Context: an optimization exercise on an open-source flow, tuned for small area. The choices shown serve that exercise and are no tape-out recipe.
At most, simulation tests tie the RTL to the original design; equivalence was not proved.
The series may have gaps, and a smaller design here may also do less where the tests do not look.
Only the layout flow was run in runs 18 and 19; the RTL was not checked for function there.

==> flow/design.v <==
`timescale 1ns / 1ps
module full_adder(
    input a,
    input b,
    input c,
    output sum,
    output carry
    );
assign sum= a ^ b ^ c;
assign carry = a&b | b&c | c&a;
endmodule
`timescale 1ns / 1ps
module memory_reg_16bit(
	 input [15:0] d,
    input en,clk,rst,
    output [15:0] q
    );
	 reg [15:0] mem;
always@(posedge clk) begin
	if(rst)	mem<=16'b0;
	else begin
		if(en)
			mem<=d;
		else
			mem<=16'b0;
	end
end
assign q=mem;
endmodule
`timescale 1ns / 1ps
module adder_16bit(
    input [15:0] a,b,
	 input ctrl,en,clk,rst,
    output [15:0] sum
     );
	 wire [15:0] sum1,sum2;
	 wire [15:1] carry;
	 full_adder X1(a[0],ctrl^b[0],ctrl,sum1[0],carry[1]);
	 full_adder X2(a[1],ctrl^b[1],carry[1],sum1[1],carry[2]);
	 full_adder X3(a[2],ctrl^b[2],carry[2],sum1[2],carry[3]);
	 full_adder X4(a[3],ctrl^b[3],carry[3],sum1[3],carry[4]);
	 full_adder X5(a[4],ctrl^b[4],carry[4],sum1[4],carry[5]);
	 full_adder X6(a[5],ctrl^b[5],carry[5],sum1[5],carry[6]);
	 full_adder X7(a[6],ctrl^b[6],carry[6],sum1[6],carry[7]);
	 full_adder X8(a[7],ctrl^b[7],carry[7],sum1[7],carry[8]);
	 full_adder X9(a[8],ctrl^b[8],carry[8],sum1[8],carry[9]);
	 full_adder X10(a[9],ctrl^b[9],carry[9],sum1[9],carry[10]);
	 full_adder X11(a[10],ctrl^b[10],carry[10],sum1[10],carry[11]);
	 full_adder X12(a[11],ctrl^b[11],carry[11],sum1[11],carry[12]);
	 full_adder X13(a[12],ctrl^b[12],carry[12],sum1[12],carry[13]);
	 full_adder X14(a[13],ctrl^b[13],carry[13],sum1[13],carry[14]);
	 full_adder X15(a[14],ctrl^b[14],carry[14],sum1[14],carry[15]);
	 full_adder X16(a[15],ctrl^b[15],carry[15],sum1[15],);
	 memory_reg_16bit R1(sum1,en,clk,rst,sum2);
	 assign sum=sum2;
endmodule
`timescale 1ns / 1ps
module constant_multiplier_16bit_RSH1(
    input [15:0] in,
    output [15:0] out
    );
	assign out[0]=in[1];
	assign out[1]=in[2];
	assign out[2]=in[3];
	assign out[3]=in[4];
	assign out[4]=in[5];
	assign out[5]=in[6];
	assign out[6]=in[7];
	assign out[7]=in[8];
	assign out[8]=in[9];
	assign out[9]=in[10];
	assign out[10]=in[11];
	assign out[11]=in[12];
	assign out[12]=in[13];
	assign out[13]=in[14];
	assign out[14]=in[15];
	assign out[15]=in[15];
endmodule
`timescale 1ns / 1ps
module constant_multiplier_16bit_1byroot2(
    input [15:0] in,
	 input en,clk,rst,
    output [15:0] out
    );
	 wire[15:0] o [8:1];
	 wire[15:0] t1,t2,t3,t4,t5;
constant_multiplier_16bit_RSH1 X1(in,o[1]);
constant_multiplier_16bit_RSH1 X2(o[1],o[2]);
constant_multiplier_16bit_RSH1 X3(o[2],o[3]);
constant_multiplier_16bit_RSH1 X4(o[3],o[4]);
constant_multiplier_16bit_RSH1 X5(o[4],o[5]);
constant_multiplier_16bit_RSH1 X6(o[5],o[6]);
constant_multiplier_16bit_RSH1 X7(o[6],o[7]);
constant_multiplier_16bit_RSH1 X8(o[7],o[8]);
adder_16bit A1(o[1],o[3],1'b0,en,clk,rst,t1);
adder_16bit A2(o[4],o[6],1'b0,en,clk,rst,t2);
adder_16bit A3(t1,t2,1'b0,en,clk,rst,t3);
memory_reg_16bit d4(o[8],en,clk,rst,t4);
memory_reg_16bit d5(t4,en,clk,rst,t5);
adder_16bit A4(t3,t5,1'b0,en,clk,rst,out);
endmodule
`timescale 1ns / 1ps
module butterfly1_FFT(
    input [15:0] a,b,
	 input en,clk,rst,ctrl,
    output [15:0] c,d
    );
	adder_16bit A1(b,a,ctrl,en,clk,rst,c);
	adder_16bit A2(a,b,~ctrl,en,clk,rst,d);
endmodule
`timescale 1ns / 1ps
module butterfly2_FFT(
    input [15:0] r,i,
	 input en,clk,rst,
    output [15:0] r1,i1,r2,i2 );
	 wire [15:0] _i;
	 memory_reg_16bit R1(r,en,clk,rst,r1);
	 memory_reg_16bit R2(i,en,clk,rst,i1);
	 memory_reg_16bit R3(r,en,clk,rst,r2);
	 memory_reg_16bit R4(i,en,clk,rst,_i);
	 assign i2=-_i;
endmodule
`timescale 1ns / 1ps
module complex_multiplier_FFT(
    input [15:0] a,b,
	 input en,clk,rst,ctrl,
    output [15:0] r,i
    );
	 wire [15:0] t1,t2,r1,i1;
	adder_16bit A1(b,a,ctrl,en,clk,rst,t1);  
	adder_16bit A2(b,a,~ctrl,en,clk,rst,t2); 
	constant_multiplier_16bit_1byroot2 X1(t1,en,clk,rst,r1);
	constant_multiplier_16bit_1byroot2 X2(t2,en,clk,rst,i1);
	assign r=r1;
	assign i=i1;
endmodule
`timescale 1ns / 1ps
module delay_16bit_4unit(
    input [15:0] in,
    input en,clk,rst,
    output [15:0] out
    );
	 wire [15:0] t[2:0];
	memory_reg_16bit d1(in,en,clk,rst,t[0]);
	memory_reg_16bit d2(t[0],en,clk,rst,t[1]);
	memory_reg_16bit d3(t[1],en,clk,rst,t[2]);
	memory_reg_16bit d4(t[2],en,clk,rst,out);
endmodule
`timescale 1ns / 1ps
module FFT_8point_16bit(
    input [15:0] x0,x1,x2,x3,x4,x5,x6,x7,
    input en,clk,rst,
    output [15:0] r7,r6,r5,r4,r3,r2,r1,r0,i7,i6,i5,i4,i3,i2,i1,i0);
  reg [120:0] q1;
  reg [119:0] q2, q3, q4, q5;
  reg [127:0] q6;
  reg [125:0] q7;
  reg [5:0] v;
  wire ok = en & ~rst;
  wire g = v[5] & ok;
  wire n_1;
  assign n_1 = x0[0] ^ x4[0];
  wire n_2;
  assign n_2 = x0[0] & x4[0];
  wire n_3;
  assign n_3 = x0[1] ^ x4[1] ^ n_2;
  wire n_4;
  assign n_4 = (x0[1] & x4[1]) | (x0[1] & n_2) | (x4[1] & n_2);
  wire n_5;
  assign n_5 = x0[2] ^ x4[2] ^ n_4;
  wire n_6;
  assign n_6 = (x0[2] & x4[2]) | (x0[2] & n_4) | (x4[2] & n_4);
  wire n_7;
  assign n_7 = x0[3] ^ x4[3] ^ n_6;
  wire n_8;
  assign n_8 = (x0[3] & x4[3]) | (x0[3] & n_6) | (x4[3] & n_6);
  wire n_9;
  assign n_9 = x0[4] ^ x4[4] ^ n_8;
  wire n_10;
  assign n_10 = (x0[4] & x4[4]) | (x0[4] & n_8) | (x4[4] & n_8);
  wire n_11;
  assign n_11 = x0[5] ^ x4[5] ^ n_10;
  wire n_12;
  assign n_12 = (x0[5] & x4[5]) | (x0[5] & n_10) | (x4[5] & n_10);
  wire n_13;
  assign n_13 = x0[6] ^ x4[6] ^ n_12;
  wire n_14;
  assign n_14 = (x0[6] & x4[6]) | (x0[6] & n_12) | (x4[6] & n_12);
  wire n_15;
  assign n_15 = x0[7] ^ x4[7] ^ n_14;
  wire n_16;
  assign n_16 = (x0[7] & x4[7]) | (x0[7] & n_14) | (x4[7] & n_14);
  wire n_17;
  assign n_17 = x0[8] ^ x4[8] ^ n_16;
  wire n_18;
  assign n_18 = (x0[8] & x4[8]) | (x0[8] & n_16) | (x4[8] & n_16);
  wire n_19;
  assign n_19 = x0[9] ^ x4[9] ^ n_18;
  wire n_20;
  assign n_20 = (x0[9] & x4[9]) | (x0[9] & n_18) | (x4[9] & n_18);
  wire n_21;
  assign n_21 = x0[10] ^ x4[10] ^ n_20;
  wire n_22;
  assign n_22 = (x0[10] & x4[10]) | (x0[10] & n_20) | (x4[10] & n_20);
  wire n_23;
  assign n_23 = x0[11] ^ x4[11] ^ n_22;
  wire n_24;
  assign n_24 = (x0[11] & x4[11]) | (x0[11] & n_22) | (x4[11] & n_22);
  wire n_25;
  assign n_25 = x0[12] ^ x4[12] ^ n_24;
  wire n_26;
  assign n_26 = (x0[12] & x4[12]) | (x0[12] & n_24) | (x4[12] & n_24);
  wire n_27;
  assign n_27 = x0[13] ^ x4[13] ^ n_26;
  wire n_28;
  assign n_28 = (x0[13] & x4[13]) | (x0[13] & n_26) | (x4[13] & n_26);
  wire n_29;
  assign n_29 = x0[14] ^ x4[14] ^ n_28;
  wire n_30;
  assign n_30 = (x0[14] & x4[14]) | (x0[14] & n_28) | (x4[14] & n_28);
  wire n_31;
  assign n_31 = x0[15] ^ x4[15] ^ n_30;
  wire n_32;
  assign n_32 = x0[0] ^ ~x4[0];
  wire n_33;
  assign n_33 = ~x0[0] & x4[0];
  wire n_34;
  assign n_34 = x0[1] ^ ~x4[1] ^ ~n_33;
  wire n_35;
  assign n_35 = (x0[1] & ~x4[1]) | (x0[1] & ~n_33) | (~x4[1] & ~n_33);
  wire n_36;
  assign n_36 = x0[2] ^ ~x4[2] ^ n_35;
  wire n_37;
  assign n_37 = (x0[2] & ~x4[2]) | (x0[2] & n_35) | (~x4[2] & n_35);
  wire n_38;
  assign n_38 = x0[3] ^ ~x4[3] ^ n_37;
  wire n_39;
  assign n_39 = (x0[3] & ~x4[3]) | (x0[3] & n_37) | (~x4[3] & n_37);
  wire n_40;
  assign n_40 = x0[4] ^ ~x4[4] ^ n_39;
  wire n_41;
  assign n_41 = (x0[4] & ~x4[4]) | (x0[4] & n_39) | (~x4[4] & n_39);
  wire n_42;
  assign n_42 = x0[5] ^ ~x4[5] ^ n_41;
  wire n_43;
  assign n_43 = (x0[5] & ~x4[5]) | (x0[5] & n_41) | (~x4[5] & n_41);
  wire n_44;
  assign n_44 = x0[6] ^ ~x4[6] ^ n_43;
  wire n_45;
  assign n_45 = (x0[6] & ~x4[6]) | (x0[6] & n_43) | (~x4[6] & n_43);
  wire n_46;
  assign n_46 = x0[7] ^ ~x4[7] ^ n_45;
  wire n_47;
  assign n_47 = (x0[7] & ~x4[7]) | (x0[7] & n_45) | (~x4[7] & n_45);
  wire n_48;
  assign n_48 = x0[8] ^ ~x4[8] ^ n_47;
  wire n_49;
  assign n_49 = (x0[8] & ~x4[8]) | (x0[8] & n_47) | (~x4[8] & n_47);
  wire n_50;
  assign n_50 = x0[9] ^ ~x4[9] ^ n_49;
  wire n_51;
  assign n_51 = (x0[9] & ~x4[9]) | (x0[9] & n_49) | (~x4[9] & n_49);
  wire n_52;
  assign n_52 = x0[10] ^ ~x4[10] ^ n_51;
  wire n_53;
  assign n_53 = (x0[10] & ~x4[10]) | (x0[10] & n_51) | (~x4[10] & n_51);
  wire n_54;
  assign n_54 = x0[11] ^ ~x4[11] ^ n_53;
  wire n_55;
  assign n_55 = (x0[11] & ~x4[11]) | (x0[11] & n_53) | (~x4[11] & n_53);
  wire n_56;
  assign n_56 = x0[12] ^ ~x4[12] ^ n_55;
  wire n_57;
  assign n_57 = (x0[12] & ~x4[12]) | (x0[12] & n_55) | (~x4[12] & n_55);
  wire n_58;
  assign n_58 = x0[13] ^ ~x4[13] ^ n_57;
  wire n_59;
  assign n_59 = (x0[13] & ~x4[13]) | (x0[13] & n_57) | (~x4[13] & n_57);
  wire n_60;
  assign n_60 = x0[14] ^ ~x4[14] ^ n_59;
  wire n_61;
  assign n_61 = (x0[14] & ~x4[14]) | (x0[14] & n_59) | (~x4[14] & n_59);
  wire n_62;
  assign n_62 = x0[15] ^ ~x4[15] ^ n_61;
  wire n_63;
  assign n_63 = x6[0] ^ x2[0];
  wire n_64;
  assign n_64 = x6[0] & x2[0];
  wire n_65;
  assign n_65 = x6[1] ^ x2[1] ^ n_64;
  wire n_66;
  assign n_66 = (x6[1] & x2[1]) | (x6[1] & n_64) | (x2[1] & n_64);
  wire n_67;
  assign n_67 = x6[2] ^ x2[2] ^ n_66;
  wire n_68;
  assign n_68 = (x6[2] & x2[2]) | (x6[2] & n_66) | (x2[2] & n_66);
  wire n_69;
  assign n_69 = x6[3] ^ x2[3] ^ n_68;
  wire n_70;
  assign n_70 = (x6[3] & x2[3]) | (x6[3] & n_68) | (x2[3] & n_68);
  wire n_71;
  assign n_71 = x6[4] ^ x2[4] ^ n_70;
  wire n_72;
  assign n_72 = (x6[4] & x2[4]) | (x6[4] & n_70) | (x2[4] & n_70);
  wire n_73;
  assign n_73 = x6[5] ^ x2[5] ^ n_72;
  wire n_74;
  assign n_74 = (x6[5] & x2[5]) | (x6[5] & n_72) | (x2[5] & n_72);
  wire n_75;
  assign n_75 = x6[6] ^ x2[6] ^ n_74;
  wire n_76;
  assign n_76 = (x6[6] & x2[6]) | (x6[6] & n_74) | (x2[6] & n_74);
  wire n_77;
  assign n_77 = x6[7] ^ x2[7] ^ n_76;
  wire n_78;
  assign n_78 = (x6[7] & x2[7]) | (x6[7] & n_76) | (x2[7] & n_76);
  wire n_79;
  assign n_79 = x6[8] ^ x2[8] ^ n_78;
  wire n_80;
  assign n_80 = (x6[8] & x2[8]) | (x6[8] & n_78) | (x2[8] & n_78);
  wire n_81;
  assign n_81 = x6[9] ^ x2[9] ^ n_80;
  wire n_82;
  assign n_82 = (x6[9] & x2[9]) | (x6[9] & n_80) | (x2[9] & n_80);
  wire n_83;
  assign n_83 = x6[10] ^ x2[10] ^ n_82;
  wire n_84;
  assign n_84 = (x6[10] & x2[10]) | (x6[10] & n_82) | (x2[10] & n_82);
  wire n_85;
  assign n_85 = x6[11] ^ x2[11] ^ n_84;
  wire n_86;
  assign n_86 = (x6[11] & x2[11]) | (x6[11] & n_84) | (x2[11] & n_84);
  wire n_87;
  assign n_87 = x6[12] ^ x2[12] ^ n_86;
  wire n_88;
  assign n_88 = (x6[12] & x2[12]) | (x6[12] & n_86) | (x2[12] & n_86);
  wire n_89;
  assign n_89 = x6[13] ^ x2[13] ^ n_88;
  wire n_90;
  assign n_90 = (x6[13] & x2[13]) | (x6[13] & n_88) | (x2[13] & n_88);
  wire n_91;
  assign n_91 = x6[14] ^ x2[14] ^ n_90;
  wire n_92;
  assign n_92 = (x6[14] & x2[14]) | (x6[14] & n_90) | (x2[14] & n_90);
  wire n_93;
  assign n_93 = x6[15] ^ x2[15] ^ n_92;
  wire n_94;
  assign n_94 = x6[0] ^ ~x2[0];
  wire n_95;
  assign n_95 = ~x6[0] & x2[0];
  wire n_96;
  assign n_96 = x6[1] ^ ~x2[1] ^ ~n_95;
  wire n_97;
  assign n_97 = (x6[1] & ~x2[1]) | (x6[1] & ~n_95) | (~x2[1] & ~n_95);
  wire n_98;
  assign n_98 = x6[2] ^ ~x2[2] ^ n_97;
  wire n_99;
  assign n_99 = (x6[2] & ~x2[2]) | (x6[2] & n_97) | (~x2[2] & n_97);
  wire n_100;
  assign n_100 = x6[3] ^ ~x2[3] ^ n_99;
  wire n_101;
  assign n_101 = (x6[3] & ~x2[3]) | (x6[3] & n_99) | (~x2[3] & n_99);
  wire n_102;
  assign n_102 = x6[4] ^ ~x2[4] ^ n_101;
  wire n_103;
  assign n_103 = (x6[4] & ~x2[4]) | (x6[4] & n_101) | (~x2[4] & n_101);
  wire n_104;
  assign n_104 = x6[5] ^ ~x2[5] ^ n_103;
  wire n_105;
  assign n_105 = (x6[5] & ~x2[5]) | (x6[5] & n_103) | (~x2[5] & n_103);
  wire n_106;
  assign n_106 = x6[6] ^ ~x2[6] ^ n_105;
  wire n_107;
  assign n_107 = (x6[6] & ~x2[6]) | (x6[6] & n_105) | (~x2[6] & n_105);
  wire n_108;
  assign n_108 = x6[7] ^ ~x2[7] ^ n_107;
  wire n_109;
  assign n_109 = (x6[7] & ~x2[7]) | (x6[7] & n_107) | (~x2[7] & n_107);
  wire n_110;
  assign n_110 = x6[8] ^ ~x2[8] ^ n_109;
  wire n_111;
  assign n_111 = (x6[8] & ~x2[8]) | (x6[8] & n_109) | (~x2[8] & n_109);
  wire n_112;
  assign n_112 = x6[9] ^ ~x2[9] ^ n_111;
  wire n_113;
  assign n_113 = (x6[9] & ~x2[9]) | (x6[9] & n_111) | (~x2[9] & n_111);
  wire n_114;
  assign n_114 = x6[10] ^ ~x2[10] ^ n_113;
  wire n_115;
  assign n_115 = (x6[10] & ~x2[10]) | (x6[10] & n_113) | (~x2[10] & n_113);
  wire n_116;
  assign n_116 = x6[11] ^ ~x2[11] ^ n_115;
  wire n_117;
  assign n_117 = (x6[11] & ~x2[11]) | (x6[11] & n_115) | (~x2[11] & n_115);
  wire n_118;
  assign n_118 = x6[12] ^ ~x2[12] ^ n_117;
  wire n_119;
  assign n_119 = (x6[12] & ~x2[12]) | (x6[12] & n_117) | (~x2[12] & n_117);
  wire n_120;
  assign n_120 = x6[13] ^ ~x2[13] ^ n_119;
  wire n_121;
  assign n_121 = (x6[13] & ~x2[13]) | (x6[13] & n_119) | (~x2[13] & n_119);
  wire n_122;
  assign n_122 = x6[14] ^ ~x2[14] ^ n_121;
  wire n_123;
  assign n_123 = (x6[14] & ~x2[14]) | (x6[14] & n_121) | (~x2[14] & n_121);
  wire n_124;
  assign n_124 = x6[15] ^ ~x2[15] ^ n_123;
  wire n_125;
  assign n_125 = x1[0] ^ x5[0];
  wire n_126;
  assign n_126 = x1[0] & x5[0];
  wire n_127;
  assign n_127 = x1[1] ^ x5[1] ^ n_126;
  wire n_128;
  assign n_128 = (x1[1] & x5[1]) | (x1[1] & n_126) | (x5[1] & n_126);
  wire n_129;
  assign n_129 = x1[2] ^ x5[2] ^ n_128;
  wire n_130;
  assign n_130 = (x1[2] & x5[2]) | (x1[2] & n_128) | (x5[2] & n_128);
  wire n_131;
  assign n_131 = x1[3] ^ x5[3] ^ n_130;
  wire n_132;
  assign n_132 = (x1[3] & x5[3]) | (x1[3] & n_130) | (x5[3] & n_130);
  wire n_133;
  assign n_133 = x1[4] ^ x5[4] ^ n_132;
  wire n_134;
  assign n_134 = (x1[4] & x5[4]) | (x1[4] & n_132) | (x5[4] & n_132);
  wire n_135;
  assign n_135 = x1[5] ^ x5[5] ^ n_134;
  wire n_136;
  assign n_136 = (x1[5] & x5[5]) | (x1[5] & n_134) | (x5[5] & n_134);
  wire n_137;
  assign n_137 = x1[6] ^ x5[6] ^ n_136;
  wire n_138;
  assign n_138 = (x1[6] & x5[6]) | (x1[6] & n_136) | (x5[6] & n_136);
  wire n_139;
  assign n_139 = x1[7] ^ x5[7] ^ n_138;
  wire n_140;
  assign n_140 = (x1[7] & x5[7]) | (x1[7] & n_138) | (x5[7] & n_138);
  wire n_141;
  assign n_141 = x1[8] ^ x5[8] ^ n_140;
  wire n_142;
  assign n_142 = (x1[8] & x5[8]) | (x1[8] & n_140) | (x5[8] & n_140);
  wire n_143;
  assign n_143 = x1[9] ^ x5[9] ^ n_142;
  wire n_144;
  assign n_144 = (x1[9] & x5[9]) | (x1[9] & n_142) | (x5[9] & n_142);
  wire n_145;
  assign n_145 = x1[10] ^ x5[10] ^ n_144;
  wire n_146;
  assign n_146 = (x1[10] & x5[10]) | (x1[10] & n_144) | (x5[10] & n_144);
  wire n_147;
  assign n_147 = x1[11] ^ x5[11] ^ n_146;
  wire n_148;
  assign n_148 = (x1[11] & x5[11]) | (x1[11] & n_146) | (x5[11] & n_146);
  wire n_149;
  assign n_149 = x1[12] ^ x5[12] ^ n_148;
  wire n_150;
  assign n_150 = (x1[12] & x5[12]) | (x1[12] & n_148) | (x5[12] & n_148);
  wire n_151;
  assign n_151 = x1[13] ^ x5[13] ^ n_150;
  wire n_152;
  assign n_152 = (x1[13] & x5[13]) | (x1[13] & n_150) | (x5[13] & n_150);
  wire n_153;
  assign n_153 = x1[14] ^ x5[14] ^ n_152;
  wire n_154;
  assign n_154 = (x1[14] & x5[14]) | (x1[14] & n_152) | (x5[14] & n_152);
  wire n_155;
  assign n_155 = x1[15] ^ x5[15] ^ n_154;
  wire n_156;
  assign n_156 = x1[0] ^ ~x5[0];
  wire n_157;
  assign n_157 = ~x1[0] & x5[0];
  wire n_158;
  assign n_158 = x1[1] ^ ~x5[1] ^ ~n_157;
  wire n_159;
  assign n_159 = (x1[1] & ~x5[1]) | (x1[1] & ~n_157) | (~x5[1] & ~n_157);
  wire n_160;
  assign n_160 = x1[2] ^ ~x5[2] ^ n_159;
  wire n_161;
  assign n_161 = (x1[2] & ~x5[2]) | (x1[2] & n_159) | (~x5[2] & n_159);
  wire n_162;
  assign n_162 = x1[3] ^ ~x5[3] ^ n_161;
  wire n_163;
  assign n_163 = (x1[3] & ~x5[3]) | (x1[3] & n_161) | (~x5[3] & n_161);
  wire n_164;
  assign n_164 = x1[4] ^ ~x5[4] ^ n_163;
  wire n_165;
  assign n_165 = (x1[4] & ~x5[4]) | (x1[4] & n_163) | (~x5[4] & n_163);
  wire n_166;
  assign n_166 = x1[5] ^ ~x5[5] ^ n_165;
  wire n_167;
  assign n_167 = (x1[5] & ~x5[5]) | (x1[5] & n_165) | (~x5[5] & n_165);
  wire n_168;
  assign n_168 = x1[6] ^ ~x5[6] ^ n_167;
  wire n_169;
  assign n_169 = (x1[6] & ~x5[6]) | (x1[6] & n_167) | (~x5[6] & n_167);
  wire n_170;
  assign n_170 = x1[7] ^ ~x5[7] ^ n_169;
  wire n_171;
  assign n_171 = (x1[7] & ~x5[7]) | (x1[7] & n_169) | (~x5[7] & n_169);
  wire n_172;
  assign n_172 = x1[8] ^ ~x5[8] ^ n_171;
  wire n_173;
  assign n_173 = (x1[8] & ~x5[8]) | (x1[8] & n_171) | (~x5[8] & n_171);
  wire n_174;
  assign n_174 = x1[9] ^ ~x5[9] ^ n_173;
  wire n_175;
  assign n_175 = (x1[9] & ~x5[9]) | (x1[9] & n_173) | (~x5[9] & n_173);
  wire n_176;
  assign n_176 = x1[10] ^ ~x5[10] ^ n_175;
  wire n_177;
  assign n_177 = (x1[10] & ~x5[10]) | (x1[10] & n_175) | (~x5[10] & n_175);
  wire n_178;
  assign n_178 = x1[11] ^ ~x5[11] ^ n_177;
  wire n_179;
  assign n_179 = (x1[11] & ~x5[11]) | (x1[11] & n_177) | (~x5[11] & n_177);
  wire n_180;
  assign n_180 = x1[12] ^ ~x5[12] ^ n_179;
  wire n_181;
  assign n_181 = (x1[12] & ~x5[12]) | (x1[12] & n_179) | (~x5[12] & n_179);
  wire n_182;
  assign n_182 = x1[13] ^ ~x5[13] ^ n_181;
  wire n_183;
  assign n_183 = (x1[13] & ~x5[13]) | (x1[13] & n_181) | (~x5[13] & n_181);
  wire n_184;
  assign n_184 = x1[14] ^ ~x5[14] ^ n_183;
  wire n_185;
  assign n_185 = (x1[14] & ~x5[14]) | (x1[14] & n_183) | (~x5[14] & n_183);
  wire n_186;
  assign n_186 = x1[15] ^ ~x5[15] ^ n_185;
  wire n_187;
  assign n_187 = x7[0] ^ x3[0];
  wire n_188;
  assign n_188 = x7[0] & x3[0];
  wire n_189;
  assign n_189 = x7[1] ^ x3[1] ^ n_188;
  wire n_190;
  assign n_190 = (x7[1] & x3[1]) | (x7[1] & n_188) | (x3[1] & n_188);
  wire n_191;
  assign n_191 = x7[2] ^ x3[2] ^ n_190;
  wire n_192;
  assign n_192 = (x7[2] & x3[2]) | (x7[2] & n_190) | (x3[2] & n_190);
  wire n_193;
  assign n_193 = x7[3] ^ x3[3] ^ n_192;
  wire n_194;
  assign n_194 = (x7[3] & x3[3]) | (x7[3] & n_192) | (x3[3] & n_192);
  wire n_195;
  assign n_195 = x7[4] ^ x3[4] ^ n_194;
  wire n_196;
  assign n_196 = (x7[4] & x3[4]) | (x7[4] & n_194) | (x3[4] & n_194);
  wire n_197;
  assign n_197 = x7[5] ^ x3[5] ^ n_196;
  wire n_198;
  assign n_198 = (x7[5] & x3[5]) | (x7[5] & n_196) | (x3[5] & n_196);
  wire n_199;
  assign n_199 = x7[6] ^ x3[6] ^ n_198;
  wire n_200;
  assign n_200 = (x7[6] & x3[6]) | (x7[6] & n_198) | (x3[6] & n_198);
  wire n_201;
  assign n_201 = x7[7] ^ x3[7] ^ n_200;
  wire n_202;
  assign n_202 = (x7[7] & x3[7]) | (x7[7] & n_200) | (x3[7] & n_200);
  wire n_203;
  assign n_203 = x7[8] ^ x3[8] ^ n_202;
  wire n_204;
  assign n_204 = (x7[8] & x3[8]) | (x7[8] & n_202) | (x3[8] & n_202);
  wire n_205;
  assign n_205 = x7[9] ^ x3[9] ^ n_204;
  wire n_206;
  assign n_206 = (x7[9] & x3[9]) | (x7[9] & n_204) | (x3[9] & n_204);
  wire n_207;
  assign n_207 = x7[10] ^ x3[10] ^ n_206;
  wire n_208;
  assign n_208 = (x7[10] & x3[10]) | (x7[10] & n_206) | (x3[10] & n_206);
  wire n_209;
  assign n_209 = x7[11] ^ x3[11] ^ n_208;
  wire n_210;
  assign n_210 = (x7[11] & x3[11]) | (x7[11] & n_208) | (x3[11] & n_208);
  wire n_211;
  assign n_211 = x7[12] ^ x3[12] ^ n_210;
  wire n_212;
  assign n_212 = (x7[12] & x3[12]) | (x7[12] & n_210) | (x3[12] & n_210);
  wire n_213;
  assign n_213 = x7[13] ^ x3[13] ^ n_212;
  wire n_214;
  assign n_214 = (x7[13] & x3[13]) | (x7[13] & n_212) | (x3[13] & n_212);
  wire n_215;
  assign n_215 = x7[14] ^ x3[14] ^ n_214;
  wire n_216;
  assign n_216 = (x7[14] & x3[14]) | (x7[14] & n_214) | (x3[14] & n_214);
  wire n_217;
  assign n_217 = x7[15] ^ x3[15] ^ n_216;
  wire n_218;
  assign n_218 = x7[0] ^ ~x3[0];
  wire n_219;
  assign n_219 = ~x7[0] & x3[0];
  wire n_220;
  assign n_220 = x7[1] ^ ~x3[1] ^ ~n_219;
  wire n_221;
  assign n_221 = (x7[1] & ~x3[1]) | (x7[1] & ~n_219) | (~x3[1] & ~n_219);
  wire n_222;
  assign n_222 = x7[2] ^ ~x3[2] ^ n_221;
  wire n_223;
  assign n_223 = (x7[2] & ~x3[2]) | (x7[2] & n_221) | (~x3[2] & n_221);
  wire n_224;
  assign n_224 = x7[3] ^ ~x3[3] ^ n_223;
  wire n_225;
  assign n_225 = (x7[3] & ~x3[3]) | (x7[3] & n_223) | (~x3[3] & n_223);
  wire n_226;
  assign n_226 = x7[4] ^ ~x3[4] ^ n_225;
  wire n_227;
  assign n_227 = (x7[4] & ~x3[4]) | (x7[4] & n_225) | (~x3[4] & n_225);
  wire n_228;
  assign n_228 = x7[5] ^ ~x3[5] ^ n_227;
  wire n_229;
  assign n_229 = (x7[5] & ~x3[5]) | (x7[5] & n_227) | (~x3[5] & n_227);
  wire n_230;
  assign n_230 = x7[6] ^ ~x3[6] ^ n_229;
  wire n_231;
  assign n_231 = (x7[6] & ~x3[6]) | (x7[6] & n_229) | (~x3[6] & n_229);
  wire n_232;
  assign n_232 = x7[7] ^ ~x3[7] ^ n_231;
  wire n_233;
  assign n_233 = (x7[7] & ~x3[7]) | (x7[7] & n_231) | (~x3[7] & n_231);
  wire n_234;
  assign n_234 = x7[8] ^ ~x3[8] ^ n_233;
  wire n_235;
  assign n_235 = (x7[8] & ~x3[8]) | (x7[8] & n_233) | (~x3[8] & n_233);
  wire n_236;
  assign n_236 = x7[9] ^ ~x3[9] ^ n_235;
  wire n_237;
  assign n_237 = (x7[9] & ~x3[9]) | (x7[9] & n_235) | (~x3[9] & n_235);
  wire n_238;
  assign n_238 = x7[10] ^ ~x3[10] ^ n_237;
  wire n_239;
  assign n_239 = (x7[10] & ~x3[10]) | (x7[10] & n_237) | (~x3[10] & n_237);
  wire n_240;
  assign n_240 = x7[11] ^ ~x3[11] ^ n_239;
  wire n_241;
  assign n_241 = (x7[11] & ~x3[11]) | (x7[11] & n_239) | (~x3[11] & n_239);
  wire n_242;
  assign n_242 = x7[12] ^ ~x3[12] ^ n_241;
  wire n_243;
  assign n_243 = (x7[12] & ~x3[12]) | (x7[12] & n_241) | (~x3[12] & n_241);
  wire n_244;
  assign n_244 = x7[13] ^ ~x3[13] ^ n_243;
  wire n_245;
  assign n_245 = (x7[13] & ~x3[13]) | (x7[13] & n_243) | (~x3[13] & n_243);
  wire n_246;
  assign n_246 = x7[14] ^ ~x3[14] ^ n_245;
  wire n_247;
  assign n_247 = (x7[14] & ~x3[14]) | (x7[14] & n_245) | (~x3[14] & n_245);
  wire n_248;
  assign n_248 = x7[15] ^ ~x3[15] ^ n_247;
  wire n_249;
  assign n_249 = n_1 ^ n_63;
  wire n_250;
  assign n_250 = n_1 & n_63;
  wire n_251;
  assign n_251 = n_3 ^ n_65 ^ n_250;
  wire n_252;
  assign n_252 = (n_3 & n_65) | (n_3 & n_250) | (n_65 & n_250);
  wire n_253;
  assign n_253 = n_5 ^ n_67 ^ n_252;
  wire n_254;
  assign n_254 = (n_5 & n_67) | (n_5 & n_252) | (n_67 & n_252);
  wire n_255;
  assign n_255 = n_7 ^ n_69 ^ n_254;
  wire n_256;
  assign n_256 = (n_7 & n_69) | (n_7 & n_254) | (n_69 & n_254);
  wire n_257;
  assign n_257 = n_9 ^ n_71 ^ n_256;
  wire n_258;
  assign n_258 = (n_9 & n_71) | (n_9 & n_256) | (n_71 & n_256);
  wire n_259;
  assign n_259 = n_11 ^ n_73 ^ n_258;
  wire n_260;
  assign n_260 = (n_11 & n_73) | (n_11 & n_258) | (n_73 & n_258);
  wire n_261;
  assign n_261 = n_13 ^ n_75 ^ n_260;
  wire n_262;
  assign n_262 = (n_13 & n_75) | (n_13 & n_260) | (n_75 & n_260);
  wire n_263;
  assign n_263 = n_15 ^ n_77 ^ n_262;
  wire n_264;
  assign n_264 = (n_15 & n_77) | (n_15 & n_262) | (n_77 & n_262);
  wire n_265;
  assign n_265 = n_17 ^ n_79 ^ n_264;
  wire n_266;
  assign n_266 = (n_17 & n_79) | (n_17 & n_264) | (n_79 & n_264);
  wire n_267;
  assign n_267 = n_19 ^ n_81 ^ n_266;
  wire n_268;
  assign n_268 = (n_19 & n_81) | (n_19 & n_266) | (n_81 & n_266);
  wire n_269;
  assign n_269 = n_21 ^ n_83 ^ n_268;
  wire n_270;
  assign n_270 = (n_21 & n_83) | (n_21 & n_268) | (n_83 & n_268);
  wire n_271;
  assign n_271 = n_23 ^ n_85 ^ n_270;
  wire n_272;
  assign n_272 = (n_23 & n_85) | (n_23 & n_270) | (n_85 & n_270);
  wire n_273;
  assign n_273 = n_25 ^ n_87 ^ n_272;
  wire n_274;
  assign n_274 = (n_25 & n_87) | (n_25 & n_272) | (n_87 & n_272);
  wire n_275;
  assign n_275 = n_27 ^ n_89 ^ n_274;
  wire n_276;
  assign n_276 = (n_27 & n_89) | (n_27 & n_274) | (n_89 & n_274);
  wire n_277;
  assign n_277 = n_29 ^ n_91 ^ n_276;
  wire n_278;
  assign n_278 = (n_29 & n_91) | (n_29 & n_276) | (n_91 & n_276);
  wire n_279;
  assign n_279 = n_31 ^ n_93 ^ n_278;
  wire n_280;
  assign n_280 = n_1 ^ ~n_63;
  wire n_281;
  assign n_281 = ~n_1 & n_63;
  wire n_282;
  assign n_282 = n_3 ^ ~n_65 ^ ~n_281;
  wire n_283;
  assign n_283 = (n_3 & ~n_65) | (n_3 & ~n_281) | (~n_65 & ~n_281);
  wire n_284;
  assign n_284 = n_5 ^ ~n_67 ^ n_283;
  wire n_285;
  assign n_285 = (n_5 & ~n_67) | (n_5 & n_283) | (~n_67 & n_283);
  wire n_286;
  assign n_286 = n_7 ^ ~n_69 ^ n_285;
  wire n_287;
  assign n_287 = (n_7 & ~n_69) | (n_7 & n_285) | (~n_69 & n_285);
  wire n_288;
  assign n_288 = n_9 ^ ~n_71 ^ n_287;
  wire n_289;
  assign n_289 = (n_9 & ~n_71) | (n_9 & n_287) | (~n_71 & n_287);
  wire n_290;
  assign n_290 = n_11 ^ ~n_73 ^ n_289;
  wire n_291;
  assign n_291 = (n_11 & ~n_73) | (n_11 & n_289) | (~n_73 & n_289);
  wire n_292;
  assign n_292 = n_13 ^ ~n_75 ^ n_291;
  wire n_293;
  assign n_293 = (n_13 & ~n_75) | (n_13 & n_291) | (~n_75 & n_291);
  wire n_294;
  assign n_294 = n_15 ^ ~n_77 ^ n_293;
  wire n_295;
  assign n_295 = (n_15 & ~n_77) | (n_15 & n_293) | (~n_77 & n_293);
  wire n_296;
  assign n_296 = n_17 ^ ~n_79 ^ n_295;
  wire n_297;
  assign n_297 = (n_17 & ~n_79) | (n_17 & n_295) | (~n_79 & n_295);
  wire n_298;
  assign n_298 = n_19 ^ ~n_81 ^ n_297;
  wire n_299;
  assign n_299 = (n_19 & ~n_81) | (n_19 & n_297) | (~n_81 & n_297);
  wire n_300;
  assign n_300 = n_21 ^ ~n_83 ^ n_299;
  wire n_301;
  assign n_301 = (n_21 & ~n_83) | (n_21 & n_299) | (~n_83 & n_299);
  wire n_302;
  assign n_302 = n_23 ^ ~n_85 ^ n_301;
  wire n_303;
  assign n_303 = (n_23 & ~n_85) | (n_23 & n_301) | (~n_85 & n_301);
  wire n_304;
  assign n_304 = n_25 ^ ~n_87 ^ n_303;
  wire n_305;
  assign n_305 = (n_25 & ~n_87) | (n_25 & n_303) | (~n_87 & n_303);
  wire n_306;
  assign n_306 = n_27 ^ ~n_89 ^ n_305;
  wire n_307;
  assign n_307 = (n_27 & ~n_89) | (n_27 & n_305) | (~n_89 & n_305);
  wire n_308;
  assign n_308 = n_29 ^ ~n_91 ^ n_307;
  wire n_309;
  assign n_309 = (n_29 & ~n_91) | (n_29 & n_307) | (~n_91 & n_307);
  wire n_310;
  assign n_310 = n_31 ^ ~n_93 ^ n_309;
  wire n_311;
  assign n_311 = n_125 ^ n_187;
  wire n_312;
  assign n_312 = n_125 & n_187;
  wire n_313;
  assign n_313 = n_127 ^ n_189 ^ n_312;
  wire n_314;
  assign n_314 = (n_127 & n_189) | (n_127 & n_312) | (n_189 & n_312);
  wire n_315;
  assign n_315 = n_129 ^ n_191 ^ n_314;
  wire n_316;
  assign n_316 = (n_129 & n_191) | (n_129 & n_314) | (n_191 & n_314);
  wire n_317;
  assign n_317 = n_131 ^ n_193 ^ n_316;
  wire n_318;
  assign n_318 = (n_131 & n_193) | (n_131 & n_316) | (n_193 & n_316);
  wire n_319;
  assign n_319 = n_133 ^ n_195 ^ n_318;
  wire n_320;
  assign n_320 = (n_133 & n_195) | (n_133 & n_318) | (n_195 & n_318);
  wire n_321;
  assign n_321 = n_135 ^ n_197 ^ n_320;
  wire n_322;
  assign n_322 = (n_135 & n_197) | (n_135 & n_320) | (n_197 & n_320);
  wire n_323;
  assign n_323 = n_137 ^ n_199 ^ n_322;
  wire n_324;
  assign n_324 = (n_137 & n_199) | (n_137 & n_322) | (n_199 & n_322);
  wire n_325;
  assign n_325 = n_139 ^ n_201 ^ n_324;
  wire n_326;
  assign n_326 = (n_139 & n_201) | (n_139 & n_324) | (n_201 & n_324);
  wire n_327;
  assign n_327 = n_141 ^ n_203 ^ n_326;
  wire n_328;
  assign n_328 = (n_141 & n_203) | (n_141 & n_326) | (n_203 & n_326);
  wire n_329;
  assign n_329 = n_143 ^ n_205 ^ n_328;
  wire n_330;
  assign n_330 = (n_143 & n_205) | (n_143 & n_328) | (n_205 & n_328);
  wire n_331;
  assign n_331 = n_145 ^ n_207 ^ n_330;
  wire n_332;
  assign n_332 = (n_145 & n_207) | (n_145 & n_330) | (n_207 & n_330);
  wire n_333;
  assign n_333 = n_147 ^ n_209 ^ n_332;
  wire n_334;
  assign n_334 = (n_147 & n_209) | (n_147 & n_332) | (n_209 & n_332);
  wire n_335;
  assign n_335 = n_149 ^ n_211 ^ n_334;
  wire n_336;
  assign n_336 = (n_149 & n_211) | (n_149 & n_334) | (n_211 & n_334);
  wire n_337;
  assign n_337 = n_151 ^ n_213 ^ n_336;
  wire n_338;
  assign n_338 = (n_151 & n_213) | (n_151 & n_336) | (n_213 & n_336);
  wire n_339;
  assign n_339 = n_153 ^ n_215 ^ n_338;
  wire n_340;
  assign n_340 = (n_153 & n_215) | (n_153 & n_338) | (n_215 & n_338);
  wire n_341;
  assign n_341 = n_155 ^ n_217 ^ n_340;
  wire n_342;
  assign n_342 = n_187 ^ ~n_125;
  wire n_343;
  assign n_343 = ~n_187 & n_125;
  wire n_344;
  assign n_344 = n_189 ^ ~n_127 ^ ~n_343;
  wire n_345;
  assign n_345 = (n_189 & ~n_127) | (n_189 & ~n_343) | (~n_127 & ~n_343);
  wire n_346;
  assign n_346 = n_191 ^ ~n_129 ^ n_345;
  wire n_347;
  assign n_347 = (n_191 & ~n_129) | (n_191 & n_345) | (~n_129 & n_345);
  wire n_348;
  assign n_348 = n_193 ^ ~n_131 ^ n_347;
  wire n_349;
  assign n_349 = (n_193 & ~n_131) | (n_193 & n_347) | (~n_131 & n_347);
  wire n_350;
  assign n_350 = n_195 ^ ~n_133 ^ n_349;
  wire n_351;
  assign n_351 = (n_195 & ~n_133) | (n_195 & n_349) | (~n_133 & n_349);
  wire n_352;
  assign n_352 = n_197 ^ ~n_135 ^ n_351;
  wire n_353;
  assign n_353 = (n_197 & ~n_135) | (n_197 & n_351) | (~n_135 & n_351);
  wire n_354;
  assign n_354 = n_199 ^ ~n_137 ^ n_353;
  wire n_355;
  assign n_355 = (n_199 & ~n_137) | (n_199 & n_353) | (~n_137 & n_353);
  wire n_356;
  assign n_356 = n_201 ^ ~n_139 ^ n_355;
  wire n_357;
  assign n_357 = (n_201 & ~n_139) | (n_201 & n_355) | (~n_139 & n_355);
  wire n_358;
  assign n_358 = n_203 ^ ~n_141 ^ n_357;
  wire n_359;
  assign n_359 = (n_203 & ~n_141) | (n_203 & n_357) | (~n_141 & n_357);
  wire n_360;
  assign n_360 = n_205 ^ ~n_143 ^ n_359;
  wire n_361;
  assign n_361 = (n_205 & ~n_143) | (n_205 & n_359) | (~n_143 & n_359);
  wire n_362;
  assign n_362 = n_207 ^ ~n_145 ^ n_361;
  wire n_363;
  assign n_363 = (n_207 & ~n_145) | (n_207 & n_361) | (~n_145 & n_361);
  wire n_364;
  assign n_364 = n_209 ^ ~n_147 ^ n_363;
  wire n_365;
  assign n_365 = (n_209 & ~n_147) | (n_209 & n_363) | (~n_147 & n_363);
  wire n_366;
  assign n_366 = n_211 ^ ~n_149 ^ n_365;
  wire n_367;
  assign n_367 = (n_211 & ~n_149) | (n_211 & n_365) | (~n_149 & n_365);
  wire n_368;
  assign n_368 = n_213 ^ ~n_151 ^ n_367;
  wire n_369;
  assign n_369 = (n_213 & ~n_151) | (n_213 & n_367) | (~n_151 & n_367);
  wire n_370;
  assign n_370 = n_215 ^ ~n_153 ^ n_369;
  wire n_371;
  assign n_371 = (n_215 & ~n_153) | (n_215 & n_369) | (~n_153 & n_369);
  wire n_372;
  assign n_372 = n_217 ^ ~n_155 ^ n_371;
  wire n_373;
  assign n_373 = ~n_218 ^ ~n_156;
  wire n_374;
  assign n_374 = ~n_218 & ~n_156;
  wire n_375;
  assign n_375 = n_220 ^ n_158 ^ n_374;
  wire n_376;
  assign n_376 = (n_220 & n_158) | (n_220 & n_374) | (n_158 & n_374);
  wire n_377;
  assign n_377 = n_222 ^ n_160 ^ n_376;
  wire n_378;
  assign n_378 = (n_222 & n_160) | (n_222 & n_376) | (n_160 & n_376);
  wire n_379;
  assign n_379 = n_224 ^ n_162 ^ n_378;
  wire n_380;
  assign n_380 = (n_224 & n_162) | (n_224 & n_378) | (n_162 & n_378);
  wire n_381;
  assign n_381 = n_226 ^ n_164 ^ n_380;
  wire n_382;
  assign n_382 = (n_226 & n_164) | (n_226 & n_380) | (n_164 & n_380);
  wire n_383;
  assign n_383 = n_228 ^ n_166 ^ n_382;
  wire n_384;
  assign n_384 = (n_228 & n_166) | (n_228 & n_382) | (n_166 & n_382);
  wire n_385;
  assign n_385 = n_230 ^ n_168 ^ n_384;
  wire n_386;
  assign n_386 = (n_230 & n_168) | (n_230 & n_384) | (n_168 & n_384);
  wire n_387;
  assign n_387 = n_232 ^ n_170 ^ n_386;
  wire n_388;
  assign n_388 = (n_232 & n_170) | (n_232 & n_386) | (n_170 & n_386);
  wire n_389;
  assign n_389 = n_234 ^ n_172 ^ n_388;
  wire n_390;
  assign n_390 = (n_234 & n_172) | (n_234 & n_388) | (n_172 & n_388);
  wire n_391;
  assign n_391 = n_236 ^ n_174 ^ n_390;
  wire n_392;
  assign n_392 = (n_236 & n_174) | (n_236 & n_390) | (n_174 & n_390);
  wire n_393;
  assign n_393 = n_238 ^ n_176 ^ n_392;
  wire n_394;
  assign n_394 = (n_238 & n_176) | (n_238 & n_392) | (n_176 & n_392);
  wire n_395;
  assign n_395 = n_240 ^ n_178 ^ n_394;
  wire n_396;
  assign n_396 = (n_240 & n_178) | (n_240 & n_394) | (n_178 & n_394);
  wire n_397;
  assign n_397 = n_242 ^ n_180 ^ n_396;
  wire n_398;
  assign n_398 = (n_242 & n_180) | (n_242 & n_396) | (n_180 & n_396);
  wire n_399;
  assign n_399 = n_244 ^ n_182 ^ n_398;
  wire n_400;
  assign n_400 = (n_244 & n_182) | (n_244 & n_398) | (n_182 & n_398);
  wire n_401;
  assign n_401 = n_246 ^ n_184 ^ n_400;
  wire n_402;
  assign n_402 = (n_246 & n_184) | (n_246 & n_400) | (n_184 & n_400);
  wire n_403;
  assign n_403 = n_248 ^ n_186 ^ n_402;
  wire n_404;
  assign n_404 = ~n_218 ^ n_156;
  wire n_405;
  assign n_405 = n_218 & ~n_156;
  wire n_406;
  assign n_406 = n_220 ^ ~n_158 ^ ~n_405;
  wire n_407;
  assign n_407 = (n_220 & ~n_158) | (n_220 & ~n_405) | (~n_158 & ~n_405);
  wire n_408;
  assign n_408 = n_222 ^ ~n_160 ^ n_407;
  wire n_409;
  assign n_409 = (n_222 & ~n_160) | (n_222 & n_407) | (~n_160 & n_407);
  wire n_410;
  assign n_410 = n_224 ^ ~n_162 ^ n_409;
  wire n_411;
  assign n_411 = (n_224 & ~n_162) | (n_224 & n_409) | (~n_162 & n_409);
  wire n_412;
  assign n_412 = n_226 ^ ~n_164 ^ n_411;
  wire n_413;
  assign n_413 = (n_226 & ~n_164) | (n_226 & n_411) | (~n_164 & n_411);
  wire n_414;
  assign n_414 = n_228 ^ ~n_166 ^ n_413;
  wire n_415;
  assign n_415 = (n_228 & ~n_166) | (n_228 & n_413) | (~n_166 & n_413);
  wire n_416;
  assign n_416 = n_230 ^ ~n_168 ^ n_415;
  wire n_417;
  assign n_417 = (n_230 & ~n_168) | (n_230 & n_415) | (~n_168 & n_415);
  wire n_418;
  assign n_418 = n_232 ^ ~n_170 ^ n_417;
  wire n_419;
  assign n_419 = (n_232 & ~n_170) | (n_232 & n_417) | (~n_170 & n_417);
  wire n_420;
  assign n_420 = n_234 ^ ~n_172 ^ n_419;
  wire n_421;
  assign n_421 = (n_234 & ~n_172) | (n_234 & n_419) | (~n_172 & n_419);
  wire n_422;
  assign n_422 = n_236 ^ ~n_174 ^ n_421;
  wire n_423;
  assign n_423 = (n_236 & ~n_174) | (n_236 & n_421) | (~n_174 & n_421);
  wire n_424;
  assign n_424 = n_238 ^ ~n_176 ^ n_423;
  wire n_425;
  assign n_425 = (n_238 & ~n_176) | (n_238 & n_423) | (~n_176 & n_423);
  wire n_426;
  assign n_426 = n_240 ^ ~n_178 ^ n_425;
  wire n_427;
  assign n_427 = (n_240 & ~n_178) | (n_240 & n_425) | (~n_178 & n_425);
  wire n_428;
  assign n_428 = n_242 ^ ~n_180 ^ n_427;
  wire n_429;
  assign n_429 = (n_242 & ~n_180) | (n_242 & n_427) | (~n_180 & n_427);
  wire n_430;
  assign n_430 = n_244 ^ ~n_182 ^ n_429;
  wire n_431;
  assign n_431 = (n_244 & ~n_182) | (n_244 & n_429) | (~n_182 & n_429);
  wire n_432;
  assign n_432 = n_246 ^ ~n_184 ^ n_431;
  wire n_433;
  assign n_433 = (n_246 & ~n_184) | (n_246 & n_431) | (~n_184 & n_431);
  wire n_434;
  assign n_434 = n_248 ^ ~n_186 ^ n_433;
  wire [120:0] d1;
  assign d1[0] = n_251;
  assign d1[1] = n_253;
  assign d1[2] = n_255;
  assign d1[3] = n_257;
  assign d1[4] = n_259;
  assign d1[5] = n_261;
  assign d1[6] = n_263;
  assign d1[7] = n_265;
  assign d1[8] = n_267;
  assign d1[9] = n_269;
  assign d1[10] = n_271;
  assign d1[11] = n_273;
  assign d1[12] = n_275;
  assign d1[13] = n_277;
  assign d1[14] = n_279;
  assign d1[15] = n_284;
  assign d1[16] = n_286;
  assign d1[17] = n_288;
  assign d1[18] = n_290;
  assign d1[19] = n_292;
  assign d1[20] = n_294;
  assign d1[21] = n_296;
  assign d1[22] = n_298;
  assign d1[23] = n_300;
  assign d1[24] = n_302;
  assign d1[25] = n_304;
  assign d1[26] = n_306;
  assign d1[27] = n_308;
  assign d1[28] = n_310;
  assign d1[29] = n_311;
  assign d1[30] = n_313;
  assign d1[31] = n_315;
  assign d1[32] = n_317;
  assign d1[33] = n_319;
  assign d1[34] = n_321;
  assign d1[35] = n_323;
  assign d1[36] = n_325;
  assign d1[37] = n_327;
  assign d1[38] = n_329;
  assign d1[39] = n_331;
  assign d1[40] = n_333;
  assign d1[41] = n_335;
  assign d1[42] = n_337;
  assign d1[43] = n_339;
  assign d1[44] = n_341;
  assign d1[45] = n_346;
  assign d1[46] = n_348;
  assign d1[47] = n_350;
  assign d1[48] = n_352;
  assign d1[49] = n_354;
  assign d1[50] = n_356;
  assign d1[51] = n_358;
  assign d1[52] = n_360;
  assign d1[53] = n_362;
  assign d1[54] = n_364;
  assign d1[55] = n_366;
  assign d1[56] = n_368;
  assign d1[57] = n_370;
  assign d1[58] = n_372;
  assign d1[59] = ~n_32;
  assign d1[60] = n_34;
  assign d1[61] = n_36;
  assign d1[62] = n_38;
  assign d1[63] = n_40;
  assign d1[64] = n_42;
  assign d1[65] = n_44;
  assign d1[66] = n_46;
  assign d1[67] = n_48;
  assign d1[68] = n_50;
  assign d1[69] = n_52;
  assign d1[70] = n_54;
  assign d1[71] = n_56;
  assign d1[72] = n_58;
  assign d1[73] = n_60;
  assign d1[74] = n_62;
  assign d1[75] = ~n_94;
  assign d1[76] = n_96;
  assign d1[77] = n_98;
  assign d1[78] = n_100;
  assign d1[79] = n_102;
  assign d1[80] = n_104;
  assign d1[81] = n_106;
  assign d1[82] = n_108;
  assign d1[83] = n_110;
  assign d1[84] = n_112;
  assign d1[85] = n_114;
  assign d1[86] = n_116;
  assign d1[87] = n_118;
  assign d1[88] = n_120;
  assign d1[89] = n_122;
  assign d1[90] = n_124;
  assign d1[91] = n_375;
  assign d1[92] = n_377;
  assign d1[93] = n_379;
  assign d1[94] = n_381;
  assign d1[95] = n_383;
  assign d1[96] = n_385;
  assign d1[97] = n_387;
  assign d1[98] = n_389;
  assign d1[99] = n_391;
  assign d1[100] = n_393;
  assign d1[101] = n_395;
  assign d1[102] = n_397;
  assign d1[103] = n_399;
  assign d1[104] = n_401;
  assign d1[105] = n_403;
  assign d1[106] = n_406;
  assign d1[107] = n_408;
  assign d1[108] = n_410;
  assign d1[109] = n_412;
  assign d1[110] = n_414;
  assign d1[111] = n_416;
  assign d1[112] = n_418;
  assign d1[113] = n_420;
  assign d1[114] = n_422;
  assign d1[115] = n_424;
  assign d1[116] = n_426;
  assign d1[117] = n_428;
  assign d1[118] = n_430;
  assign d1[119] = n_432;
  assign d1[120] = n_434;
  wire n_435;
  assign n_435 = q1[59] ^ q1[75];
  wire n_436;
  assign n_436 = n_435 ^ q1[29];
  wire n_437;
  assign n_437 = n_435 & q1[29];
  wire n_438;
  assign n_438 = q1[0] ^ q1[30] ^ n_437;
  wire n_439;
  assign n_439 = (q1[0] & q1[30]) | (q1[0] & n_437) | (q1[30] & n_437);
  wire n_440;
  assign n_440 = q1[1] ^ q1[31] ^ n_439;
  wire n_441;
  assign n_441 = (q1[1] & q1[31]) | (q1[1] & n_439) | (q1[31] & n_439);
  wire n_442;
  assign n_442 = q1[2] ^ q1[32] ^ n_441;
  wire n_443;
  assign n_443 = (q1[2] & q1[32]) | (q1[2] & n_441) | (q1[32] & n_441);
  wire n_444;
  assign n_444 = q1[3] ^ q1[33] ^ n_443;
  wire n_445;
  assign n_445 = (q1[3] & q1[33]) | (q1[3] & n_443) | (q1[33] & n_443);
  wire n_446;
  assign n_446 = q1[4] ^ q1[34] ^ n_445;
  wire n_447;
  assign n_447 = (q1[4] & q1[34]) | (q1[4] & n_445) | (q1[34] & n_445);
  wire n_448;
  assign n_448 = q1[5] ^ q1[35] ^ n_447;
  wire n_449;
  assign n_449 = (q1[5] & q1[35]) | (q1[5] & n_447) | (q1[35] & n_447);
  wire n_450;
  assign n_450 = q1[6] ^ q1[36] ^ n_449;
  wire n_451;
  assign n_451 = (q1[6] & q1[36]) | (q1[6] & n_449) | (q1[36] & n_449);
  wire n_452;
  assign n_452 = q1[7] ^ q1[37] ^ n_451;
  wire n_453;
  assign n_453 = (q1[7] & q1[37]) | (q1[7] & n_451) | (q1[37] & n_451);
  wire n_454;
  assign n_454 = q1[8] ^ q1[38] ^ n_453;
  wire n_455;
  assign n_455 = (q1[8] & q1[38]) | (q1[8] & n_453) | (q1[38] & n_453);
  wire n_456;
  assign n_456 = q1[9] ^ q1[39] ^ n_455;
  wire n_457;
  assign n_457 = (q1[9] & q1[39]) | (q1[9] & n_455) | (q1[39] & n_455);
  wire n_458;
  assign n_458 = q1[10] ^ q1[40] ^ n_457;
  wire n_459;
  assign n_459 = (q1[10] & q1[40]) | (q1[10] & n_457) | (q1[40] & n_457);
  wire n_460;
  assign n_460 = q1[11] ^ q1[41] ^ n_459;
  wire n_461;
  assign n_461 = (q1[11] & q1[41]) | (q1[11] & n_459) | (q1[41] & n_459);
  wire n_462;
  assign n_462 = q1[12] ^ q1[42] ^ n_461;
  wire n_463;
  assign n_463 = (q1[12] & q1[42]) | (q1[12] & n_461) | (q1[42] & n_461);
  wire n_464;
  assign n_464 = q1[13] ^ q1[43] ^ n_463;
  wire n_465;
  assign n_465 = (q1[13] & q1[43]) | (q1[13] & n_463) | (q1[43] & n_463);
  wire n_466;
  assign n_466 = q1[14] ^ q1[44] ^ n_465;
  wire n_467;
  assign n_467 = n_435 ^ ~q1[29];
  wire n_468;
  assign n_468 = ~n_435 & q1[29];
  wire n_469;
  assign n_469 = q1[0] ^ ~q1[30] ^ ~n_468;
  wire n_470;
  assign n_470 = (q1[0] & ~q1[30]) | (q1[0] & ~n_468) | (~q1[30] & ~n_468);
  wire n_471;
  assign n_471 = q1[1] ^ ~q1[31] ^ n_470;
  wire n_472;
  assign n_472 = (q1[1] & ~q1[31]) | (q1[1] & n_470) | (~q1[31] & n_470);
  wire n_473;
  assign n_473 = q1[2] ^ ~q1[32] ^ n_472;
  wire n_474;
  assign n_474 = (q1[2] & ~q1[32]) | (q1[2] & n_472) | (~q1[32] & n_472);
  wire n_475;
  assign n_475 = q1[3] ^ ~q1[33] ^ n_474;
  wire n_476;
  assign n_476 = (q1[3] & ~q1[33]) | (q1[3] & n_474) | (~q1[33] & n_474);
  wire n_477;
  assign n_477 = q1[4] ^ ~q1[34] ^ n_476;
  wire n_478;
  assign n_478 = (q1[4] & ~q1[34]) | (q1[4] & n_476) | (~q1[34] & n_476);
  wire n_479;
  assign n_479 = q1[5] ^ ~q1[35] ^ n_478;
  wire n_480;
  assign n_480 = (q1[5] & ~q1[35]) | (q1[5] & n_478) | (~q1[35] & n_478);
  wire n_481;
  assign n_481 = q1[6] ^ ~q1[36] ^ n_480;
  wire n_482;
  assign n_482 = (q1[6] & ~q1[36]) | (q1[6] & n_480) | (~q1[36] & n_480);
  wire n_483;
  assign n_483 = q1[7] ^ ~q1[37] ^ n_482;
  wire n_484;
  assign n_484 = (q1[7] & ~q1[37]) | (q1[7] & n_482) | (~q1[37] & n_482);
  wire n_485;
  assign n_485 = q1[8] ^ ~q1[38] ^ n_484;
  wire n_486;
  assign n_486 = (q1[8] & ~q1[38]) | (q1[8] & n_484) | (~q1[38] & n_484);
  wire n_487;
  assign n_487 = q1[9] ^ ~q1[39] ^ n_486;
  wire n_488;
  assign n_488 = (q1[9] & ~q1[39]) | (q1[9] & n_486) | (~q1[39] & n_486);
  wire n_489;
  assign n_489 = q1[10] ^ ~q1[40] ^ n_488;
  wire n_490;
  assign n_490 = (q1[10] & ~q1[40]) | (q1[10] & n_488) | (~q1[40] & n_488);
  wire n_491;
  assign n_491 = q1[11] ^ ~q1[41] ^ n_490;
  wire n_492;
  assign n_492 = (q1[11] & ~q1[41]) | (q1[11] & n_490) | (~q1[41] & n_490);
  wire n_493;
  assign n_493 = q1[12] ^ ~q1[42] ^ n_492;
  wire n_494;
  assign n_494 = (q1[12] & ~q1[42]) | (q1[12] & n_492) | (~q1[42] & n_492);
  wire n_495;
  assign n_495 = q1[13] ^ ~q1[43] ^ n_494;
  wire n_496;
  assign n_496 = (q1[13] & ~q1[43]) | (q1[13] & n_494) | (~q1[43] & n_494);
  wire n_497;
  assign n_497 = q1[14] ^ ~q1[44] ^ n_496;
  wire [119:0] d2;
  assign d2[0] = n_438;
  assign d2[1] = n_440;
  assign d2[2] = n_442;
  assign d2[3] = n_444;
  assign d2[4] = n_446;
  assign d2[5] = n_448;
  assign d2[6] = n_450;
  assign d2[7] = n_452;
  assign d2[8] = n_454;
  assign d2[9] = n_456;
  assign d2[10] = n_458;
  assign d2[11] = n_460;
  assign d2[12] = n_462;
  assign d2[13] = n_464;
  assign d2[14] = n_466;
  assign d2[15] = n_471;
  assign d2[16] = n_473;
  assign d2[17] = n_475;
  assign d2[18] = n_477;
  assign d2[19] = n_479;
  assign d2[20] = n_481;
  assign d2[21] = n_483;
  assign d2[22] = n_485;
  assign d2[23] = n_487;
  assign d2[24] = n_489;
  assign d2[25] = n_491;
  assign d2[26] = n_493;
  assign d2[27] = n_495;
  assign d2[28] = n_497;
  assign d2[29] = q1[15];
  assign d2[30] = q1[16];
  assign d2[31] = q1[17];
  assign d2[32] = q1[18];
  assign d2[33] = q1[19];
  assign d2[34] = q1[20];
  assign d2[35] = q1[21];
  assign d2[36] = q1[22];
  assign d2[37] = q1[23];
  assign d2[38] = q1[24];
  assign d2[39] = q1[25];
  assign d2[40] = q1[26];
  assign d2[41] = q1[27];
  assign d2[42] = q1[28];
  assign d2[43] = q1[45];
  assign d2[44] = q1[46];
  assign d2[45] = q1[47];
  assign d2[46] = q1[48];
  assign d2[47] = q1[49];
  assign d2[48] = q1[50];
  assign d2[49] = q1[51];
  assign d2[50] = q1[52];
  assign d2[51] = q1[53];
  assign d2[52] = q1[54];
  assign d2[53] = q1[55];
  assign d2[54] = q1[56];
  assign d2[55] = q1[57];
  assign d2[56] = q1[58];
  assign d2[57] = q1[59];
  assign d2[58] = q1[60];
  assign d2[59] = q1[61];
  assign d2[60] = q1[62];
  assign d2[61] = q1[63];
  assign d2[62] = q1[64];
  assign d2[63] = q1[65];
  assign d2[64] = q1[66];
  assign d2[65] = q1[67];
  assign d2[66] = q1[68];
  assign d2[67] = q1[69];
  assign d2[68] = q1[70];
  assign d2[69] = q1[71];
  assign d2[70] = q1[72];
  assign d2[71] = q1[73];
  assign d2[72] = q1[74];
  assign d2[73] = q1[75];
  assign d2[74] = q1[76];
  assign d2[75] = q1[77];
  assign d2[76] = q1[78];
  assign d2[77] = q1[79];
  assign d2[78] = q1[80];
  assign d2[79] = q1[81];
  assign d2[80] = q1[82];
  assign d2[81] = q1[83];
  assign d2[82] = q1[84];
  assign d2[83] = q1[85];
  assign d2[84] = q1[86];
  assign d2[85] = q1[87];
  assign d2[86] = q1[88];
  assign d2[87] = q1[89];
  assign d2[88] = q1[90];
  assign d2[89] = q1[29];
  assign d2[90] = q1[91];
  assign d2[91] = q1[92];
  assign d2[92] = q1[93];
  assign d2[93] = q1[94];
  assign d2[94] = q1[95];
  assign d2[95] = q1[96];
  assign d2[96] = q1[97];
  assign d2[97] = q1[98];
  assign d2[98] = q1[99];
  assign d2[99] = q1[100];
  assign d2[100] = q1[101];
  assign d2[101] = q1[102];
  assign d2[102] = q1[103];
  assign d2[103] = q1[104];
  assign d2[104] = q1[105];
  assign d2[105] = q1[106];
  assign d2[106] = q1[107];
  assign d2[107] = q1[108];
  assign d2[108] = q1[109];
  assign d2[109] = q1[110];
  assign d2[110] = q1[111];
  assign d2[111] = q1[112];
  assign d2[112] = q1[113];
  assign d2[113] = q1[114];
  assign d2[114] = q1[115];
  assign d2[115] = q1[116];
  assign d2[116] = q1[117];
  assign d2[117] = q1[118];
  assign d2[118] = q1[119];
  assign d2[119] = q1[120];
  wire n_498;
  assign n_498 = q5[0] ^ q5[89];
  wire n_499;
  assign n_499 = q5[1] ^ q5[15];
  wire n_500;
  assign n_500 = ~q5[0] & n_498;
  wire n_501;
  assign n_501 = n_499 ^ n_500;
  wire n_502;
  assign n_502 = n_501 ^ q5[90];
  wire n_503;
  assign n_503 = n_502 ^ q5[105];
  wire n_504;
  assign n_504 = q5[90] ^ q5[92];
  wire n_505;
  assign n_505 = q5[90] & q5[92];
  wire n_506;
  assign n_506 = q5[91] ^ q5[93] ^ q5[94];
  wire n_507;
  assign n_507 = (q5[91] & q5[93]) | (q5[91] & q5[94]) | (q5[93] & q5[94]);
  wire n_508;
  assign n_508 = q5[92] ^ q5[94] ^ q5[95];
  wire n_509;
  assign n_509 = (q5[92] & q5[94]) | (q5[92] & q5[95]) | (q5[94] & q5[95]);
  wire n_510;
  assign n_510 = q5[93] ^ q5[95] ^ q5[96];
  wire n_511;
  assign n_511 = (q5[93] & q5[95]) | (q5[93] & q5[96]) | (q5[95] & q5[96]);
  wire n_512;
  assign n_512 = q5[94] ^ q5[96] ^ q5[97];
  wire n_513;
  assign n_513 = (q5[94] & q5[96]) | (q5[94] & q5[97]) | (q5[96] & q5[97]);
  wire n_514;
  assign n_514 = q5[95] ^ q5[97] ^ q5[98];
  wire n_515;
  assign n_515 = (q5[95] & q5[97]) | (q5[95] & q5[98]) | (q5[97] & q5[98]);
  wire n_516;
  assign n_516 = q5[96] ^ q5[98] ^ q5[99];
  wire n_517;
  assign n_517 = (q5[96] & q5[98]) | (q5[96] & q5[99]) | (q5[98] & q5[99]);
  wire n_518;
  assign n_518 = q5[97] ^ q5[99] ^ q5[100];
  wire n_519;
  assign n_519 = (q5[97] & q5[99]) | (q5[97] & q5[100]) | (q5[99] & q5[100]);
  wire n_520;
  assign n_520 = q5[98] ^ q5[100] ^ q5[101];
  wire n_521;
  assign n_521 = (q5[98] & q5[100]) | (q5[98] & q5[101]) | (q5[100] & q5[101]);
  wire n_522;
  assign n_522 = q5[93] ^ q5[95];
  wire n_523;
  assign n_523 = q5[93] & q5[95];
  wire n_524;
  assign n_524 = q5[96] ^ q5[98] ^ n_505;
  wire n_525;
  assign n_525 = (q5[96] & q5[98]) | (q5[96] & n_505) | (q5[98] & n_505);
  wire n_526;
  assign n_526 = q5[97] ^ q5[99] ^ n_507;
  wire n_527;
  assign n_527 = (q5[97] & q5[99]) | (q5[97] & n_507) | (q5[99] & n_507);
  wire n_528;
  assign n_528 = q5[98] ^ q5[100] ^ n_509;
  wire n_529;
  assign n_529 = (q5[98] & q5[100]) | (q5[98] & n_509) | (q5[100] & n_509);
  wire n_530;
  assign n_530 = q5[99] ^ q5[101] ^ n_511;
  wire n_531;
  assign n_531 = (q5[99] & q5[101]) | (q5[99] & n_511) | (q5[101] & n_511);
  wire n_532;
  assign n_532 = q5[100] ^ q5[102] ^ n_513;
  wire n_533;
  assign n_533 = (q5[100] & q5[102]) | (q5[100] & n_513) | (q5[102] & n_513);
  wire n_534;
  assign n_534 = q5[101] ^ q5[103] ^ n_515;
  wire n_535;
  assign n_535 = (q5[101] & q5[103]) | (q5[101] & n_515) | (q5[103] & n_515);
  wire n_536;
  assign n_536 = q5[102] ^ q5[104] ^ n_517;
  wire n_537;
  assign n_537 = (q5[102] & q5[104]) | (q5[102] & n_517) | (q5[104] & n_517);
  wire n_538;
  assign n_538 = q5[103] ^ q5[104] ^ n_519;
  wire n_539;
  assign n_539 = (q5[103] & q5[104]) | (q5[103] & n_519) | (q5[104] & n_519);
  wire n_540;
  assign n_540 = q5[99] ^ q5[101] ^ q5[102];
  wire n_541;
  assign n_541 = (q5[99] & q5[101]) | (q5[99] & q5[102]) | (q5[101] & q5[102]);
  wire n_542;
  assign n_542 = q5[100] ^ q5[102] ^ q5[103];
  wire n_543;
  assign n_543 = (q5[100] & q5[102]) | (q5[100] & q5[103]) | (q5[102] & q5[103]);
  wire n_544;
  assign n_544 = q5[97] ^ n_504;
  wire n_545;
  assign n_545 = q5[97] & n_504;
  wire n_546;
  assign n_546 = n_506 ^ n_523 ^ n_524;
  wire n_547;
  assign n_547 = (n_506 & n_523) | (n_506 & n_524) | (n_523 & n_524);
  wire n_548;
  assign n_548 = n_508 ^ n_525 ^ n_526;
  wire n_549;
  assign n_549 = (n_508 & n_525) | (n_508 & n_526) | (n_525 & n_526);
  wire n_550;
  assign n_550 = n_510 ^ n_527 ^ n_528;
  wire n_551;
  assign n_551 = (n_510 & n_527) | (n_510 & n_528) | (n_527 & n_528);
  wire n_552;
  assign n_552 = n_512 ^ n_529 ^ n_530;
  wire n_553;
  assign n_553 = (n_512 & n_529) | (n_512 & n_530) | (n_529 & n_530);
  wire n_554;
  assign n_554 = n_514 ^ n_531 ^ n_532;
  wire n_555;
  assign n_555 = (n_514 & n_531) | (n_514 & n_532) | (n_531 & n_532);
  wire n_556;
  assign n_556 = n_516 ^ n_533 ^ n_534;
  wire n_557;
  assign n_557 = (n_516 & n_533) | (n_516 & n_534) | (n_533 & n_534);
  wire n_558;
  assign n_558 = n_518 ^ n_535 ^ n_536;
  wire n_559;
  assign n_559 = (n_518 & n_535) | (n_518 & n_536) | (n_535 & n_536);
  wire n_560;
  assign n_560 = n_520 ^ n_537 ^ n_538;
  wire n_561;
  assign n_561 = (n_520 & n_537) | (n_520 & n_538) | (n_537 & n_538);
  wire n_562;
  assign n_562 = n_521 ^ n_539 ^ n_540;
  wire n_563;
  assign n_563 = (n_521 & n_539) | (n_521 & n_540) | (n_539 & n_540);
  wire n_564;
  assign n_564 = q5[104] ^ n_541 ^ n_542;
  wire n_565;
  assign n_565 = (q5[104] & n_541) | (q5[104] & n_542) | (n_541 & n_542);
  wire n_566;
  assign n_566 = q5[101] ^ q5[103] ^ n_543;
  wire n_567;
  assign n_567 = (q5[101] & q5[103]) | (q5[101] & n_543) | (q5[103] & n_543);
  wire n_568;
  assign n_568 = n_522 ^ n_544;
  wire n_569;
  assign n_569 = n_522 & n_544;
  wire n_570;
  assign n_570 = n_545 ^ n_546 ^ n_569;
  wire n_571;
  assign n_571 = (n_545 & n_546) | (n_545 & n_569) | (n_546 & n_569);
  wire n_572;
  assign n_572 = n_547 ^ n_548 ^ n_571;
  wire n_573;
  assign n_573 = (n_547 & n_548) | (n_547 & n_571) | (n_548 & n_571);
  wire n_574;
  assign n_574 = n_549 ^ n_550 ^ n_573;
  wire n_575;
  assign n_575 = (n_549 & n_550) | (n_549 & n_573) | (n_550 & n_573);
  wire n_576;
  assign n_576 = n_551 ^ n_552 ^ n_575;
  wire n_577;
  assign n_577 = (n_551 & n_552) | (n_551 & n_575) | (n_552 & n_575);
  wire n_578;
  assign n_578 = n_553 ^ n_554 ^ n_577;
  wire n_579;
  assign n_579 = (n_553 & n_554) | (n_553 & n_577) | (n_554 & n_577);
  wire n_580;
  assign n_580 = n_555 ^ n_556 ^ n_579;
  wire n_581;
  assign n_581 = (n_555 & n_556) | (n_555 & n_579) | (n_556 & n_579);
  wire n_582;
  assign n_582 = n_557 ^ n_558 ^ n_581;
  wire n_583;
  assign n_583 = (n_557 & n_558) | (n_557 & n_581) | (n_558 & n_581);
  wire n_584;
  assign n_584 = n_559 ^ n_560 ^ n_583;
  wire n_585;
  assign n_585 = (n_559 & n_560) | (n_559 & n_583) | (n_560 & n_583);
  wire n_586;
  assign n_586 = n_561 ^ n_562 ^ n_585;
  wire n_587;
  assign n_587 = (n_561 & n_562) | (n_561 & n_585) | (n_562 & n_585);
  wire n_588;
  assign n_588 = n_563 ^ n_564 ^ n_587;
  wire n_589;
  assign n_589 = (n_563 & n_564) | (n_563 & n_587) | (n_564 & n_587);
  wire n_590;
  assign n_590 = n_565 ^ n_566 ^ n_589;
  wire n_591;
  assign n_591 = (n_565 & n_566) | (n_565 & n_589) | (n_566 & n_589);
  wire n_592;
  assign n_592 = q5[102] ^ n_567 ^ n_591;
  wire n_593;
  assign n_593 = (q5[102] & n_567) | (q5[102] & n_591) | (n_567 & n_591);
  wire n_594;
  assign n_594 = q5[103] ^ q5[104] ^ n_593;
  wire n_595;
  assign n_595 = (q5[103] & q5[104]) | (q5[103] & n_593) | (q5[104] & n_593);
  wire n_596;
  assign n_596 = q5[105] ^ q5[107];
  wire n_597;
  assign n_597 = q5[105] & q5[107];
  wire n_598;
  assign n_598 = q5[106] ^ q5[108] ^ q5[109];
  wire n_599;
  assign n_599 = (q5[106] & q5[108]) | (q5[106] & q5[109]) | (q5[108] & q5[109]);
  wire n_600;
  assign n_600 = q5[107] ^ q5[109] ^ q5[110];
  wire n_601;
  assign n_601 = (q5[107] & q5[109]) | (q5[107] & q5[110]) | (q5[109] & q5[110]);
  wire n_602;
  assign n_602 = q5[108] ^ q5[110] ^ q5[111];
  wire n_603;
  assign n_603 = (q5[108] & q5[110]) | (q5[108] & q5[111]) | (q5[110] & q5[111]);
  wire n_604;
  assign n_604 = q5[109] ^ q5[111] ^ q5[112];
  wire n_605;
  assign n_605 = (q5[109] & q5[111]) | (q5[109] & q5[112]) | (q5[111] & q5[112]);
  wire n_606;
  assign n_606 = q5[110] ^ q5[112] ^ q5[113];
  wire n_607;
  assign n_607 = (q5[110] & q5[112]) | (q5[110] & q5[113]) | (q5[112] & q5[113]);
  wire n_608;
  assign n_608 = q5[111] ^ q5[113] ^ q5[114];
  wire n_609;
  assign n_609 = (q5[111] & q5[113]) | (q5[111] & q5[114]) | (q5[113] & q5[114]);
  wire n_610;
  assign n_610 = q5[112] ^ q5[114] ^ q5[115];
  wire n_611;
  assign n_611 = (q5[112] & q5[114]) | (q5[112] & q5[115]) | (q5[114] & q5[115]);
  wire n_612;
  assign n_612 = q5[113] ^ q5[115] ^ q5[116];
  wire n_613;
  assign n_613 = (q5[113] & q5[115]) | (q5[113] & q5[116]) | (q5[115] & q5[116]);
  wire n_614;
  assign n_614 = q5[108] ^ q5[110];
  wire n_615;
  assign n_615 = q5[108] & q5[110];
  wire n_616;
  assign n_616 = q5[111] ^ q5[113] ^ n_597;
  wire n_617;
  assign n_617 = (q5[111] & q5[113]) | (q5[111] & n_597) | (q5[113] & n_597);
  wire n_618;
  assign n_618 = q5[112] ^ q5[114] ^ n_599;
  wire n_619;
  assign n_619 = (q5[112] & q5[114]) | (q5[112] & n_599) | (q5[114] & n_599);
  wire n_620;
  assign n_620 = q5[113] ^ q5[115] ^ n_601;
  wire n_621;
  assign n_621 = (q5[113] & q5[115]) | (q5[113] & n_601) | (q5[115] & n_601);
  wire n_622;
  assign n_622 = q5[114] ^ q5[116] ^ n_603;
  wire n_623;
  assign n_623 = (q5[114] & q5[116]) | (q5[114] & n_603) | (q5[116] & n_603);
  wire n_624;
  assign n_624 = q5[115] ^ q5[117] ^ n_605;
  wire n_625;
  assign n_625 = (q5[115] & q5[117]) | (q5[115] & n_605) | (q5[117] & n_605);
  wire n_626;
  assign n_626 = q5[116] ^ q5[118] ^ n_607;
  wire n_627;
  assign n_627 = (q5[116] & q5[118]) | (q5[116] & n_607) | (q5[118] & n_607);
  wire n_628;
  assign n_628 = q5[117] ^ q5[119] ^ n_609;
  wire n_629;
  assign n_629 = (q5[117] & q5[119]) | (q5[117] & n_609) | (q5[119] & n_609);
  wire n_630;
  assign n_630 = q5[118] ^ q5[119] ^ n_611;
  wire n_631;
  assign n_631 = (q5[118] & q5[119]) | (q5[118] & n_611) | (q5[119] & n_611);
  wire n_632;
  assign n_632 = q5[114] ^ q5[116] ^ q5[117];
  wire n_633;
  assign n_633 = (q5[114] & q5[116]) | (q5[114] & q5[117]) | (q5[116] & q5[117]);
  wire n_634;
  assign n_634 = q5[115] ^ q5[117] ^ q5[118];
  wire n_635;
  assign n_635 = (q5[115] & q5[117]) | (q5[115] & q5[118]) | (q5[117] & q5[118]);
  wire n_636;
  assign n_636 = q5[112] ^ n_596;
  wire n_637;
  assign n_637 = q5[112] & n_596;
  wire n_638;
  assign n_638 = n_598 ^ n_615 ^ n_616;
  wire n_639;
  assign n_639 = (n_598 & n_615) | (n_598 & n_616) | (n_615 & n_616);
  wire n_640;
  assign n_640 = n_600 ^ n_617 ^ n_618;
  wire n_641;
  assign n_641 = (n_600 & n_617) | (n_600 & n_618) | (n_617 & n_618);
  wire n_642;
  assign n_642 = n_602 ^ n_619 ^ n_620;
  wire n_643;
  assign n_643 = (n_602 & n_619) | (n_602 & n_620) | (n_619 & n_620);
  wire n_644;
  assign n_644 = n_604 ^ n_621 ^ n_622;
  wire n_645;
  assign n_645 = (n_604 & n_621) | (n_604 & n_622) | (n_621 & n_622);
  wire n_646;
  assign n_646 = n_606 ^ n_623 ^ n_624;
  wire n_647;
  assign n_647 = (n_606 & n_623) | (n_606 & n_624) | (n_623 & n_624);
  wire n_648;
  assign n_648 = n_608 ^ n_625 ^ n_626;
  wire n_649;
  assign n_649 = (n_608 & n_625) | (n_608 & n_626) | (n_625 & n_626);
  wire n_650;
  assign n_650 = n_610 ^ n_627 ^ n_628;
  wire n_651;
  assign n_651 = (n_610 & n_627) | (n_610 & n_628) | (n_627 & n_628);
  wire n_652;
  assign n_652 = n_612 ^ n_629 ^ n_630;
  wire n_653;
  assign n_653 = (n_612 & n_629) | (n_612 & n_630) | (n_629 & n_630);
  wire n_654;
  assign n_654 = n_613 ^ n_631 ^ n_632;
  wire n_655;
  assign n_655 = (n_613 & n_631) | (n_613 & n_632) | (n_631 & n_632);
  wire n_656;
  assign n_656 = q5[119] ^ n_633 ^ n_634;
  wire n_657;
  assign n_657 = (q5[119] & n_633) | (q5[119] & n_634) | (n_633 & n_634);
  wire n_658;
  assign n_658 = q5[116] ^ q5[118] ^ n_635;
  wire n_659;
  assign n_659 = (q5[116] & q5[118]) | (q5[116] & n_635) | (q5[118] & n_635);
  wire n_660;
  assign n_660 = n_614 ^ n_636;
  wire n_661;
  assign n_661 = n_614 & n_636;
  wire n_662;
  assign n_662 = n_637 ^ n_638 ^ n_661;
  wire n_663;
  assign n_663 = (n_637 & n_638) | (n_637 & n_661) | (n_638 & n_661);
  wire n_664;
  assign n_664 = n_639 ^ n_640 ^ n_663;
  wire n_665;
  assign n_665 = (n_639 & n_640) | (n_639 & n_663) | (n_640 & n_663);
  wire n_666;
  assign n_666 = n_641 ^ n_642 ^ n_665;
  wire n_667;
  assign n_667 = (n_641 & n_642) | (n_641 & n_665) | (n_642 & n_665);
  wire n_668;
  assign n_668 = n_643 ^ n_644 ^ n_667;
  wire n_669;
  assign n_669 = (n_643 & n_644) | (n_643 & n_667) | (n_644 & n_667);
  wire n_670;
  assign n_670 = n_645 ^ n_646 ^ n_669;
  wire n_671;
  assign n_671 = (n_645 & n_646) | (n_645 & n_669) | (n_646 & n_669);
  wire n_672;
  assign n_672 = n_647 ^ n_648 ^ n_671;
  wire n_673;
  assign n_673 = (n_647 & n_648) | (n_647 & n_671) | (n_648 & n_671);
  wire n_674;
  assign n_674 = n_649 ^ n_650 ^ n_673;
  wire n_675;
  assign n_675 = (n_649 & n_650) | (n_649 & n_673) | (n_650 & n_673);
  wire n_676;
  assign n_676 = n_651 ^ n_652 ^ n_675;
  wire n_677;
  assign n_677 = (n_651 & n_652) | (n_651 & n_675) | (n_652 & n_675);
  wire n_678;
  assign n_678 = n_653 ^ n_654 ^ n_677;
  wire n_679;
  assign n_679 = (n_653 & n_654) | (n_653 & n_677) | (n_654 & n_677);
  wire n_680;
  assign n_680 = n_655 ^ n_656 ^ n_679;
  wire n_681;
  assign n_681 = (n_655 & n_656) | (n_655 & n_679) | (n_656 & n_679);
  wire n_682;
  assign n_682 = n_657 ^ n_658 ^ n_681;
  wire n_683;
  assign n_683 = (n_657 & n_658) | (n_657 & n_681) | (n_658 & n_681);
  wire n_684;
  assign n_684 = q5[117] ^ n_659 ^ n_683;
  wire n_685;
  assign n_685 = (q5[117] & n_659) | (q5[117] & n_683) | (n_659 & n_683);
  wire n_686;
  assign n_686 = q5[118] ^ q5[119] ^ n_685;
  wire n_687;
  assign n_687 = (q5[118] & q5[119]) | (q5[118] & n_685) | (q5[119] & n_685);
  wire n_688;
  assign n_688 = ~q5[89] & ~q5[90];
  wire n_689;
  assign n_689 = n_688 & ~q5[91];
  wire n_690;
  assign n_690 = n_689 & ~q5[92];
  wire n_691;
  assign n_691 = n_690 & ~q5[93];
  wire n_692;
  assign n_692 = n_691 & ~q5[94];
  wire n_693;
  assign n_693 = n_692 & ~q5[95];
  wire n_694;
  assign n_694 = n_693 & ~q5[96];
  wire n_695;
  assign n_695 = ~q5[97] & ~q5[98];
  wire n_696;
  assign n_696 = n_695 & ~q5[99];
  wire n_697;
  assign n_697 = n_696 & ~q5[100];
  wire n_698;
  assign n_698 = n_697 & ~q5[101];
  wire n_699;
  assign n_699 = n_698 & ~q5[102];
  wire n_700;
  assign n_700 = n_699 & ~q5[103];
  wire n_701;
  assign n_701 = n_700 & n_694;
  wire n_702;
  assign n_702 = q5[104] & n_701;
  wire n_703;
  assign n_703 = ~n_694 & n_692;
  wire n_704;
  assign n_704 = ~n_690 & n_689;
  wire n_705;
  assign n_705 = ~n_703 & ~n_704;
  wire n_706;
  assign n_706 = n_705 & ~q5[89];
  wire n_707;
  assign n_707 = ~n_692 & n_689;
  wire n_708;
  assign n_708 = ~n_707 & ~n_702;
  wire n_709;
  assign n_709 = n_689 & ~n_702;
  wire n_710;
  assign n_710 = ~q5[89] & ~q5[105];
  wire n_711;
  assign n_711 = n_710 & ~q5[106];
  wire n_712;
  assign n_712 = n_711 & ~q5[107];
  wire n_713;
  assign n_713 = n_712 & ~q5[108];
  wire n_714;
  assign n_714 = n_713 & ~q5[109];
  wire n_715;
  assign n_715 = n_714 & ~q5[110];
  wire n_716;
  assign n_716 = n_715 & ~q5[111];
  wire n_717;
  assign n_717 = ~q5[112] & ~q5[113];
  wire n_718;
  assign n_718 = n_717 & ~q5[114];
  wire n_719;
  assign n_719 = n_718 & ~q5[115];
  wire n_720;
  assign n_720 = n_719 & ~q5[116];
  wire n_721;
  assign n_721 = n_720 & ~q5[117];
  wire n_722;
  assign n_722 = n_721 & ~q5[118];
  wire n_723;
  assign n_723 = n_722 & n_716;
  wire n_724;
  assign n_724 = q5[119] & n_723;
  wire n_725;
  assign n_725 = ~n_716 & n_714;
  wire n_726;
  assign n_726 = ~n_712 & n_711;
  wire n_727;
  assign n_727 = ~n_725 & ~n_726;
  wire n_728;
  assign n_728 = n_727 & ~q5[89];
  wire n_729;
  assign n_729 = ~n_714 & n_711;
  wire n_730;
  assign n_730 = ~n_729 & ~n_724;
  wire n_731;
  assign n_731 = n_711 & ~n_724;
  wire [127:0] d6;
  assign d6[0] = q5[0];
  assign d6[1] = q5[1];
  assign d6[2] = q5[2];
  assign d6[3] = q5[3];
  assign d6[4] = q5[4];
  assign d6[5] = q5[5];
  assign d6[6] = q5[6];
  assign d6[7] = q5[7];
  assign d6[8] = q5[8];
  assign d6[9] = q5[9];
  assign d6[10] = q5[10];
  assign d6[11] = q5[11];
  assign d6[12] = q5[12];
  assign d6[13] = q5[13];
  assign d6[14] = q5[14];
  assign d6[15] = q5[15];
  assign d6[16] = q5[16];
  assign d6[17] = q5[17];
  assign d6[18] = q5[18];
  assign d6[19] = q5[19];
  assign d6[20] = q5[20];
  assign d6[21] = q5[21];
  assign d6[22] = q5[22];
  assign d6[23] = q5[23];
  assign d6[24] = q5[24];
  assign d6[25] = q5[25];
  assign d6[26] = q5[26];
  assign d6[27] = q5[27];
  assign d6[28] = q5[28];
  assign d6[29] = q5[29];
  assign d6[30] = q5[30];
  assign d6[31] = q5[31];
  assign d6[32] = q5[32];
  assign d6[33] = q5[33];
  assign d6[34] = q5[34];
  assign d6[35] = q5[35];
  assign d6[36] = q5[36];
  assign d6[37] = q5[37];
  assign d6[38] = q5[38];
  assign d6[39] = q5[39];
  assign d6[40] = q5[40];
  assign d6[41] = q5[41];
  assign d6[42] = q5[42];
  assign d6[43] = n_503;
  assign d6[44] = q5[43];
  assign d6[45] = q5[44];
  assign d6[46] = q5[45];
  assign d6[47] = q5[46];
  assign d6[48] = q5[47];
  assign d6[49] = q5[48];
  assign d6[50] = q5[49];
  assign d6[51] = q5[50];
  assign d6[52] = q5[51];
  assign d6[53] = q5[52];
  assign d6[54] = q5[53];
  assign d6[55] = q5[54];
  assign d6[56] = q5[55];
  assign d6[57] = q5[56];
  assign d6[58] = q5[57];
  assign d6[59] = q5[58];
  assign d6[60] = q5[59];
  assign d6[61] = q5[60];
  assign d6[62] = q5[61];
  assign d6[63] = q5[62];
  assign d6[64] = q5[63];
  assign d6[65] = q5[64];
  assign d6[66] = q5[65];
  assign d6[67] = q5[66];
  assign d6[68] = q5[67];
  assign d6[69] = q5[68];
  assign d6[70] = q5[69];
  assign d6[71] = q5[70];
  assign d6[72] = q5[71];
  assign d6[73] = q5[72];
  assign d6[74] = q5[73];
  assign d6[75] = q5[74];
  assign d6[76] = q5[75];
  assign d6[77] = q5[76];
  assign d6[78] = q5[77];
  assign d6[79] = q5[78];
  assign d6[80] = q5[79];
  assign d6[81] = q5[80];
  assign d6[82] = q5[81];
  assign d6[83] = q5[82];
  assign d6[84] = q5[83];
  assign d6[85] = q5[84];
  assign d6[86] = q5[85];
  assign d6[87] = q5[86];
  assign d6[88] = q5[87];
  assign d6[89] = q5[88];
  assign d6[90] = n_568;
  assign d6[91] = n_570;
  assign d6[92] = n_572;
  assign d6[93] = n_574;
  assign d6[94] = n_576;
  assign d6[95] = n_578;
  assign d6[96] = n_580;
  assign d6[97] = n_582;
  assign d6[98] = n_584;
  assign d6[99] = n_586;
  assign d6[100] = n_588;
  assign d6[101] = n_590;
  assign d6[102] = n_592;
  assign d6[103] = n_594;
  assign d6[104] = n_595;
  assign d6[105] = q5[104];
  assign d6[106] = n_660;
  assign d6[107] = n_662;
  assign d6[108] = n_664;
  assign d6[109] = n_666;
  assign d6[110] = n_668;
  assign d6[111] = n_670;
  assign d6[112] = n_672;
  assign d6[113] = n_674;
  assign d6[114] = n_676;
  assign d6[115] = n_678;
  assign d6[116] = n_680;
  assign d6[117] = n_682;
  assign d6[118] = n_684;
  assign d6[119] = n_686;
  assign d6[120] = n_687;
  assign d6[121] = q5[119];
  assign d6[122] = ~n_706;
  assign d6[123] = ~n_708;
  assign d6[124] = ~n_709;
  assign d6[125] = ~n_728;
  assign d6[126] = ~n_730;
  assign d6[127] = ~n_731;
  wire n_732;
  assign n_732 = q6[58] ^ q6[90];
  wire n_733;
  assign n_733 = q6[58] & q6[90];
  wire n_734;
  assign n_734 = q6[59] ^ q6[91] ^ n_733;
  wire n_735;
  assign n_735 = (q6[59] & q6[91]) | (q6[59] & n_733) | (q6[91] & n_733);
  wire n_736;
  assign n_736 = q6[60] ^ q6[92] ^ n_735;
  wire n_737;
  assign n_737 = (q6[60] & q6[92]) | (q6[60] & n_735) | (q6[92] & n_735);
  wire n_738;
  assign n_738 = q6[61] ^ q6[93] ^ n_737;
  wire n_739;
  assign n_739 = (q6[61] & q6[93]) | (q6[61] & n_737) | (q6[93] & n_737);
  wire n_740;
  assign n_740 = q6[62] ^ q6[94] ^ n_739;
  wire n_741;
  assign n_741 = (q6[62] & q6[94]) | (q6[62] & n_739) | (q6[94] & n_739);
  wire n_742;
  assign n_742 = q6[63] ^ q6[95] ^ n_741;
  wire n_743;
  assign n_743 = (q6[63] & q6[95]) | (q6[63] & n_741) | (q6[95] & n_741);
  wire n_744;
  assign n_744 = q6[64] ^ q6[96] ^ n_743;
  wire n_745;
  assign n_745 = (q6[64] & q6[96]) | (q6[64] & n_743) | (q6[96] & n_743);
  wire n_746;
  assign n_746 = q6[65] ^ q6[97] ^ n_745;
  wire n_747;
  assign n_747 = (q6[65] & q6[97]) | (q6[65] & n_745) | (q6[97] & n_745);
  wire n_748;
  assign n_748 = q6[66] ^ q6[98] ^ n_747;
  wire n_749;
  assign n_749 = (q6[66] & q6[98]) | (q6[66] & n_747) | (q6[98] & n_747);
  wire n_750;
  assign n_750 = q6[67] ^ q6[99] ^ n_749;
  wire n_751;
  assign n_751 = (q6[67] & q6[99]) | (q6[67] & n_749) | (q6[99] & n_749);
  wire n_752;
  assign n_752 = q6[68] ^ q6[100] ^ n_751;
  wire n_753;
  assign n_753 = (q6[68] & q6[100]) | (q6[68] & n_751) | (q6[100] & n_751);
  wire n_754;
  assign n_754 = q6[69] ^ q6[101] ^ n_753;
  wire n_755;
  assign n_755 = (q6[69] & q6[101]) | (q6[69] & n_753) | (q6[101] & n_753);
  wire n_756;
  assign n_756 = q6[70] ^ q6[102] ^ n_755;
  wire n_757;
  assign n_757 = (q6[70] & q6[102]) | (q6[70] & n_755) | (q6[102] & n_755);
  wire n_758;
  assign n_758 = q6[71] ^ q6[103] ^ n_757;
  wire n_759;
  assign n_759 = (q6[71] & q6[103]) | (q6[71] & n_757) | (q6[103] & n_757);
  wire n_760;
  assign n_760 = q6[72] ^ q6[104] ^ n_759;
  wire n_761;
  assign n_761 = (q6[72] & q6[104]) | (q6[72] & n_759) | (q6[104] & n_759);
  wire n_762;
  assign n_762 = q6[73] ^ q6[105] ^ n_761;
  wire n_763;
  assign n_763 = q6[58] ^ ~q6[90];
  wire n_764;
  assign n_764 = ~q6[58] & q6[90];
  wire n_765;
  assign n_765 = q6[59] ^ ~q6[91] ^ ~n_764;
  wire n_766;
  assign n_766 = (q6[59] & ~q6[91]) | (q6[59] & ~n_764) | (~q6[91] & ~n_764);
  wire n_767;
  assign n_767 = q6[60] ^ ~q6[92] ^ n_766;
  wire n_768;
  assign n_768 = (q6[60] & ~q6[92]) | (q6[60] & n_766) | (~q6[92] & n_766);
  wire n_769;
  assign n_769 = q6[61] ^ ~q6[93] ^ n_768;
  wire n_770;
  assign n_770 = (q6[61] & ~q6[93]) | (q6[61] & n_768) | (~q6[93] & n_768);
  wire n_771;
  assign n_771 = q6[62] ^ ~q6[94] ^ n_770;
  wire n_772;
  assign n_772 = (q6[62] & ~q6[94]) | (q6[62] & n_770) | (~q6[94] & n_770);
  wire n_773;
  assign n_773 = q6[63] ^ ~q6[95] ^ n_772;
  wire n_774;
  assign n_774 = (q6[63] & ~q6[95]) | (q6[63] & n_772) | (~q6[95] & n_772);
  wire n_775;
  assign n_775 = q6[64] ^ ~q6[96] ^ n_774;
  wire n_776;
  assign n_776 = (q6[64] & ~q6[96]) | (q6[64] & n_774) | (~q6[96] & n_774);
  wire n_777;
  assign n_777 = q6[65] ^ ~q6[97] ^ n_776;
  wire n_778;
  assign n_778 = (q6[65] & ~q6[97]) | (q6[65] & n_776) | (~q6[97] & n_776);
  wire n_779;
  assign n_779 = q6[66] ^ ~q6[98] ^ n_778;
  wire n_780;
  assign n_780 = (q6[66] & ~q6[98]) | (q6[66] & n_778) | (~q6[98] & n_778);
  wire n_781;
  assign n_781 = q6[67] ^ ~q6[99] ^ n_780;
  wire n_782;
  assign n_782 = (q6[67] & ~q6[99]) | (q6[67] & n_780) | (~q6[99] & n_780);
  wire n_783;
  assign n_783 = q6[68] ^ ~q6[100] ^ n_782;
  wire n_784;
  assign n_784 = (q6[68] & ~q6[100]) | (q6[68] & n_782) | (~q6[100] & n_782);
  wire n_785;
  assign n_785 = q6[69] ^ ~q6[101] ^ n_784;
  wire n_786;
  assign n_786 = (q6[69] & ~q6[101]) | (q6[69] & n_784) | (~q6[101] & n_784);
  wire n_787;
  assign n_787 = q6[70] ^ ~q6[102] ^ n_786;
  wire n_788;
  assign n_788 = (q6[70] & ~q6[102]) | (q6[70] & n_786) | (~q6[102] & n_786);
  wire n_789;
  assign n_789 = q6[71] ^ ~q6[103] ^ n_788;
  wire n_790;
  assign n_790 = (q6[71] & ~q6[103]) | (q6[71] & n_788) | (~q6[103] & n_788);
  wire n_791;
  assign n_791 = q6[72] ^ ~q6[104] ^ n_790;
  wire n_792;
  assign n_792 = (q6[72] & ~q6[104]) | (q6[72] & n_790) | (~q6[104] & n_790);
  wire n_793;
  assign n_793 = q6[73] ^ ~q6[105] ^ n_792;
  wire n_794;
  assign n_794 = q6[74] ^ q6[106];
  wire n_795;
  assign n_795 = q6[74] & q6[106];
  wire n_796;
  assign n_796 = q6[75] ^ q6[107] ^ n_795;
  wire n_797;
  assign n_797 = (q6[75] & q6[107]) | (q6[75] & n_795) | (q6[107] & n_795);
  wire n_798;
  assign n_798 = q6[76] ^ q6[108] ^ n_797;
  wire n_799;
  assign n_799 = (q6[76] & q6[108]) | (q6[76] & n_797) | (q6[108] & n_797);
  wire n_800;
  assign n_800 = q6[77] ^ q6[109] ^ n_799;
  wire n_801;
  assign n_801 = (q6[77] & q6[109]) | (q6[77] & n_799) | (q6[109] & n_799);
  wire n_802;
  assign n_802 = q6[78] ^ q6[110] ^ n_801;
  wire n_803;
  assign n_803 = (q6[78] & q6[110]) | (q6[78] & n_801) | (q6[110] & n_801);
  wire n_804;
  assign n_804 = q6[79] ^ q6[111] ^ n_803;
  wire n_805;
  assign n_805 = (q6[79] & q6[111]) | (q6[79] & n_803) | (q6[111] & n_803);
  wire n_806;
  assign n_806 = q6[80] ^ q6[112] ^ n_805;
  wire n_807;
  assign n_807 = (q6[80] & q6[112]) | (q6[80] & n_805) | (q6[112] & n_805);
  wire n_808;
  assign n_808 = q6[81] ^ q6[113] ^ n_807;
  wire n_809;
  assign n_809 = (q6[81] & q6[113]) | (q6[81] & n_807) | (q6[113] & n_807);
  wire n_810;
  assign n_810 = q6[82] ^ q6[114] ^ n_809;
  wire n_811;
  assign n_811 = (q6[82] & q6[114]) | (q6[82] & n_809) | (q6[114] & n_809);
  wire n_812;
  assign n_812 = q6[83] ^ q6[115] ^ n_811;
  wire n_813;
  assign n_813 = (q6[83] & q6[115]) | (q6[83] & n_811) | (q6[115] & n_811);
  wire n_814;
  assign n_814 = q6[84] ^ q6[116] ^ n_813;
  wire n_815;
  assign n_815 = (q6[84] & q6[116]) | (q6[84] & n_813) | (q6[116] & n_813);
  wire n_816;
  assign n_816 = q6[85] ^ q6[117] ^ n_815;
  wire n_817;
  assign n_817 = (q6[85] & q6[117]) | (q6[85] & n_815) | (q6[117] & n_815);
  wire n_818;
  assign n_818 = q6[86] ^ q6[118] ^ n_817;
  wire n_819;
  assign n_819 = (q6[86] & q6[118]) | (q6[86] & n_817) | (q6[118] & n_817);
  wire n_820;
  assign n_820 = q6[87] ^ q6[119] ^ n_819;
  wire n_821;
  assign n_821 = (q6[87] & q6[119]) | (q6[87] & n_819) | (q6[119] & n_819);
  wire n_822;
  assign n_822 = q6[88] ^ q6[120] ^ n_821;
  wire n_823;
  assign n_823 = (q6[88] & q6[120]) | (q6[88] & n_821) | (q6[120] & n_821);
  wire n_824;
  assign n_824 = q6[89] ^ q6[121] ^ n_823;
  wire n_825;
  assign n_825 = q6[74] ^ ~q6[106];
  wire n_826;
  assign n_826 = ~q6[74] & q6[106];
  wire n_827;
  assign n_827 = q6[75] ^ ~q6[107] ^ ~n_826;
  wire n_828;
  assign n_828 = (q6[75] & ~q6[107]) | (q6[75] & ~n_826) | (~q6[107] & ~n_826);
  wire n_829;
  assign n_829 = q6[76] ^ ~q6[108] ^ n_828;
  wire n_830;
  assign n_830 = (q6[76] & ~q6[108]) | (q6[76] & n_828) | (~q6[108] & n_828);
  wire n_831;
  assign n_831 = q6[77] ^ ~q6[109] ^ n_830;
  wire n_832;
  assign n_832 = (q6[77] & ~q6[109]) | (q6[77] & n_830) | (~q6[109] & n_830);
  wire n_833;
  assign n_833 = q6[78] ^ ~q6[110] ^ n_832;
  wire n_834;
  assign n_834 = (q6[78] & ~q6[110]) | (q6[78] & n_832) | (~q6[110] & n_832);
  wire n_835;
  assign n_835 = q6[79] ^ ~q6[111] ^ n_834;
  wire n_836;
  assign n_836 = (q6[79] & ~q6[111]) | (q6[79] & n_834) | (~q6[111] & n_834);
  wire n_837;
  assign n_837 = q6[80] ^ ~q6[112] ^ n_836;
  wire n_838;
  assign n_838 = (q6[80] & ~q6[112]) | (q6[80] & n_836) | (~q6[112] & n_836);
  wire n_839;
  assign n_839 = q6[81] ^ ~q6[113] ^ n_838;
  wire n_840;
  assign n_840 = (q6[81] & ~q6[113]) | (q6[81] & n_838) | (~q6[113] & n_838);
  wire n_841;
  assign n_841 = q6[82] ^ ~q6[114] ^ n_840;
  wire n_842;
  assign n_842 = (q6[82] & ~q6[114]) | (q6[82] & n_840) | (~q6[114] & n_840);
  wire n_843;
  assign n_843 = q6[83] ^ ~q6[115] ^ n_842;
  wire n_844;
  assign n_844 = (q6[83] & ~q6[115]) | (q6[83] & n_842) | (~q6[115] & n_842);
  wire n_845;
  assign n_845 = q6[84] ^ ~q6[116] ^ n_844;
  wire n_846;
  assign n_846 = (q6[84] & ~q6[116]) | (q6[84] & n_844) | (~q6[116] & n_844);
  wire n_847;
  assign n_847 = q6[85] ^ ~q6[117] ^ n_846;
  wire n_848;
  assign n_848 = (q6[85] & ~q6[117]) | (q6[85] & n_846) | (~q6[117] & n_846);
  wire n_849;
  assign n_849 = q6[86] ^ ~q6[118] ^ n_848;
  wire n_850;
  assign n_850 = (q6[86] & ~q6[118]) | (q6[86] & n_848) | (~q6[118] & n_848);
  wire n_851;
  assign n_851 = q6[87] ^ ~q6[119] ^ n_850;
  wire n_852;
  assign n_852 = (q6[87] & ~q6[119]) | (q6[87] & n_850) | (~q6[119] & n_850);
  wire n_853;
  assign n_853 = q6[88] ^ ~q6[120] ^ n_852;
  wire n_854;
  assign n_854 = (q6[88] & ~q6[120]) | (q6[88] & n_852) | (~q6[120] & n_852);
  wire n_855;
  assign n_855 = q6[89] ^ ~q6[121] ^ n_854;
  wire n_856;
  assign n_856 = q6[0] & g;
  wire n_857;
  assign n_857 = q6[1] & g;
  wire n_858;
  assign n_858 = q6[2] & g;
  wire n_859;
  assign n_859 = q6[3] & g;
  wire n_860;
  assign n_860 = q6[4] & g;
  wire n_861;
  assign n_861 = q6[5] & g;
  wire n_862;
  assign n_862 = q6[6] & g;
  wire n_863;
  assign n_863 = q6[7] & g;
  wire n_864;
  assign n_864 = q6[8] & g;
  wire n_865;
  assign n_865 = q6[9] & g;
  wire n_866;
  assign n_866 = q6[10] & g;
  wire n_867;
  assign n_867 = q6[11] & g;
  wire n_868;
  assign n_868 = q6[12] & g;
  wire n_869;
  assign n_869 = q6[13] & g;
  wire n_870;
  assign n_870 = q6[14] & g;
  wire n_871;
  assign n_871 = q6[15] & g;
  wire n_872;
  assign n_872 = q6[16] & g;
  wire n_873;
  assign n_873 = q6[17] & g;
  wire n_874;
  assign n_874 = q6[18] & g;
  wire n_875;
  assign n_875 = q6[19] & g;
  wire n_876;
  assign n_876 = q6[20] & g;
  wire n_877;
  assign n_877 = q6[21] & g;
  wire n_878;
  assign n_878 = q6[22] & g;
  wire n_879;
  assign n_879 = q6[23] & g;
  wire n_880;
  assign n_880 = q6[24] & g;
  wire n_881;
  assign n_881 = q6[25] & g;
  wire n_882;
  assign n_882 = q6[26] & g;
  wire n_883;
  assign n_883 = q6[27] & g;
  wire n_884;
  assign n_884 = q6[28] & g;
  wire n_885;
  assign n_885 = q6[29] & g;
  wire n_886;
  assign n_886 = q6[30] & g;
  wire n_887;
  assign n_887 = q6[31] & g;
  wire n_888;
  assign n_888 = q6[32] & g;
  wire n_889;
  assign n_889 = q6[33] & g;
  wire n_890;
  assign n_890 = q6[34] & g;
  wire n_891;
  assign n_891 = q6[35] & g;
  wire n_892;
  assign n_892 = q6[36] & g;
  wire n_893;
  assign n_893 = q6[37] & g;
  wire n_894;
  assign n_894 = q6[38] & g;
  wire n_895;
  assign n_895 = q6[39] & g;
  wire n_896;
  assign n_896 = q6[40] & g;
  wire n_897;
  assign n_897 = q6[41] & g;
  wire n_898;
  assign n_898 = q6[42] & g;
  wire n_899;
  assign n_899 = q6[43] & g;
  wire n_900;
  assign n_900 = q6[44] & g;
  wire n_901;
  assign n_901 = q6[45] & g;
  wire n_902;
  assign n_902 = q6[46] & g;
  wire n_903;
  assign n_903 = q6[47] & g;
  wire n_904;
  assign n_904 = q6[48] & g;
  wire n_905;
  assign n_905 = q6[49] & g;
  wire n_906;
  assign n_906 = q6[50] & g;
  wire n_907;
  assign n_907 = q6[51] & g;
  wire n_908;
  assign n_908 = q6[52] & g;
  wire n_909;
  assign n_909 = q6[53] & g;
  wire n_910;
  assign n_910 = q6[54] & g;
  wire n_911;
  assign n_911 = q6[55] & g;
  wire n_912;
  assign n_912 = q6[56] & g;
  wire n_913;
  assign n_913 = q6[57] & g;
  wire n_914;
  assign n_914 = n_732 & g;
  wire n_915;
  assign n_915 = n_734 & g;
  wire n_916;
  assign n_916 = n_736 & g;
  wire n_917;
  assign n_917 = n_738 & g;
  wire n_918;
  assign n_918 = n_740 & g;
  wire n_919;
  assign n_919 = n_742 & g;
  wire n_920;
  assign n_920 = n_744 & g;
  wire n_921;
  assign n_921 = n_746 & g;
  wire n_922;
  assign n_922 = n_748 & g;
  wire n_923;
  assign n_923 = n_750 & g;
  wire n_924;
  assign n_924 = n_752 & g;
  wire n_925;
  assign n_925 = n_754 & g;
  wire n_926;
  assign n_926 = n_756 & g;
  wire n_927;
  assign n_927 = n_758 & g;
  wire n_928;
  assign n_928 = n_760 & g;
  wire n_929;
  assign n_929 = n_762 & g;
  wire n_930;
  assign n_930 = n_765 & g;
  wire n_931;
  assign n_931 = n_767 & g;
  wire n_932;
  assign n_932 = n_769 & g;
  wire n_933;
  assign n_933 = n_771 & g;
  wire n_934;
  assign n_934 = n_773 & g;
  wire n_935;
  assign n_935 = n_775 & g;
  wire n_936;
  assign n_936 = n_777 & g;
  wire n_937;
  assign n_937 = n_779 & g;
  wire n_938;
  assign n_938 = n_781 & g;
  wire n_939;
  assign n_939 = n_783 & g;
  wire n_940;
  assign n_940 = n_785 & g;
  wire n_941;
  assign n_941 = n_787 & g;
  wire n_942;
  assign n_942 = n_789 & g;
  wire n_943;
  assign n_943 = n_791 & g;
  wire n_944;
  assign n_944 = n_793 & g;
  wire n_945;
  assign n_945 = q6[122] & g;
  wire n_946;
  assign n_946 = q6[123] & g;
  wire n_947;
  assign n_947 = q6[124] & g;
  wire n_948;
  assign n_948 = n_794 & g;
  wire n_949;
  assign n_949 = n_796 & g;
  wire n_950;
  assign n_950 = n_798 & g;
  wire n_951;
  assign n_951 = n_800 & g;
  wire n_952;
  assign n_952 = n_802 & g;
  wire n_953;
  assign n_953 = n_804 & g;
  wire n_954;
  assign n_954 = n_806 & g;
  wire n_955;
  assign n_955 = n_808 & g;
  wire n_956;
  assign n_956 = n_810 & g;
  wire n_957;
  assign n_957 = n_812 & g;
  wire n_958;
  assign n_958 = n_814 & g;
  wire n_959;
  assign n_959 = n_816 & g;
  wire n_960;
  assign n_960 = n_818 & g;
  wire n_961;
  assign n_961 = n_820 & g;
  wire n_962;
  assign n_962 = n_822 & g;
  wire n_963;
  assign n_963 = n_824 & g;
  wire n_964;
  assign n_964 = n_827 & g;
  wire n_965;
  assign n_965 = n_829 & g;
  wire n_966;
  assign n_966 = n_831 & g;
  wire n_967;
  assign n_967 = n_833 & g;
  wire n_968;
  assign n_968 = n_835 & g;
  wire n_969;
  assign n_969 = n_837 & g;
  wire n_970;
  assign n_970 = n_839 & g;
  wire n_971;
  assign n_971 = n_841 & g;
  wire n_972;
  assign n_972 = n_843 & g;
  wire n_973;
  assign n_973 = n_845 & g;
  wire n_974;
  assign n_974 = n_847 & g;
  wire n_975;
  assign n_975 = n_849 & g;
  wire n_976;
  assign n_976 = n_851 & g;
  wire n_977;
  assign n_977 = n_853 & g;
  wire n_978;
  assign n_978 = n_855 & g;
  wire n_979;
  assign n_979 = q6[125] & g;
  wire n_980;
  assign n_980 = q6[126] & g;
  wire n_981;
  assign n_981 = q6[127] & g;
  wire [125:0] d7;
  assign d7[0] = n_856;
  assign d7[1] = n_857;
  assign d7[2] = n_858;
  assign d7[3] = n_859;
  assign d7[4] = n_860;
  assign d7[5] = n_861;
  assign d7[6] = n_862;
  assign d7[7] = n_863;
  assign d7[8] = n_864;
  assign d7[9] = n_865;
  assign d7[10] = n_866;
  assign d7[11] = n_867;
  assign d7[12] = n_868;
  assign d7[13] = n_869;
  assign d7[14] = n_870;
  assign d7[15] = n_871;
  assign d7[16] = n_872;
  assign d7[17] = n_873;
  assign d7[18] = n_874;
  assign d7[19] = n_875;
  assign d7[20] = n_876;
  assign d7[21] = n_877;
  assign d7[22] = n_878;
  assign d7[23] = n_879;
  assign d7[24] = n_880;
  assign d7[25] = n_881;
  assign d7[26] = n_882;
  assign d7[27] = n_883;
  assign d7[28] = n_884;
  assign d7[29] = n_885;
  assign d7[30] = n_886;
  assign d7[31] = n_887;
  assign d7[32] = n_888;
  assign d7[33] = n_889;
  assign d7[34] = n_890;
  assign d7[35] = n_891;
  assign d7[36] = n_892;
  assign d7[37] = n_893;
  assign d7[38] = n_894;
  assign d7[39] = n_895;
  assign d7[40] = n_896;
  assign d7[41] = n_897;
  assign d7[42] = n_898;
  assign d7[43] = n_899;
  assign d7[44] = n_900;
  assign d7[45] = n_901;
  assign d7[46] = n_902;
  assign d7[47] = n_903;
  assign d7[48] = n_904;
  assign d7[49] = n_905;
  assign d7[50] = n_906;
  assign d7[51] = n_907;
  assign d7[52] = n_908;
  assign d7[53] = n_909;
  assign d7[54] = n_910;
  assign d7[55] = n_911;
  assign d7[56] = n_912;
  assign d7[57] = n_913;
  assign d7[58] = n_914;
  assign d7[59] = n_915;
  assign d7[60] = n_916;
  assign d7[61] = n_917;
  assign d7[62] = n_918;
  assign d7[63] = n_919;
  assign d7[64] = n_920;
  assign d7[65] = n_921;
  assign d7[66] = n_922;
  assign d7[67] = n_923;
  assign d7[68] = n_924;
  assign d7[69] = n_925;
  assign d7[70] = n_926;
  assign d7[71] = n_927;
  assign d7[72] = n_928;
  assign d7[73] = n_929;
  assign d7[74] = n_930;
  assign d7[75] = n_931;
  assign d7[76] = n_932;
  assign d7[77] = n_933;
  assign d7[78] = n_934;
  assign d7[79] = n_935;
  assign d7[80] = n_936;
  assign d7[81] = n_937;
  assign d7[82] = n_938;
  assign d7[83] = n_939;
  assign d7[84] = n_940;
  assign d7[85] = n_941;
  assign d7[86] = n_942;
  assign d7[87] = n_943;
  assign d7[88] = n_944;
  assign d7[89] = n_945;
  assign d7[90] = n_946;
  assign d7[91] = n_947;
  assign d7[92] = n_948;
  assign d7[93] = n_949;
  assign d7[94] = n_950;
  assign d7[95] = n_951;
  assign d7[96] = n_952;
  assign d7[97] = n_953;
  assign d7[98] = n_954;
  assign d7[99] = n_955;
  assign d7[100] = n_956;
  assign d7[101] = n_957;
  assign d7[102] = n_958;
  assign d7[103] = n_959;
  assign d7[104] = n_960;
  assign d7[105] = n_961;
  assign d7[106] = n_962;
  assign d7[107] = n_963;
  assign d7[108] = n_964;
  assign d7[109] = n_965;
  assign d7[110] = n_966;
  assign d7[111] = n_967;
  assign d7[112] = n_968;
  assign d7[113] = n_969;
  assign d7[114] = n_970;
  assign d7[115] = n_971;
  assign d7[116] = n_972;
  assign d7[117] = n_973;
  assign d7[118] = n_974;
  assign d7[119] = n_975;
  assign d7[120] = n_976;
  assign d7[121] = n_977;
  assign d7[122] = n_978;
  assign d7[123] = n_979;
  assign d7[124] = n_980;
  assign d7[125] = n_981;
  wire n_982;
  assign n_982 = q7[91] & q7[89];
  wire n_983;
  assign n_983 = q7[59] ^ q7[74];
  wire n_984;
  assign n_984 = n_983 ^ q7[58];
  wire n_985;
  assign n_985 = q7[93] ^ q7[108];
  wire n_986;
  assign n_986 = n_985 ^ q7[92];
  wire n_987;
  assign n_987 = n_984 ^ n_986;
  wire n_988;
  assign n_988 = n_987 ^ n_982;
  wire n_989;
  assign n_989 = q7[0] ^ n_982;
  wire n_990;
  assign n_990 = q7[0] & n_989;
  wire n_991;
  assign n_991 = q7[0] & n_988;
  wire n_992;
  assign n_992 = ~n_990 & ~n_991;
  wire n_993;
  assign n_993 = n_989 & n_988;
  wire n_994;
  assign n_994 = n_992 & ~n_993;
  wire n_995;
  assign n_995 = q7[1] ^ q7[15];
  wire n_996;
  assign n_996 = n_995 ^ ~n_994;
  wire n_997;
  assign n_997 = n_996 ^ n_986;
  wire n_998;
  assign n_998 = q7[91] & q7[90];
  wire n_999;
  assign n_999 = q7[90] & ~q7[91];
  wire n_1000;
  assign n_1000 = q7[91] & ~q7[90];
  wire n_1001;
  assign n_1001 = q7[125] & q7[124];
  wire n_1002;
  assign n_1002 = q7[124] & ~q7[125];
  wire n_1003;
  assign n_1003 = q7[125] & ~q7[124];
  wire n_1004;
  assign n_1004 = q7[58] ^ q7[89];
  wire n_1005;
  assign n_1005 = q7[58] & q7[89];
  wire n_1006;
  assign n_1006 = q7[59] ^ n_999 ^ n_1005;
  wire n_1007;
  assign n_1007 = (q7[59] & n_999) | (q7[59] & n_1005) | (n_999 & n_1005);
  wire n_1008;
  assign n_1008 = q7[60] ^ n_1000 ^ n_1007;
  wire n_1009;
  assign n_1009 = (q7[60] & n_1000) | (q7[60] & n_1007) | (n_1000 & n_1007);
  wire n_1010;
  assign n_1010 = q7[61] ^ n_1009;
  wire n_1011;
  assign n_1011 = q7[61] & n_1009;
  wire n_1012;
  assign n_1012 = q7[62] ^ n_1011;
  wire n_1013;
  assign n_1013 = q7[62] & n_1011;
  wire n_1014;
  assign n_1014 = q7[63] ^ n_1013;
  wire n_1015;
  assign n_1015 = q7[63] & n_1013;
  wire n_1016;
  assign n_1016 = q7[64] ^ n_1015;
  wire n_1017;
  assign n_1017 = q7[64] & n_1015;
  wire n_1018;
  assign n_1018 = q7[65] ^ n_1017;
  wire n_1019;
  assign n_1019 = q7[65] & n_1017;
  wire n_1020;
  assign n_1020 = q7[66] ^ n_998 ^ n_1019;
  wire n_1021;
  assign n_1021 = (q7[66] & n_998) | (q7[66] & n_1019) | (n_998 & n_1019);
  wire n_1022;
  assign n_1022 = q7[67] ^ n_1021;
  wire n_1023;
  assign n_1023 = q7[67] & n_1021;
  wire n_1024;
  assign n_1024 = q7[68] ^ n_998 ^ n_1023;
  wire n_1025;
  assign n_1025 = (q7[68] & n_998) | (q7[68] & n_1023) | (n_998 & n_1023);
  wire n_1026;
  assign n_1026 = q7[69] ^ n_1025;
  wire n_1027;
  assign n_1027 = q7[69] & n_1025;
  wire n_1028;
  assign n_1028 = q7[70] ^ n_998 ^ n_1027;
  wire n_1029;
  assign n_1029 = (q7[70] & n_998) | (q7[70] & n_1027) | (n_998 & n_1027);
  wire n_1030;
  assign n_1030 = q7[71] ^ n_998 ^ n_1029;
  wire n_1031;
  assign n_1031 = (q7[71] & n_998) | (q7[71] & n_1029) | (n_998 & n_1029);
  wire n_1032;
  assign n_1032 = q7[72] ^ n_1031;
  wire n_1033;
  assign n_1033 = q7[72] & n_1031;
  wire n_1034;
  assign n_1034 = q7[73] ^ n_998 ^ n_1033;
  wire n_1035;
  assign n_1035 = ~q7[58] ^ q7[89];
  wire n_1036;
  assign n_1036 = ~q7[58] & q7[89];
  wire n_1037;
  assign n_1037 = ~q7[74] ^ n_999 ^ n_1036;
  wire n_1038;
  assign n_1038 = (~q7[74] & n_999) | (~q7[74] & n_1036) | (n_999 & n_1036);
  wire n_1039;
  assign n_1039 = ~q7[75] ^ n_1000 ^ n_1038;
  wire n_1040;
  assign n_1040 = (~q7[75] & n_1000) | (~q7[75] & n_1038) | (n_1000 & n_1038);
  wire n_1041;
  assign n_1041 = ~q7[76] ^ n_1040;
  wire n_1042;
  assign n_1042 = ~q7[76] & n_1040;
  wire n_1043;
  assign n_1043 = ~q7[77] ^ n_1042;
  wire n_1044;
  assign n_1044 = ~q7[77] & n_1042;
  wire n_1045;
  assign n_1045 = ~q7[78] ^ n_1044;
  wire n_1046;
  assign n_1046 = ~q7[78] & n_1044;
  wire n_1047;
  assign n_1047 = ~q7[79] ^ n_1046;
  wire n_1048;
  assign n_1048 = ~q7[79] & n_1046;
  wire n_1049;
  assign n_1049 = ~q7[80] ^ n_1048;
  wire n_1050;
  assign n_1050 = ~q7[80] & n_1048;
  wire n_1051;
  assign n_1051 = ~q7[81] ^ n_998 ^ n_1050;
  wire n_1052;
  assign n_1052 = (~q7[81] & n_998) | (~q7[81] & n_1050) | (n_998 & n_1050);
  wire n_1053;
  assign n_1053 = ~q7[82] ^ n_1052;
  wire n_1054;
  assign n_1054 = ~q7[82] & n_1052;
  wire n_1055;
  assign n_1055 = ~q7[83] ^ n_998 ^ n_1054;
  wire n_1056;
  assign n_1056 = (~q7[83] & n_998) | (~q7[83] & n_1054) | (n_998 & n_1054);
  wire n_1057;
  assign n_1057 = ~q7[84] ^ n_1056;
  wire n_1058;
  assign n_1058 = ~q7[84] & n_1056;
  wire n_1059;
  assign n_1059 = ~q7[85] ^ n_998 ^ n_1058;
  wire n_1060;
  assign n_1060 = (~q7[85] & n_998) | (~q7[85] & n_1058) | (n_998 & n_1058);
  wire n_1061;
  assign n_1061 = ~q7[86] ^ n_998 ^ n_1060;
  wire n_1062;
  assign n_1062 = (~q7[86] & n_998) | (~q7[86] & n_1060) | (n_998 & n_1060);
  wire n_1063;
  assign n_1063 = ~q7[87] ^ n_1062;
  wire n_1064;
  assign n_1064 = ~q7[87] & n_1062;
  wire n_1065;
  assign n_1065 = ~q7[88] ^ n_998 ^ n_1064;
  wire n_1066;
  assign n_1066 = ~q7[92] ^ q7[123];
  wire n_1067;
  assign n_1067 = q7[92] & ~q7[123];
  wire n_1068;
  assign n_1068 = ~q7[108] ^ n_1002 ^ ~n_1067;
  wire n_1069;
  assign n_1069 = (~q7[108] & n_1002) | (~q7[108] & ~n_1067) | (n_1002 & ~n_1067);
  wire n_1070;
  assign n_1070 = ~q7[109] ^ n_1003 ^ n_1069;
  wire n_1071;
  assign n_1071 = (~q7[109] & n_1003) | (~q7[109] & n_1069) | (n_1003 & n_1069);
  wire n_1072;
  assign n_1072 = ~q7[110] ^ n_1071;
  wire n_1073;
  assign n_1073 = ~q7[110] & n_1071;
  wire n_1074;
  assign n_1074 = ~q7[111] ^ n_1073;
  wire n_1075;
  assign n_1075 = ~q7[111] & n_1073;
  wire n_1076;
  assign n_1076 = ~q7[112] ^ n_1075;
  wire n_1077;
  assign n_1077 = ~q7[112] & n_1075;
  wire n_1078;
  assign n_1078 = ~q7[113] ^ n_1077;
  wire n_1079;
  assign n_1079 = ~q7[113] & n_1077;
  wire n_1080;
  assign n_1080 = ~q7[114] ^ n_1079;
  wire n_1081;
  assign n_1081 = ~q7[114] & n_1079;
  wire n_1082;
  assign n_1082 = ~q7[115] ^ n_1001 ^ n_1081;
  wire n_1083;
  assign n_1083 = (~q7[115] & n_1001) | (~q7[115] & n_1081) | (n_1001 & n_1081);
  wire n_1084;
  assign n_1084 = ~q7[116] ^ n_1083;
  wire n_1085;
  assign n_1085 = ~q7[116] & n_1083;
  wire n_1086;
  assign n_1086 = ~q7[117] ^ n_1001 ^ n_1085;
  wire n_1087;
  assign n_1087 = (~q7[117] & n_1001) | (~q7[117] & n_1085) | (n_1001 & n_1085);
  wire n_1088;
  assign n_1088 = ~q7[118] ^ n_1087;
  wire n_1089;
  assign n_1089 = ~q7[118] & n_1087;
  wire n_1090;
  assign n_1090 = ~q7[119] ^ n_1001 ^ n_1089;
  wire n_1091;
  assign n_1091 = (~q7[119] & n_1001) | (~q7[119] & n_1089) | (n_1001 & n_1089);
  wire n_1092;
  assign n_1092 = ~q7[120] ^ n_1001 ^ n_1091;
  wire n_1093;
  assign n_1093 = (~q7[120] & n_1001) | (~q7[120] & n_1091) | (n_1001 & n_1091);
  wire n_1094;
  assign n_1094 = ~q7[121] ^ n_1093;
  wire n_1095;
  assign n_1095 = ~q7[121] & n_1093;
  wire n_1096;
  assign n_1096 = ~q7[122] ^ n_1001 ^ n_1095;
  wire n_1097;
  assign n_1097 = q7[92] ^ q7[123];
  wire n_1098;
  assign n_1098 = q7[92] & q7[123];
  wire n_1099;
  assign n_1099 = q7[93] ^ n_1002 ^ n_1098;
  wire n_1100;
  assign n_1100 = (q7[93] & n_1002) | (q7[93] & n_1098) | (n_1002 & n_1098);
  wire n_1101;
  assign n_1101 = q7[94] ^ n_1003 ^ n_1100;
  wire n_1102;
  assign n_1102 = (q7[94] & n_1003) | (q7[94] & n_1100) | (n_1003 & n_1100);
  wire n_1103;
  assign n_1103 = q7[95] ^ n_1102;
  wire n_1104;
  assign n_1104 = q7[95] & n_1102;
  wire n_1105;
  assign n_1105 = q7[96] ^ n_1104;
  wire n_1106;
  assign n_1106 = q7[96] & n_1104;
  wire n_1107;
  assign n_1107 = q7[97] ^ n_1106;
  wire n_1108;
  assign n_1108 = q7[97] & n_1106;
  wire n_1109;
  assign n_1109 = q7[98] ^ n_1108;
  wire n_1110;
  assign n_1110 = q7[98] & n_1108;
  wire n_1111;
  assign n_1111 = q7[99] ^ n_1110;
  wire n_1112;
  assign n_1112 = q7[99] & n_1110;
  wire n_1113;
  assign n_1113 = q7[100] ^ n_1001 ^ n_1112;
  wire n_1114;
  assign n_1114 = (q7[100] & n_1001) | (q7[100] & n_1112) | (n_1001 & n_1112);
  wire n_1115;
  assign n_1115 = q7[101] ^ n_1114;
  wire n_1116;
  assign n_1116 = q7[101] & n_1114;
  wire n_1117;
  assign n_1117 = q7[102] ^ n_1001 ^ n_1116;
  wire n_1118;
  assign n_1118 = (q7[102] & n_1001) | (q7[102] & n_1116) | (n_1001 & n_1116);
  wire n_1119;
  assign n_1119 = q7[103] ^ n_1118;
  wire n_1120;
  assign n_1120 = q7[103] & n_1118;
  wire n_1121;
  assign n_1121 = q7[104] ^ n_1001 ^ n_1120;
  wire n_1122;
  assign n_1122 = (q7[104] & n_1001) | (q7[104] & n_1120) | (n_1001 & n_1120);
  wire n_1123;
  assign n_1123 = q7[105] ^ n_1001 ^ n_1122;
  wire n_1124;
  assign n_1124 = (q7[105] & n_1001) | (q7[105] & n_1122) | (n_1001 & n_1122);
  wire n_1125;
  assign n_1125 = q7[106] ^ n_1124;
  wire n_1126;
  assign n_1126 = q7[106] & n_1124;
  wire n_1127;
  assign n_1127 = q7[107] ^ n_1001 ^ n_1126;
  wire n_1128;
  assign n_1128 = ~n_1099 ^ ~n_1097;
  wire n_1129;
  assign n_1129 = ~n_1099 & ~n_1097;
  wire n_1130;
  assign n_1130 = ~n_1101 ^ n_1129;
  wire n_1131;
  assign n_1131 = ~n_1101 & n_1129;
  wire n_1132;
  assign n_1132 = ~n_1103 ^ n_1131;
  wire n_1133;
  assign n_1133 = ~n_1103 & n_1131;
  wire n_1134;
  assign n_1134 = ~n_1105 ^ n_1133;
  wire n_1135;
  assign n_1135 = ~n_1105 & n_1133;
  wire n_1136;
  assign n_1136 = ~n_1107 ^ n_1135;
  wire n_1137;
  assign n_1137 = ~n_1107 & n_1135;
  wire n_1138;
  assign n_1138 = ~n_1109 ^ n_1137;
  wire n_1139;
  assign n_1139 = ~n_1109 & n_1137;
  wire n_1140;
  assign n_1140 = ~n_1111 ^ n_1139;
  wire n_1141;
  assign n_1141 = ~n_1111 & n_1139;
  wire n_1142;
  assign n_1142 = ~n_1113 ^ n_1141;
  wire n_1143;
  assign n_1143 = ~n_1113 & n_1141;
  wire n_1144;
  assign n_1144 = ~n_1115 ^ n_1143;
  wire n_1145;
  assign n_1145 = ~n_1115 & n_1143;
  wire n_1146;
  assign n_1146 = ~n_1117 ^ n_1145;
  wire n_1147;
  assign n_1147 = ~n_1117 & n_1145;
  wire n_1148;
  assign n_1148 = ~n_1119 ^ n_1147;
  wire n_1149;
  assign n_1149 = ~n_1119 & n_1147;
  wire n_1150;
  assign n_1150 = ~n_1121 ^ n_1149;
  wire n_1151;
  assign n_1151 = ~n_1121 & n_1149;
  wire n_1152;
  assign n_1152 = ~n_1123 ^ n_1151;
  wire n_1153;
  assign n_1153 = ~n_1123 & n_1151;
  wire n_1154;
  assign n_1154 = ~n_1125 ^ n_1153;
  wire n_1155;
  assign n_1155 = ~n_1125 & n_1153;
  wire n_1156;
  assign n_1156 = ~n_1127 ^ n_1155;
  wire n_1157;
  assign n_1157 = ~q7[43] ^ ~n_982;
  wire n_1158;
  assign n_1158 = ~q7[43] & ~n_982;
  wire n_1159;
  assign n_1159 = ~q7[44] ^ n_1158;
  wire n_1160;
  assign n_1160 = ~q7[44] & n_1158;
  wire n_1161;
  assign n_1161 = ~q7[45] ^ n_1160;
  wire n_1162;
  assign n_1162 = ~q7[45] & n_1160;
  wire n_1163;
  assign n_1163 = ~q7[46] ^ n_1162;
  wire n_1164;
  assign n_1164 = ~q7[46] & n_1162;
  wire n_1165;
  assign n_1165 = ~q7[47] ^ n_1164;
  wire n_1166;
  assign n_1166 = ~q7[47] & n_1164;
  wire n_1167;
  assign n_1167 = ~q7[48] ^ n_1166;
  wire n_1168;
  assign n_1168 = ~q7[48] & n_1166;
  wire n_1169;
  assign n_1169 = ~q7[49] ^ n_1168;
  wire n_1170;
  assign n_1170 = ~q7[49] & n_1168;
  wire n_1171;
  assign n_1171 = ~q7[50] ^ n_1170;
  wire n_1172;
  assign n_1172 = ~q7[50] & n_1170;
  wire n_1173;
  assign n_1173 = ~q7[51] ^ n_1172;
  wire n_1174;
  assign n_1174 = ~q7[51] & n_1172;
  wire n_1175;
  assign n_1175 = ~q7[52] ^ n_1174;
  wire n_1176;
  assign n_1176 = ~q7[52] & n_1174;
  wire n_1177;
  assign n_1177 = ~q7[53] ^ n_1176;
  wire n_1178;
  assign n_1178 = ~q7[53] & n_1176;
  wire n_1179;
  assign n_1179 = ~q7[54] ^ n_1178;
  wire n_1180;
  assign n_1180 = ~q7[54] & n_1178;
  wire n_1181;
  assign n_1181 = ~q7[55] ^ n_1180;
  wire n_1182;
  assign n_1182 = ~q7[55] & n_1180;
  wire n_1183;
  assign n_1183 = ~q7[56] ^ n_1182;
  wire n_1184;
  assign n_1184 = ~q7[56] & n_1182;
  wire n_1185;
  assign n_1185 = ~q7[57] ^ n_1184;
  assign r0[0] = n_988;
  assign r0[1] = q7[0];
  assign r0[2] = q7[1];
  assign r0[3] = q7[2];
  assign r0[4] = q7[3];
  assign r0[5] = q7[4];
  assign r0[6] = q7[5];
  assign r0[7] = q7[6];
  assign r0[8] = q7[7];
  assign r0[9] = q7[8];
  assign r0[10] = q7[9];
  assign r0[11] = q7[10];
  assign r0[12] = q7[11];
  assign r0[13] = q7[12];
  assign r0[14] = q7[13];
  assign r0[15] = q7[14];
  assign r1[0] = q7[58];
  assign r1[1] = q7[59];
  assign r1[2] = q7[60];
  assign r1[3] = q7[61];
  assign r1[4] = q7[62];
  assign r1[5] = q7[63];
  assign r1[6] = q7[64];
  assign r1[7] = q7[65];
  assign r1[8] = q7[66];
  assign r1[9] = q7[67];
  assign r1[10] = q7[68];
  assign r1[11] = q7[69];
  assign r1[12] = q7[70];
  assign r1[13] = q7[71];
  assign r1[14] = q7[72];
  assign r1[15] = q7[73];
  assign r2[0] = n_987;
  assign r2[1] = n_997;
  assign r2[2] = q7[29];
  assign r2[3] = q7[30];
  assign r2[4] = q7[31];
  assign r2[5] = q7[32];
  assign r2[6] = q7[33];
  assign r2[7] = q7[34];
  assign r2[8] = q7[35];
  assign r2[9] = q7[36];
  assign r2[10] = q7[37];
  assign r2[11] = q7[38];
  assign r2[12] = q7[39];
  assign r2[13] = q7[40];
  assign r2[14] = q7[41];
  assign r2[15] = q7[42];
  assign r3[0] = ~n_1035;
  assign r3[1] = ~n_1037;
  assign r3[2] = ~n_1039;
  assign r3[3] = ~n_1041;
  assign r3[4] = ~n_1043;
  assign r3[5] = ~n_1045;
  assign r3[6] = ~n_1047;
  assign r3[7] = ~n_1049;
  assign r3[8] = ~n_1051;
  assign r3[9] = ~n_1053;
  assign r3[10] = ~n_1055;
  assign r3[11] = ~n_1057;
  assign r3[12] = ~n_1059;
  assign r3[13] = ~n_1061;
  assign r3[14] = ~n_1063;
  assign r3[15] = ~n_1065;
  assign r4[0] = n_988;
  assign r4[1] = n_989;
  assign r4[2] = q7[15];
  assign r4[3] = q7[16];
  assign r4[4] = q7[17];
  assign r4[5] = q7[18];
  assign r4[6] = q7[19];
  assign r4[7] = q7[20];
  assign r4[8] = q7[21];
  assign r4[9] = q7[22];
  assign r4[10] = q7[23];
  assign r4[11] = q7[24];
  assign r4[12] = q7[25];
  assign r4[13] = q7[26];
  assign r4[14] = q7[27];
  assign r4[15] = q7[28];
  assign r5[0] = q7[58];
  assign r5[1] = q7[74];
  assign r5[2] = q7[75];
  assign r5[3] = q7[76];
  assign r5[4] = q7[77];
  assign r5[5] = q7[78];
  assign r5[6] = q7[79];
  assign r5[7] = q7[80];
  assign r5[8] = q7[81];
  assign r5[9] = q7[82];
  assign r5[10] = q7[83];
  assign r5[11] = q7[84];
  assign r5[12] = q7[85];
  assign r5[13] = q7[86];
  assign r5[14] = q7[87];
  assign r5[15] = q7[88];
  assign r6[0] = n_987;
  assign r6[1] = n_997;
  assign r6[2] = q7[29];
  assign r6[3] = q7[30];
  assign r6[4] = q7[31];
  assign r6[5] = q7[32];
  assign r6[6] = q7[33];
  assign r6[7] = q7[34];
  assign r6[8] = q7[35];
  assign r6[9] = q7[36];
  assign r6[10] = q7[37];
  assign r6[11] = q7[38];
  assign r6[12] = q7[39];
  assign r6[13] = q7[40];
  assign r6[14] = q7[41];
  assign r6[15] = q7[42];
  assign r7[0] = n_1004;
  assign r7[1] = n_1006;
  assign r7[2] = n_1008;
  assign r7[3] = n_1010;
  assign r7[4] = n_1012;
  assign r7[5] = n_1014;
  assign r7[6] = n_1016;
  assign r7[7] = n_1018;
  assign r7[8] = n_1020;
  assign r7[9] = n_1022;
  assign r7[10] = n_1024;
  assign r7[11] = n_1026;
  assign r7[12] = n_1028;
  assign r7[13] = n_1030;
  assign r7[14] = n_1032;
  assign r7[15] = n_1034;
  assign i0[0] = 1'b0;
  assign i0[1] = 1'b0;
  assign i0[2] = 1'b0;
  assign i0[3] = 1'b0;
  assign i0[4] = 1'b0;
  assign i0[5] = 1'b0;
  assign i0[6] = 1'b0;
  assign i0[7] = 1'b0;
  assign i0[8] = 1'b0;
  assign i0[9] = 1'b0;
  assign i0[10] = 1'b0;
  assign i0[11] = 1'b0;
  assign i0[12] = 1'b0;
  assign i0[13] = 1'b0;
  assign i0[14] = 1'b0;
  assign i0[15] = 1'b0;
  assign i1[0] = q7[92];
  assign i1[1] = q7[93];
  assign i1[2] = q7[94];
  assign i1[3] = q7[95];
  assign i1[4] = q7[96];
  assign i1[5] = q7[97];
  assign i1[6] = q7[98];
  assign i1[7] = q7[99];
  assign i1[8] = q7[100];
  assign i1[9] = q7[101];
  assign i1[10] = q7[102];
  assign i1[11] = q7[103];
  assign i1[12] = q7[104];
  assign i1[13] = q7[105];
  assign i1[14] = q7[106];
  assign i1[15] = q7[107];
  assign i2[0] = n_982;
  assign i2[1] = q7[43];
  assign i2[2] = q7[44];
  assign i2[3] = q7[45];
  assign i2[4] = q7[46];
  assign i2[5] = q7[47];
  assign i2[6] = q7[48];
  assign i2[7] = q7[49];
  assign i2[8] = q7[50];
  assign i2[9] = q7[51];
  assign i2[10] = q7[52];
  assign i2[11] = q7[53];
  assign i2[12] = q7[54];
  assign i2[13] = q7[55];
  assign i2[14] = q7[56];
  assign i2[15] = q7[57];
  assign i3[0] = ~n_1066;
  assign i3[1] = n_1068;
  assign i3[2] = n_1070;
  assign i3[3] = n_1072;
  assign i3[4] = n_1074;
  assign i3[5] = n_1076;
  assign i3[6] = n_1078;
  assign i3[7] = n_1080;
  assign i3[8] = n_1082;
  assign i3[9] = n_1084;
  assign i3[10] = n_1086;
  assign i3[11] = n_1088;
  assign i3[12] = n_1090;
  assign i3[13] = n_1092;
  assign i3[14] = n_1094;
  assign i3[15] = n_1096;
  assign i4[0] = 1'b0;
  assign i4[1] = 1'b0;
  assign i4[2] = 1'b0;
  assign i4[3] = 1'b0;
  assign i4[4] = 1'b0;
  assign i4[5] = 1'b0;
  assign i4[6] = 1'b0;
  assign i4[7] = 1'b0;
  assign i4[8] = 1'b0;
  assign i4[9] = 1'b0;
  assign i4[10] = 1'b0;
  assign i4[11] = 1'b0;
  assign i4[12] = 1'b0;
  assign i4[13] = 1'b0;
  assign i4[14] = 1'b0;
  assign i4[15] = 1'b0;
  assign i5[0] = q7[92];
  assign i5[1] = q7[108];
  assign i5[2] = q7[109];
  assign i5[3] = q7[110];
  assign i5[4] = q7[111];
  assign i5[5] = q7[112];
  assign i5[6] = q7[113];
  assign i5[7] = q7[114];
  assign i5[8] = q7[115];
  assign i5[9] = q7[116];
  assign i5[10] = q7[117];
  assign i5[11] = q7[118];
  assign i5[12] = q7[119];
  assign i5[13] = q7[120];
  assign i5[14] = q7[121];
  assign i5[15] = q7[122];
  assign i6[0] = n_982;
  assign i6[1] = n_1157;
  assign i6[2] = n_1159;
  assign i6[3] = n_1161;
  assign i6[4] = n_1163;
  assign i6[5] = n_1165;
  assign i6[6] = n_1167;
  assign i6[7] = n_1169;
  assign i6[8] = n_1171;
  assign i6[9] = n_1173;
  assign i6[10] = n_1175;
  assign i6[11] = n_1177;
  assign i6[12] = n_1179;
  assign i6[13] = n_1181;
  assign i6[14] = n_1183;
  assign i6[15] = n_1185;
  assign i7[0] = n_1097;
  assign i7[1] = n_1128;
  assign i7[2] = n_1130;
  assign i7[3] = n_1132;
  assign i7[4] = n_1134;
  assign i7[5] = n_1136;
  assign i7[6] = n_1138;
  assign i7[7] = n_1140;
  assign i7[8] = n_1142;
  assign i7[9] = n_1144;
  assign i7[10] = n_1146;
  assign i7[11] = n_1148;
  assign i7[12] = n_1150;
  assign i7[13] = n_1152;
  assign i7[14] = n_1154;
  assign i7[15] = n_1156;
  always @(posedge clk) begin
    v <= {v[4:0], 1'b1} & {6{ok}};
    q1 <= d1;
    q2 <= d2;
    q3 <= q2;
    q4 <= q3;
    q5 <= q4;
    q6 <= d6;
    q7 <= d7;
  end
endmodule
==> flow/run.sh <==
#!/bin/bash
# synth_recipe.tcl (not shown) runs the flow's synth.tcl, then flattens the netlist and writes it again
# the make line also repeats each setting of config.mk as NAME=value (left out here)
make -C /OpenROAD-flow-scripts/flow DESIGN_CONFIG=/design/flow/config.mk WORK_HOME=/design/flow/orfs CLKGATE_MAP_FILE= SYNTH_SCRIPT=/design/flow/synth_recipe.tcl finish
==> flow/config.mk <==
export PLATFORM = sky130hd
export DESIGN_NAME = FFT_8point_16bit
export DESIGN_NICKNAME = FFT_8point_16bit
export VERILOG_FILES = /design/flow/design.v
export SDC_FILE = /design/flow/constraint.sdc
export NUM_CORES = 4
export LEC_CHECK = 0
export CAP_MARGIN = 20
export CORE_MARGIN = 2
export CORE_UTILIZATION = 40
export CTS_BUF_LIST = sky130_fd_sc_hd__clkbuf_4
export SLEW_MARGIN = 20
==> flow/constraint.sdc <==
create_clock -name core_clock -period 8.5 [get_ports {clk}]
set_input_delay 1.7000 -clock core_clock [delete_from_list [all_inputs] [get_ports {clk}]]
set_output_delay 1.7000 -clock core_clock [all_outputs]
set_load 0.01 [all_outputs]
==> summary.txt, run 1 <==
Run status
  • Outcome: complete, no violations

Clock tree
  • Clock Latency Late Sink: 1.00 ns
  • CTS tree: built
  • Post-CTS Resized: 0
  • Clk sinks: 861
  • CTS HTree Levels: 4
  • Clock slew at reported path FFs: 0.07 ns
  • Root Driver: clkbuf_4
  • Worst-case clock buffer depth: 3
  • Setup Fix Bufs, Post-CTS: 0

Placed design
  • Dpl cell area: 0.0362 mm²
  • Worst slack, placed: -0.798 ns
  • Hpwl dp: 52900 µm
  • Placed Cells: 3898
  • Global placer's final weighted congestion: 0.870
  • Port Buffers: 354

Layout
  • N_diodes: 9
  • Final instance area: 0.0388 mm²
  • Top reg by flops: q6
  • Post-Layout Cell Count: 4268
  • Final core utilization: 48.1%
  • Fin nets: 3625
  • Top cell category: flip-flops and latches
  • Sequential share of cell area: 44.4%
  • Clock buf/inv share: 6.71%
  • Largest register FFs: 128
  • Nonclk buf count: 413
  • Most common cell after layout, fill and taps aside: dfxtp_1
  • Comb_multi_in: 1051
  • Fillers: 7257
  • Buffer share of cell area: 10.3%
  • Inverter count: 513
  • Share of cells above drive strength 1: 12.5%
  • Sequential Area: 0.0172 mm²
  • Multi-input gate share of the layout cell area: 30.2%
  • Most frequent cells in the layout: 860 x dfxtp_1, 513 x inv_1, 353 x clkdlybuf4s50_1, 301 x fa_1, 289 x clkbuf_4
  • Area delta synth->final: 18.9%
  • Seq_cells: 861
  • Multi-input logic area: 0.0117 mm²

Synthesis
  • Ys Warns: 1
  • Syn Inst Count: 2659
  • Library cells used by synthesis: 56
  • Post-synth top cells: 861 x dfxtp_1, 513 x inv_1, 301 x fa_1
  • Mux cell area share after synthesis: 0.0306%
  • Combinational family with the most area after synthesis: adder cells
  • Asr flop ratio synth: 0%
  • Synthesized flop and latch total: 861
  • Post-Syn Area: 0.0327 mm²
  • Synth Area in Simple Gates: 4.32%
  • Post-synthesis adder-cell area fraction: 24.5%
  • Most frequent cell after synthesis: dfxtp_1
  • Post-synthesis xor/xnor area fraction: 4.26%
  • Register area share after synthesis: 52.8%
  • Leading post-synthesis cells by cell area: dfxtp_1 53%, fa_1 18%, inv_1 5.9%, ha_1 5.6%, buf_4 5.5%

Worst setup path
  • Worst r2r path cells: 20
  • Worst Path Max Fanout: 8
  • Worst Setup End Kind: flip-flop
  • Reg2reg end: q6[103]
  • Crit path depth: 23
  • Setup CP Type: primary input to flip-flop
  • CP max stage cell: clkdlybuf4s50_1
  • Arr. time, crit path: 9.21 ns
  • Setup crit start: x3[0]
  • Crit-path leading delay family: adder cells
  • Crit path capture: q1[44]
  • Crit path largest cell delay: 0.49 ns
  • Startpoint class of the critical path: primary input
  • Crit-path cells: clkdlybuf4s50_1 -> ha_1 -> inv_1 -> fa_1 -> fa_1 -> fa_1 -> fa_1 -> fa_1 -> fa_1 -> fa_1 -> fa_1 -> fa_1 -> fa_1 -> fa_1 -> fa_1 -> fa_1 -> fa_1 -> xnor2_1 -> xnor2_1 -> nor3_1 -> a31oi_1 -> nand2_1 -> nor3_1
  • Worst path most repeated cell: fa_1
  • Critical path buffers and inverters: 2

Timing
  • Skew final: 0.0562 ns
  • Number of setup violations in the final report: 0
  • Achievable Freq: 120 MHz
  • Slack of the critical path: 0.170 ns
  • Hold WS: 0.300 ns
  • Worst Max-Slew Pin Slew: 1.06 ns
  • TNS Setup: 0 ns
  • Final Hold Vio Count: 0

Worst hold path
  • Min-Delay Endpoint: q2[69]
  • Hold crit path type: flip-flop to flip-flop
  • Hold Crit Start: q1[71]

Global route
  • Vias in the first global route: 20055
  • Initial antenna violation count: 5
  • Global Route Usage Sum: 16.4%
  • Gr busiest metal: met2
  • Overflow after GRT: 0

Route
  • Wire per inst: 15.6 µm
  • Initial drt markers: 545
  • DRC: 0
  • Drt first pass iters: 5
  • M1 wire length: 28500 µm
  • DR top layer: met5
  • Final ANT Viol Nets: 0

Floorplanning
  • Chip height: 290 µm
  • I/O pin count: 387
  • Core ar.: 0.0807 mm²
  • Die ar.: 0.0840 mm²

Job
  • Max cap viols: 0
Run 1, M2 wires:
Drawn at 2 px/µm. Cells faint in the background.
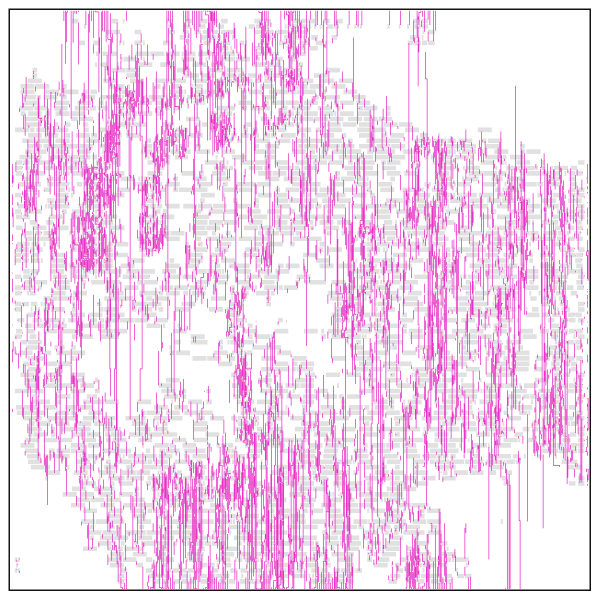
share of all routed wire	50%
main direction	vertical
nets with wire on the layer	3173
wire length on this layer	33.2 mm
longest straight run	122 µm
GRT met2 Usage: 27.9%
DRT Wirelength: 66700 µm
routed via count: 17813

Run 1, met3 routing:
Drawn at 2 px/µm. Cells faint in the background.
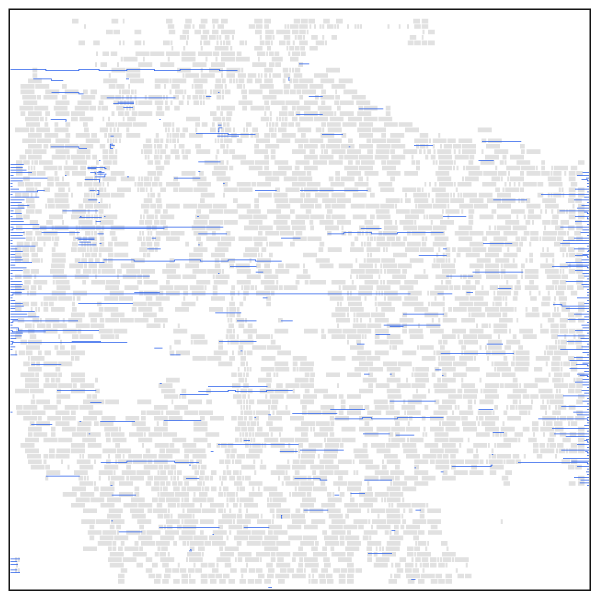
nets with wire on the layer	261
main direction	horizontal
share of all routed wire	5.1%
wire length on this layer	3410 µm
GRT met3 Usage: 4.32%

Run 1, metal 4:
Drawn at 2 px/µm. Supply wires on this layer in grey. Cells faint in the background.
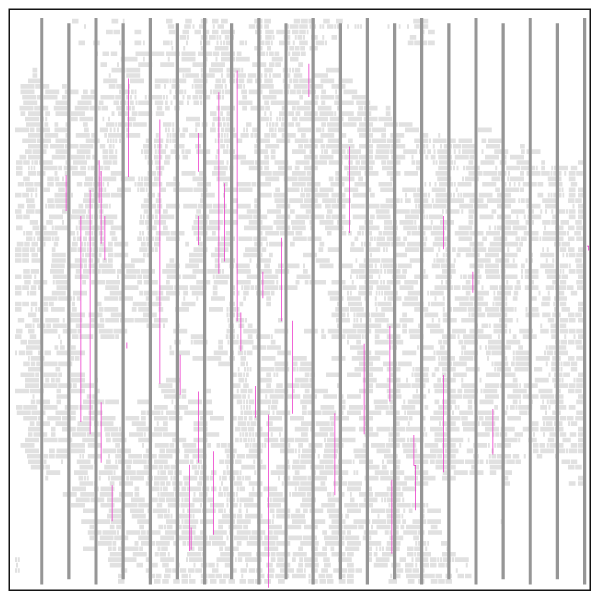
nets with wire on the layer	27
wire length on this layer	1570 µm
share of all routed wire	2.4%
longest straight run	132 µm
main direction	vertical

==> run 2: changes to the inputs <==
--- a/flow/config.mk
+++ b/flow/config.mk
@@ -8,5 +8,4 @@
 export CAP_MARGIN = 20
 export CORE_MARGIN = 2
 export CORE_UTILIZATION = 40
-export CTS_BUF_LIST = sky130_fd_sc_hd__clkbuf_4
 export SLEW_MARGIN = 20
==> summary.txt, run 2 <==
Run status
  • Outcome: complete, no violations

Timing
  • Hold WS: 0.307 ns
  • Achievable Freq: 120 MHz
  • Slack of the critical path: 0.158 ns
  • Number of setup violations in the final report: 0
  • Final Hold Vio Count: 0

Synthesis
  • Mux cell area share after synthesis: 0.0306%
  • Most frequent cell after synthesis: dfxtp_1
  • Post-synthesis adder-cell area fraction: 24.5%
  • Ys Warns: 1
  • Leading post-synthesis cells by cell area: dfxtp_1 53%, fa_1 18%, inv_1 5.9%, ha_1 5.6%, buf_4 5.5%

Worst hold path
  • Hold Crit Start: q4[60]

Worst setup path
  • Reg2reg end: q6[103]
  • Critical path buffers and inverters: 3
  • Setup CP Type: primary input to flip-flop
  • Setup crit start: x3[0]
  • Crit path largest cell delay: 0.49 ns
  • Worst Path Max Fanout: 7
  • Worst path most repeated cell: fa_1

Layout
  • Most common cell after layout, fill and taps aside: dfxtp_1
  • Share of cells above drive strength 1: 8.02%
  • Largest register FFs: 128
  • Final core utilization: 48.5%
  • Post-Layout Cell Count: 4054
  • N_diodes: 2
  • Final instance area: 0.0392 mm²

Clock tree
  • CTS HTree Levels: 3
  • Post-CTS Resized: 6
  • CTS tree: built
  • Root Driver: clkbuf_16

Route
  • Wire per inst: 16.3 µm
  • Routed via count: 17107

Floorplanning
  • I/O pin count: 387
  • Core ar.: 0.0807 mm²

Global route
  • GRT met3 Usage: 3.25%
  • Global Route Usage Sum: 16.0%
Run 2, the clock network:
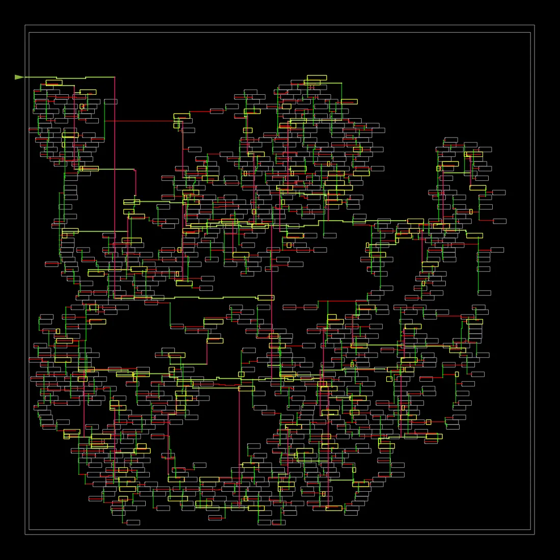
seq_cells: 861
clk sinks: 861

Run 2, M2 wires:
Drawn at 2 px/µm. Cells faint in the background.
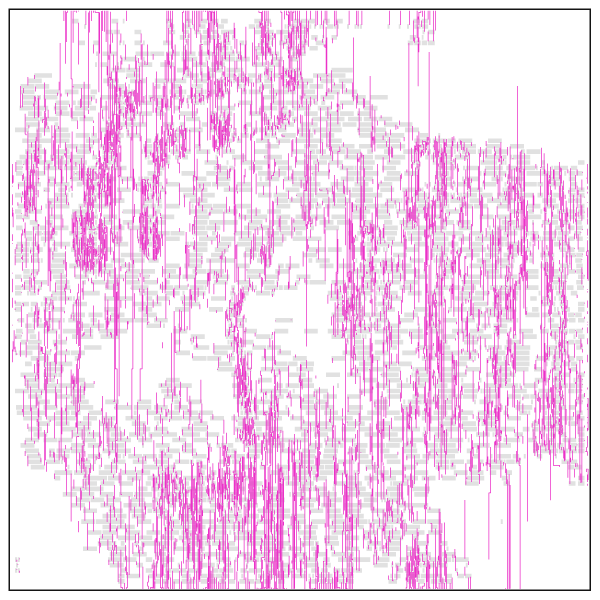
wire length on this layer	32.5 mm
main direction	vertical
share of all routed wire	49%
longest straight run	125 µm
nets with wire on the layer	3060

--- run 3: outline of the changes from run 2 ---
flow/design.v: 3296 -> 2877 lines; modules unchanged: 9
  FFT_8point_16bit: edited, 3147 -> 2724 lines
  half_adder: new, 4 lines
==> module half_adder as of run 3 <==
module half_adder(input a, b, output sum, carry);
  assign sum = a ^ b;
  assign carry = a & b;
endmodule
--- a/flow/config.mk
+++ b/flow/config.mk
@@ -10,2 +10,3 @@
 export CORE_UTILIZATION = 40
 export SLEW_MARGIN = 20
+export SYNTH_HIERARCHICAL = 1
==> summary.txt, run 3 <==
Synthesis
  • Post-synth top cells: 861 x dfxtp_1, 388 x fa_1, 239 x buf_4
  • Post-synthesis adder-cell area fraction: 29.1%
  • Mux cell area share after synthesis: 0.0330%
  • Library cells used by synthesis: 28
  • Post-Syn Area: 0.0304 mm²
  • Post-synthesis xor/xnor area fraction: 1.62%
  • Synth Area in Simple Gates: 3.27%
  • Combinational family with the most area after synthesis: adder cells
  • Ys Warns: 7
  • Synthesized flop and latch total: 861
  • Most frequent cell after synthesis: dfxtp_1
  • Register area share after synthesis: 56.7%

Worst setup path
  • Reg2reg end: q6[119]
  • Worst Path Max Fanout: 2
  • Worst r2r path cells: 15
  • Setup crit start: x0[0]
  • Crit-path cells: clkdlybuf4s50_1 -> ha_1 -> fa_1 -> fa_1 -> fa_1 -> fa_1 -> fa_1 -> fa_1 -> fa_1 -> fa_1 -> fa_1 -> fa_1 -> fa_1 -> fa_1 -> fa_1 -> fa_1 -> fa_1 -> xor2_1
  • Crit path depth: 18
  • Critical path buffers and inverters: 1
  • Setup CP Type: primary input to flip-flop
  • Worst path most repeated cell: fa_1
  • Arr. time, crit path: 8.76 ns
  • Crit path capture: q1[28]

Layout
  • Multi-input logic area: 0.0105 mm²
  • N_diodes: 8
  • Most frequent cells in the layout: 860 x dfxtp_1, 388 x fa_1, 354 x clkdlybuf4s50_1, 231 x inv_1, 122 x and3_1
  • Sequential share of cell area: 47.1%
  • Final core utilization: 48.4%
  • Top cell category: flip-flops and latches
  • Largest register FFs: 128
  • Multi-input gate share of the layout cell area: 28.7%
  • Sequential Area: 0.0172 mm²
  • Nonclk buf count: 385
  • Seq_cells: 861
  • Fillers: 6494
  • Fin nets: 2896

Timing
  • Achievable Freq: 121 MHz
  • Final Hold Vio Count: 0
  • Slack of the critical path: 0.228 ns
  • Worst Max-Slew Pin Slew: 0.810 ns

Global route
  • GRT met3 Usage: 3.89%
  • Overflow after GRT: 0
  • Initial antenna violation count: 17
  • Global Route Usage Sum: 15.0%

Route
  • DR top layer: met5
  • Drt first pass iters: 4
  • Wire per inst: 17.2 µm
  • DRC: 0
  • M1 wire length: 23900 µm

Floorplanning
  • I/O pin count: 387
  • Core ar.: 0.0756 mm²
  • Die ar.: 0.0782 mm²

Clock tree
  • Post-CTS Resized: 0
  • CTS HTree Levels: 3
  • Setup Fix Bufs, Post-CTS: 0

Worst hold path
  • Min-Delay Endpoint: q4[107]
  • Hold crit path type: flip-flop to flip-flop

Job
  • Max cap viols: 0

Placed design
  • Global placer's final weighted congestion: 0.808

Run status
  • Outcome: complete, no violations
Run 3, M2 wires:
Drawn at 2 px/µm. Cells faint in the background.
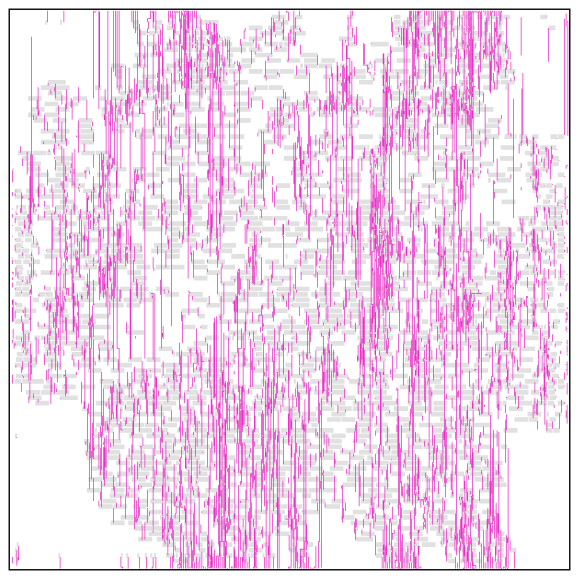
share of all routed wire	50%
main direction	vertical
GRT met2 Usage: 25.6%
routed via count: 13698
DRT Wirelength: 57400 µm

Run 3, the clock network:
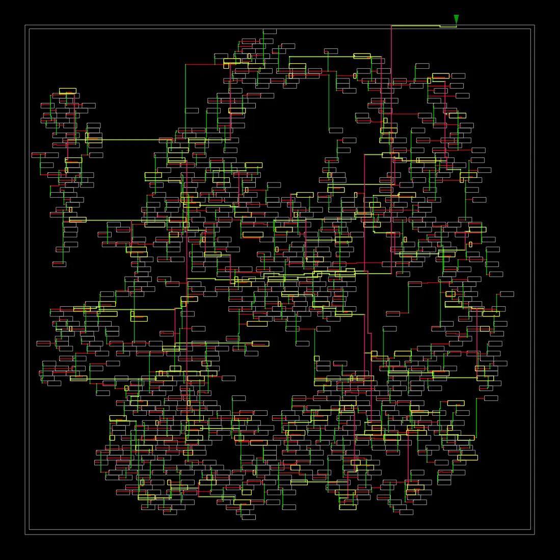
Clock Latency Late Sink: 0.63 ns
CLK BUF: 120
skew final: 0.0194 ns
total CTS buffers: 85

==> run 4: changes to the inputs <==
--- a/flow/config.mk
+++ b/flow/config.mk
@@ -8,5 +8,8 @@
 export CAP_MARGIN = 20
 export CORE_MARGIN = 2
 export CORE_UTILIZATION = 40
+export CTS_BUF_LIST = sky130_fd_sc_hd__clkbuf_8
+export CTS_CLUSTER_DIAMETER = 40
+export CTS_CLUSTER_SIZE = 20
 export SLEW_MARGIN = 20
 export SYNTH_HIERARCHICAL = 1
==> summary.txt, run 4 <==
Run status
  • Outcome: complete, no violations

Layout
  • Comb_multi_in: 728
  • Share of cells above drive strength 1: 9.03%
  • Nonclk buf count: 385
  • Most common cell after layout, fill and taps aside: dfxtp_1
  • Final instance area: 0.0360 mm²
  • Most frequent cells in the layout: 860 x dfxtp_1, 388 x fa_1, 354 x clkdlybuf4s50_1, 237 x inv_1, 122 x and3_1
  • Seq_cells: 861
  • Multi-input gate share of the layout cell area: 29.1%
  • Top cell category: flip-flops and latches
  • Buffer share of cell area: 10.5%

Route
  • Final ANT Viol Nets: 0
  • Drt first pass iters: 6
  • DR top layer: met5
  • Wire per inst: 17.0 µm
  • Initial drt markers: 497

Synthesis
  • Post-synthesis adder-cell area fraction: 29.1%
  • Synth Area in Simple Gates: 3.27%
  • Library cells used by synthesis: 28
  • Combinational family with the most area after synthesis: adder cells
  • Asr flop ratio synth: 0%
  • Mux cell area share after synthesis: 0.0330%
  • Post-Syn Area: 0.0304 mm²

Worst setup path
  • Setup crit start: x0[0]
  • Crit path largest cell delay: 0.52 ns
  • CP max stage cell: fa_1
  • Worst path most repeated cell: fa_1

Placed design
  • Global placer's final weighted congestion: 0.808
  • Port Buffers: 354
  • Dpl cell area: 0.0336 mm²

Timing
  • Achievable Freq: 122 MHz
  • Number of setup violations in the final report: 0
  • Hold WS: 0.300 ns

Clock tree
  • Worst-case clock buffer depth: 3

Global route
  • Vias in the first global route: 15523
  • Initial antenna violation count: 18
  • GRT met3 Usage: 3.71%

Worst hold path
  • Min-Delay Endpoint: q4[100]

Floorplanning
  • Core ar.: 0.0756 mm²
Run 4, the clock network:
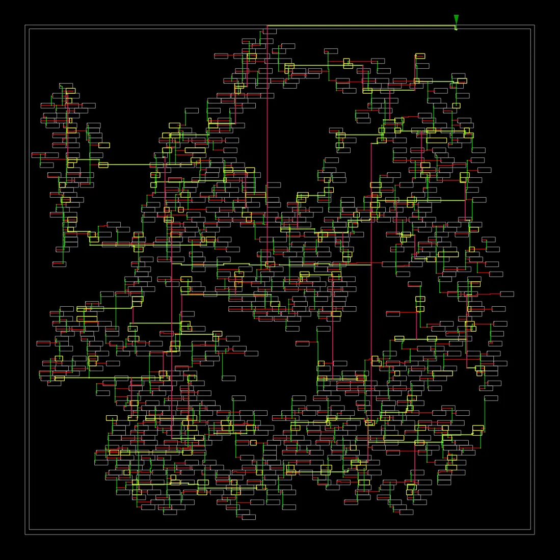
CLK BUF: 105
skew final: 0.0435 ns
Clock Latency Late Sink: 0.71 ns
total CTS buffers: 98

Run 4, metal 4:
Drawn at 2 px/µm. Supply wires on this layer in grey. Cells faint in the background.
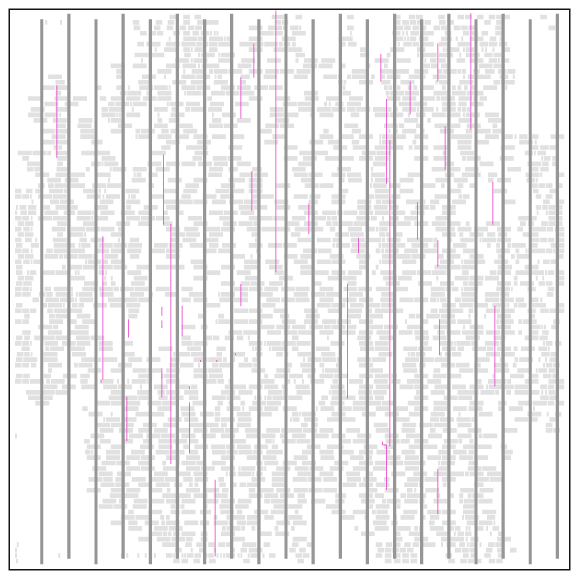
routed via count: 13838
DRT Wirelength: 57300 µm

==> run 5: changes to the inputs <==
--- a/flow/config.mk
+++ b/flow/config.mk
@@ -9,7 +9,7 @@
 export CORE_MARGIN = 2
 export CORE_UTILIZATION = 40
 export CTS_BUF_LIST = sky130_fd_sc_hd__clkbuf_8
-export CTS_CLUSTER_DIAMETER = 40
-export CTS_CLUSTER_SIZE = 20
+export CTS_CLUSTER_DIAMETER = 50
+export CTS_CLUSTER_SIZE = 16
 export SLEW_MARGIN = 20
 export SYNTH_HIERARCHICAL = 1
==> summary.txt, run 5 <==
Timing
  • Skew final: 0.0316 ns

Clock tree
  • Post-CTS Resized: 0
  • CTS HTree Levels: 3
  • Setup Fix Bufs, Post-CTS: 0
  • CTS tree: built
  • Root Driver: clkbuf_8

Worst setup path
  • Worst path most repeated cell: fa_1
  • Crit path largest cell delay: 0.52 ns
  • Crit-path cells: clkdlybuf4s50_1 -> ha_1 -> fa_1 -> fa_1 -> fa_1 -> fa_1 -> fa_1 -> fa_1 -> fa_1 -> fa_1 -> fa_1 -> fa_1 -> fa_1 -> fa_1 -> fa_1 -> fa_1 -> fa_1 -> xor2_1
  • CP max stage cell: fa_1
  • Arr. time, crit path: 8.75 ns
  • Worst Path Max Fanout: 2
  • Setup CP Type: primary input to flip-flop

Placed design
  • Placed Cells: 3183
  • Dpl cell area: 0.0336 mm²
  • Worst slack, placed: -0.530 ns
  • Hpwl dp: 46500 µm

Layout
  • Buffer share of cell area: 10.8%
  • Sequential share of cell area: 48.9%
  • Sequential Area: 0.0172 mm²
  • Most frequent cells in the layout: 860 x dfxtp_1, 388 x fa_1, 353 x clkdlybuf4s50_1, 238 x inv_1, 122 x and3_1
  • Nonclk buf count: 385
  • Most common cell after layout, fill and taps aside: dfxtp_1
  • Inverter count: 231
  • Final instance area: 0.0352 mm²
  • Final core utilization: 46.6%
  • Top reg by flops: q6
  • Fin nets: 2889

Synthesis
  • Syn Inst Count: 2055
  • Library cells used by synthesis: 28
  • Post-Syn Area: 0.0304 mm²
  • Combinational family with the most area after synthesis: adder cells
  • Post-synthesis adder-cell area fraction: 29.1%
  • Leading post-synthesis cells by cell area: dfxtp_1 57%, fa_1 26%, buf_4 5.9%, ha_1 3.5%, inv_1 2.9%
  • Ys Warns: 7

Global route
  • Gr busiest metal: met2
  • Overflow after GRT: 0
  • GRT met3 Usage: 3.69%

Route
  • DR top layer: met5
  • DRC: 0
  • Wire per inst: 17.1 µm
  • Final ANT Viol Nets: 0
  • Drt first pass iters: 5

Worst hold path
  • Min-Delay Endpoint: q2[86]
  • Hold Crit Start: q1[88]

Run status
  • Outcome: complete, no violations

Job
  • Max cap viols: 0
Run 5, metal 4:
Drawn at 2 px/µm. Supply wires on this layer in grey. Cells faint in the background.
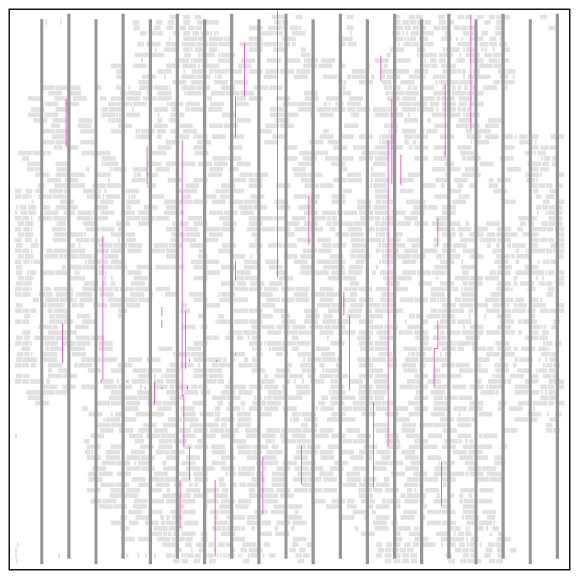
DRT Wirelength: 56700 µm
routed via count: 13596

Run 5, M2 wires:
Drawn at 2 px/µm. Cells faint in the background.
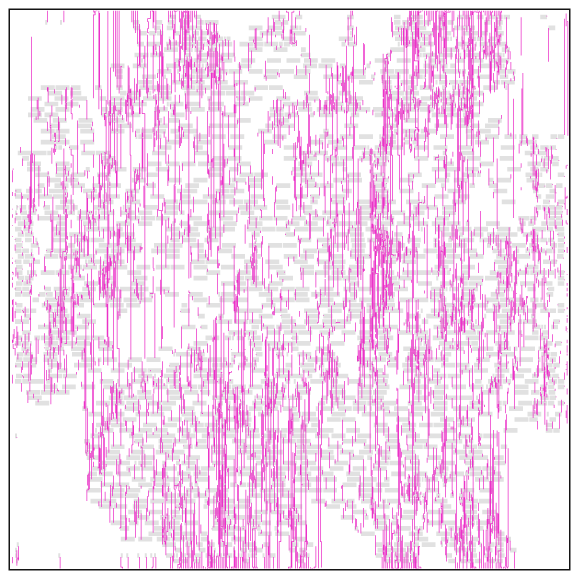
GRT met2 Usage: 25.1%

==> run 6: changes to the inputs <==
--- a/flow/config.mk
+++ b/flow/config.mk
@@ -7,7 +7,7 @@
 export LEC_CHECK = 0
 export CAP_MARGIN = 20
 export CORE_MARGIN = 2
-export CORE_UTILIZATION = 40
+export CORE_UTILIZATION = 60
 export CTS_BUF_LIST = sky130_fd_sc_hd__clkbuf_8
 export CTS_CLUSTER_DIAMETER = 50
 export CTS_CLUSTER_SIZE = 16
==> summary.txt, run 6 <==
Synthesis
  • Mux cell area share after synthesis: 0.0330%
  • Post-synth top cells: 861 x dfxtp_1, 388 x fa_1, 239 x buf_4
  • Register area share after synthesis: 56.7%
  • Post-synthesis adder-cell area fraction: 29.1%
  • Combinational family with the most area after synthesis: adder cells
  • Syn Inst Count: 2055
  • Asr flop ratio synth: 0%
  • Library cells used by synthesis: 28
  • Synthesized flop and latch total: 861
  • Leading post-synthesis cells by cell area: dfxtp_1 57%, fa_1 26%, buf_4 5.9%, ha_1 3.5%, inv_1 2.9%
  • Ys Warns: 7
  • Synth Area in Simple Gates: 3.27%

Clock tree
  • Setup Fix Bufs, Post-CTS: 0
  • Worst-case clock buffer depth: 3
  • Post-CTS Resized: 0
  • Total CTS buffers: 69
  • CTS HTree Levels: 3
  • Clock Latency Late Sink: 0.64 ns
  • Clk sinks: 861

Worst setup path
  • Crit-path cells: clkdlybuf4s50_1 -> ha_1 -> fa_1 -> fa_1 -> fa_1 -> fa_1 -> fa_1 -> fa_1 -> fa_1 -> fa_1 -> fa_1 -> inv_1 -> fa_1 -> fa_1 -> fa_1 -> fa_1 -> fa_1 -> fa_1 -> xor2_1
  • Setup CP Type: primary input to flip-flop
  • Critical path buffers and inverters: 2
  • Startpoint class of the critical path: primary input
  • Crit path depth: 19
  • Worst Setup End Kind: flip-flop
  • CP max stage cell: fa_1
  • Crit path largest cell delay: 0.56 ns
  • Crit path capture: q1[58]
  • Worst path most repeated cell: fa_1

Worst hold path
  • Min-Delay Endpoint: q4[76]
  • Hold crit path type: flip-flop to flip-flop

Global route
  • Gr busiest metal: met2
  • Initial antenna violation count: 7
  • Global Route Usage Sum: 20.3%
  • GRT met3 Usage: 3.57%
  • GRT met2 Usage: 34.9%
  • Vias in the first global route: 14520

Layout
  • Most frequent cells in the layout: 860 x dfxtp_1, 387 x fa_1, 354 x clkdlybuf4s50_1, 232 x inv_1, 122 x and3_1
  • Sequential Area: 0.0172 mm²
  • Fin nets: 2878
  • Final instance area: 0.0344 mm²
  • CLK BUF: 73
  • Final core utilization: 68.7%
  • Seq_cells: 861
  • Inverter count: 231
  • N_diodes: 12
  • Top reg by flops: q6
  • Top cell category: flip-flops and latches
  • Clock buf/inv share: 3.40%
  • Share of cells above drive strength 1: 5.49%
  • Nonclk buf count: 383
  • Comb_multi_in: 728
  • Multi-input gate share of the layout cell area: 30.5%
  • Most common cell after layout, fill and taps aside: dfxtp_1
  • Post-Layout Cell Count: 2978

Placed design
  • Port Buffers: 354
  • Dpl cell area: 0.0332 mm²
  • Hpwl dp: 41800 µm
  • Worst slack, placed: -0.611 ns

Route
  • Drt first pass iters: 4
  • DRT Wirelength: 51600 µm
  • Initial drt markers: 464
  • M1 wire length: 21300 µm
  • DRC: 0
  • Final ANT Viol Nets: 0

Timing
  • TNS Setup: 0 ns
  • Hold WS: 0.302 ns
  • Final Hold Vio Count: 0
  • Number of setup violations in the final report: 0
  • Worst Max-Slew Pin Slew: 0.901 ns

Floorplanning
  • I/O pin count: 387
  • Chip height: 229 µm
  • Core ar.: 0.0501 mm²
  • Die ar.: 0.0524 mm²

Run status
  • Outcome: complete, no violations

Job
  • Max cap viols: 0
Run 6, M2 wires:
Drawn at 2 px/µm. Cells faint in the background.
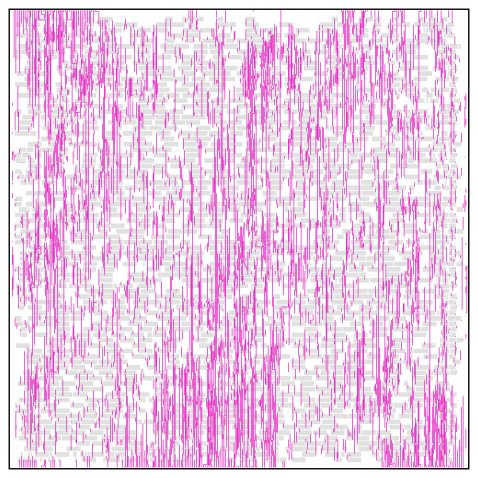
wire length on this layer	26.0 mm
nets with wire on the layer	2526
longest straight run	129 µm
main direction	vertical
share of all routed wire	51%

Run 6, sequential cells coloured by netlist name:
Drawn at 3 px/µm. Other sequential cells in the stronger grey, the rest of the logic in the fainter grey.
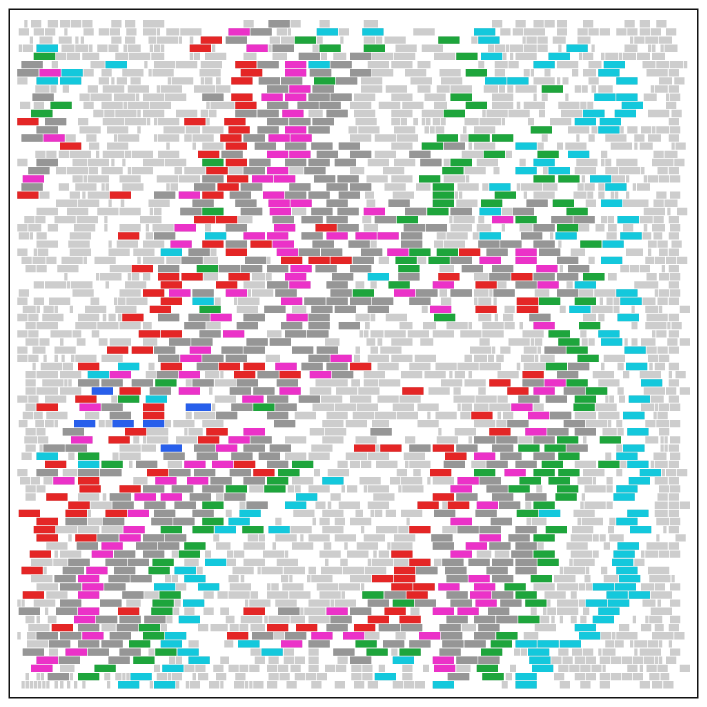
colour	signal	placed flops
cyan	q7	126
blue	v	6
green	q6	128
red	q1	121
magenta	q3	120

==> run 7: changes to the inputs <==
==> flow/flow/run.sh (new file) <==
#!/bin/bash
# The standard layout (standard.sh, all ORFS steps), with two changes:
# the port buffers use the smallest buffer cell, and CTS inserts no dummy loads.
set -o pipefail
export BUFFER_PORTS_ARGS="-buffer_cell sky130_fd_sc_hd__buf_1"
export CTS_ARGS="-sink_clustering_enable -repair_clock_nets -buf_list sky130_fd_sc_hd__clkbuf_8 -sink_clustering_size 20 -sink_clustering_max_diameter 50 -dont_use_dummy_load"
bash standard.sh > standard.log 2>&1
==> flow/standard.sh (new file) <==
#!/bin/bash
# synth_recipe.tcl (not shown) runs the flow's synth.tcl, then flattens the netlist and writes it again
# the make line also repeats each setting of config.mk as NAME=value (left out here)
make -C /OpenROAD-flow-scripts/flow DESIGN_CONFIG=/design/flow/config.mk WORK_HOME=/design/flow/orfs CLKGATE_MAP_FILE= SYNTH_SCRIPT=/design/flow/synth_recipe.tcl "${@:-finish}"
--- a/flow/config.mk
+++ b/flow/config.mk
@@ -8,8 +8,5 @@
 export CAP_MARGIN = 20
 export CORE_MARGIN = 2
 export CORE_UTILIZATION = 60
-export CTS_BUF_LIST = sky130_fd_sc_hd__clkbuf_8
-export CTS_CLUSTER_DIAMETER = 50
-export CTS_CLUSTER_SIZE = 16
 export SLEW_MARGIN = 20
 export SYNTH_HIERARCHICAL = 1
removed: flow/run.sh
==> summary.txt, run 7 <==
Clock tree
  • CTS HTree Levels: 2
  • Clock slew at reported path FFs: 0.10 ns
  • Clock Latency Late Sink: 0.69 ns
  • Worst-case clock buffer depth: 3
  • Root Driver: clkbuf_8
  • Setup Fix Bufs, Post-CTS: 0
  • CTS tree: built
  • Clk sinks: 861
  • Total CTS buffers: 59
  • Post-CTS Resized: 0

Placed design
  • Port Buffers: 354
  • Placed Cells: 2848

Route
  • Wire per inst: 16.9 µm
  • Initial drt markers: 522
  • Drt first pass iters: 4
  • DR top layer: met4
  • Routed via count: 13156
  • Final ANT Viol Nets: 0

Synthesis
  • Mux cell area share after synthesis: 0.0330%
  • Post-Syn Area: 0.0304 mm²
  • Register area share after synthesis: 56.7%
  • Most frequent cell after synthesis: dfxtp_1
  • Post-synthesis xor/xnor area fraction: 1.62%
  • Combinational family with the most area after synthesis: adder cells
  • Library cells used by synthesis: 28
  • Ys Warns: 7
  • Asr flop ratio synth: 0%

Layout
  • Area delta synth->final: 4.07%
  • Sequential Area: 0.0172 mm²
  • Top reg by flops: q6
  • Seq_cells: 861
  • Largest register FFs: 128
  • Final instance area: 0.0316 mm²
  • Fillers: 3938
  • Buffer share of cell area: 4.25%
  • Final core utilization: 63.1%
  • Comb_multi_in: 728
  • Sequential share of cell area: 54.5%
  • Multi-input logic area: 0.0105 mm²
  • Post-Layout Cell Count: 2910
  • N_diodes: 3
  • Most frequent cells in the layout: 860 x dfxtp_1, 388 x fa_1, 354 x buf_1, 231 x inv_1, 122 x and3_1

Timing
  • Final Hold Vio Count: 0
  • Skew final: 0.0749 ns
  • Slack of the critical path: 0.622 ns
  • Number of setup violations in the final report: 0

Worst setup path
  • Crit path capture: q1[120]
  • Reg2reg end: q6[103]
  • Worst path most repeated cell: fa_1
  • Arr. time, crit path: 8.39 ns
  • Startpoint class of the critical path: primary input
  • Worst Path Max Fanout: 2
  • Crit-path cells: buf_1 -> inv_1 -> ha_1 -> inv_1 -> fa_1 -> fa_1 -> fa_1 -> fa_1 -> fa_1 -> fa_1 -> fa_1 -> fa_1 -> fa_1 -> fa_1 -> fa_1 -> inv_1 -> fa_1 -> fa_1 -> fa_1 -> fa_1 -> xor2_1
  • Critical path buffers and inverters: 4
  • Setup crit start: x1[0]
  • Crit path depth: 21
  • Crit-path leading delay family: adder cells

Job
  • Max cap viols: 0

Global route
  • Gr busiest metal: met2
  • GRT met3 Usage: 3.76%
  • Overflow after GRT: 0
  • GRT met2 Usage: 33.2%

Run status
  • Outcome: complete, no violations

Worst hold path
  • Hold crit path type: flip-flop to flip-flop
  • Hold Crit Start: q3[52]

Floorplanning
  • Die ar.: 0.0524 mm²
  • Core ar.: 0.0501 mm²
  • Chip height: 229 µm
Run 7, routing view:
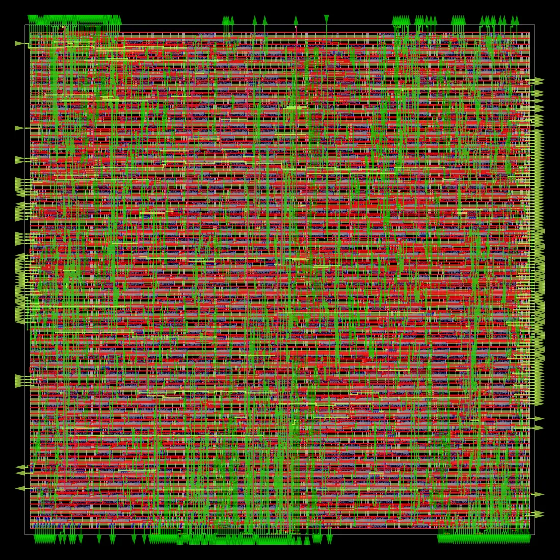
met3 routed WL: 2140 µm
M1 wire length: 21200 µm

Run 7, M2 wires:
Drawn at 2 px/µm. Cells faint in the background.
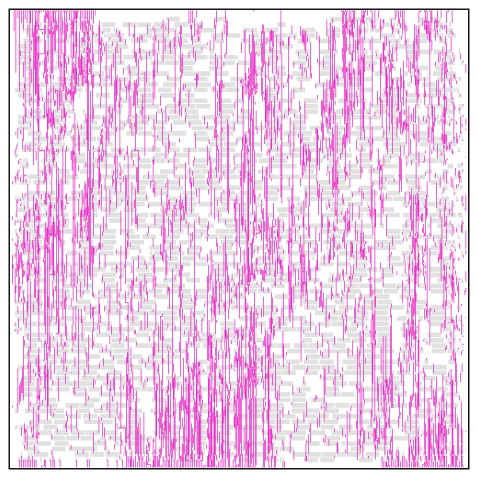
main direction	vertical
wire length on this layer	24.8 mm
nets with wire on the layer	2465

==> run 8: changes to the inputs <==
==> flow/flow/run.sh (replaced) <==
#!/bin/bash
# The standard layout (standard.sh, all ORFS steps), with two changes:
# the port buffers use the smallest buffer cell, and CTS inserts no dummy loads.
set -o pipefail
export BUFFER_PORTS_ARGS="-buffer_cell sky130_fd_sc_hd__buf_1"
export CTS_ARGS="-sink_clustering_enable -repair_clock_nets -buf_list sky130_fd_sc_hd__clkbuf_8 -sink_clustering_size 16 -sink_clustering_max_diameter 50 -dont_use_dummy_load"
bash standard.sh > standard.log 2>&1
--- a/flow/config.mk
+++ b/flow/config.mk
@@ -7,6 +7,9 @@
 export LEC_CHECK = 0
 export CAP_MARGIN = 20
 export CORE_MARGIN = 2
-export CORE_UTILIZATION = 60
+export CORE_UTILIZATION = 40
+export CTS_BUF_LIST = sky130_fd_sc_hd__clkbuf_8
+export CTS_CLUSTER_DIAMETER = 50
+export CTS_CLUSTER_SIZE = 16
 export SLEW_MARGIN = 20
 export SYNTH_HIERARCHICAL = 1
==> summary.txt, run 8 <==
Run status
  • Outcome: complete, no violations

Floorplanning
  • Chip height: 280 µm
  • Die ar.: 0.0782 mm²
  • Core ar.: 0.0756 mm²

Timing
  • Worst Max-Slew Pin Slew: 0.646 ns
  • Skew final: 0.0815 ns
  • Final Hold Vio Count: 0
  • Achievable Freq: 127 MHz

Placed design
  • Global placer's final weighted congestion: 0.854
  • Dpl cell area: 0.0313 mm²
  • Hpwl dp: 46500 µm
  • Worst slack, placed: -0.147 ns
  • Placed Cells: 3167

Layout
  • Share of cells above drive strength 1: 4.28%
  • Seq_cells: 861
  • Area delta synth->final: 6.53%
  • Multi-input gate share of the layout cell area: 32.4%
  • Final instance area: 0.0324 mm²
  • Inverter count: 231
  • Comb_multi_in: 728
  • Top cell category: flip-flops and latches
  • Largest register FFs: 128
  • Top reg by flops: q6
  • Final core utilization: 42.8%

Global route
  • Overflow after GRT: 0
  • Global Route Usage Sum: 14.8%
  • Gr busiest metal: met2

Worst hold path
  • Hold crit path type: flip-flop to flip-flop
  • Hold Crit Start: q3[61]

Worst setup path
  • Worst path most repeated cell: fa_1
  • CP max stage cell: fa_1
  • Critical path buffers and inverters: 4
  • Setup crit start: x1[0]
  • Reg2reg end: q6[119]
  • Worst Path Max Fanout: 2
  • Crit path depth: 21
  • Crit path capture: q1[120]
  • Setup CP Type: primary input to flip-flop

Clock tree
  • Clock slew at reported path FFs: 0.09 ns
  • Setup Fix Bufs, Post-CTS: 0
  • Post-CTS Resized: 0
  • Total CTS buffers: 77
  • Clock Latency Late Sink: 0.67 ns

Route
  • DRC: 0
  • DR top layer: met5
  • Initial drt markers: 519
  • Drt first pass iters: 7

Synthesis
  • Asr flop ratio synth: 0%
  • Post-synthesis xor/xnor area fraction: 1.62%
  • Mux cell area share after synthesis: 0.0330%
  • Library cells used by synthesis: 28
  • Synth Area in Simple Gates: 3.27%
  • Register area share after synthesis: 56.7%
  • Leading post-synthesis cells by cell area: dfxtp_1 57%, fa_1 26%, buf_4 5.9%, ha_1 3.5%, inv_1 2.9%
  • Combinational family with the most area after synthesis: adder cells
Run 8, M2 wires:
Drawn at 2 px/µm. Cells faint in the background.
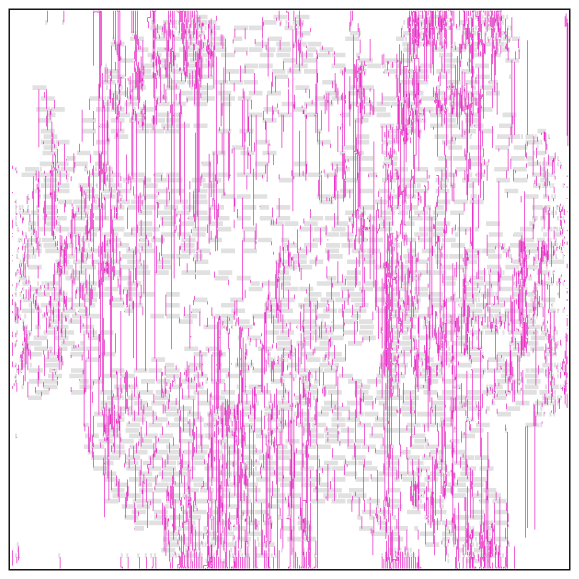
nets with wire on the layer	2537
share of all routed wire	48%
longest straight run	143 µm
main direction	vertical
routed via count: 13486
GRT met2 Usage: 24.5%

Run 8, routing view:
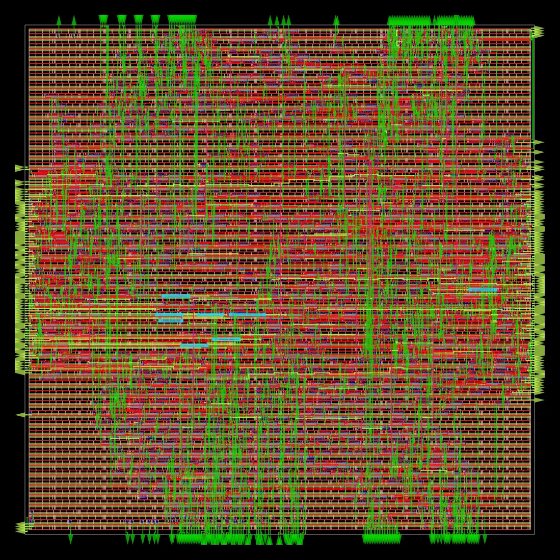
DRT Wirelength: 56800 µm
wire per inst: 17.5 µm
M1 wire length: 24100 µm

==> run 9: changes to the inputs <==
--- a/flow/design.v
+++ b/flow/design.v
@@ -540,7 +540,7 @@
   assign n_248 = x7[15] ^ ~x3[15] ^ n_247;
   wire n_249;
   wire n_250;
-  half_adder h250(n_1, n_63, n_249, n_250);
+  assign n_250 = n_1 & n_63;
   wire n_251;
   wire n_252;
   full_adder f252(n_3, n_65, n_250, n_251, n_252);
@@ -586,12 +586,11 @@
   wire n_279;
   assign n_279 = n_31 ^ n_93 ^ n_278;
   wire n_280;
-  assign n_280 = n_1 ^ ~n_63;
   wire n_281;
   assign n_281 = ~n_1 & n_63;
   wire n_282;
   wire n_283;
-  full_adder f283(n_3, ~n_65, ~n_281, n_282, n_283);
+  assign n_283 = (n_3 & ~n_65) | (n_3 & ~n_281) | (~n_65 & ~n_281);
   wire n_284;
   wire n_285;
   full_adder f285(n_5, ~n_67, n_283, n_284, n_285);
@@ -681,12 +680,11 @@
   wire n_341;
   assign n_341 = n_155 ^ n_217 ^ n_340;
   wire n_342;
-  assign n_342 = n_187 ^ ~n_125;
   wire n_343;
   assign n_343 = ~n_187 & n_125;
   wire n_344;
   wire n_345;
-  full_adder f345(n_189, ~n_127, ~n_343, n_344, n_345);
+  assign n_345 = (n_189 & ~n_127) | (n_189 & ~n_343) | (~n_127 & ~n_343);
   wire n_346;
   wire n_347;
   full_adder f347(n_191, ~n_129, n_345, n_346, n_347);
@@ -729,7 +727,6 @@
   wire n_372;
   assign n_372 = n_217 ^ ~n_155 ^ n_371;
   wire n_373;
-  assign n_373 = ~n_218 ^ ~n_156;
   wire n_374;
   assign n_374 = ~n_218 & ~n_156;
   wire n_375;
@@ -777,7 +774,6 @@
   wire n_403;
   assign n_403 = n_248 ^ n_186 ^ n_402;
   wire n_404;
-  assign n_404 = ~n_218 ^ n_156;
   wire n_405;
   assign n_405 = n_218 & ~n_156;
   wire n_406;
@@ -950,7 +946,7 @@
   assign n_435 = q1[59] ^ q1[75];
   wire n_436;
   wire n_437;
-  half_adder h437(n_435, q1[29], n_436, n_437);
+  assign n_437 = n_435 & q1[29];
   wire n_438;
   wire n_439;
   full_adder f439(q1[0], q1[30], n_437, n_438, n_439);
@@ -996,12 +992,11 @@
   wire n_466;
   assign n_466 = q1[14] ^ q1[44] ^ n_465;
   wire n_467;
-  assign n_467 = n_435 ^ ~q1[29];
   wire n_468;
   assign n_468 = ~n_435 & q1[29];
   wire n_469;
   wire n_470;
-  full_adder f470(q1[0], ~q1[30], ~n_468, n_469, n_470);
+  assign n_470 = (q1[0] & ~q1[30]) | (q1[0] & ~n_468) | (~q1[30] & ~n_468);
   wire n_471;
   wire n_472;
   full_adder f472(q1[1], ~q1[31], n_470, n_471, n_472);
@@ -1717,7 +1712,6 @@
   wire n_762;
   assign n_762 = q6[73] ^ q6[105] ^ n_761;
   wire n_763;
-  assign n_763 = q6[58] ^ ~q6[90];
   wire n_764;
   assign n_764 = ~q6[58] & q6[90];
   wire n_765;
@@ -1812,7 +1806,6 @@
   wire n_824;
   assign n_824 = q6[89] ^ q6[121] ^ n_823;
   wire n_825;
-  assign n_825 = q6[74] ^ ~q6[106];
   wire n_826;
   assign n_826 = ~q6[74] & q6[106];
   wire n_827;
==> flow/flow/run.sh (replaced) <==
#!/bin/bash
# The standard layout (standard.sh, all ORFS steps), with two changes:
# the port buffers use the smallest buffer cell, and CTS inserts no dummy loads.
set -o pipefail
export BUFFER_PORTS_ARGS="-buffer_cell sky130_fd_sc_hd__buf_1"
export CTS_ARGS="-sink_clustering_enable -repair_clock_nets -buf_list sky130_fd_sc_hd__clkbuf_8 -sink_clustering_size 20 -sink_clustering_max_diameter 50 -dont_use_dummy_load"
bash standard.sh > standard.log 2>&1
--- a/flow/config.mk
+++ b/flow/config.mk
@@ -7,9 +7,6 @@
 export LEC_CHECK = 0
 export CAP_MARGIN = 20
 export CORE_MARGIN = 2
-export CORE_UTILIZATION = 40
-export CTS_BUF_LIST = sky130_fd_sc_hd__clkbuf_8
-export CTS_CLUSTER_DIAMETER = 50
-export CTS_CLUSTER_SIZE = 16
+export CORE_UTILIZATION = 70
 export SLEW_MARGIN = 20
 export SYNTH_HIERARCHICAL = 1
==> summary.txt, run 9 <==
Synthesis
  • Post-Syn Area: 0.0303 mm²
  • Ys Warns: 7
  • Syn Inst Count: 2055
  • Combinational family with the most area after synthesis: adder cells
  • Asr flop ratio synth: 0%
  • Register area share after synthesis: 56.8%
  • Mux cell area share after synthesis: 0.0330%
  • Post-synth top cells: 861 x dfxtp_1, 385 x fa_1, 239 x buf_4
  • Post-synthesis adder-cell area fraction: 28.9%
  • Post-synthesis xor/xnor area fraction: 1.62%
  • Leading post-synthesis cells by cell area: dfxtp_1 57%, fa_1 25%, buf_4 5.9%, ha_1 3.4%, inv_1 2.8%
  • Library cells used by synthesis: 29
  • Most frequent cell after synthesis: dfxtp_1
  • Synth Area in Simple Gates: 3.32%

Layout
  • Largest register FFs: 128
  • Multi-input logic area: 0.0105 mm²
  • Area delta synth->final: 3.65%
  • CLK BUF: 55
  • Most frequent cells in the layout: 860 x dfxtp_1, 385 x fa_1, 354 x buf_1, 229 x inv_1, 122 x and3_1
  • Clock buf/inv share: 2.41%
  • Sequential share of cell area: 54.9%
  • Fin nets: 2832
  • Nonclk buf count: 356
  • Multi-input gate share of the layout cell area: 33.3%
  • Fillers: 2822
  • Sequential Area: 0.0172 mm²
  • Top reg by flops: q6
  • Post-Layout Cell Count: 2824
  • Seq_cells: 861
  • Final core utilization: 73.3%
  • Share of cells above drive strength 1: 2.73%
  • Inverter count: 229

Clock tree
  • Post-CTS Resized: 0
  • Root Driver: clkbuf_8
  • Worst-case clock buffer depth: 3
  • Clk sinks: 861
  • CTS HTree Levels: 2

Worst setup path
  • Worst Setup End Kind: flip-flop
  • Crit path largest cell delay: 0.58 ns
  • Worst Path Max Fanout: 2
  • Crit-path cells: buf_1 -> inv_1 -> ha_1 -> inv_1 -> fa_1 -> fa_1 -> inv_1 -> fa_1 -> fa_1 -> fa_1 -> fa_1 -> fa_1 -> fa_1 -> fa_1 -> fa_1 -> fa_1 -> fa_1 -> fa_1 -> fa_1 -> fa_1 -> xor2_1
  • Startpoint class of the critical path: primary input
  • Setup CP Type: primary input to flip-flop
  • Critical path buffers and inverters: 4
  • Arr. time, crit path: 8.40 ns
  • CP max stage cell: fa_1
  • Crit path depth: 21
  • Crit path capture: q1[120]
  • Worst path most repeated cell: fa_1
  • Crit-path leading delay family: adder cells

Job
  • Max cap viols: 0

Global route
  • Gr busiest metal: met2
  • GRT met2 Usage: 38.3%
  • GRT met3 Usage: 4.59%
  • Global Route Usage Sum: 22.1%
  • Initial antenna violation count: 13
  • Vias in the first global route: 13906

Placed design
  • Placed Cells: 2760
  • Worst slack, placed: -0.0974 ns
  • Global placer's final weighted congestion: 0.838
  • Dpl cell area: 0.0306 mm²

Floorplanning
  • I/O pin count: 387

Timing
  • Worst Max-Slew Pin Slew: 0.837 ns
  • Achievable Freq: 127 MHz
  • Hold WS: 0.240 ns
  • Skew final: 0.0715 ns
  • Slack of the critical path: 0.642 ns

Worst hold path
  • Hold Crit Start: q1[64]
  • Min-Delay Endpoint: q2[62]

Route
  • DR top layer: met5
  • DRC: 0
  • Routed via count: 13209
  • Met3 routed WL: 2400 µm
  • M1 wire length: 20000 µm

Run status
  • Outcome: complete, no violations
Run 9, metal 4:
Drawn at 3 px/µm. Supply wires on this layer in grey. Cells faint in the background.
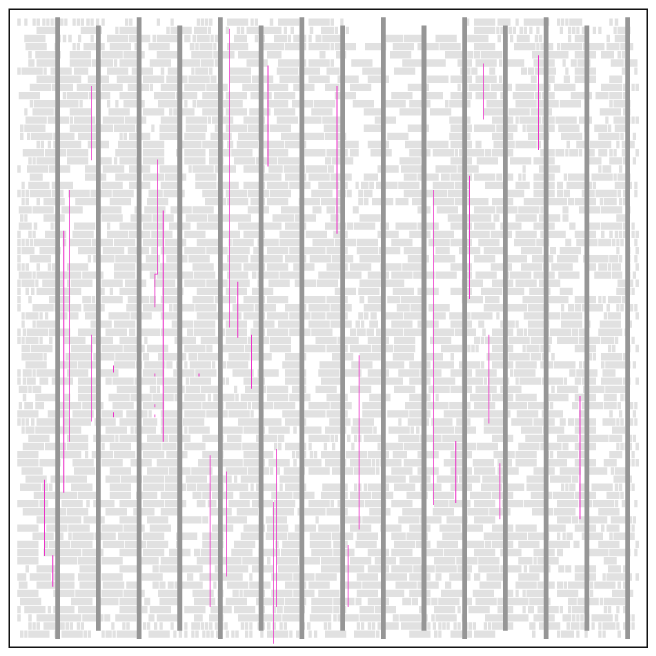
share of all routed wire	2.4%
nets with wire on the layer	17
wire length on this layer	1180 µm
main direction	vertical
longest straight run	105 µm

Run 9, M2 wires:
Drawn at 3 px/µm. Cells faint in the background.
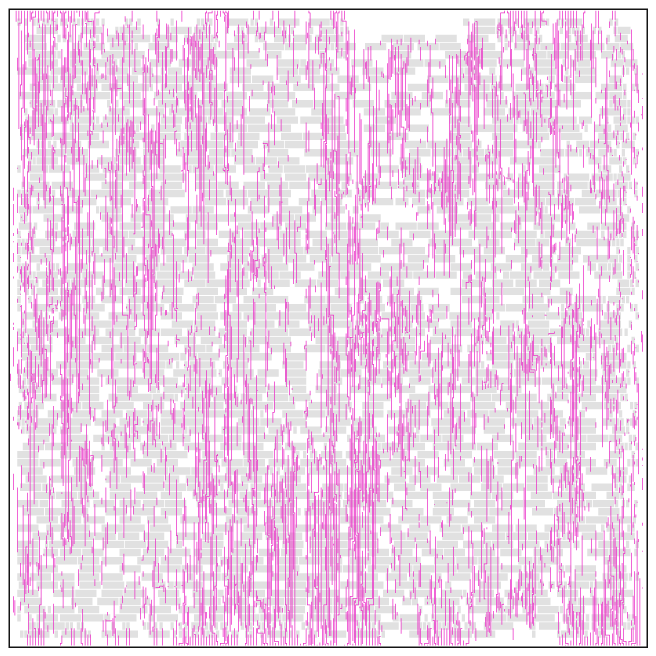
share of all routed wire	51%
longest straight run	146 µm

==> run 10: changes to the inputs <==
--- a/flow/config.mk
+++ b/flow/config.mk
@@ -7,6 +7,6 @@
 export LEC_CHECK = 0
 export CAP_MARGIN = 20
 export CORE_MARGIN = 2
-export CORE_UTILIZATION = 70
+export CORE_UTILIZATION = 80
 export SLEW_MARGIN = 20
 export SYNTH_HIERARCHICAL = 1
==> summary.txt, run 10 <==
Worst setup path
  • Startpoint class of the critical path: primary input
  • Setup CP Type: primary input to flip-flop
  • Crit-path leading delay family: adder cells
  • Arr. time, crit path: 8.70 ns
  • Reg2reg end: q6[103]
  • Crit path capture: q1[28]
  • Crit path largest cell delay: 0.54 ns
  • Setup crit start: x0[0]
  • CP max stage cell: fa_1
  • Worst path most repeated cell: fa_1
  • Worst Path Max Fanout: 2
  • Crit path depth: 18

Route
  • Drt first pass iters: 4
  • DRC: 0
  • Final ANT Viol Nets: 0
  • Routed via count: 13617
  • Wire per inst: 19.5 µm
  • M1 wire length: 20200 µm
  • DRT Wirelength: 53600 µm
  • Initial drt markers: 547

Synthesis
  • Post-synthesis adder-cell area fraction: 28.9%
  • Synth Area in Simple Gates: 3.32%
  • Post-synth top cells: 861 x dfxtp_1, 385 x fa_1, 239 x buf_4
  • Syn Inst Count: 2055
  • Synthesized flop and latch total: 861
  • Leading post-synthesis cells by cell area: dfxtp_1 57%, fa_1 25%, buf_4 5.9%, ha_1 3.4%, inv_1 2.8%
  • Library cells used by synthesis: 29
  • Register area share after synthesis: 56.8%
  • Mux cell area share after synthesis: 0.0330%
  • Post-synthesis xor/xnor area fraction: 1.62%

Worst hold path
  • Hold crit path type: flip-flop to flip-flop
  • Min-Delay Endpoint: q3[46]

Floorplanning
  • Die ar.: 0.0395 mm²
  • Core ar.: 0.0375 mm²
  • I/O pin count: 387
  • Chip height: 199 µm

Layout
  • Fillers: 1883
  • Final core utilization: 83.5%
  • Multi-input logic area: 0.0105 mm²
  • N_diodes: 8
  • Area delta synth->final: 3.17%
  • Top cell category: flip-flops and latches
  • Multi-input gate share of the layout cell area: 33.4%
  • Seq_cells: 861
  • Largest register FFs: 128
  • Nonclk buf count: 356
  • Final instance area: 0.0313 mm²
  • Post-Layout Cell Count: 2747
  • Buffer share of cell area: 4.34%
  • CLK BUF: 52
  • Most common cell after layout, fill and taps aside: dfxtp_1

Timing
  • Slack of the critical path: 0.352 ns
  • Final Hold Vio Count: 0
  • Achievable Freq: 123 MHz

Placed design
  • Port Buffers: 354
  • Placed Cells: 2686
  • Hpwl dp: 42000 µm
  • Global placer's final weighted congestion: 0.879

Job
  • Max cap viols: 0

Global route
  • Global Route Usage Sum: 27.9%
  • Gr busiest metal: met2
  • Overflow after GRT: 0
  • GRT met3 Usage: 5.43%

Clock tree
  • Clk sinks: 861
  • CTS tree: built
  • Worst-case clock buffer depth: 3

Run status
  • Outcome: complete, no violations
Run 10, sequential cells coloured by netlist name:
Drawn at 4 px/µm. Other sequential cells in the stronger grey, the rest of the logic in the fainter grey.
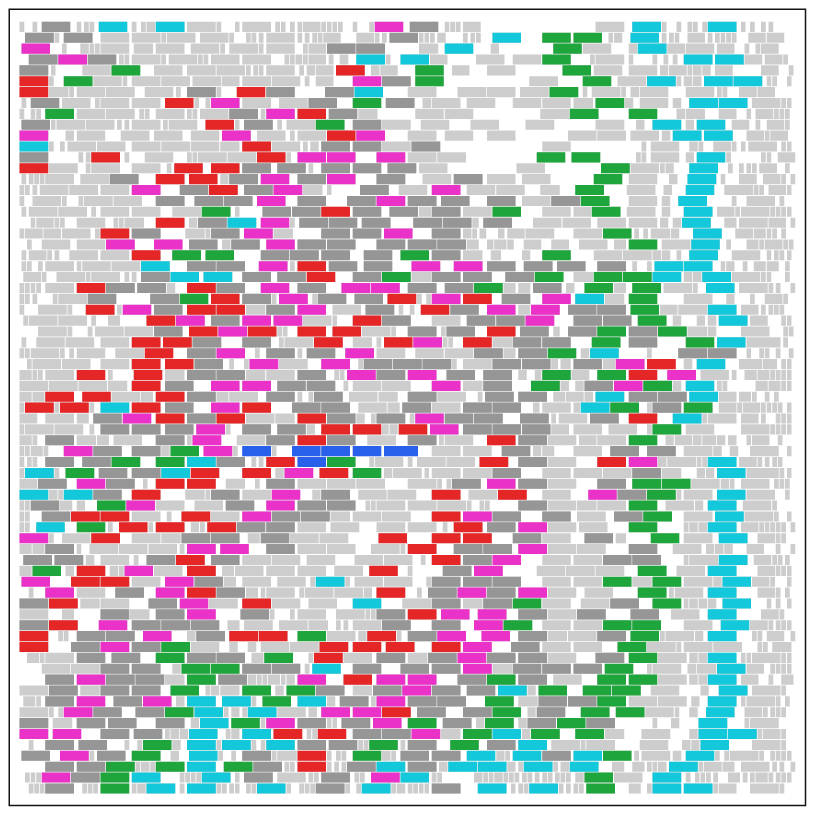
sequential share of cell area: 55.1%
Sequential Area: 0.0172 mm²

Run 10, routing view:
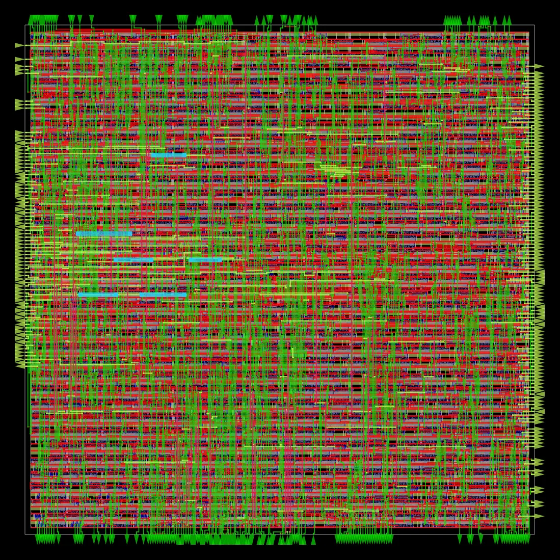
met3 routed WL: 2870 µm
DR top layer: met5
met2 WL post-DR: 28500 µm

==> run 11: changes to the inputs <==
==> flow/flow/run.sh (replaced) <==
#!/bin/bash
# The standard layout (standard.sh, all ORFS steps), with two changes:
# the port buffers use the smallest buffer cell, and CTS inserts no dummy loads.
set -o pipefail
export BUFFER_PORTS_ARGS="-buffer_cell sky130_fd_sc_hd__buf_1"
export CTS_ARGS="-sink_clustering_enable -repair_clock_nets -buf_list sky130_fd_sc_hd__clkbuf_8 -sink_clustering_size 20 -sink_clustering_max_diameter 45 -dont_use_dummy_load"
bash standard.sh > standard.log 2>&1
--- a/flow/config.mk
+++ b/flow/config.mk
@@ -7,6 +7,6 @@
 export LEC_CHECK = 0
 export CAP_MARGIN = 20
 export CORE_MARGIN = 2
-export CORE_UTILIZATION = 80
+export CORE_UTILIZATION = 88
 export SLEW_MARGIN = 20
 export SYNTH_HIERARCHICAL = 1
==> summary.txt, run 11 <==
Synthesis
  • Post-synthesis xor/xnor area fraction: 1.62%
  • Synth Area in Simple Gates: 3.32%
  • Ys Warns: 7
  • Largest area contributor in the netlist: dfxtp_1
  • Post-synth top cells: 861 x dfxtp_1, 385 x fa_1, 239 x buf_4
  • Syn Inst Count: 2055
  • Compound-Gate Fraction of Synth Area: 0.202%
  • Combinational family with the most area after synthesis: adder cells
  • Register area share after synthesis: 56.8%
  • Mean Syn Cell Area: 14.8 µm²
  • Library cells used by synthesis: 29
  • Asr flop ratio synth: 0%
  • Most frequent cell after synthesis: dfxtp_1
  • Leading post-synthesis cells by cell area: dfxtp_1 57%, fa_1 25%, buf_4 5.9%, ha_1 3.4%, inv_1 2.8%
  • Synth top area share: 56.8%
  • Synthesized flop and latch total: 861
  • Post-synthesis adder-cell area fraction: 28.9%
  • Post-synth EDFFs: 0
  • Primary FF master, synth: dfxtp_1
  • Mux cell area share after synthesis: 0.0330%
  • Post-Syn Area: 0.0303 mm²

Run status
  • Error: [ERROR DPL-0033] detailed placement checks failed during check placement.
  • Outcome: aborted with a tool error
  • Failed at: detailed placement

Floorplanning
  • I/O pin count: 387
  • Chip height: 190 µm
  • Chip width: 190 µm
  • Initial core utilization: 90.0%
  • Std cell rows: 67

Placed design
  • Global placer's final weighted congestion: 0.875
  • Port Buffers: 354
  • Hpwl dp: 53100 µm
==> run 12: changes to the inputs <==
--- a/flow/design.v
+++ b/flow/design.v
@@ -2379,61 +2379,61 @@
   wire n_1065;
   assign n_1065 = ~q7[88] ^ n_998 ^ n_1064;
   wire n_1066;
-  assign n_1066 = ~q7[92] ^ q7[123];
+  assign n_1066 = q7[92] ^ ~q7[123];
   wire n_1067;
   assign n_1067 = q7[92] & ~q7[123];
   wire n_1068;
   wire n_1069;
-  full_adder f1069(~q7[108], n_1002, ~n_1067, n_1068, n_1069);
+  full_adder f1069(q7[108], ~n_1002, n_1067, n_1068, n_1069);
   wire n_1070;
   wire n_1071;
-  full_adder f1071(~q7[109], n_1003, n_1069, n_1070, n_1071);
+  full_adder f1071(q7[109], ~n_1003, n_1069, n_1070, n_1071);
   wire n_1072;
-  assign n_1072 = ~q7[110] ^ n_1071;
+  assign n_1072 = q7[110] ^ n_1071;
   wire n_1073;
-  assign n_1073 = ~q7[110] & n_1071;
+  assign n_1073 = ~q7[110] & ~n_1071;
   wire n_1074;
-  assign n_1074 = ~q7[111] ^ n_1073;
+  assign n_1074 = q7[111] ^ ~n_1073;
   wire n_1075;
   assign n_1075 = ~q7[111] & n_1073;
   wire n_1076;
-  assign n_1076 = ~q7[112] ^ n_1075;
+  assign n_1076 = q7[112] ^ ~n_1075;
   wire n_1077;
   assign n_1077 = ~q7[112] & n_1075;
   wire n_1078;
-  assign n_1078 = ~q7[113] ^ n_1077;
+  assign n_1078 = q7[113] ^ ~n_1077;
   wire n_1079;
   assign n_1079 = ~q7[113] & n_1077;
   wire n_1080;
-  assign n_1080 = ~q7[114] ^ n_1079;
+  assign n_1080 = q7[114] ^ ~n_1079;
   wire n_1081;
   assign n_1081 = ~q7[114] & n_1079;
   wire n_1082;
   wire n_1083;
-  full_adder f1083(~q7[115], n_1001, n_1081, n_1082, n_1083);
+  full_adder f1083(q7[115], ~n_1001, ~n_1081, n_1082, n_1083);
   wire n_1084;
-  assign n_1084 = ~q7[116] ^ n_1083;
+  assign n_1084 = q7[116] ^ n_1083;
   wire n_1085;
-  assign n_1085 = ~q7[116] & n_1083;
+  assign n_1085 = ~q7[116] & ~n_1083;
   wire n_1086;
   wire n_1087;
-  full_adder f1087(~q7[117], n_1001, n_1085, n_1086, n_1087);
+  full_adder f1087(q7[117], ~n_1001, ~n_1085, n_1086, n_1087);
   wire n_1088;
-  assign n_1088 = ~q7[118] ^ n_1087;
+  assign n_1088 = q7[118] ^ n_1087;
   wire n_1089;
-  assign n_1089 = ~q7[118] & n_1087;
+  assign n_1089 = ~q7[118] & ~n_1087;
   wire n_1090;
   wire n_1091;
-  full_adder f1091(~q7[119], n_1001, n_1089, n_1090, n_1091);
+  full_adder f1091(q7[119], ~n_1001, ~n_1089, n_1090, n_1091);
   wire n_1092;
   wire n_1093;
-  full_adder f1093(~q7[120], n_1001, n_1091, n_1092, n_1093);
+  full_adder f1093(q7[120], ~n_1001, n_1091, n_1092, n_1093);
   wire n_1094;
-  assign n_1094 = ~q7[121] ^ n_1093;
+  assign n_1094 = q7[121] ^ n_1093;
   wire n_1095;
-  assign n_1095 = ~q7[121] & n_1093;
+  assign n_1095 = ~q7[121] & ~n_1093;
   wire n_1096;
-  assign n_1096 = ~q7[122] ^ n_1001 ^ n_1095;
+  assign n_1096 = q7[122] ^ ~n_1001 ^ ~n_1095;
   wire n_1097;
   wire n_1098;
   half_adder h1098(q7[92], q7[123], n_1097, n_1098);
@@ -2774,21 +2774,21 @@
   assign i2[14] = q7[56];
   assign i2[15] = q7[57];
   assign i3[0] = ~n_1066;
-  assign i3[1] = n_1068;
-  assign i3[2] = n_1070;
+  assign i3[1] = ~n_1068;
+  assign i3[2] = ~n_1070;
   assign i3[3] = n_1072;
   assign i3[4] = n_1074;
   assign i3[5] = n_1076;
   assign i3[6] = n_1078;
   assign i3[7] = n_1080;
-  assign i3[8] = n_1082;
+  assign i3[8] = ~n_1082;
   assign i3[9] = n_1084;
-  assign i3[10] = n_1086;
+  assign i3[10] = ~n_1086;
   assign i3[11] = n_1088;
-  assign i3[12] = n_1090;
-  assign i3[13] = n_1092;
+  assign i3[12] = ~n_1090;
+  assign i3[13] = ~n_1092;
   assign i3[14] = n_1094;
-  assign i3[15] = n_1096;
+  assign i3[15] = ~n_1096;
   assign i4[0] = 1'b0;
   assign i4[1] = 1'b0;
   assign i4[2] = 1'b0;
==> flow/flow/run.sh (replaced) <==
#!/bin/bash
# The standard layout (standard.sh, all ORFS steps), with three changes:
# the port buffers use the smallest buffer cell, and CTS inserts no dummy loads, and one tie cell drives all constant outputs.
set -o pipefail
export BUFFER_PORTS_ARGS="-buffer_cell sky130_fd_sc_hd__buf_1"
export SKIP_REPAIR_TIE_FANOUT=1
export CTS_ARGS="-sink_clustering_enable -repair_clock_nets -buf_list sky130_fd_sc_hd__clkbuf_8 -sink_clustering_size 24 -sink_clustering_max_diameter 40 -dont_use_dummy_load"
bash standard.sh > standard.log 2>&1
--- a/flow/config.mk
+++ b/flow/config.mk
@@ -7,6 +7,6 @@
 export LEC_CHECK = 0
 export CAP_MARGIN = 20
 export CORE_MARGIN = 2
-export CORE_UTILIZATION = 88
+export CORE_UTILIZATION = 80
 export SLEW_MARGIN = 20
 export SYNTH_HIERARCHICAL = 1
==> summary.txt, run 12 <==
Synthesis
  • Post-Syn Area: 0.0303 mm²
  • Primary FF master, synth: dfxtp_1
  • Synth top area share: 56.9%
  • Compound-Gate Fraction of Synth Area: 0.202%

Worst setup path
  • Crit path capture: q1[120]
  • Crit-path leading delay family: adder cells
  • Reg2reg end: q6[104]
  • Setup CP Type: primary input to flip-flop
  • Startpoint class of the critical path: primary input
  • Critical path buffers and inverters: 4
  • Worst Setup End Kind: flip-flop
  • Crit-path cells: buf_1 -> inv_1 -> ha_1 -> inv_1 -> fa_1 -> fa_1 -> fa_1 -> fa_1 -> fa_1 -> fa_1 -> fa_1 -> fa_1 -> fa_1 -> fa_1 -> fa_1 -> fa_1 -> fa_1 -> fa_1 -> inv_1 -> fa_1 -> xor2_1
  • Worst path most repeated cell: fa_1

Worst hold path
  • Hold Crit Start: q3[53]

Layout
  • Buffer share of cell area: 4.27%
  • Seq_cells: 861
  • Inverter count: 237
  • Top reg by flops: q6
  • Final core utilization: 83.5%
  • CLK BUF: 60
  • Area delta synth->final: 3.26%
  • Multi-input logic area: 0.0103 mm²

Run status
  • Outcome: complete, no violations

Floorplanning
  • Chip width: 199 µm
  • Initial core utilization: 80.8%
  • Chip height: 199 µm

Route
  • Initial drt markers: 472
  • M1 wire length: 18200 µm
  • Met3 routed WL: 3640 µm

Timing
  • Final Hold Vio Count: 0
  • Number of setup violations in the final report: 0

Job
  • Max cap viols: 0

Clock tree
  • Setup Fix Bufs, Post-CTS: 0
  • Clock slew at reported path FFs: 0.12 ns

Placed design
  • Worst slack, placed: -0.126 ns
  • Placed Cells: 2663
  • Dpl cell area: 0.0305 mm²

Global route
  • Gr busiest metal: met2
Run 12, M2 wires:
Drawn at 3 px/µm. Cells faint in the background.
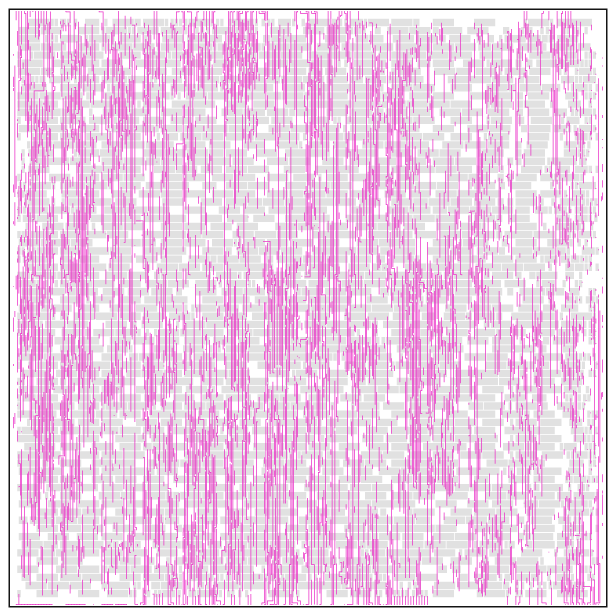
DRT Wirelength: 49800 µm
routed via count: 13394
GRT met2 Usage: 47.7%

Run 12, metal 4:
Drawn at 3 px/µm. Supply wires on this layer in grey. Cells faint in the background.
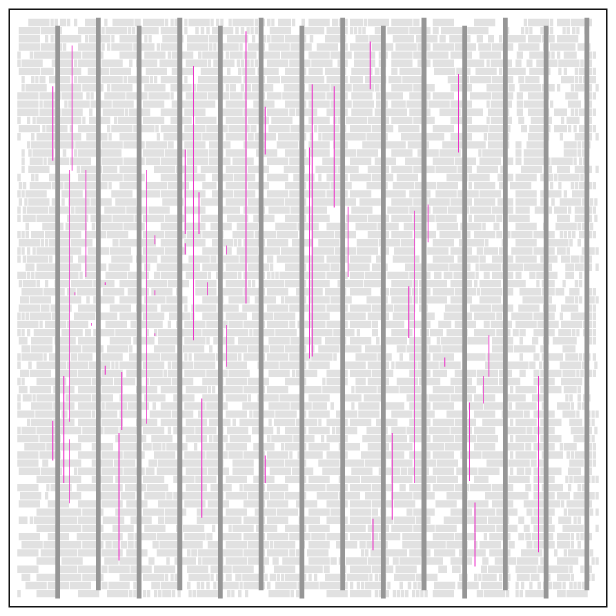

==> run 13: changes to the inputs <==
==> flow/flow/run.sh (replaced) <==
#!/bin/bash
# The standard layout (standard.sh, all ORFS steps), with three changes:
# the port buffers use the smallest buffer cell, and CTS inserts no dummy loads, and one tie cell drives all constant outputs.
set -o pipefail
export BUFFER_PORTS_ARGS="-buffer_cell sky130_fd_sc_hd__buf_1"
export SKIP_REPAIR_TIE_FANOUT=1
export CTS_ARGS="-sink_clustering_enable -repair_clock_nets -buf_list sky130_fd_sc_hd__clkbuf_16 -sink_clustering_size 30 -sink_clustering_max_diameter 50 -dont_use_dummy_load"
bash standard.sh > standard.log 2>&1
==> summary.txt, run 13 <==
Layout
  • Comb_multi_in: 699
  • Multi-input logic area: 0.0103 mm²
  • Most frequent cells in the layout: 860 x dfxtp_1, 385 x fa_1, 354 x buf_1, 237 x inv_1, 122 x and3_1
  • CLK BUF: 45
  • Inverter count: 237
  • Top reg by flops: q6
  • N_diodes: 9
  • Top cell category: flip-flops and latches
  • Seq_cells: 861
  • Largest register FFs: 128
  • Final instance area: 0.0316 mm²
  • Nonclk buf count: 356
  • Post-Layout Cell Count: 2718

Synthesis
  • Mean Syn Cell Area: 14.7 µm²
  • Leading post-synthesis cells by cell area: dfxtp_1 57%, fa_1 25%, buf_4 5.7%, ha_1 3.4%, inv_1 2.9%
  • Library cells used by synthesis: 30
  • Post-synth top cells: 861 x dfxtp_1, 385 x fa_1, 237 x inv_1
  • Syn Inst Count: 2056
  • Mux cell area share after synthesis: 0.0330%
  • Post-synthesis xor/xnor area fraction: 1.65%
  • Most frequent cell after synthesis: dfxtp_1
  • Ys Warns: 7
  • Combinational family with the most area after synthesis: adder cells
  • Synth Area in Simple Gates: 3.32%

Worst setup path
  • CP max stage cell: fa_1
  • Worst Setup End Kind: flip-flop
  • Crit path depth: 20
  • Crit-path leading delay family: adder cells
  • Worst r2r path cells: 15
  • Startpoint class of the critical path: primary input
  • Worst path most repeated cell: fa_1
  • Crit path capture: q1[14]
  • Setup CP Type: primary input to flip-flop
  • Crit-path cells: buf_1 -> ha_1 -> fa_1 -> fa_1 -> fa_1 -> fa_1 -> fa_1 -> fa_1 -> fa_1 -> fa_1 -> fa_1 -> fa_1 -> fa_1 -> fa_1 -> fa_1 -> fa_1 -> xnor2_1 -> xnor2_1 -> xnor2_1 -> xnor2_1

Floorplanning
  • Die ar.: 0.0395 mm²
  • Core ar.: 0.0375 mm²
  • Initial core utilization: 80.8%
  • Std cell rows: 71
  • I/O pin count: 387
  • Chip width: 199 µm

Clock tree
  • CTS HTree Levels: 2
  • Worst-case clock buffer depth: 3
  • Post-CTS Resized: 0
  • Clk sinks: 861
  • CTS tree: built

Placed design
  • Worst slack, placed: -0.126 ns
  • Hpwl dp: 39800 µm

Global route
  • Global Route Usage Sum: 28.7%
  • Overflow after GRT: 0
  • Vias in the first global route: 15028
  • GRT met3 Usage: 5.70%
  • Gr busiest metal: met2

Worst hold path
  • Hold Crit Start: q3[46]
  • Hold crit path type: flip-flop to flip-flop

Route
  • DR top layer: met5
  • M1 wire length: 19800 µm
  • Final ANT Viol Nets: 0
  • Met2 WL post-DR: 30100 µm

Run status
  • Outcome: complete, no violations
Run 13, sequential cells coloured by netlist name:
Drawn at 4 px/µm. Other sequential cells in the stronger grey, the rest of the logic in the fainter grey.
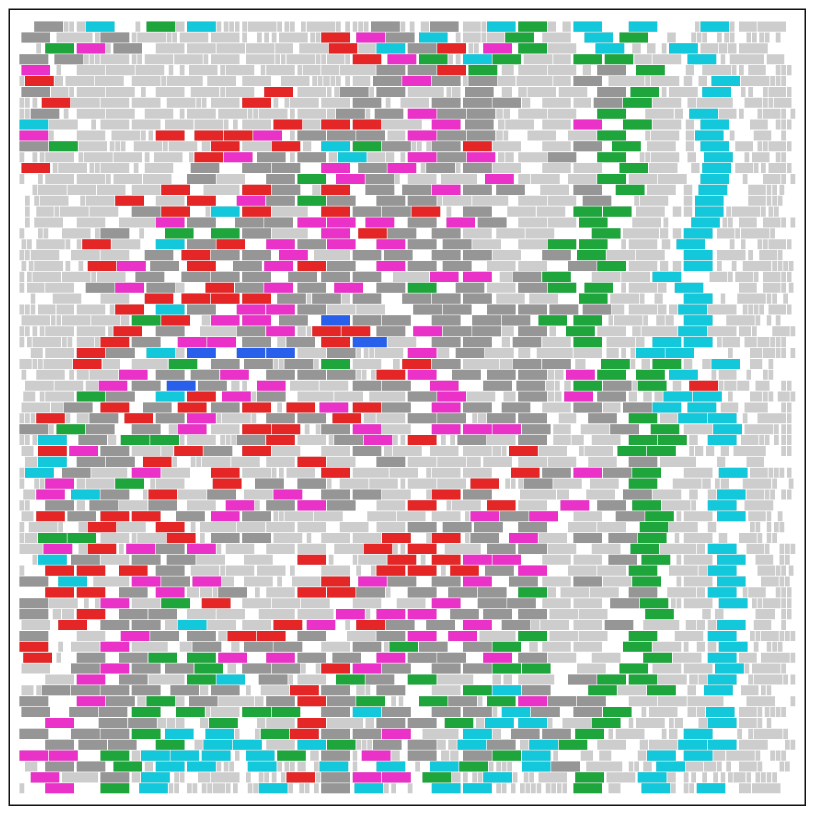
colour	signal	placed flops
cyan	q7	126
blue	v	6
green	q6	128
red	q1	121
magenta	q3	120
sequential share of cell area: 54.5%
final core utilization: 84.4%

Run 13, metal 4:
Drawn at 3 px/µm. Supply wires on this layer in grey. Cells faint in the background.
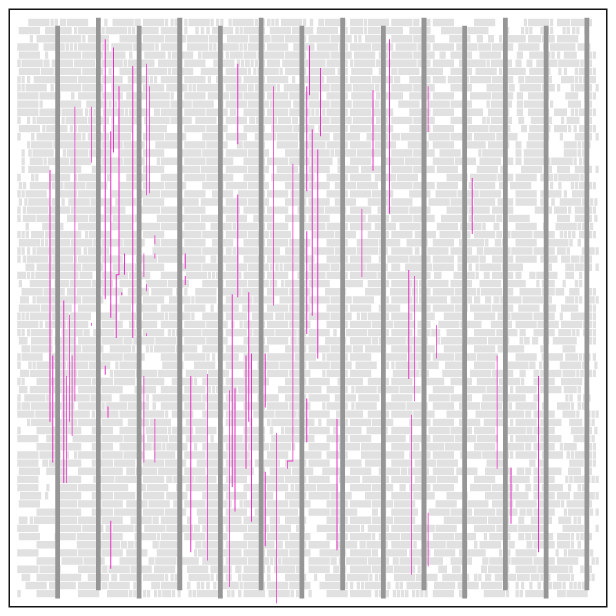
main direction	vertical
wire length on this layer	2400 µm
share of all routed wire	4.3%
longest straight run	98.9 µm
routed via count: 13674
DRT Wirelength: 55600 µm

==> run 14: changes to the inputs <==
==> flow/flow/run.sh (replaced) <==
#!/bin/bash
# The standard layout (standard.sh, all ORFS steps), with three changes:
# the port buffers use the smallest buffer cell, and CTS inserts no dummy loads, and one tie cell drives all constant outputs.
set -o pipefail
export BUFFER_PORTS_ARGS="-buffer_cell sky130_fd_sc_hd__buf_1"
export SKIP_REPAIR_TIE_FANOUT=1
export CTS_ARGS="-sink_clustering_enable -repair_clock_nets -buf_list sky130_fd_sc_hd__clkbuf_4 -sink_clustering_size 10 -sink_clustering_max_diameter 40 -dont_use_dummy_load"
bash standard.sh > standard.log 2>&1
==> summary.txt, run 14 <==
Run status
  • Outcome: complete, no violations

Synthesis
  • Post-synth EDFFs: 0
  • Most frequent cell after synthesis: dfxtp_1
  • Mean Syn Cell Area: 14.7 µm²
  • Synthesized flop and latch total: 861
  • Leading post-synthesis cells by cell area: dfxtp_1 57%, fa_1 25%, buf_4 5.7%, ha_1 3.4%, inv_1 2.9%
  • Register area share after synthesis: 56.9%
  • Post-synth top cells: 861 x dfxtp_1, 385 x fa_1, 237 x inv_1
  • Asr flop ratio synth: 0%
  • Compound-Gate Fraction of Synth Area: 0.202%
  • Combinational family with the most area after synthesis: adder cells
  • Syn Inst Count: 2056

Layout
  • Top cell category: flip-flops and latches
  • Clock buf/inv share: 2.36%
  • Area delta synth->final: 2.98%
  • Multi-input logic area: 0.0103 mm²
  • Largest register FFs: 128
  • Buffer share of cell area: 4.28%
  • Final instance area: 0.0312 mm²
  • Inverter count: 237

Clock tree
  • Total CTS buffers: 98
  • Setup Fix Bufs, Post-CTS: 0
  • Clk sinks: 861
  • Clock slew at reported path FFs: 0.10 ns

Worst setup path
  • Arr. time, crit path: 6.11 ns
  • Worst Path Max Fanout: 3
  • Crit path depth: 22
  • Crit path largest cell delay: 0.41 ns

Timing
  • Worst Max-Slew Pin Slew: 1.06 ns
  • Final Hold Vio Count: 0

Placed design
  • Hpwl dp: 39800 µm

Global route
  • Global Route Usage Sum: 26.0%
  • GRT met2 Usage: 46.6%

Route
  • Final ANT Viol Nets: 0

Floorplanning
  • Initial core utilization: 80.8%

Worst hold path
  • Hold crit path type: flip-flop to flip-flop
Run 14, met3 routing:
Drawn at 3 px/µm. Cells faint in the background.
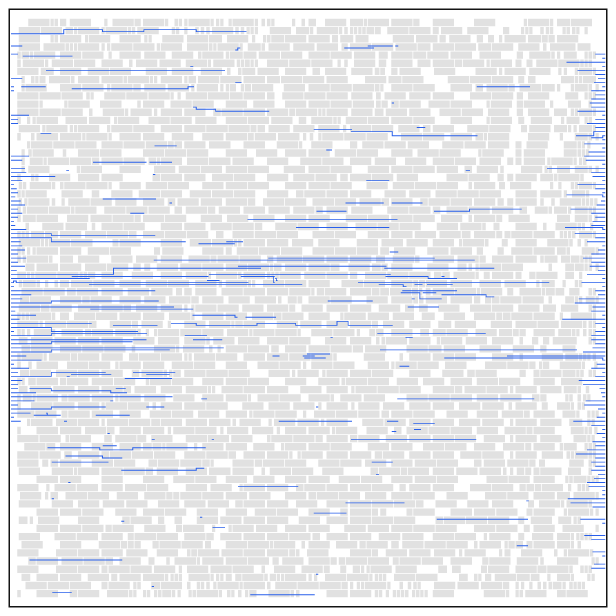
main direction	horizontal
wire length on this layer	3720 µm
longest straight run	107 µm
DRT Wirelength: 49000 µm
routed via count: 13493

Run 14, the clock network:
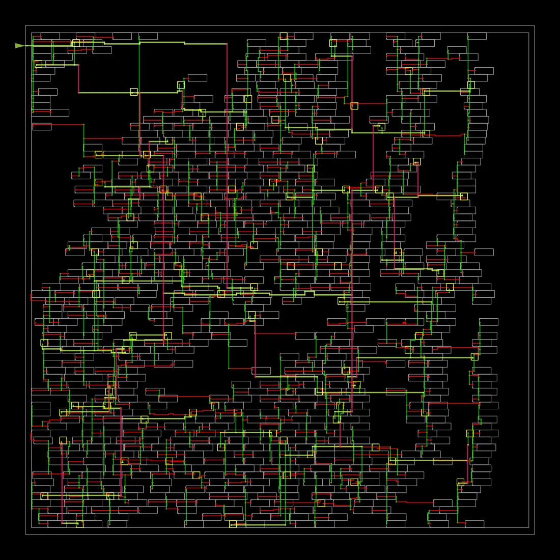
Clock Latency Late Sink: 0.79 ns
skew final: 0.0691 ns
CLK BUF: 98

==> run 15: changes to the inputs <==
==> flow/flow/run.sh (replaced) <==
#!/bin/bash
# The standard layout (standard.sh, all ORFS steps), with three changes:
# the port buffers use the smallest buffer cell, and CTS inserts no dummy loads, and one tie cell drives all constant outputs.
set -o pipefail
export BUFFER_PORTS_ARGS="-buffer_cell sky130_fd_sc_hd__buf_1"
export SKIP_REPAIR_TIE_FANOUT=1
export CTS_ARGS="-sink_clustering_enable -repair_clock_nets -buf_list sky130_fd_sc_hd__clkbuf_8 -sink_clustering_size 20 -sink_clustering_max_diameter 50 -dont_use_dummy_load"
bash standard.sh > standard.log 2>&1
--- a/flow/config.mk
+++ b/flow/config.mk
@@ -7,6 +7,6 @@
 export LEC_CHECK = 0
 export CAP_MARGIN = 20
 export CORE_MARGIN = 2
-export CORE_UTILIZATION = 80
+export CORE_UTILIZATION = 75
 export SLEW_MARGIN = 20
 export SYNTH_HIERARCHICAL = 1
==> summary.txt, run 15 <==
Synthesis
  • Post-synth EDFFs: 0
  • Compound-Gate Fraction of Synth Area: 0.202%
  • Largest area contributor in the netlist: dfxtp_1
  • Syn Inst Count: 2056
  • Most frequent cell after synthesis: dfxtp_1
  • Ys Warns: 7
  • Post-synth top cells: 861 x dfxtp_1, 385 x fa_1, 237 x inv_1
  • Primary FF master, synth: dfxtp_1
  • Post-synthesis adder-cell area fraction: 28.9%
  • Leading post-synthesis cells by cell area: dfxtp_1 57%, fa_1 25%, buf_4 5.7%, ha_1 3.4%, inv_1 2.9%
  • Post-Syn Area: 0.0303 mm²
  • Synthesized flop and latch total: 861
  • Mean Syn Cell Area: 14.7 µm²

Layout
  • Final instance area: 0.0312 mm²
  • Seq_cells: 861
  • Clock buf/inv share: 2.38%
  • Most frequent cells in the layout: 860 x dfxtp_1, 385 x fa_1, 354 x buf_1, 237 x inv_1, 122 x and3_1
  • Area delta synth->final: 3.10%
  • Multi-input logic area: 0.0103 mm²
  • Comb_multi_in: 699
  • Share of cells above drive strength 1: 2.76%
  • Largest register FFs: 128
  • Top reg by flops: q6
  • Fin nets: 2808
  • Final core utilization: 78.5%

Run status
  • Outcome: complete, no violations

Placed design
  • Port Buffers: 354
  • Placed Cells: 2677
  • Global placer's final weighted congestion: 0.842
  • Worst slack, placed: -0.0641 ns

Clock tree
  • Setup Fix Bufs, Post-CTS: 0
  • Clock slew at reported path FFs: 0.11 ns
  • Worst-case clock buffer depth: 3
  • Root Driver: clkbuf_8
  • CTS tree: built
  • CTS HTree Levels: 2
  • Clk sinks: 861

Worst setup path
  • Reg2reg end: q6[119]
  • Crit path depth: 19
  • Crit-path leading delay family: adder cells
  • Worst Path Max Fanout: 2
  • Worst r2r path cells: 15
  • Setup crit start: x1[0]
  • Critical path buffers and inverters: 2
  • CP max stage cell: fa_1
  • Arr. time, crit path: 8.39 ns
  • Worst path most repeated cell: fa_1
  • Crit-path cells: buf_1 -> ha_1 -> fa_1 -> fa_1 -> fa_1 -> fa_1 -> fa_1 -> fa_1 -> fa_1 -> fa_1 -> fa_1 -> fa_1 -> fa_1 -> fa_1 -> fa_1 -> fa_1 -> inv_1 -> fa_1 -> xor2_1

Global route
  • Overflow after GRT: 0
  • Initial antenna violation count: 13
  • Global Route Usage Sum: 23.6%
  • GRT met2 Usage: 41.6%

Timing
  • Worst Max-Slew Pin Slew: 0.824 ns
  • Achievable Freq: 126 MHz
  • TNS Setup: 0 ns

Route
  • DR top layer: met5
  • Drt first pass iters: 4
  • DRT Wirelength: 47800 µm
  • M1 wire length: 18800 µm

Job
  • Max cap viols: 0

Floorplanning
  • Initial core utilization: 76.1%
  • I/O pin count: 387

Worst hold path
  • Hold crit path type: flip-flop to flip-flop
Run 15, the clock network:
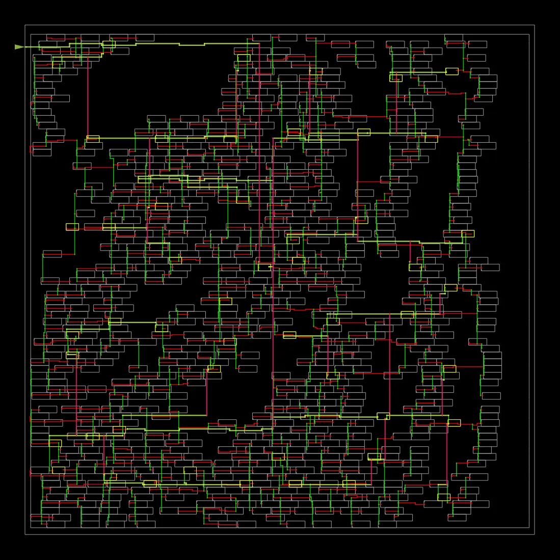
total CTS buffers: 54
CLK BUF: 54
skew final: 0.0625 ns

Run 15, M2 wires:
Drawn at 3 px/µm. Cells faint in the background.
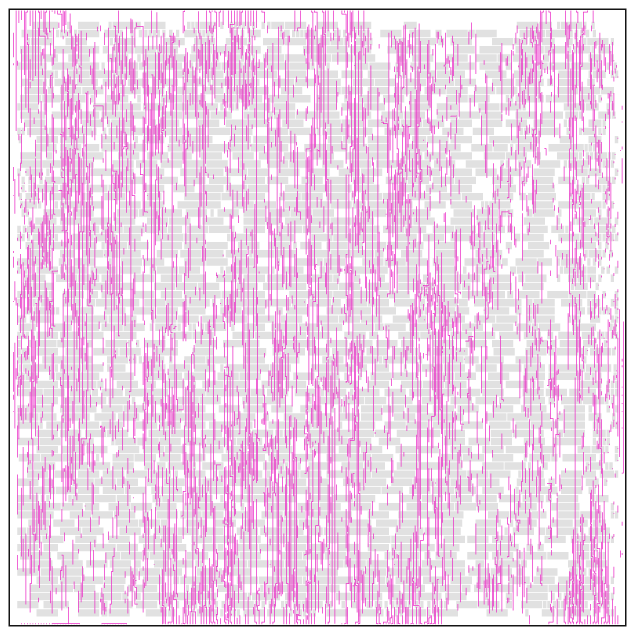
nets with wire on the layer	2455
wire length on this layer	24.6 mm
main direction	vertical
longest straight run	100 µm

==> run 16: changes to the inputs <==
--- a/flow/config.mk
+++ b/flow/config.mk
@@ -7,6 +7,7 @@
 export LEC_CHECK = 0
 export CAP_MARGIN = 20
 export CORE_MARGIN = 2
-export CORE_UTILIZATION = 75
+export CORE_UTILIZATION = 80
+export GPL_TIMING_DRIVEN = 0
 export SLEW_MARGIN = 20
 export SYNTH_HIERARCHICAL = 1
==> summary.txt, run 16 <==
Synthesis
  • Post-synthesis xor/xnor area fraction: 1.65%
  • Asr flop ratio synth: 0%
  • Library cells used by synthesis: 30
  • Post-synthesis adder-cell area fraction: 28.9%
  • Post-synth EDFFs: 0
  • Syn Inst Count: 2056
  • Largest area contributor in the netlist: dfxtp_1
  • Leading post-synthesis cells by cell area: dfxtp_1 57%, fa_1 25%, buf_4 5.7%, ha_1 3.4%, inv_1 2.9%
  • Mux cell area share after synthesis: 0.0330%
  • Synthesized flop and latch total: 861
  • Compound-Gate Fraction of Synth Area: 0.202%
  • Mean Syn Cell Area: 14.7 µm²
  • Ys Warns: 7
  • Synth top area share: 56.9%
  • Most frequent cell after synthesis: dfxtp_1

Worst setup path
  • Worst r2r path cells: 15
  • Critical path buffers and inverters: 2
  • Crit path largest cell delay: 0.66 ns
  • Arr. time, crit path: 8.81 ns
  • CP max stage cell: fa_1
  • Worst Setup End Kind: flip-flop
  • Crit path depth: 19
  • Worst path most repeated cell: fa_1

Clock tree
  • Clock slew at reported path FFs: 0.12 ns
  • Setup Fix Bufs, Post-CTS: 0
  • Total CTS buffers: 51
  • Post-CTS Resized: 0
  • Worst-case clock buffer depth: 3

Layout
  • Multi-input logic area: 0.0103 mm²
  • Fin nets: 3062
  • Sequential Area: 0.0172 mm²
  • Area delta synth->final: 8.86%
  • Buffer share of cell area: 9.62%
  • Multi-input gate share of the layout cell area: 31.3%
  • N_diodes: 6
  • Final core utilization: 88.0%
  • Largest register FFs: 128
  • Most frequent cells in the layout: 861 x dfxtp_1, 385 x fa_1, 354 x buf_1, 237 x inv_1, 232 x buf_4
  • Share of cells above drive strength 1: 11.7%
  • CLK BUF: 51
  • Most common cell after layout, fill and taps aside: dfxtp_1
  • Sequential share of cell area: 52.2%
  • Top cell category: flip-flops and latches
  • Post-Layout Cell Count: 2978
  • Final instance area: 0.0330 mm²
  • Comb_multi_in: 699

Worst hold path
  • Min-Delay Endpoint: q3[106]

Global route
  • Gr busiest metal: met2
  • GRT met3 Usage: 5.82%
  • Initial antenna violation count: 10

Floorplanning
  • Chip width: 199 µm
  • I/O pin count: 387
  • Core ar.: 0.0375 mm²
  • Chip height: 199 µm

Route
  • Drt first pass iters: 5
  • Initial drt markers: 645
  • DRC: 0
  • Wire per inst: 20.5 µm
  • DR top layer: met5

Placed design
  • Worst slack, placed: -0.446 ns
  • Port Buffers: 354

Timing
  • TNS Setup: 0 ns
  • Number of setup violations in the final report: 0
  • Final Hold Vio Count: 0

Run status
  • Outcome: complete, no violations
Run 16, routing view:
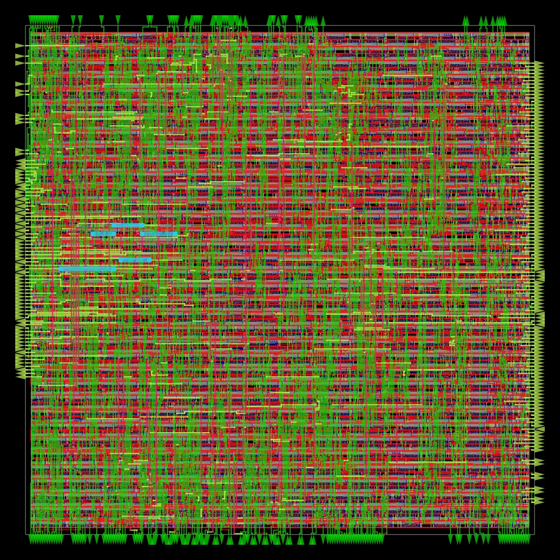
M1 wire length: 21600 µm
DRT Wirelength: 61100 µm
Global Route Usage Sum: 31.9%

Run 16, met3 routing:
Drawn at 3 px/µm. Cells faint in the background.
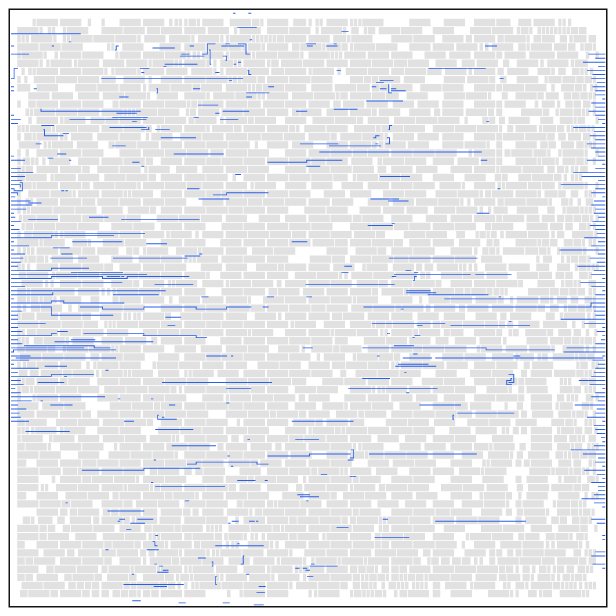
wire length on this layer	3310 µm
share of all routed wire	5.4%
main direction	horizontal

==> run 17: changes to the inputs <==
--- a/flow/config.mk
+++ b/flow/config.mk
@@ -8,6 +8,5 @@
 export CAP_MARGIN = 20
 export CORE_MARGIN = 2
 export CORE_UTILIZATION = 80
-export GPL_TIMING_DRIVEN = 0
 export SLEW_MARGIN = 20
 export SYNTH_HIERARCHICAL = 1
==> summary.txt, run 17 <==
Synthesis
  • Post-synth EDFFs: 0
  • Syn Inst Count: 2056
  • Most frequent cell after synthesis: dfxtp_1
  • Library cells used by synthesis: 30
  • Mux cell area share after synthesis: 0.0330%
  • Synthesized flop and latch total: 861
  • Synth top area share: 56.9%
  • Post-synthesis xor/xnor area fraction: 1.65%
  • Post-synth top cells: 861 x dfxtp_1, 385 x fa_1, 237 x inv_1
  • Ys Warns: 7
  • Primary FF master, synth: dfxtp_1
  • Synth Area in Simple Gates: 3.32%
  • Compound-Gate Fraction of Synth Area: 0.202%

Worst setup path
  • Worst r2r path cells: 16
  • Setup CP Type: primary input to flip-flop
  • Worst path most repeated cell: fa_1
  • Worst Setup End Kind: flip-flop
  • CP max stage cell: fa_1
  • Setup crit start: x4[0]
  • Arr. time, crit path: 8.38 ns
  • Worst Path Max Fanout: 2
  • Crit path largest cell delay: 0.53 ns
  • Crit-path cells: buf_1 -> ha_1 -> fa_1 -> fa_1 -> fa_1 -> fa_1 -> fa_1 -> fa_1 -> fa_1 -> fa_1 -> fa_1 -> fa_1 -> fa_1 -> fa_1 -> fa_1 -> fa_1 -> fa_1 -> xnor2_1
  • Crit path capture: q1[14]
  • Startpoint class of the critical path: primary input

Clock tree
  • Setup Fix Bufs, Post-CTS: 0
  • CTS tree: built
  • Post-CTS Resized: 0
  • CTS HTree Levels: 2
  • Root Driver: clkbuf_8
  • Worst-case clock buffer depth: 3

Layout
  • Multi-input gate share of the layout cell area: 33.2%
  • Comb_multi_in: 699
  • Multi-input logic area: 0.0103 mm²
  • Most frequent cells in the layout: 860 x dfxtp_1, 385 x fa_1, 354 x buf_1, 237 x inv_1, 122 x and3_1
  • Most common cell after layout, fill and taps aside: dfxtp_1
  • Nonclk buf count: 355
  • Fillers: 1979
  • Final core utilization: 83.2%
  • Clock buf/inv share: 2.34%
  • N_diodes: 7
  • Top reg by flops: q6
  • Sequential Area: 0.0172 mm²
  • Post-Layout Cell Count: 2723
  • Fin nets: 2806
  • Share of cells above drive strength 1: 2.68%

Timing
  • Worst Max-Slew Pin Slew: 1.11 ns
  • Hold WS: 0.266 ns
  • Final Hold Vio Count: 0
  • Slack of the critical path: 0.627 ns
  • Achievable Freq: 127 MHz
  • Number of setup violations in the final report: 0

Floorplanning
  • Core ar.: 0.0375 mm²
  • Initial core utilization: 80.8%
  • Die ar.: 0.0395 mm²
  • Chip height: 199 µm
  • I/O pin count: 387
  • Chip width: 199 µm
  • Std cell rows: 71

Global route
  • Overflow after GRT: 0
  • GRT met2 Usage: 47.8%
  • GRT met3 Usage: 6.49%
  • Gr busiest metal: met2

Placed design
  • Worst slack, placed: -0.126 ns
  • Dpl cell area: 0.0305 mm²
  • Port Buffers: 354
  • Placed Cells: 2663

Worst hold path
  • Hold Crit Start: q3[23]
  • Hold crit path type: flip-flop to flip-flop
  • Min-Delay Endpoint: q4[23]

Route
  • Drt first pass iters: 5
  • Final ANT Viol Nets: 0
  • Initial drt markers: 510
  • DR top layer: met5

Run status
  • Outcome: complete, no violations
Run 17, the clock network:
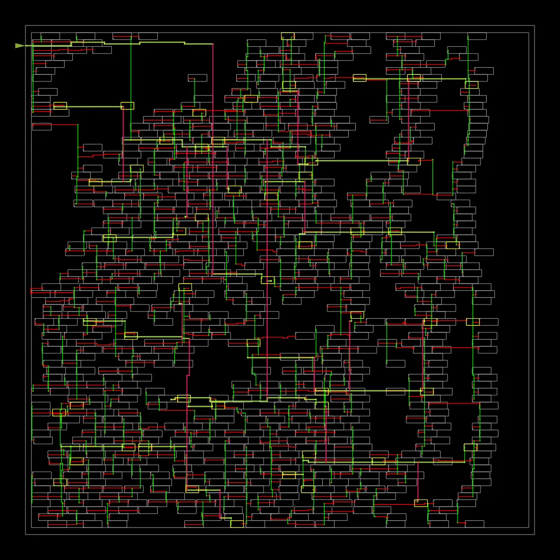
total CTS buffers: 53
Clock Latency Late Sink: 0.61 ns
skew final: 0.0536 ns
CLK BUF: 53

Run 17, routing view:
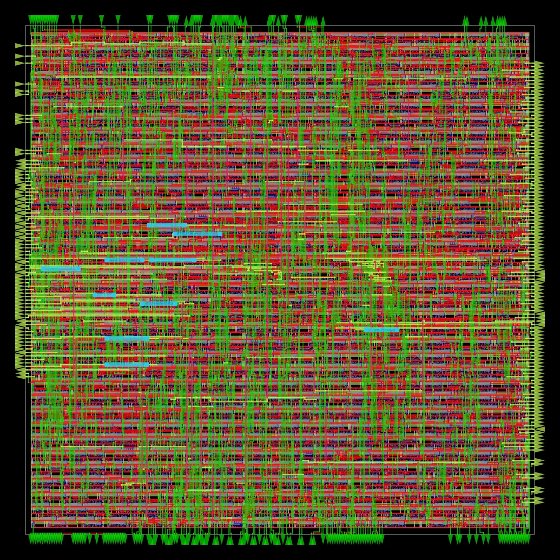
met3 routed WL: 3170 µm
M1 wire length: 18600 µm
Global Route Usage Sum: 26.0%
routed via count: 13357
met2 WL post-DR: 26400 µm

==> run 18: changes to the inputs <==
--- a/flow/design.v
+++ b/flow/design.v
@@ -2435,168 +2435,147 @@
   wire n_1096;
   assign n_1096 = q7[122] ^ ~n_1001 ^ ~n_1095;
   wire n_1097;
+  assign n_1097 = q7[125] & q7[124];
   wire n_1098;
-  half_adder h1098(q7[92], q7[123], n_1097, n_1098);
   wire n_1099;
   wire n_1100;
-  full_adder f1100(q7[93], n_1002, n_1098, n_1099, n_1100);
+  assign n_1100 = ~q7[123] & ~q7[124];
   wire n_1101;
+  assign n_1101 = n_1100 & ~q7[125];
   wire n_1102;
-  full_adder f1102(q7[94], n_1003, n_1100, n_1101, n_1102);
+  assign n_1102 = q7[124] ^ q7[123];
   wire n_1103;
+  assign n_1103 = n_1102 & ~n_1097;
   wire n_1104;
-  half_adder h1104(q7[95], n_1102, n_1103, n_1104);
+  assign n_1104 = q7[125] & q7[123];
   wire n_1105;
+  assign n_1105 = ~n_1101 & ~n_1104;
   wire n_1106;
-  half_adder h1106(q7[96], n_1104, n_1105, n_1106);
+  assign n_1106 = n_1105 & ~n_1097;
   wire n_1107;
+  assign n_1107 = ~n_1101 & ~n_1097;
   wire n_1108;
-  half_adder h1108(q7[97], n_1106, n_1107, n_1108);
+  assign n_1108 = ~n_1101 & ~n_1097;
   wire n_1109;
+  assign n_1109 = ~n_1101 & ~n_1097;
   wire n_1110;
-  half_adder h1110(q7[98], n_1108, n_1109, n_1110);
+  assign n_1110 = ~n_1101 & ~n_1097;
   wire n_1111;
+  assign n_1111 = ~n_1101 & ~n_1097;
   wire n_1112;
-  half_adder h1112(q7[99], n_1110, n_1111, n_1112);
+  assign n_1112 = ~n_1101 & ~n_1097;
   wire n_1113;
+  assign n_1113 = ~n_1101 & ~n_1097;
   wire n_1114;
-  full_adder f1114(q7[100], n_1001, n_1112, n_1113, n_1114);
+  assign n_1114 = ~n_1101 & ~n_1097;
   wire n_1115;
+  assign n_1115 = ~n_1101 & ~n_1097;
   wire n_1116;
-  half_adder h1116(q7[101], n_1114, n_1115, n_1116);
+  assign n_1116 = q7[92] ^ ~q7[123];
   wire n_1117;
+  assign n_1117 = q7[92] & ~q7[123];
   wire n_1118;
-  full_adder f1118(q7[102], n_1001, n_1116, n_1117, n_1118);
   wire n_1119;
+  full_adder f1119(q7[93], ~n_1103, n_1117, n_1118, n_1119);
   wire n_1120;
-  half_adder h1120(q7[103], n_1118, n_1119, n_1120);
   wire n_1121;
+  full_adder f1121(q7[94], ~n_1106, n_1119, n_1120, n_1121);
   wire n_1122;
-  full_adder f1122(q7[104], n_1001, n_1120, n_1121, n_1122);
   wire n_1123;
+  full_adder f1123(q7[95], ~n_1107, n_1121, n_1122, n_1123);
   wire n_1124;
-  full_adder f1124(q7[105], n_1001, n_1122, n_1123, n_1124);
   wire n_1125;
+  full_adder f1125(q7[96], ~n_1108, n_1123, n_1124, n_1125);
   wire n_1126;
-  half_adder h1126(q7[106], n_1124, n_1125, n_1126);
   wire n_1127;
-  assign n_1127 = q7[107] ^ n_1001 ^ n_1126;
+  full_adder f1127(q7[97], ~n_1109, n_1125, n_1126, n_1127);
   wire n_1128;
-  assign n_1128 = ~n_1099 ^ ~n_1097;
   wire n_1129;
-  assign n_1129 = ~n_1099 & ~n_1097;
+  full_adder f1129(q7[98], ~n_1110, n_1127, n_1128, n_1129);
   wire n_1130;
-  assign n_1130 = ~n_1101 ^ n_1129;
   wire n_1131;
-  assign n_1131 = ~n_1101 & n_1129;
+  full_adder f1131(q7[99], ~n_1111, n_1129, n_1130, n_1131);
   wire n_1132;
-  assign n_1132 = ~n_1103 ^ n_1131;
   wire n_1133;
-  assign n_1133 = ~n_1103 & n_1131;
+  full_adder f1133(q7[100], n_1101, n_1131, n_1132, n_1133);
   wire n_1134;
-  assign n_1134 = ~n_1105 ^ n_1133;
   wire n_1135;
-  assign n_1135 = ~n_1105 & n_1133;
+  full_adder f1135(q7[101], n_1101, n_1133, n_1134, n_1135);
   wire n_1136;
-  assign n_1136 = ~n_1107 ^ n_1135;
   wire n_1137;
-  assign n_1137 = ~n_1107 & n_1135;
+  full_adder f1137(q7[102], ~n_1112, n_1135, n_1136, n_1137);
   wire n_1138;
-  assign n_1138 = ~n_1109 ^ n_1137;
   wire n_1139;
-  assign n_1139 = ~n_1109 & n_1137;
+  full_adder f1139(q7[103], n_1101, n_1137, n_1138, n_1139);
   wire n_1140;
-  assign n_1140 = ~n_1111 ^ n_1139;
   wire n_1141;
-  assign n_1141 = ~n_1111 & n_1139;
+  full_adder f1141(q7[104], ~n_1113, n_1139, n_1140, n_1141);
   wire n_1142;
-  assign n_1142 = ~n_1113 ^ n_1141;
   wire n_1143;
-  assign n_1143 = ~n_1113 & n_1141;
+  full_adder f1143(q7[105], ~n_1114, n_1141, n_1142, n_1143);
   wire n_1144;
-  assign n_1144 = ~n_1115 ^ n_1143;
   wire n_1145;
-  assign n_1145 = ~n_1115 & n_1143;
+  full_adder f1145(q7[106], n_1101, n_1143, n_1144, n_1145);
   wire n_1146;
-  assign n_1146 = ~n_1117 ^ n_1145;
+  assign n_1146 = q7[107] ^ ~n_1115 ^ n_1145;
   wire n_1147;
-  assign n_1147 = ~n_1117 & n_1145;
+  assign n_1147 = ~q7[43] ^ ~n_982;
   wire n_1148;
-  assign n_1148 = ~n_1119 ^ n_1147;
+  assign n_1148 = ~q7[43] & ~n_982;
   wire n_1149;
-  assign n_1149 = ~n_1119 & n_1147;
+  assign n_1149 = ~q7[44] ^ n_1148;
   wire n_1150;
-  assign n_1150 = ~n_1121 ^ n_1149;
+  assign n_1150 = ~q7[44] & n_1148;
   wire n_1151;
-  assign n_1151 = ~n_1121 & n_1149;
+  assign n_1151 = ~q7[45] ^ n_1150;
   wire n_1152;
-  assign n_1152 = ~n_1123 ^ n_1151;
+  assign n_1152 = ~q7[45] & n_1150;
   wire n_1153;
-  assign n_1153 = ~n_1123 & n_1151;
+  assign n_1153 = ~q7[46] ^ n_1152;
   wire n_1154;
-  assign n_1154 = ~n_1125 ^ n_1153;
+  assign n_1154 = ~q7[46] & n_1152;
   wire n_1155;
-  assign n_1155 = ~n_1125 & n_1153;
+  assign n_1155 = ~q7[47] ^ n_1154;
   wire n_1156;
-  assign n_1156 = ~n_1127 ^ n_1155;
+  assign n_1156 = ~q7[47] & n_1154;
   wire n_1157;
-  assign n_1157 = ~q7[43] ^ ~n_982;
+  assign n_1157 = ~q7[48] ^ n_1156;
   wire n_1158;
-  assign n_1158 = ~q7[43] & ~n_982;
+  assign n_1158 = ~q7[48] & n_1156;
   wire n_1159;
-  assign n_1159 = ~q7[44] ^ n_1158;
+  assign n_1159 = ~q7[49] ^ n_1158;
   wire n_1160;
-  assign n_1160 = ~q7[44] & n_1158;
+  assign n_1160 = ~q7[49] & n_1158;
   wire n_1161;
-  assign n_1161 = ~q7[45] ^ n_1160;
+  assign n_1161 = ~q7[50] ^ n_1160;
   wire n_1162;
-  assign n_1162 = ~q7[45] & n_1160;
+  assign n_1162 = ~q7[50] & n_1160;
   wire n_1163;
-  assign n_1163 = ~q7[46] ^ n_1162;
+  assign n_1163 = ~q7[51] ^ n_1162;
   wire n_1164;
-  assign n_1164 = ~q7[46] & n_1162;
+  assign n_1164 = ~q7[51] & n_1162;
   wire n_1165;
-  assign n_1165 = ~q7[47] ^ n_1164;
+  assign n_1165 = ~q7[52] ^ n_1164;
   wire n_1166;
-  assign n_1166 = ~q7[47] & n_1164;
+  assign n_1166 = ~q7[52] & n_1164;
   wire n_1167;
-  assign n_1167 = ~q7[48] ^ n_1166;
+  assign n_1167 = ~q7[53] ^ n_1166;
   wire n_1168;
-  assign n_1168 = ~q7[48] & n_1166;
+  assign n_1168 = ~q7[53] & n_1166;
   wire n_1169;
-  assign n_1169 = ~q7[49] ^ n_1168;
+  assign n_1169 = ~q7[54] ^ n_1168;
   wire n_1170;
-  assign n_1170 = ~q7[49] & n_1168;
+  assign n_1170 = ~q7[54] & n_1168;
   wire n_1171;
-  assign n_1171 = ~q7[50] ^ n_1170;
+  assign n_1171 = ~q7[55] ^ n_1170;
   wire n_1172;
-  assign n_1172 = ~q7[50] & n_1170;
+  assign n_1172 = ~q7[55] & n_1170;
   wire n_1173;
-  assign n_1173 = ~q7[51] ^ n_1172;
+  assign n_1173 = ~q7[56] ^ n_1172;
   wire n_1174;
-  assign n_1174 = ~q7[51] & n_1172;
+  assign n_1174 = ~q7[56] & n_1172;
   wire n_1175;
-  assign n_1175 = ~q7[52] ^ n_1174;
-  wire n_1176;
-  assign n_1176 = ~q7[52] & n_1174;
-  wire n_1177;
-  assign n_1177 = ~q7[53] ^ n_1176;
-  wire n_1178;
-  assign n_1178 = ~q7[53] & n_1176;
-  wire n_1179;
-  assign n_1179 = ~q7[54] ^ n_1178;
-  wire n_1180;
-  assign n_1180 = ~q7[54] & n_1178;
-  wire n_1181;
-  assign n_1181 = ~q7[55] ^ n_1180;
-  wire n_1182;
-  assign n_1182 = ~q7[55] & n_1180;
-  wire n_1183;
-  assign n_1183 = ~q7[56] ^ n_1182;
-  wire n_1184;
-  assign n_1184 = ~q7[56] & n_1182;
-  wire n_1185;
-  assign n_1185 = ~q7[57] ^ n_1184;
+  assign n_1175 = ~q7[57] ^ n_1174;
   assign r0[0] = n_988;
   assign r0[1] = q7[0];
   assign r0[2] = q7[1];
@@ -2822,37 +2801,37 @@
   assign i5[14] = q7[121];
   assign i5[15] = q7[122];
   assign i6[0] = n_982;
-  assign i6[1] = n_1157;
-  assign i6[2] = n_1159;
-  assign i6[3] = n_1161;
-  assign i6[4] = n_1163;
-  assign i6[5] = n_1165;
-  assign i6[6] = n_1167;
-  assign i6[7] = n_1169;
-  assign i6[8] = n_1171;
-  assign i6[9] = n_1173;
-  assign i6[10] = n_1175;
-  assign i6[11] = n_1177;
-  assign i6[12] = n_1179;
-  assign i6[13] = n_1181;
-  assign i6[14] = n_1183;
-  assign i6[15] = n_1185;
-  assign i7[0] = n_1097;
-  assign i7[1] = n_1128;
-  assign i7[2] = n_1130;
-  assign i7[3] = n_1132;
-  assign i7[4] = n_1134;
-  assign i7[5] = n_1136;
-  assign i7[6] = n_1138;
-  assign i7[7] = n_1140;
-  assign i7[8] = n_1142;
-  assign i7[9] = n_1144;
-  assign i7[10] = n_1146;
-  assign i7[11] = n_1148;
-  assign i7[12] = n_1150;
-  assign i7[13] = n_1152;
-  assign i7[14] = n_1154;
-  assign i7[15] = n_1156;
+  assign i6[1] = n_1147;
+  assign i6[2] = n_1149;
+  assign i6[3] = n_1151;
+  assign i6[4] = n_1153;
+  assign i6[5] = n_1155;
+  assign i6[6] = n_1157;
+  assign i6[7] = n_1159;
+  assign i6[8] = n_1161;
+  assign i6[9] = n_1163;
+  assign i6[10] = n_1165;
+  assign i6[11] = n_1167;
+  assign i6[12] = n_1169;
+  assign i6[13] = n_1171;
+  assign i6[14] = n_1173;
+  assign i6[15] = n_1175;
+  assign i7[0] = ~n_1116;
+  assign i7[1] = ~n_1118;
+  assign i7[2] = ~n_1120;
+  assign i7[3] = ~n_1122;
+  assign i7[4] = ~n_1124;
+  assign i7[5] = ~n_1126;
+  assign i7[6] = ~n_1128;
+  assign i7[7] = ~n_1130;
+  assign i7[8] = ~n_1132;
+  assign i7[9] = ~n_1134;
+  assign i7[10] = ~n_1136;
+  assign i7[11] = ~n_1138;
+  assign i7[12] = ~n_1140;
+  assign i7[13] = ~n_1142;
+  assign i7[14] = ~n_1144;
+  assign i7[15] = ~n_1146;
   always @(posedge clk) begin
     v <= {v[4:0], 1'b1} & {6{ok}};
     q1 <= d1;
==> flow/flow/run.sh (replaced) <==
#!/bin/bash
# The standard layout (standard.sh, all ORFS steps), with two changes:
# the port buffers use the smallest buffer cell, and CTS inserts no dummy loads.
set -o pipefail
export BUFFER_PORTS_ARGS="-buffer_cell sky130_fd_sc_hd__buf_1"
export CTS_ARGS="-sink_clustering_enable -repair_clock_nets -buf_list sky130_fd_sc_hd__clkbuf_8 -sink_clustering_size 20 -sink_clustering_max_diameter 50 -dont_use_dummy_load"
bash standard.sh > standard.log 2>&1
==> summary.txt, run 18 <==
Timing
  • TNS Setup: 0 ns
  • Number of setup violations in the final report: 0
  • Slack of the critical path: 0.190 ns
  • Hold WS: 0.271 ns

Layout
  • Post-Layout Cell Count: 2705
  • Comb_multi_in: 719
  • Final instance area: 0.0313 mm²
  • CLK BUF: 53
  • Area delta synth->final: 3.96%

Synthesis
  • Synthesized flop and latch total: 861
  • Post-synthesis adder-cell area fraction: 28.7%
  • Largest area contributor in the netlist: dfxtp_1
  • Most frequent cell after synthesis: dfxtp_1
  • Leading post-synthesis cells by cell area: dfxtp_1 57%, fa_1 26%, buf_4 5.4%, inv_1 2.9%, and3_1 2.5%
  • Primary FF master, synth: dfxtp_1
  • Post-synth top cells: 861 x dfxtp_1, 393 x fa_1, 234 x inv_1
  • Register area share after synthesis: 57.3%
  • Mux cell area share after synthesis: 0.0333%

Clock tree
  • Post-CTS Resized: 15
  • Root Driver: clkbuf_8
  • Clock Latency Late Sink: 0.64 ns
  • CTS tree: built

Route
  • Final ANT Viol Nets: 0
  • Initial drt markers: 519

Global route
  • Initial antenna violation count: 12
  • Gr busiest metal: met2
  • Vias in the first global route: 14193

Placed design
  • Global placer's final weighted congestion: 0.880
  • Port Buffers: 354

Worst setup path
  • Startpoint class of the critical path: flip-flop
  • Worst r2r path cells: 15
  • Critical path buffers and inverters: 2

Run status
  • Outcome: complete, no violations

Worst hold path
  • Hold crit path type: flip-flop to flip-flop
  • Hold Crit Start: q3[27]

Job
  • Max cap viols: 0

Floorplanning
  • Std cell rows: 71
Run 18, metal 4:
Drawn at 3 px/µm. Supply wires on this layer in grey. Cells faint in the background.
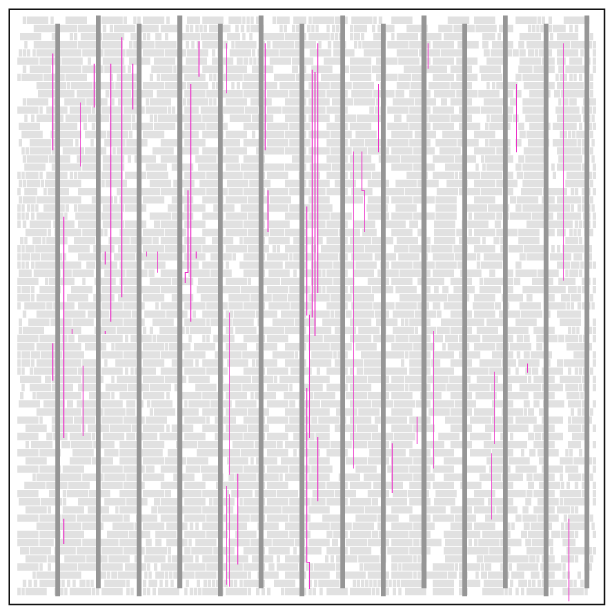
nets with wire on the layer	29
longest straight run	105 µm
main direction	vertical
wire length on this layer	1550 µm
routed via count: 13238
DRT Wirelength: 48200 µm

Run 18, routing view:
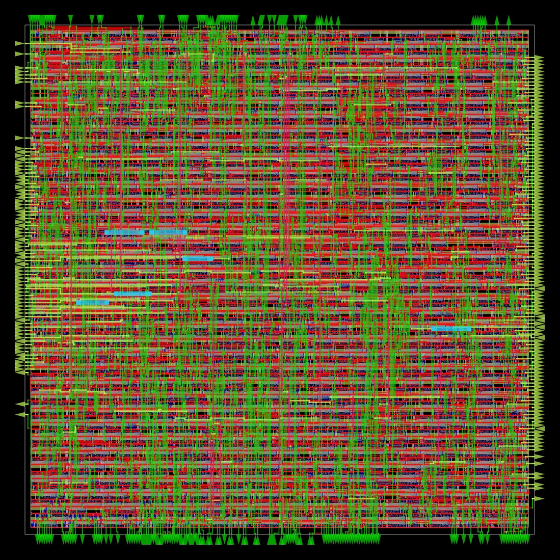
met3 routed WL: 2690 µm
Global Route Usage Sum: 25.5%
met2 WL post-DR: 25400 µm
M1 wire length: 18500 µm

==> run 19: changes to the inputs <==
==> flow/flow/run.sh (replaced) <==
#!/bin/bash
# The standard layout (standard.sh, all ORFS steps), with three changes:
# the port buffers use the smallest buffer cell, and CTS inserts no dummy loads, and one tie cell drives all constant outputs.
set -o pipefail
export BUFFER_PORTS_ARGS="-buffer_cell sky130_fd_sc_hd__buf_1"
export SKIP_REPAIR_TIE_FANOUT=1
export CTS_ARGS="-sink_clustering_enable -repair_clock_nets -buf_list sky130_fd_sc_hd__clkbuf_8 -sink_clustering_size 20 -sink_clustering_max_diameter 50 -dont_use_dummy_load"
bash standard.sh > standard.log 2>&1
==> summary.txt, run 19 <==
Layout
  • Top reg by flops: q6
  • Top cell category: flip-flops and latches
  • Final instance area: 0.0311 mm²
  • Most common cell after layout, fill and taps aside: dfxtp_1
  • Fin nets: 2781
  • Multi-input gate share of the layout cell area: 33.1%
  • Largest register FFs: 128
  • CLK BUF: 53
  • Sequential Area: 0.0172 mm²
  • Multi-input logic area: 0.0103 mm²
  • Share of cells above drive strength 1: 3.87%
  • Area delta synth->final: 3.52%
  • Sequential share of cell area: 55.4%
  • Most frequent cells in the layout: 858 x dfxtp_1, 379 x fa_1, 352 x buf_1, 232 x inv_1, 122 x and3_1
  • Seq_cells: 861
  • Nonclk buf count: 358
  • Inverter count: 234
  • Post-Layout Cell Count: 2675

Route
  • DR top layer: met5
  • Drt first pass iters: 5
  • Met3 routed WL: 3130 µm
  • Wire per inst: 18.6 µm
  • Final ANT Viol Nets: 0
  • M1 wire length: 18800 µm
  • DRC: 0
  • Initial drt markers: 559
  • Met2 WL post-DR: 25900 µm

Worst hold path
  • Min-Delay Endpoint: q2[112]
  • Hold crit path type: flip-flop to flip-flop
  • Hold Crit Start: q1[113]

Placed design
  • Port Buffers: 354
  • Dpl cell area: 0.0303 mm²
  • Placed Cells: 2615
  • Worst slack, placed: -0.164 ns
  • Global placer's final weighted congestion: 0.835
  • Hpwl dp: 39800 µm

Timing
  • Slack of the critical path: 0.0866 ns
  • Hold WS: 0.280 ns
  • TNS Setup: 0 ns
  • Achievable Freq: 119 MHz
  • Skew final: 0.0419 ns
  • Number of setup violations in the final report: 0
  • Worst Max-Slew Pin Slew: 1.09 ns

Worst setup path
  • Setup CP Type: flip-flop to primary output
  • Worst Setup End Kind: primary output
  • Worst r2r path cells: 16
  • Crit-path leading delay family: adder cells
  • Crit path largest cell delay: 0.36 ns
  • Crit-path cells: inv_2 -> ha_4 -> nand2_4 -> fa_2 -> fa_2 -> fa_2 -> fa_2 -> fa_2 -> fa_2 -> fa_2 -> fa_2 -> fa_2 -> fa_2 -> fa_2 -> fa_2 -> fa_2 -> fa_2 -> xor2_2 -> xnor2_1 -> buf_2
  • Reg2reg end: q6[103]
  • Crit path capture: i7[15]
  • Startpoint class of the critical path: flip-flop
  • Setup crit start: q7[124]
  • Critical path buffers and inverters: 2

Clock tree
  • CTS tree: built
  • Worst-case clock buffer depth: 3
  • Clk sinks: 861
  • Clock slew at reported path FFs: 0.11 ns
  • Root Driver: clkbuf_8
  • Total CTS buffers: 53
  • Clock Latency Late Sink: 0.63 ns
  • Post-CTS Resized: 18
  • Setup Fix Bufs, Post-CTS: 0

Floorplanning
  • Core ar.: 0.0373 mm²
  • Std cell rows: 71
  • Chip height: 198 µm
  • Die ar.: 0.0392 mm²
  • I/O pin count: 387

Run status
  • Outcome: complete, no violations

Synthesis
  • Post-Syn Area: 0.0301 mm²
  • Synth top area share: 57.3%
  • Compound-Gate Fraction of Synth Area: 0.233%
  • Ys Warns: 7
  • Largest area contributor in the netlist: dfxtp_1
  • Post-synthesis adder-cell area fraction: 28.7%
  • Mean Syn Cell Area: 14.8 µm²
  • Post-synthesis xor/xnor area fraction: 1.63%
  • Leading post-synthesis cells by cell area: dfxtp_1 57%, fa_1 26%, buf_4 5.4%, inv_1 2.9%, and3_1 2.5%
  • Asr flop ratio synth: 0%
  • Combinational family with the most area after synthesis: adder cells
  • Mux cell area share after synthesis: 0.0333%
  • Post-synth EDFFs: 0

Global route
  • Gr busiest metal: met2
  • GRT met2 Usage: 47.0%
  • Initial antenna violation count: 15
  • Overflow after GRT: 0
  • Global Route Usage Sum: 26.3%
  • Vias in the first global route: 14374
Run 19, sequential cells coloured by netlist name:
Drawn at 4 px/µm. Other sequential cells in the stronger grey, the rest of the logic in the fainter grey.
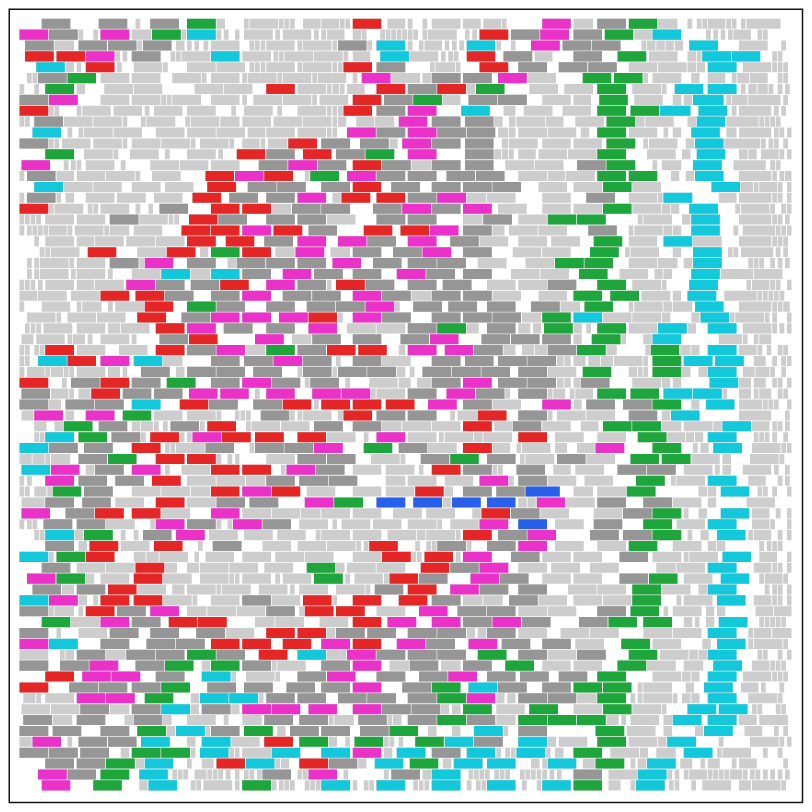
colour	signal	placed flops
blue	v	6
magenta	q3	120
green	q6	128
cyan	q7	126
red	q1	121
final core utilization: 83.5%

Run 19, met3 routing:
Drawn at 3 px/µm. Cells faint in the background.
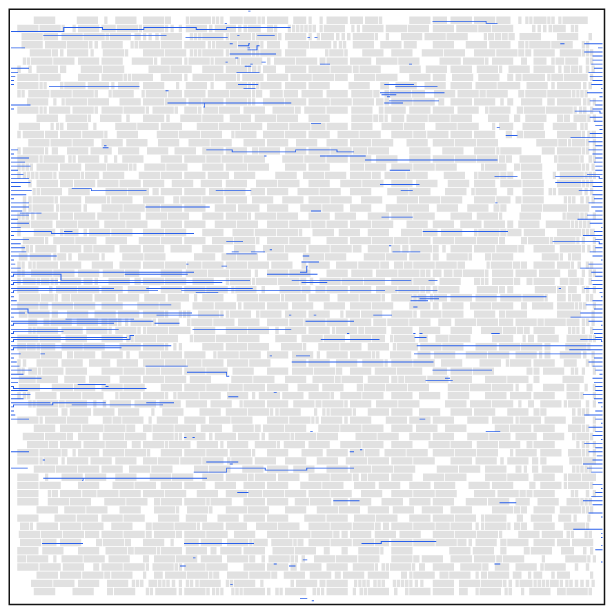
nets with wire on the layer	261
share of all routed wire	6.3%
longest straight run	69.5 µm
wire length on this layer	3130 µm
main direction	horizontal
routed via count: 13284
DRT Wirelength: 49700 µm
GRT met3 Usage: 6.40%


==> notes/layouts.md <==
Pictures saved along the way, in no particular order.

Sequential cells coloured by netlist name.
Plate I
Drawn at 4 px/µm. Other sequential cells in the stronger grey, the rest of the logic in the fainter grey.
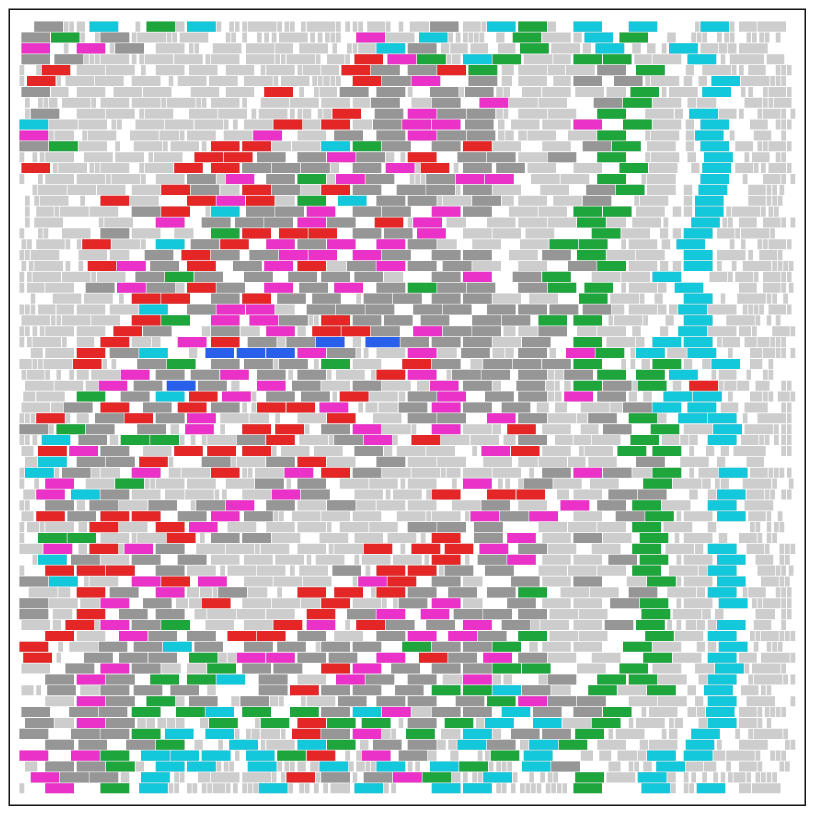
Plate II
Drawn at 4 px/µm. Other sequential cells in the stronger grey, the rest of the logic in the fainter grey.
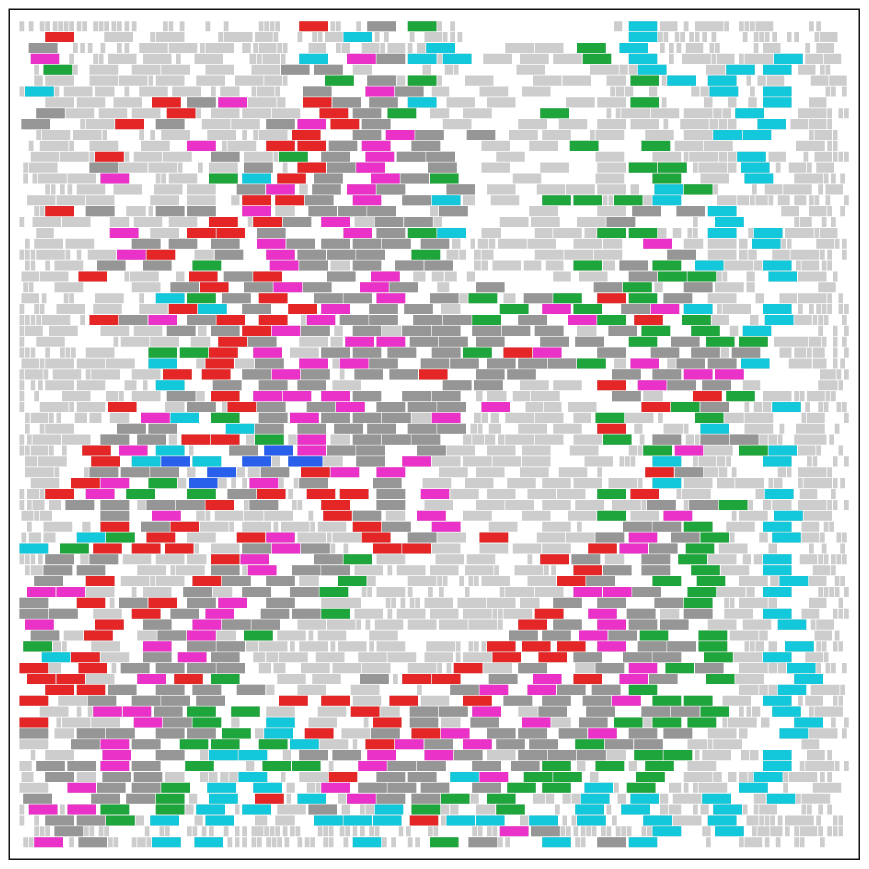
Plate III
Drawn at 3 px/µm. Other sequential cells in the stronger grey, the rest of the logic in the fainter grey.
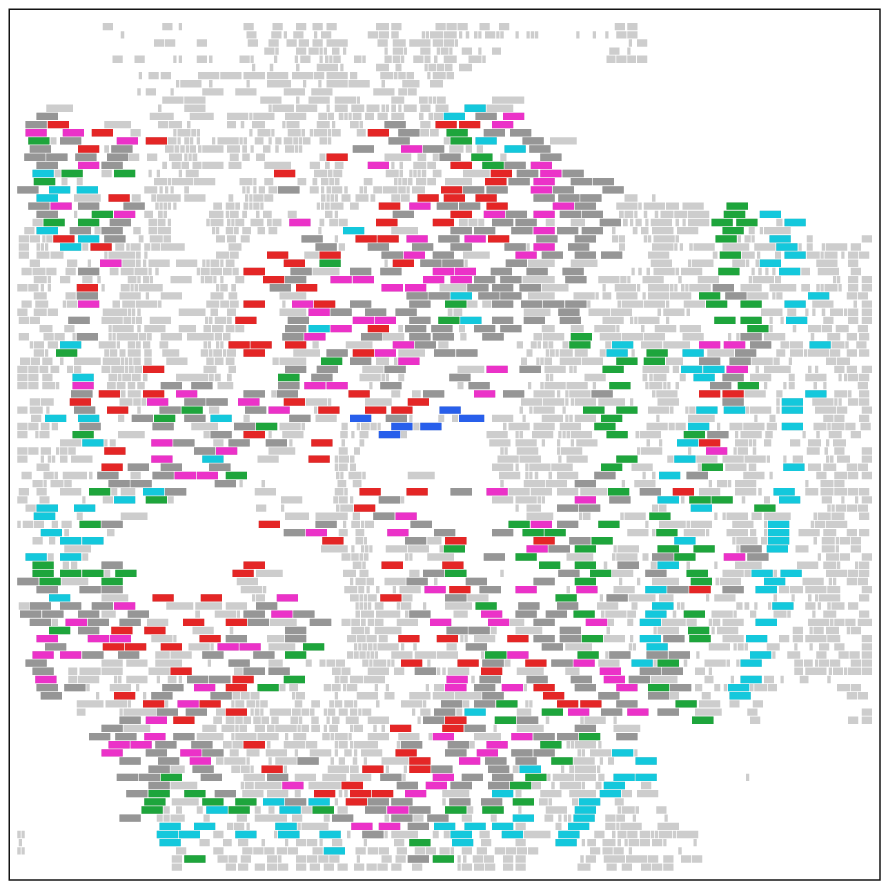
Plate IV
Drawn at 3 px/µm. Other sequential cells in the stronger grey, the rest of the logic in the fainter grey.
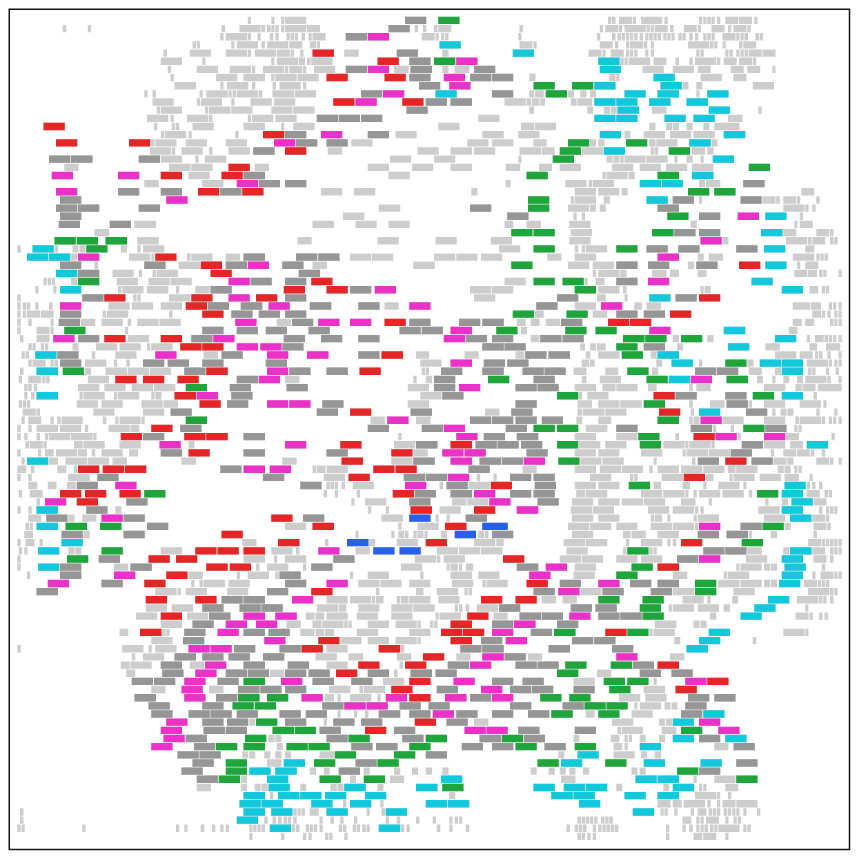
run 2: Plate III
run 8: Plate IV
run 9: Plate II
run 17: Plate I
Of these, most cells: Plate III


==> screenshots <==
Routing view.
panel A
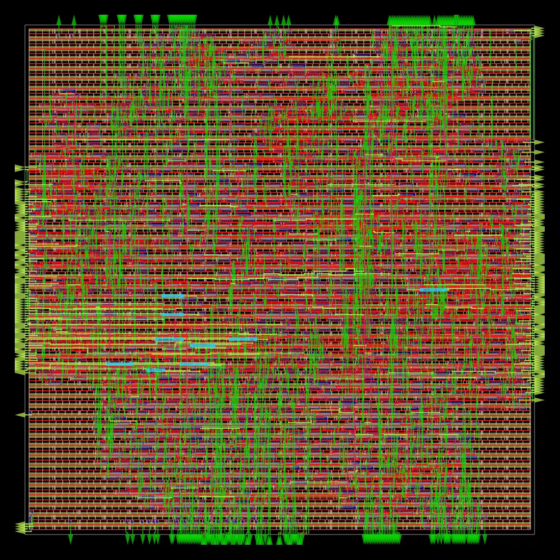
panel B
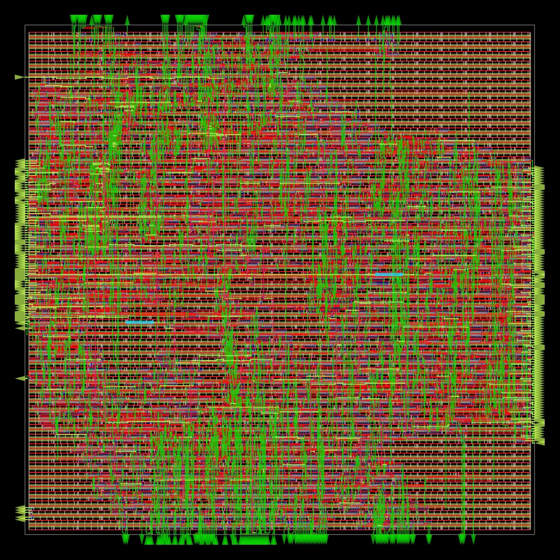
panel C
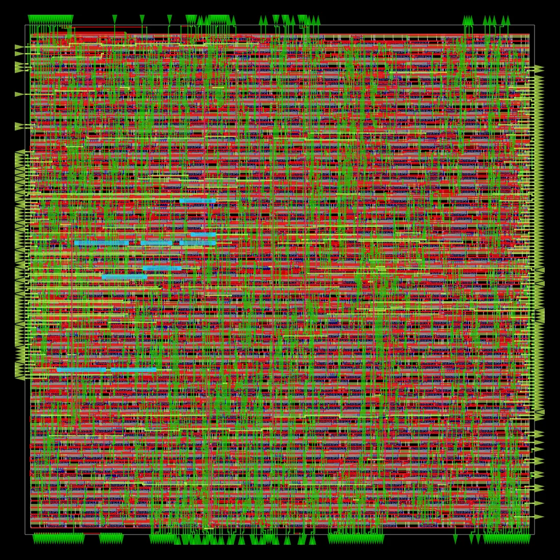
- panel B = run 1
- panel A = run 3
- panel C = run 15
- least wire: panel C
- highest track usage: panel C

separate check: timing with driven ports:
No port has a modelled driver above. Below, the same layouts with a new extraction and two added sets of constraints.
Step 1 assumes that a clkbuf_16 drives the clock port and a buf_2 every other input.
Step 2 moves the port delays by t, midway between the first and last clock arrival at a register: inputs arrive t later, outputs are due t later. That takes back most of the time a late clock gives input paths.
Slacks: ideal ports / drivers / drivers and shift; pairs: ideal ports / drivers.
run	t (ns)	slack for setup (ns)	worst setup path at the end	worst register clock-pin slew, ns
run 1	1.032	0.170 / 0.205 / -0.827	input to register	0.07 / 0.07
run 2	0.671	0.158 / 0.092 / -0.579	input to register	0.07 / 0.07
run 3	0.678	0.228 / 0.268 / -0.410	input to register	0.06 / 0.06
run 4	0.735	0.311 / 0.323 / -0.392	input to register	0.11 / 0.11
run 5	0.714	0.287 / 0.319 / -0.395	input to register	0.10 / 0.10
run 6	0.682	0.202 / 0.234 / -0.448	input to register	0.10 / 0.10
run 7	0.702	0.622 / 0.649 / -0.053	input to register	0.11 / 0.11
run 8	0.698	0.620 / 0.655 / -0.043	input to register	0.10 / 0.10
run 9	0.685	0.642 / 0.671 / -0.014	input to register	0.11 / 0.11
run 10	0.681	0.352 / 0.385 / -0.296	input to register	0.12 / 0.12
run 12	0.698	0.613 / 0.645 / -0.053	input to register	0.12 / 0.12
run 13	0.613	0.177 / 0.209 / -0.404	input to register	0.11 / 0.11
run 14	0.794	0.687 / 0.634 / -0.028	input to register	0.11 / 0.11
run 15	0.685	0.594 / 0.621 / -0.064	input to register	0.11 / 0.11
run 16	0.665	0.188 / 0.172 / -0.494	input to register	0.12 / 0.12
run 17	0.645	0.627 / 0.658 / 0.013	input to register	0.12 / 0.12
run 18	0.658	0.190 / 0.140 / -0.085	input to register	0.12 / 0.12
run 19	0.667	0.087 / 0.033 / -0.167	input to register	0.11 / 0.11
Met with ideal ports but missed after step 2: setup timing in 17 of these runs. The setup slack of run 1, which loses most, moves by +0.035 ns with the drivers and by -0.997 ns with both steps.
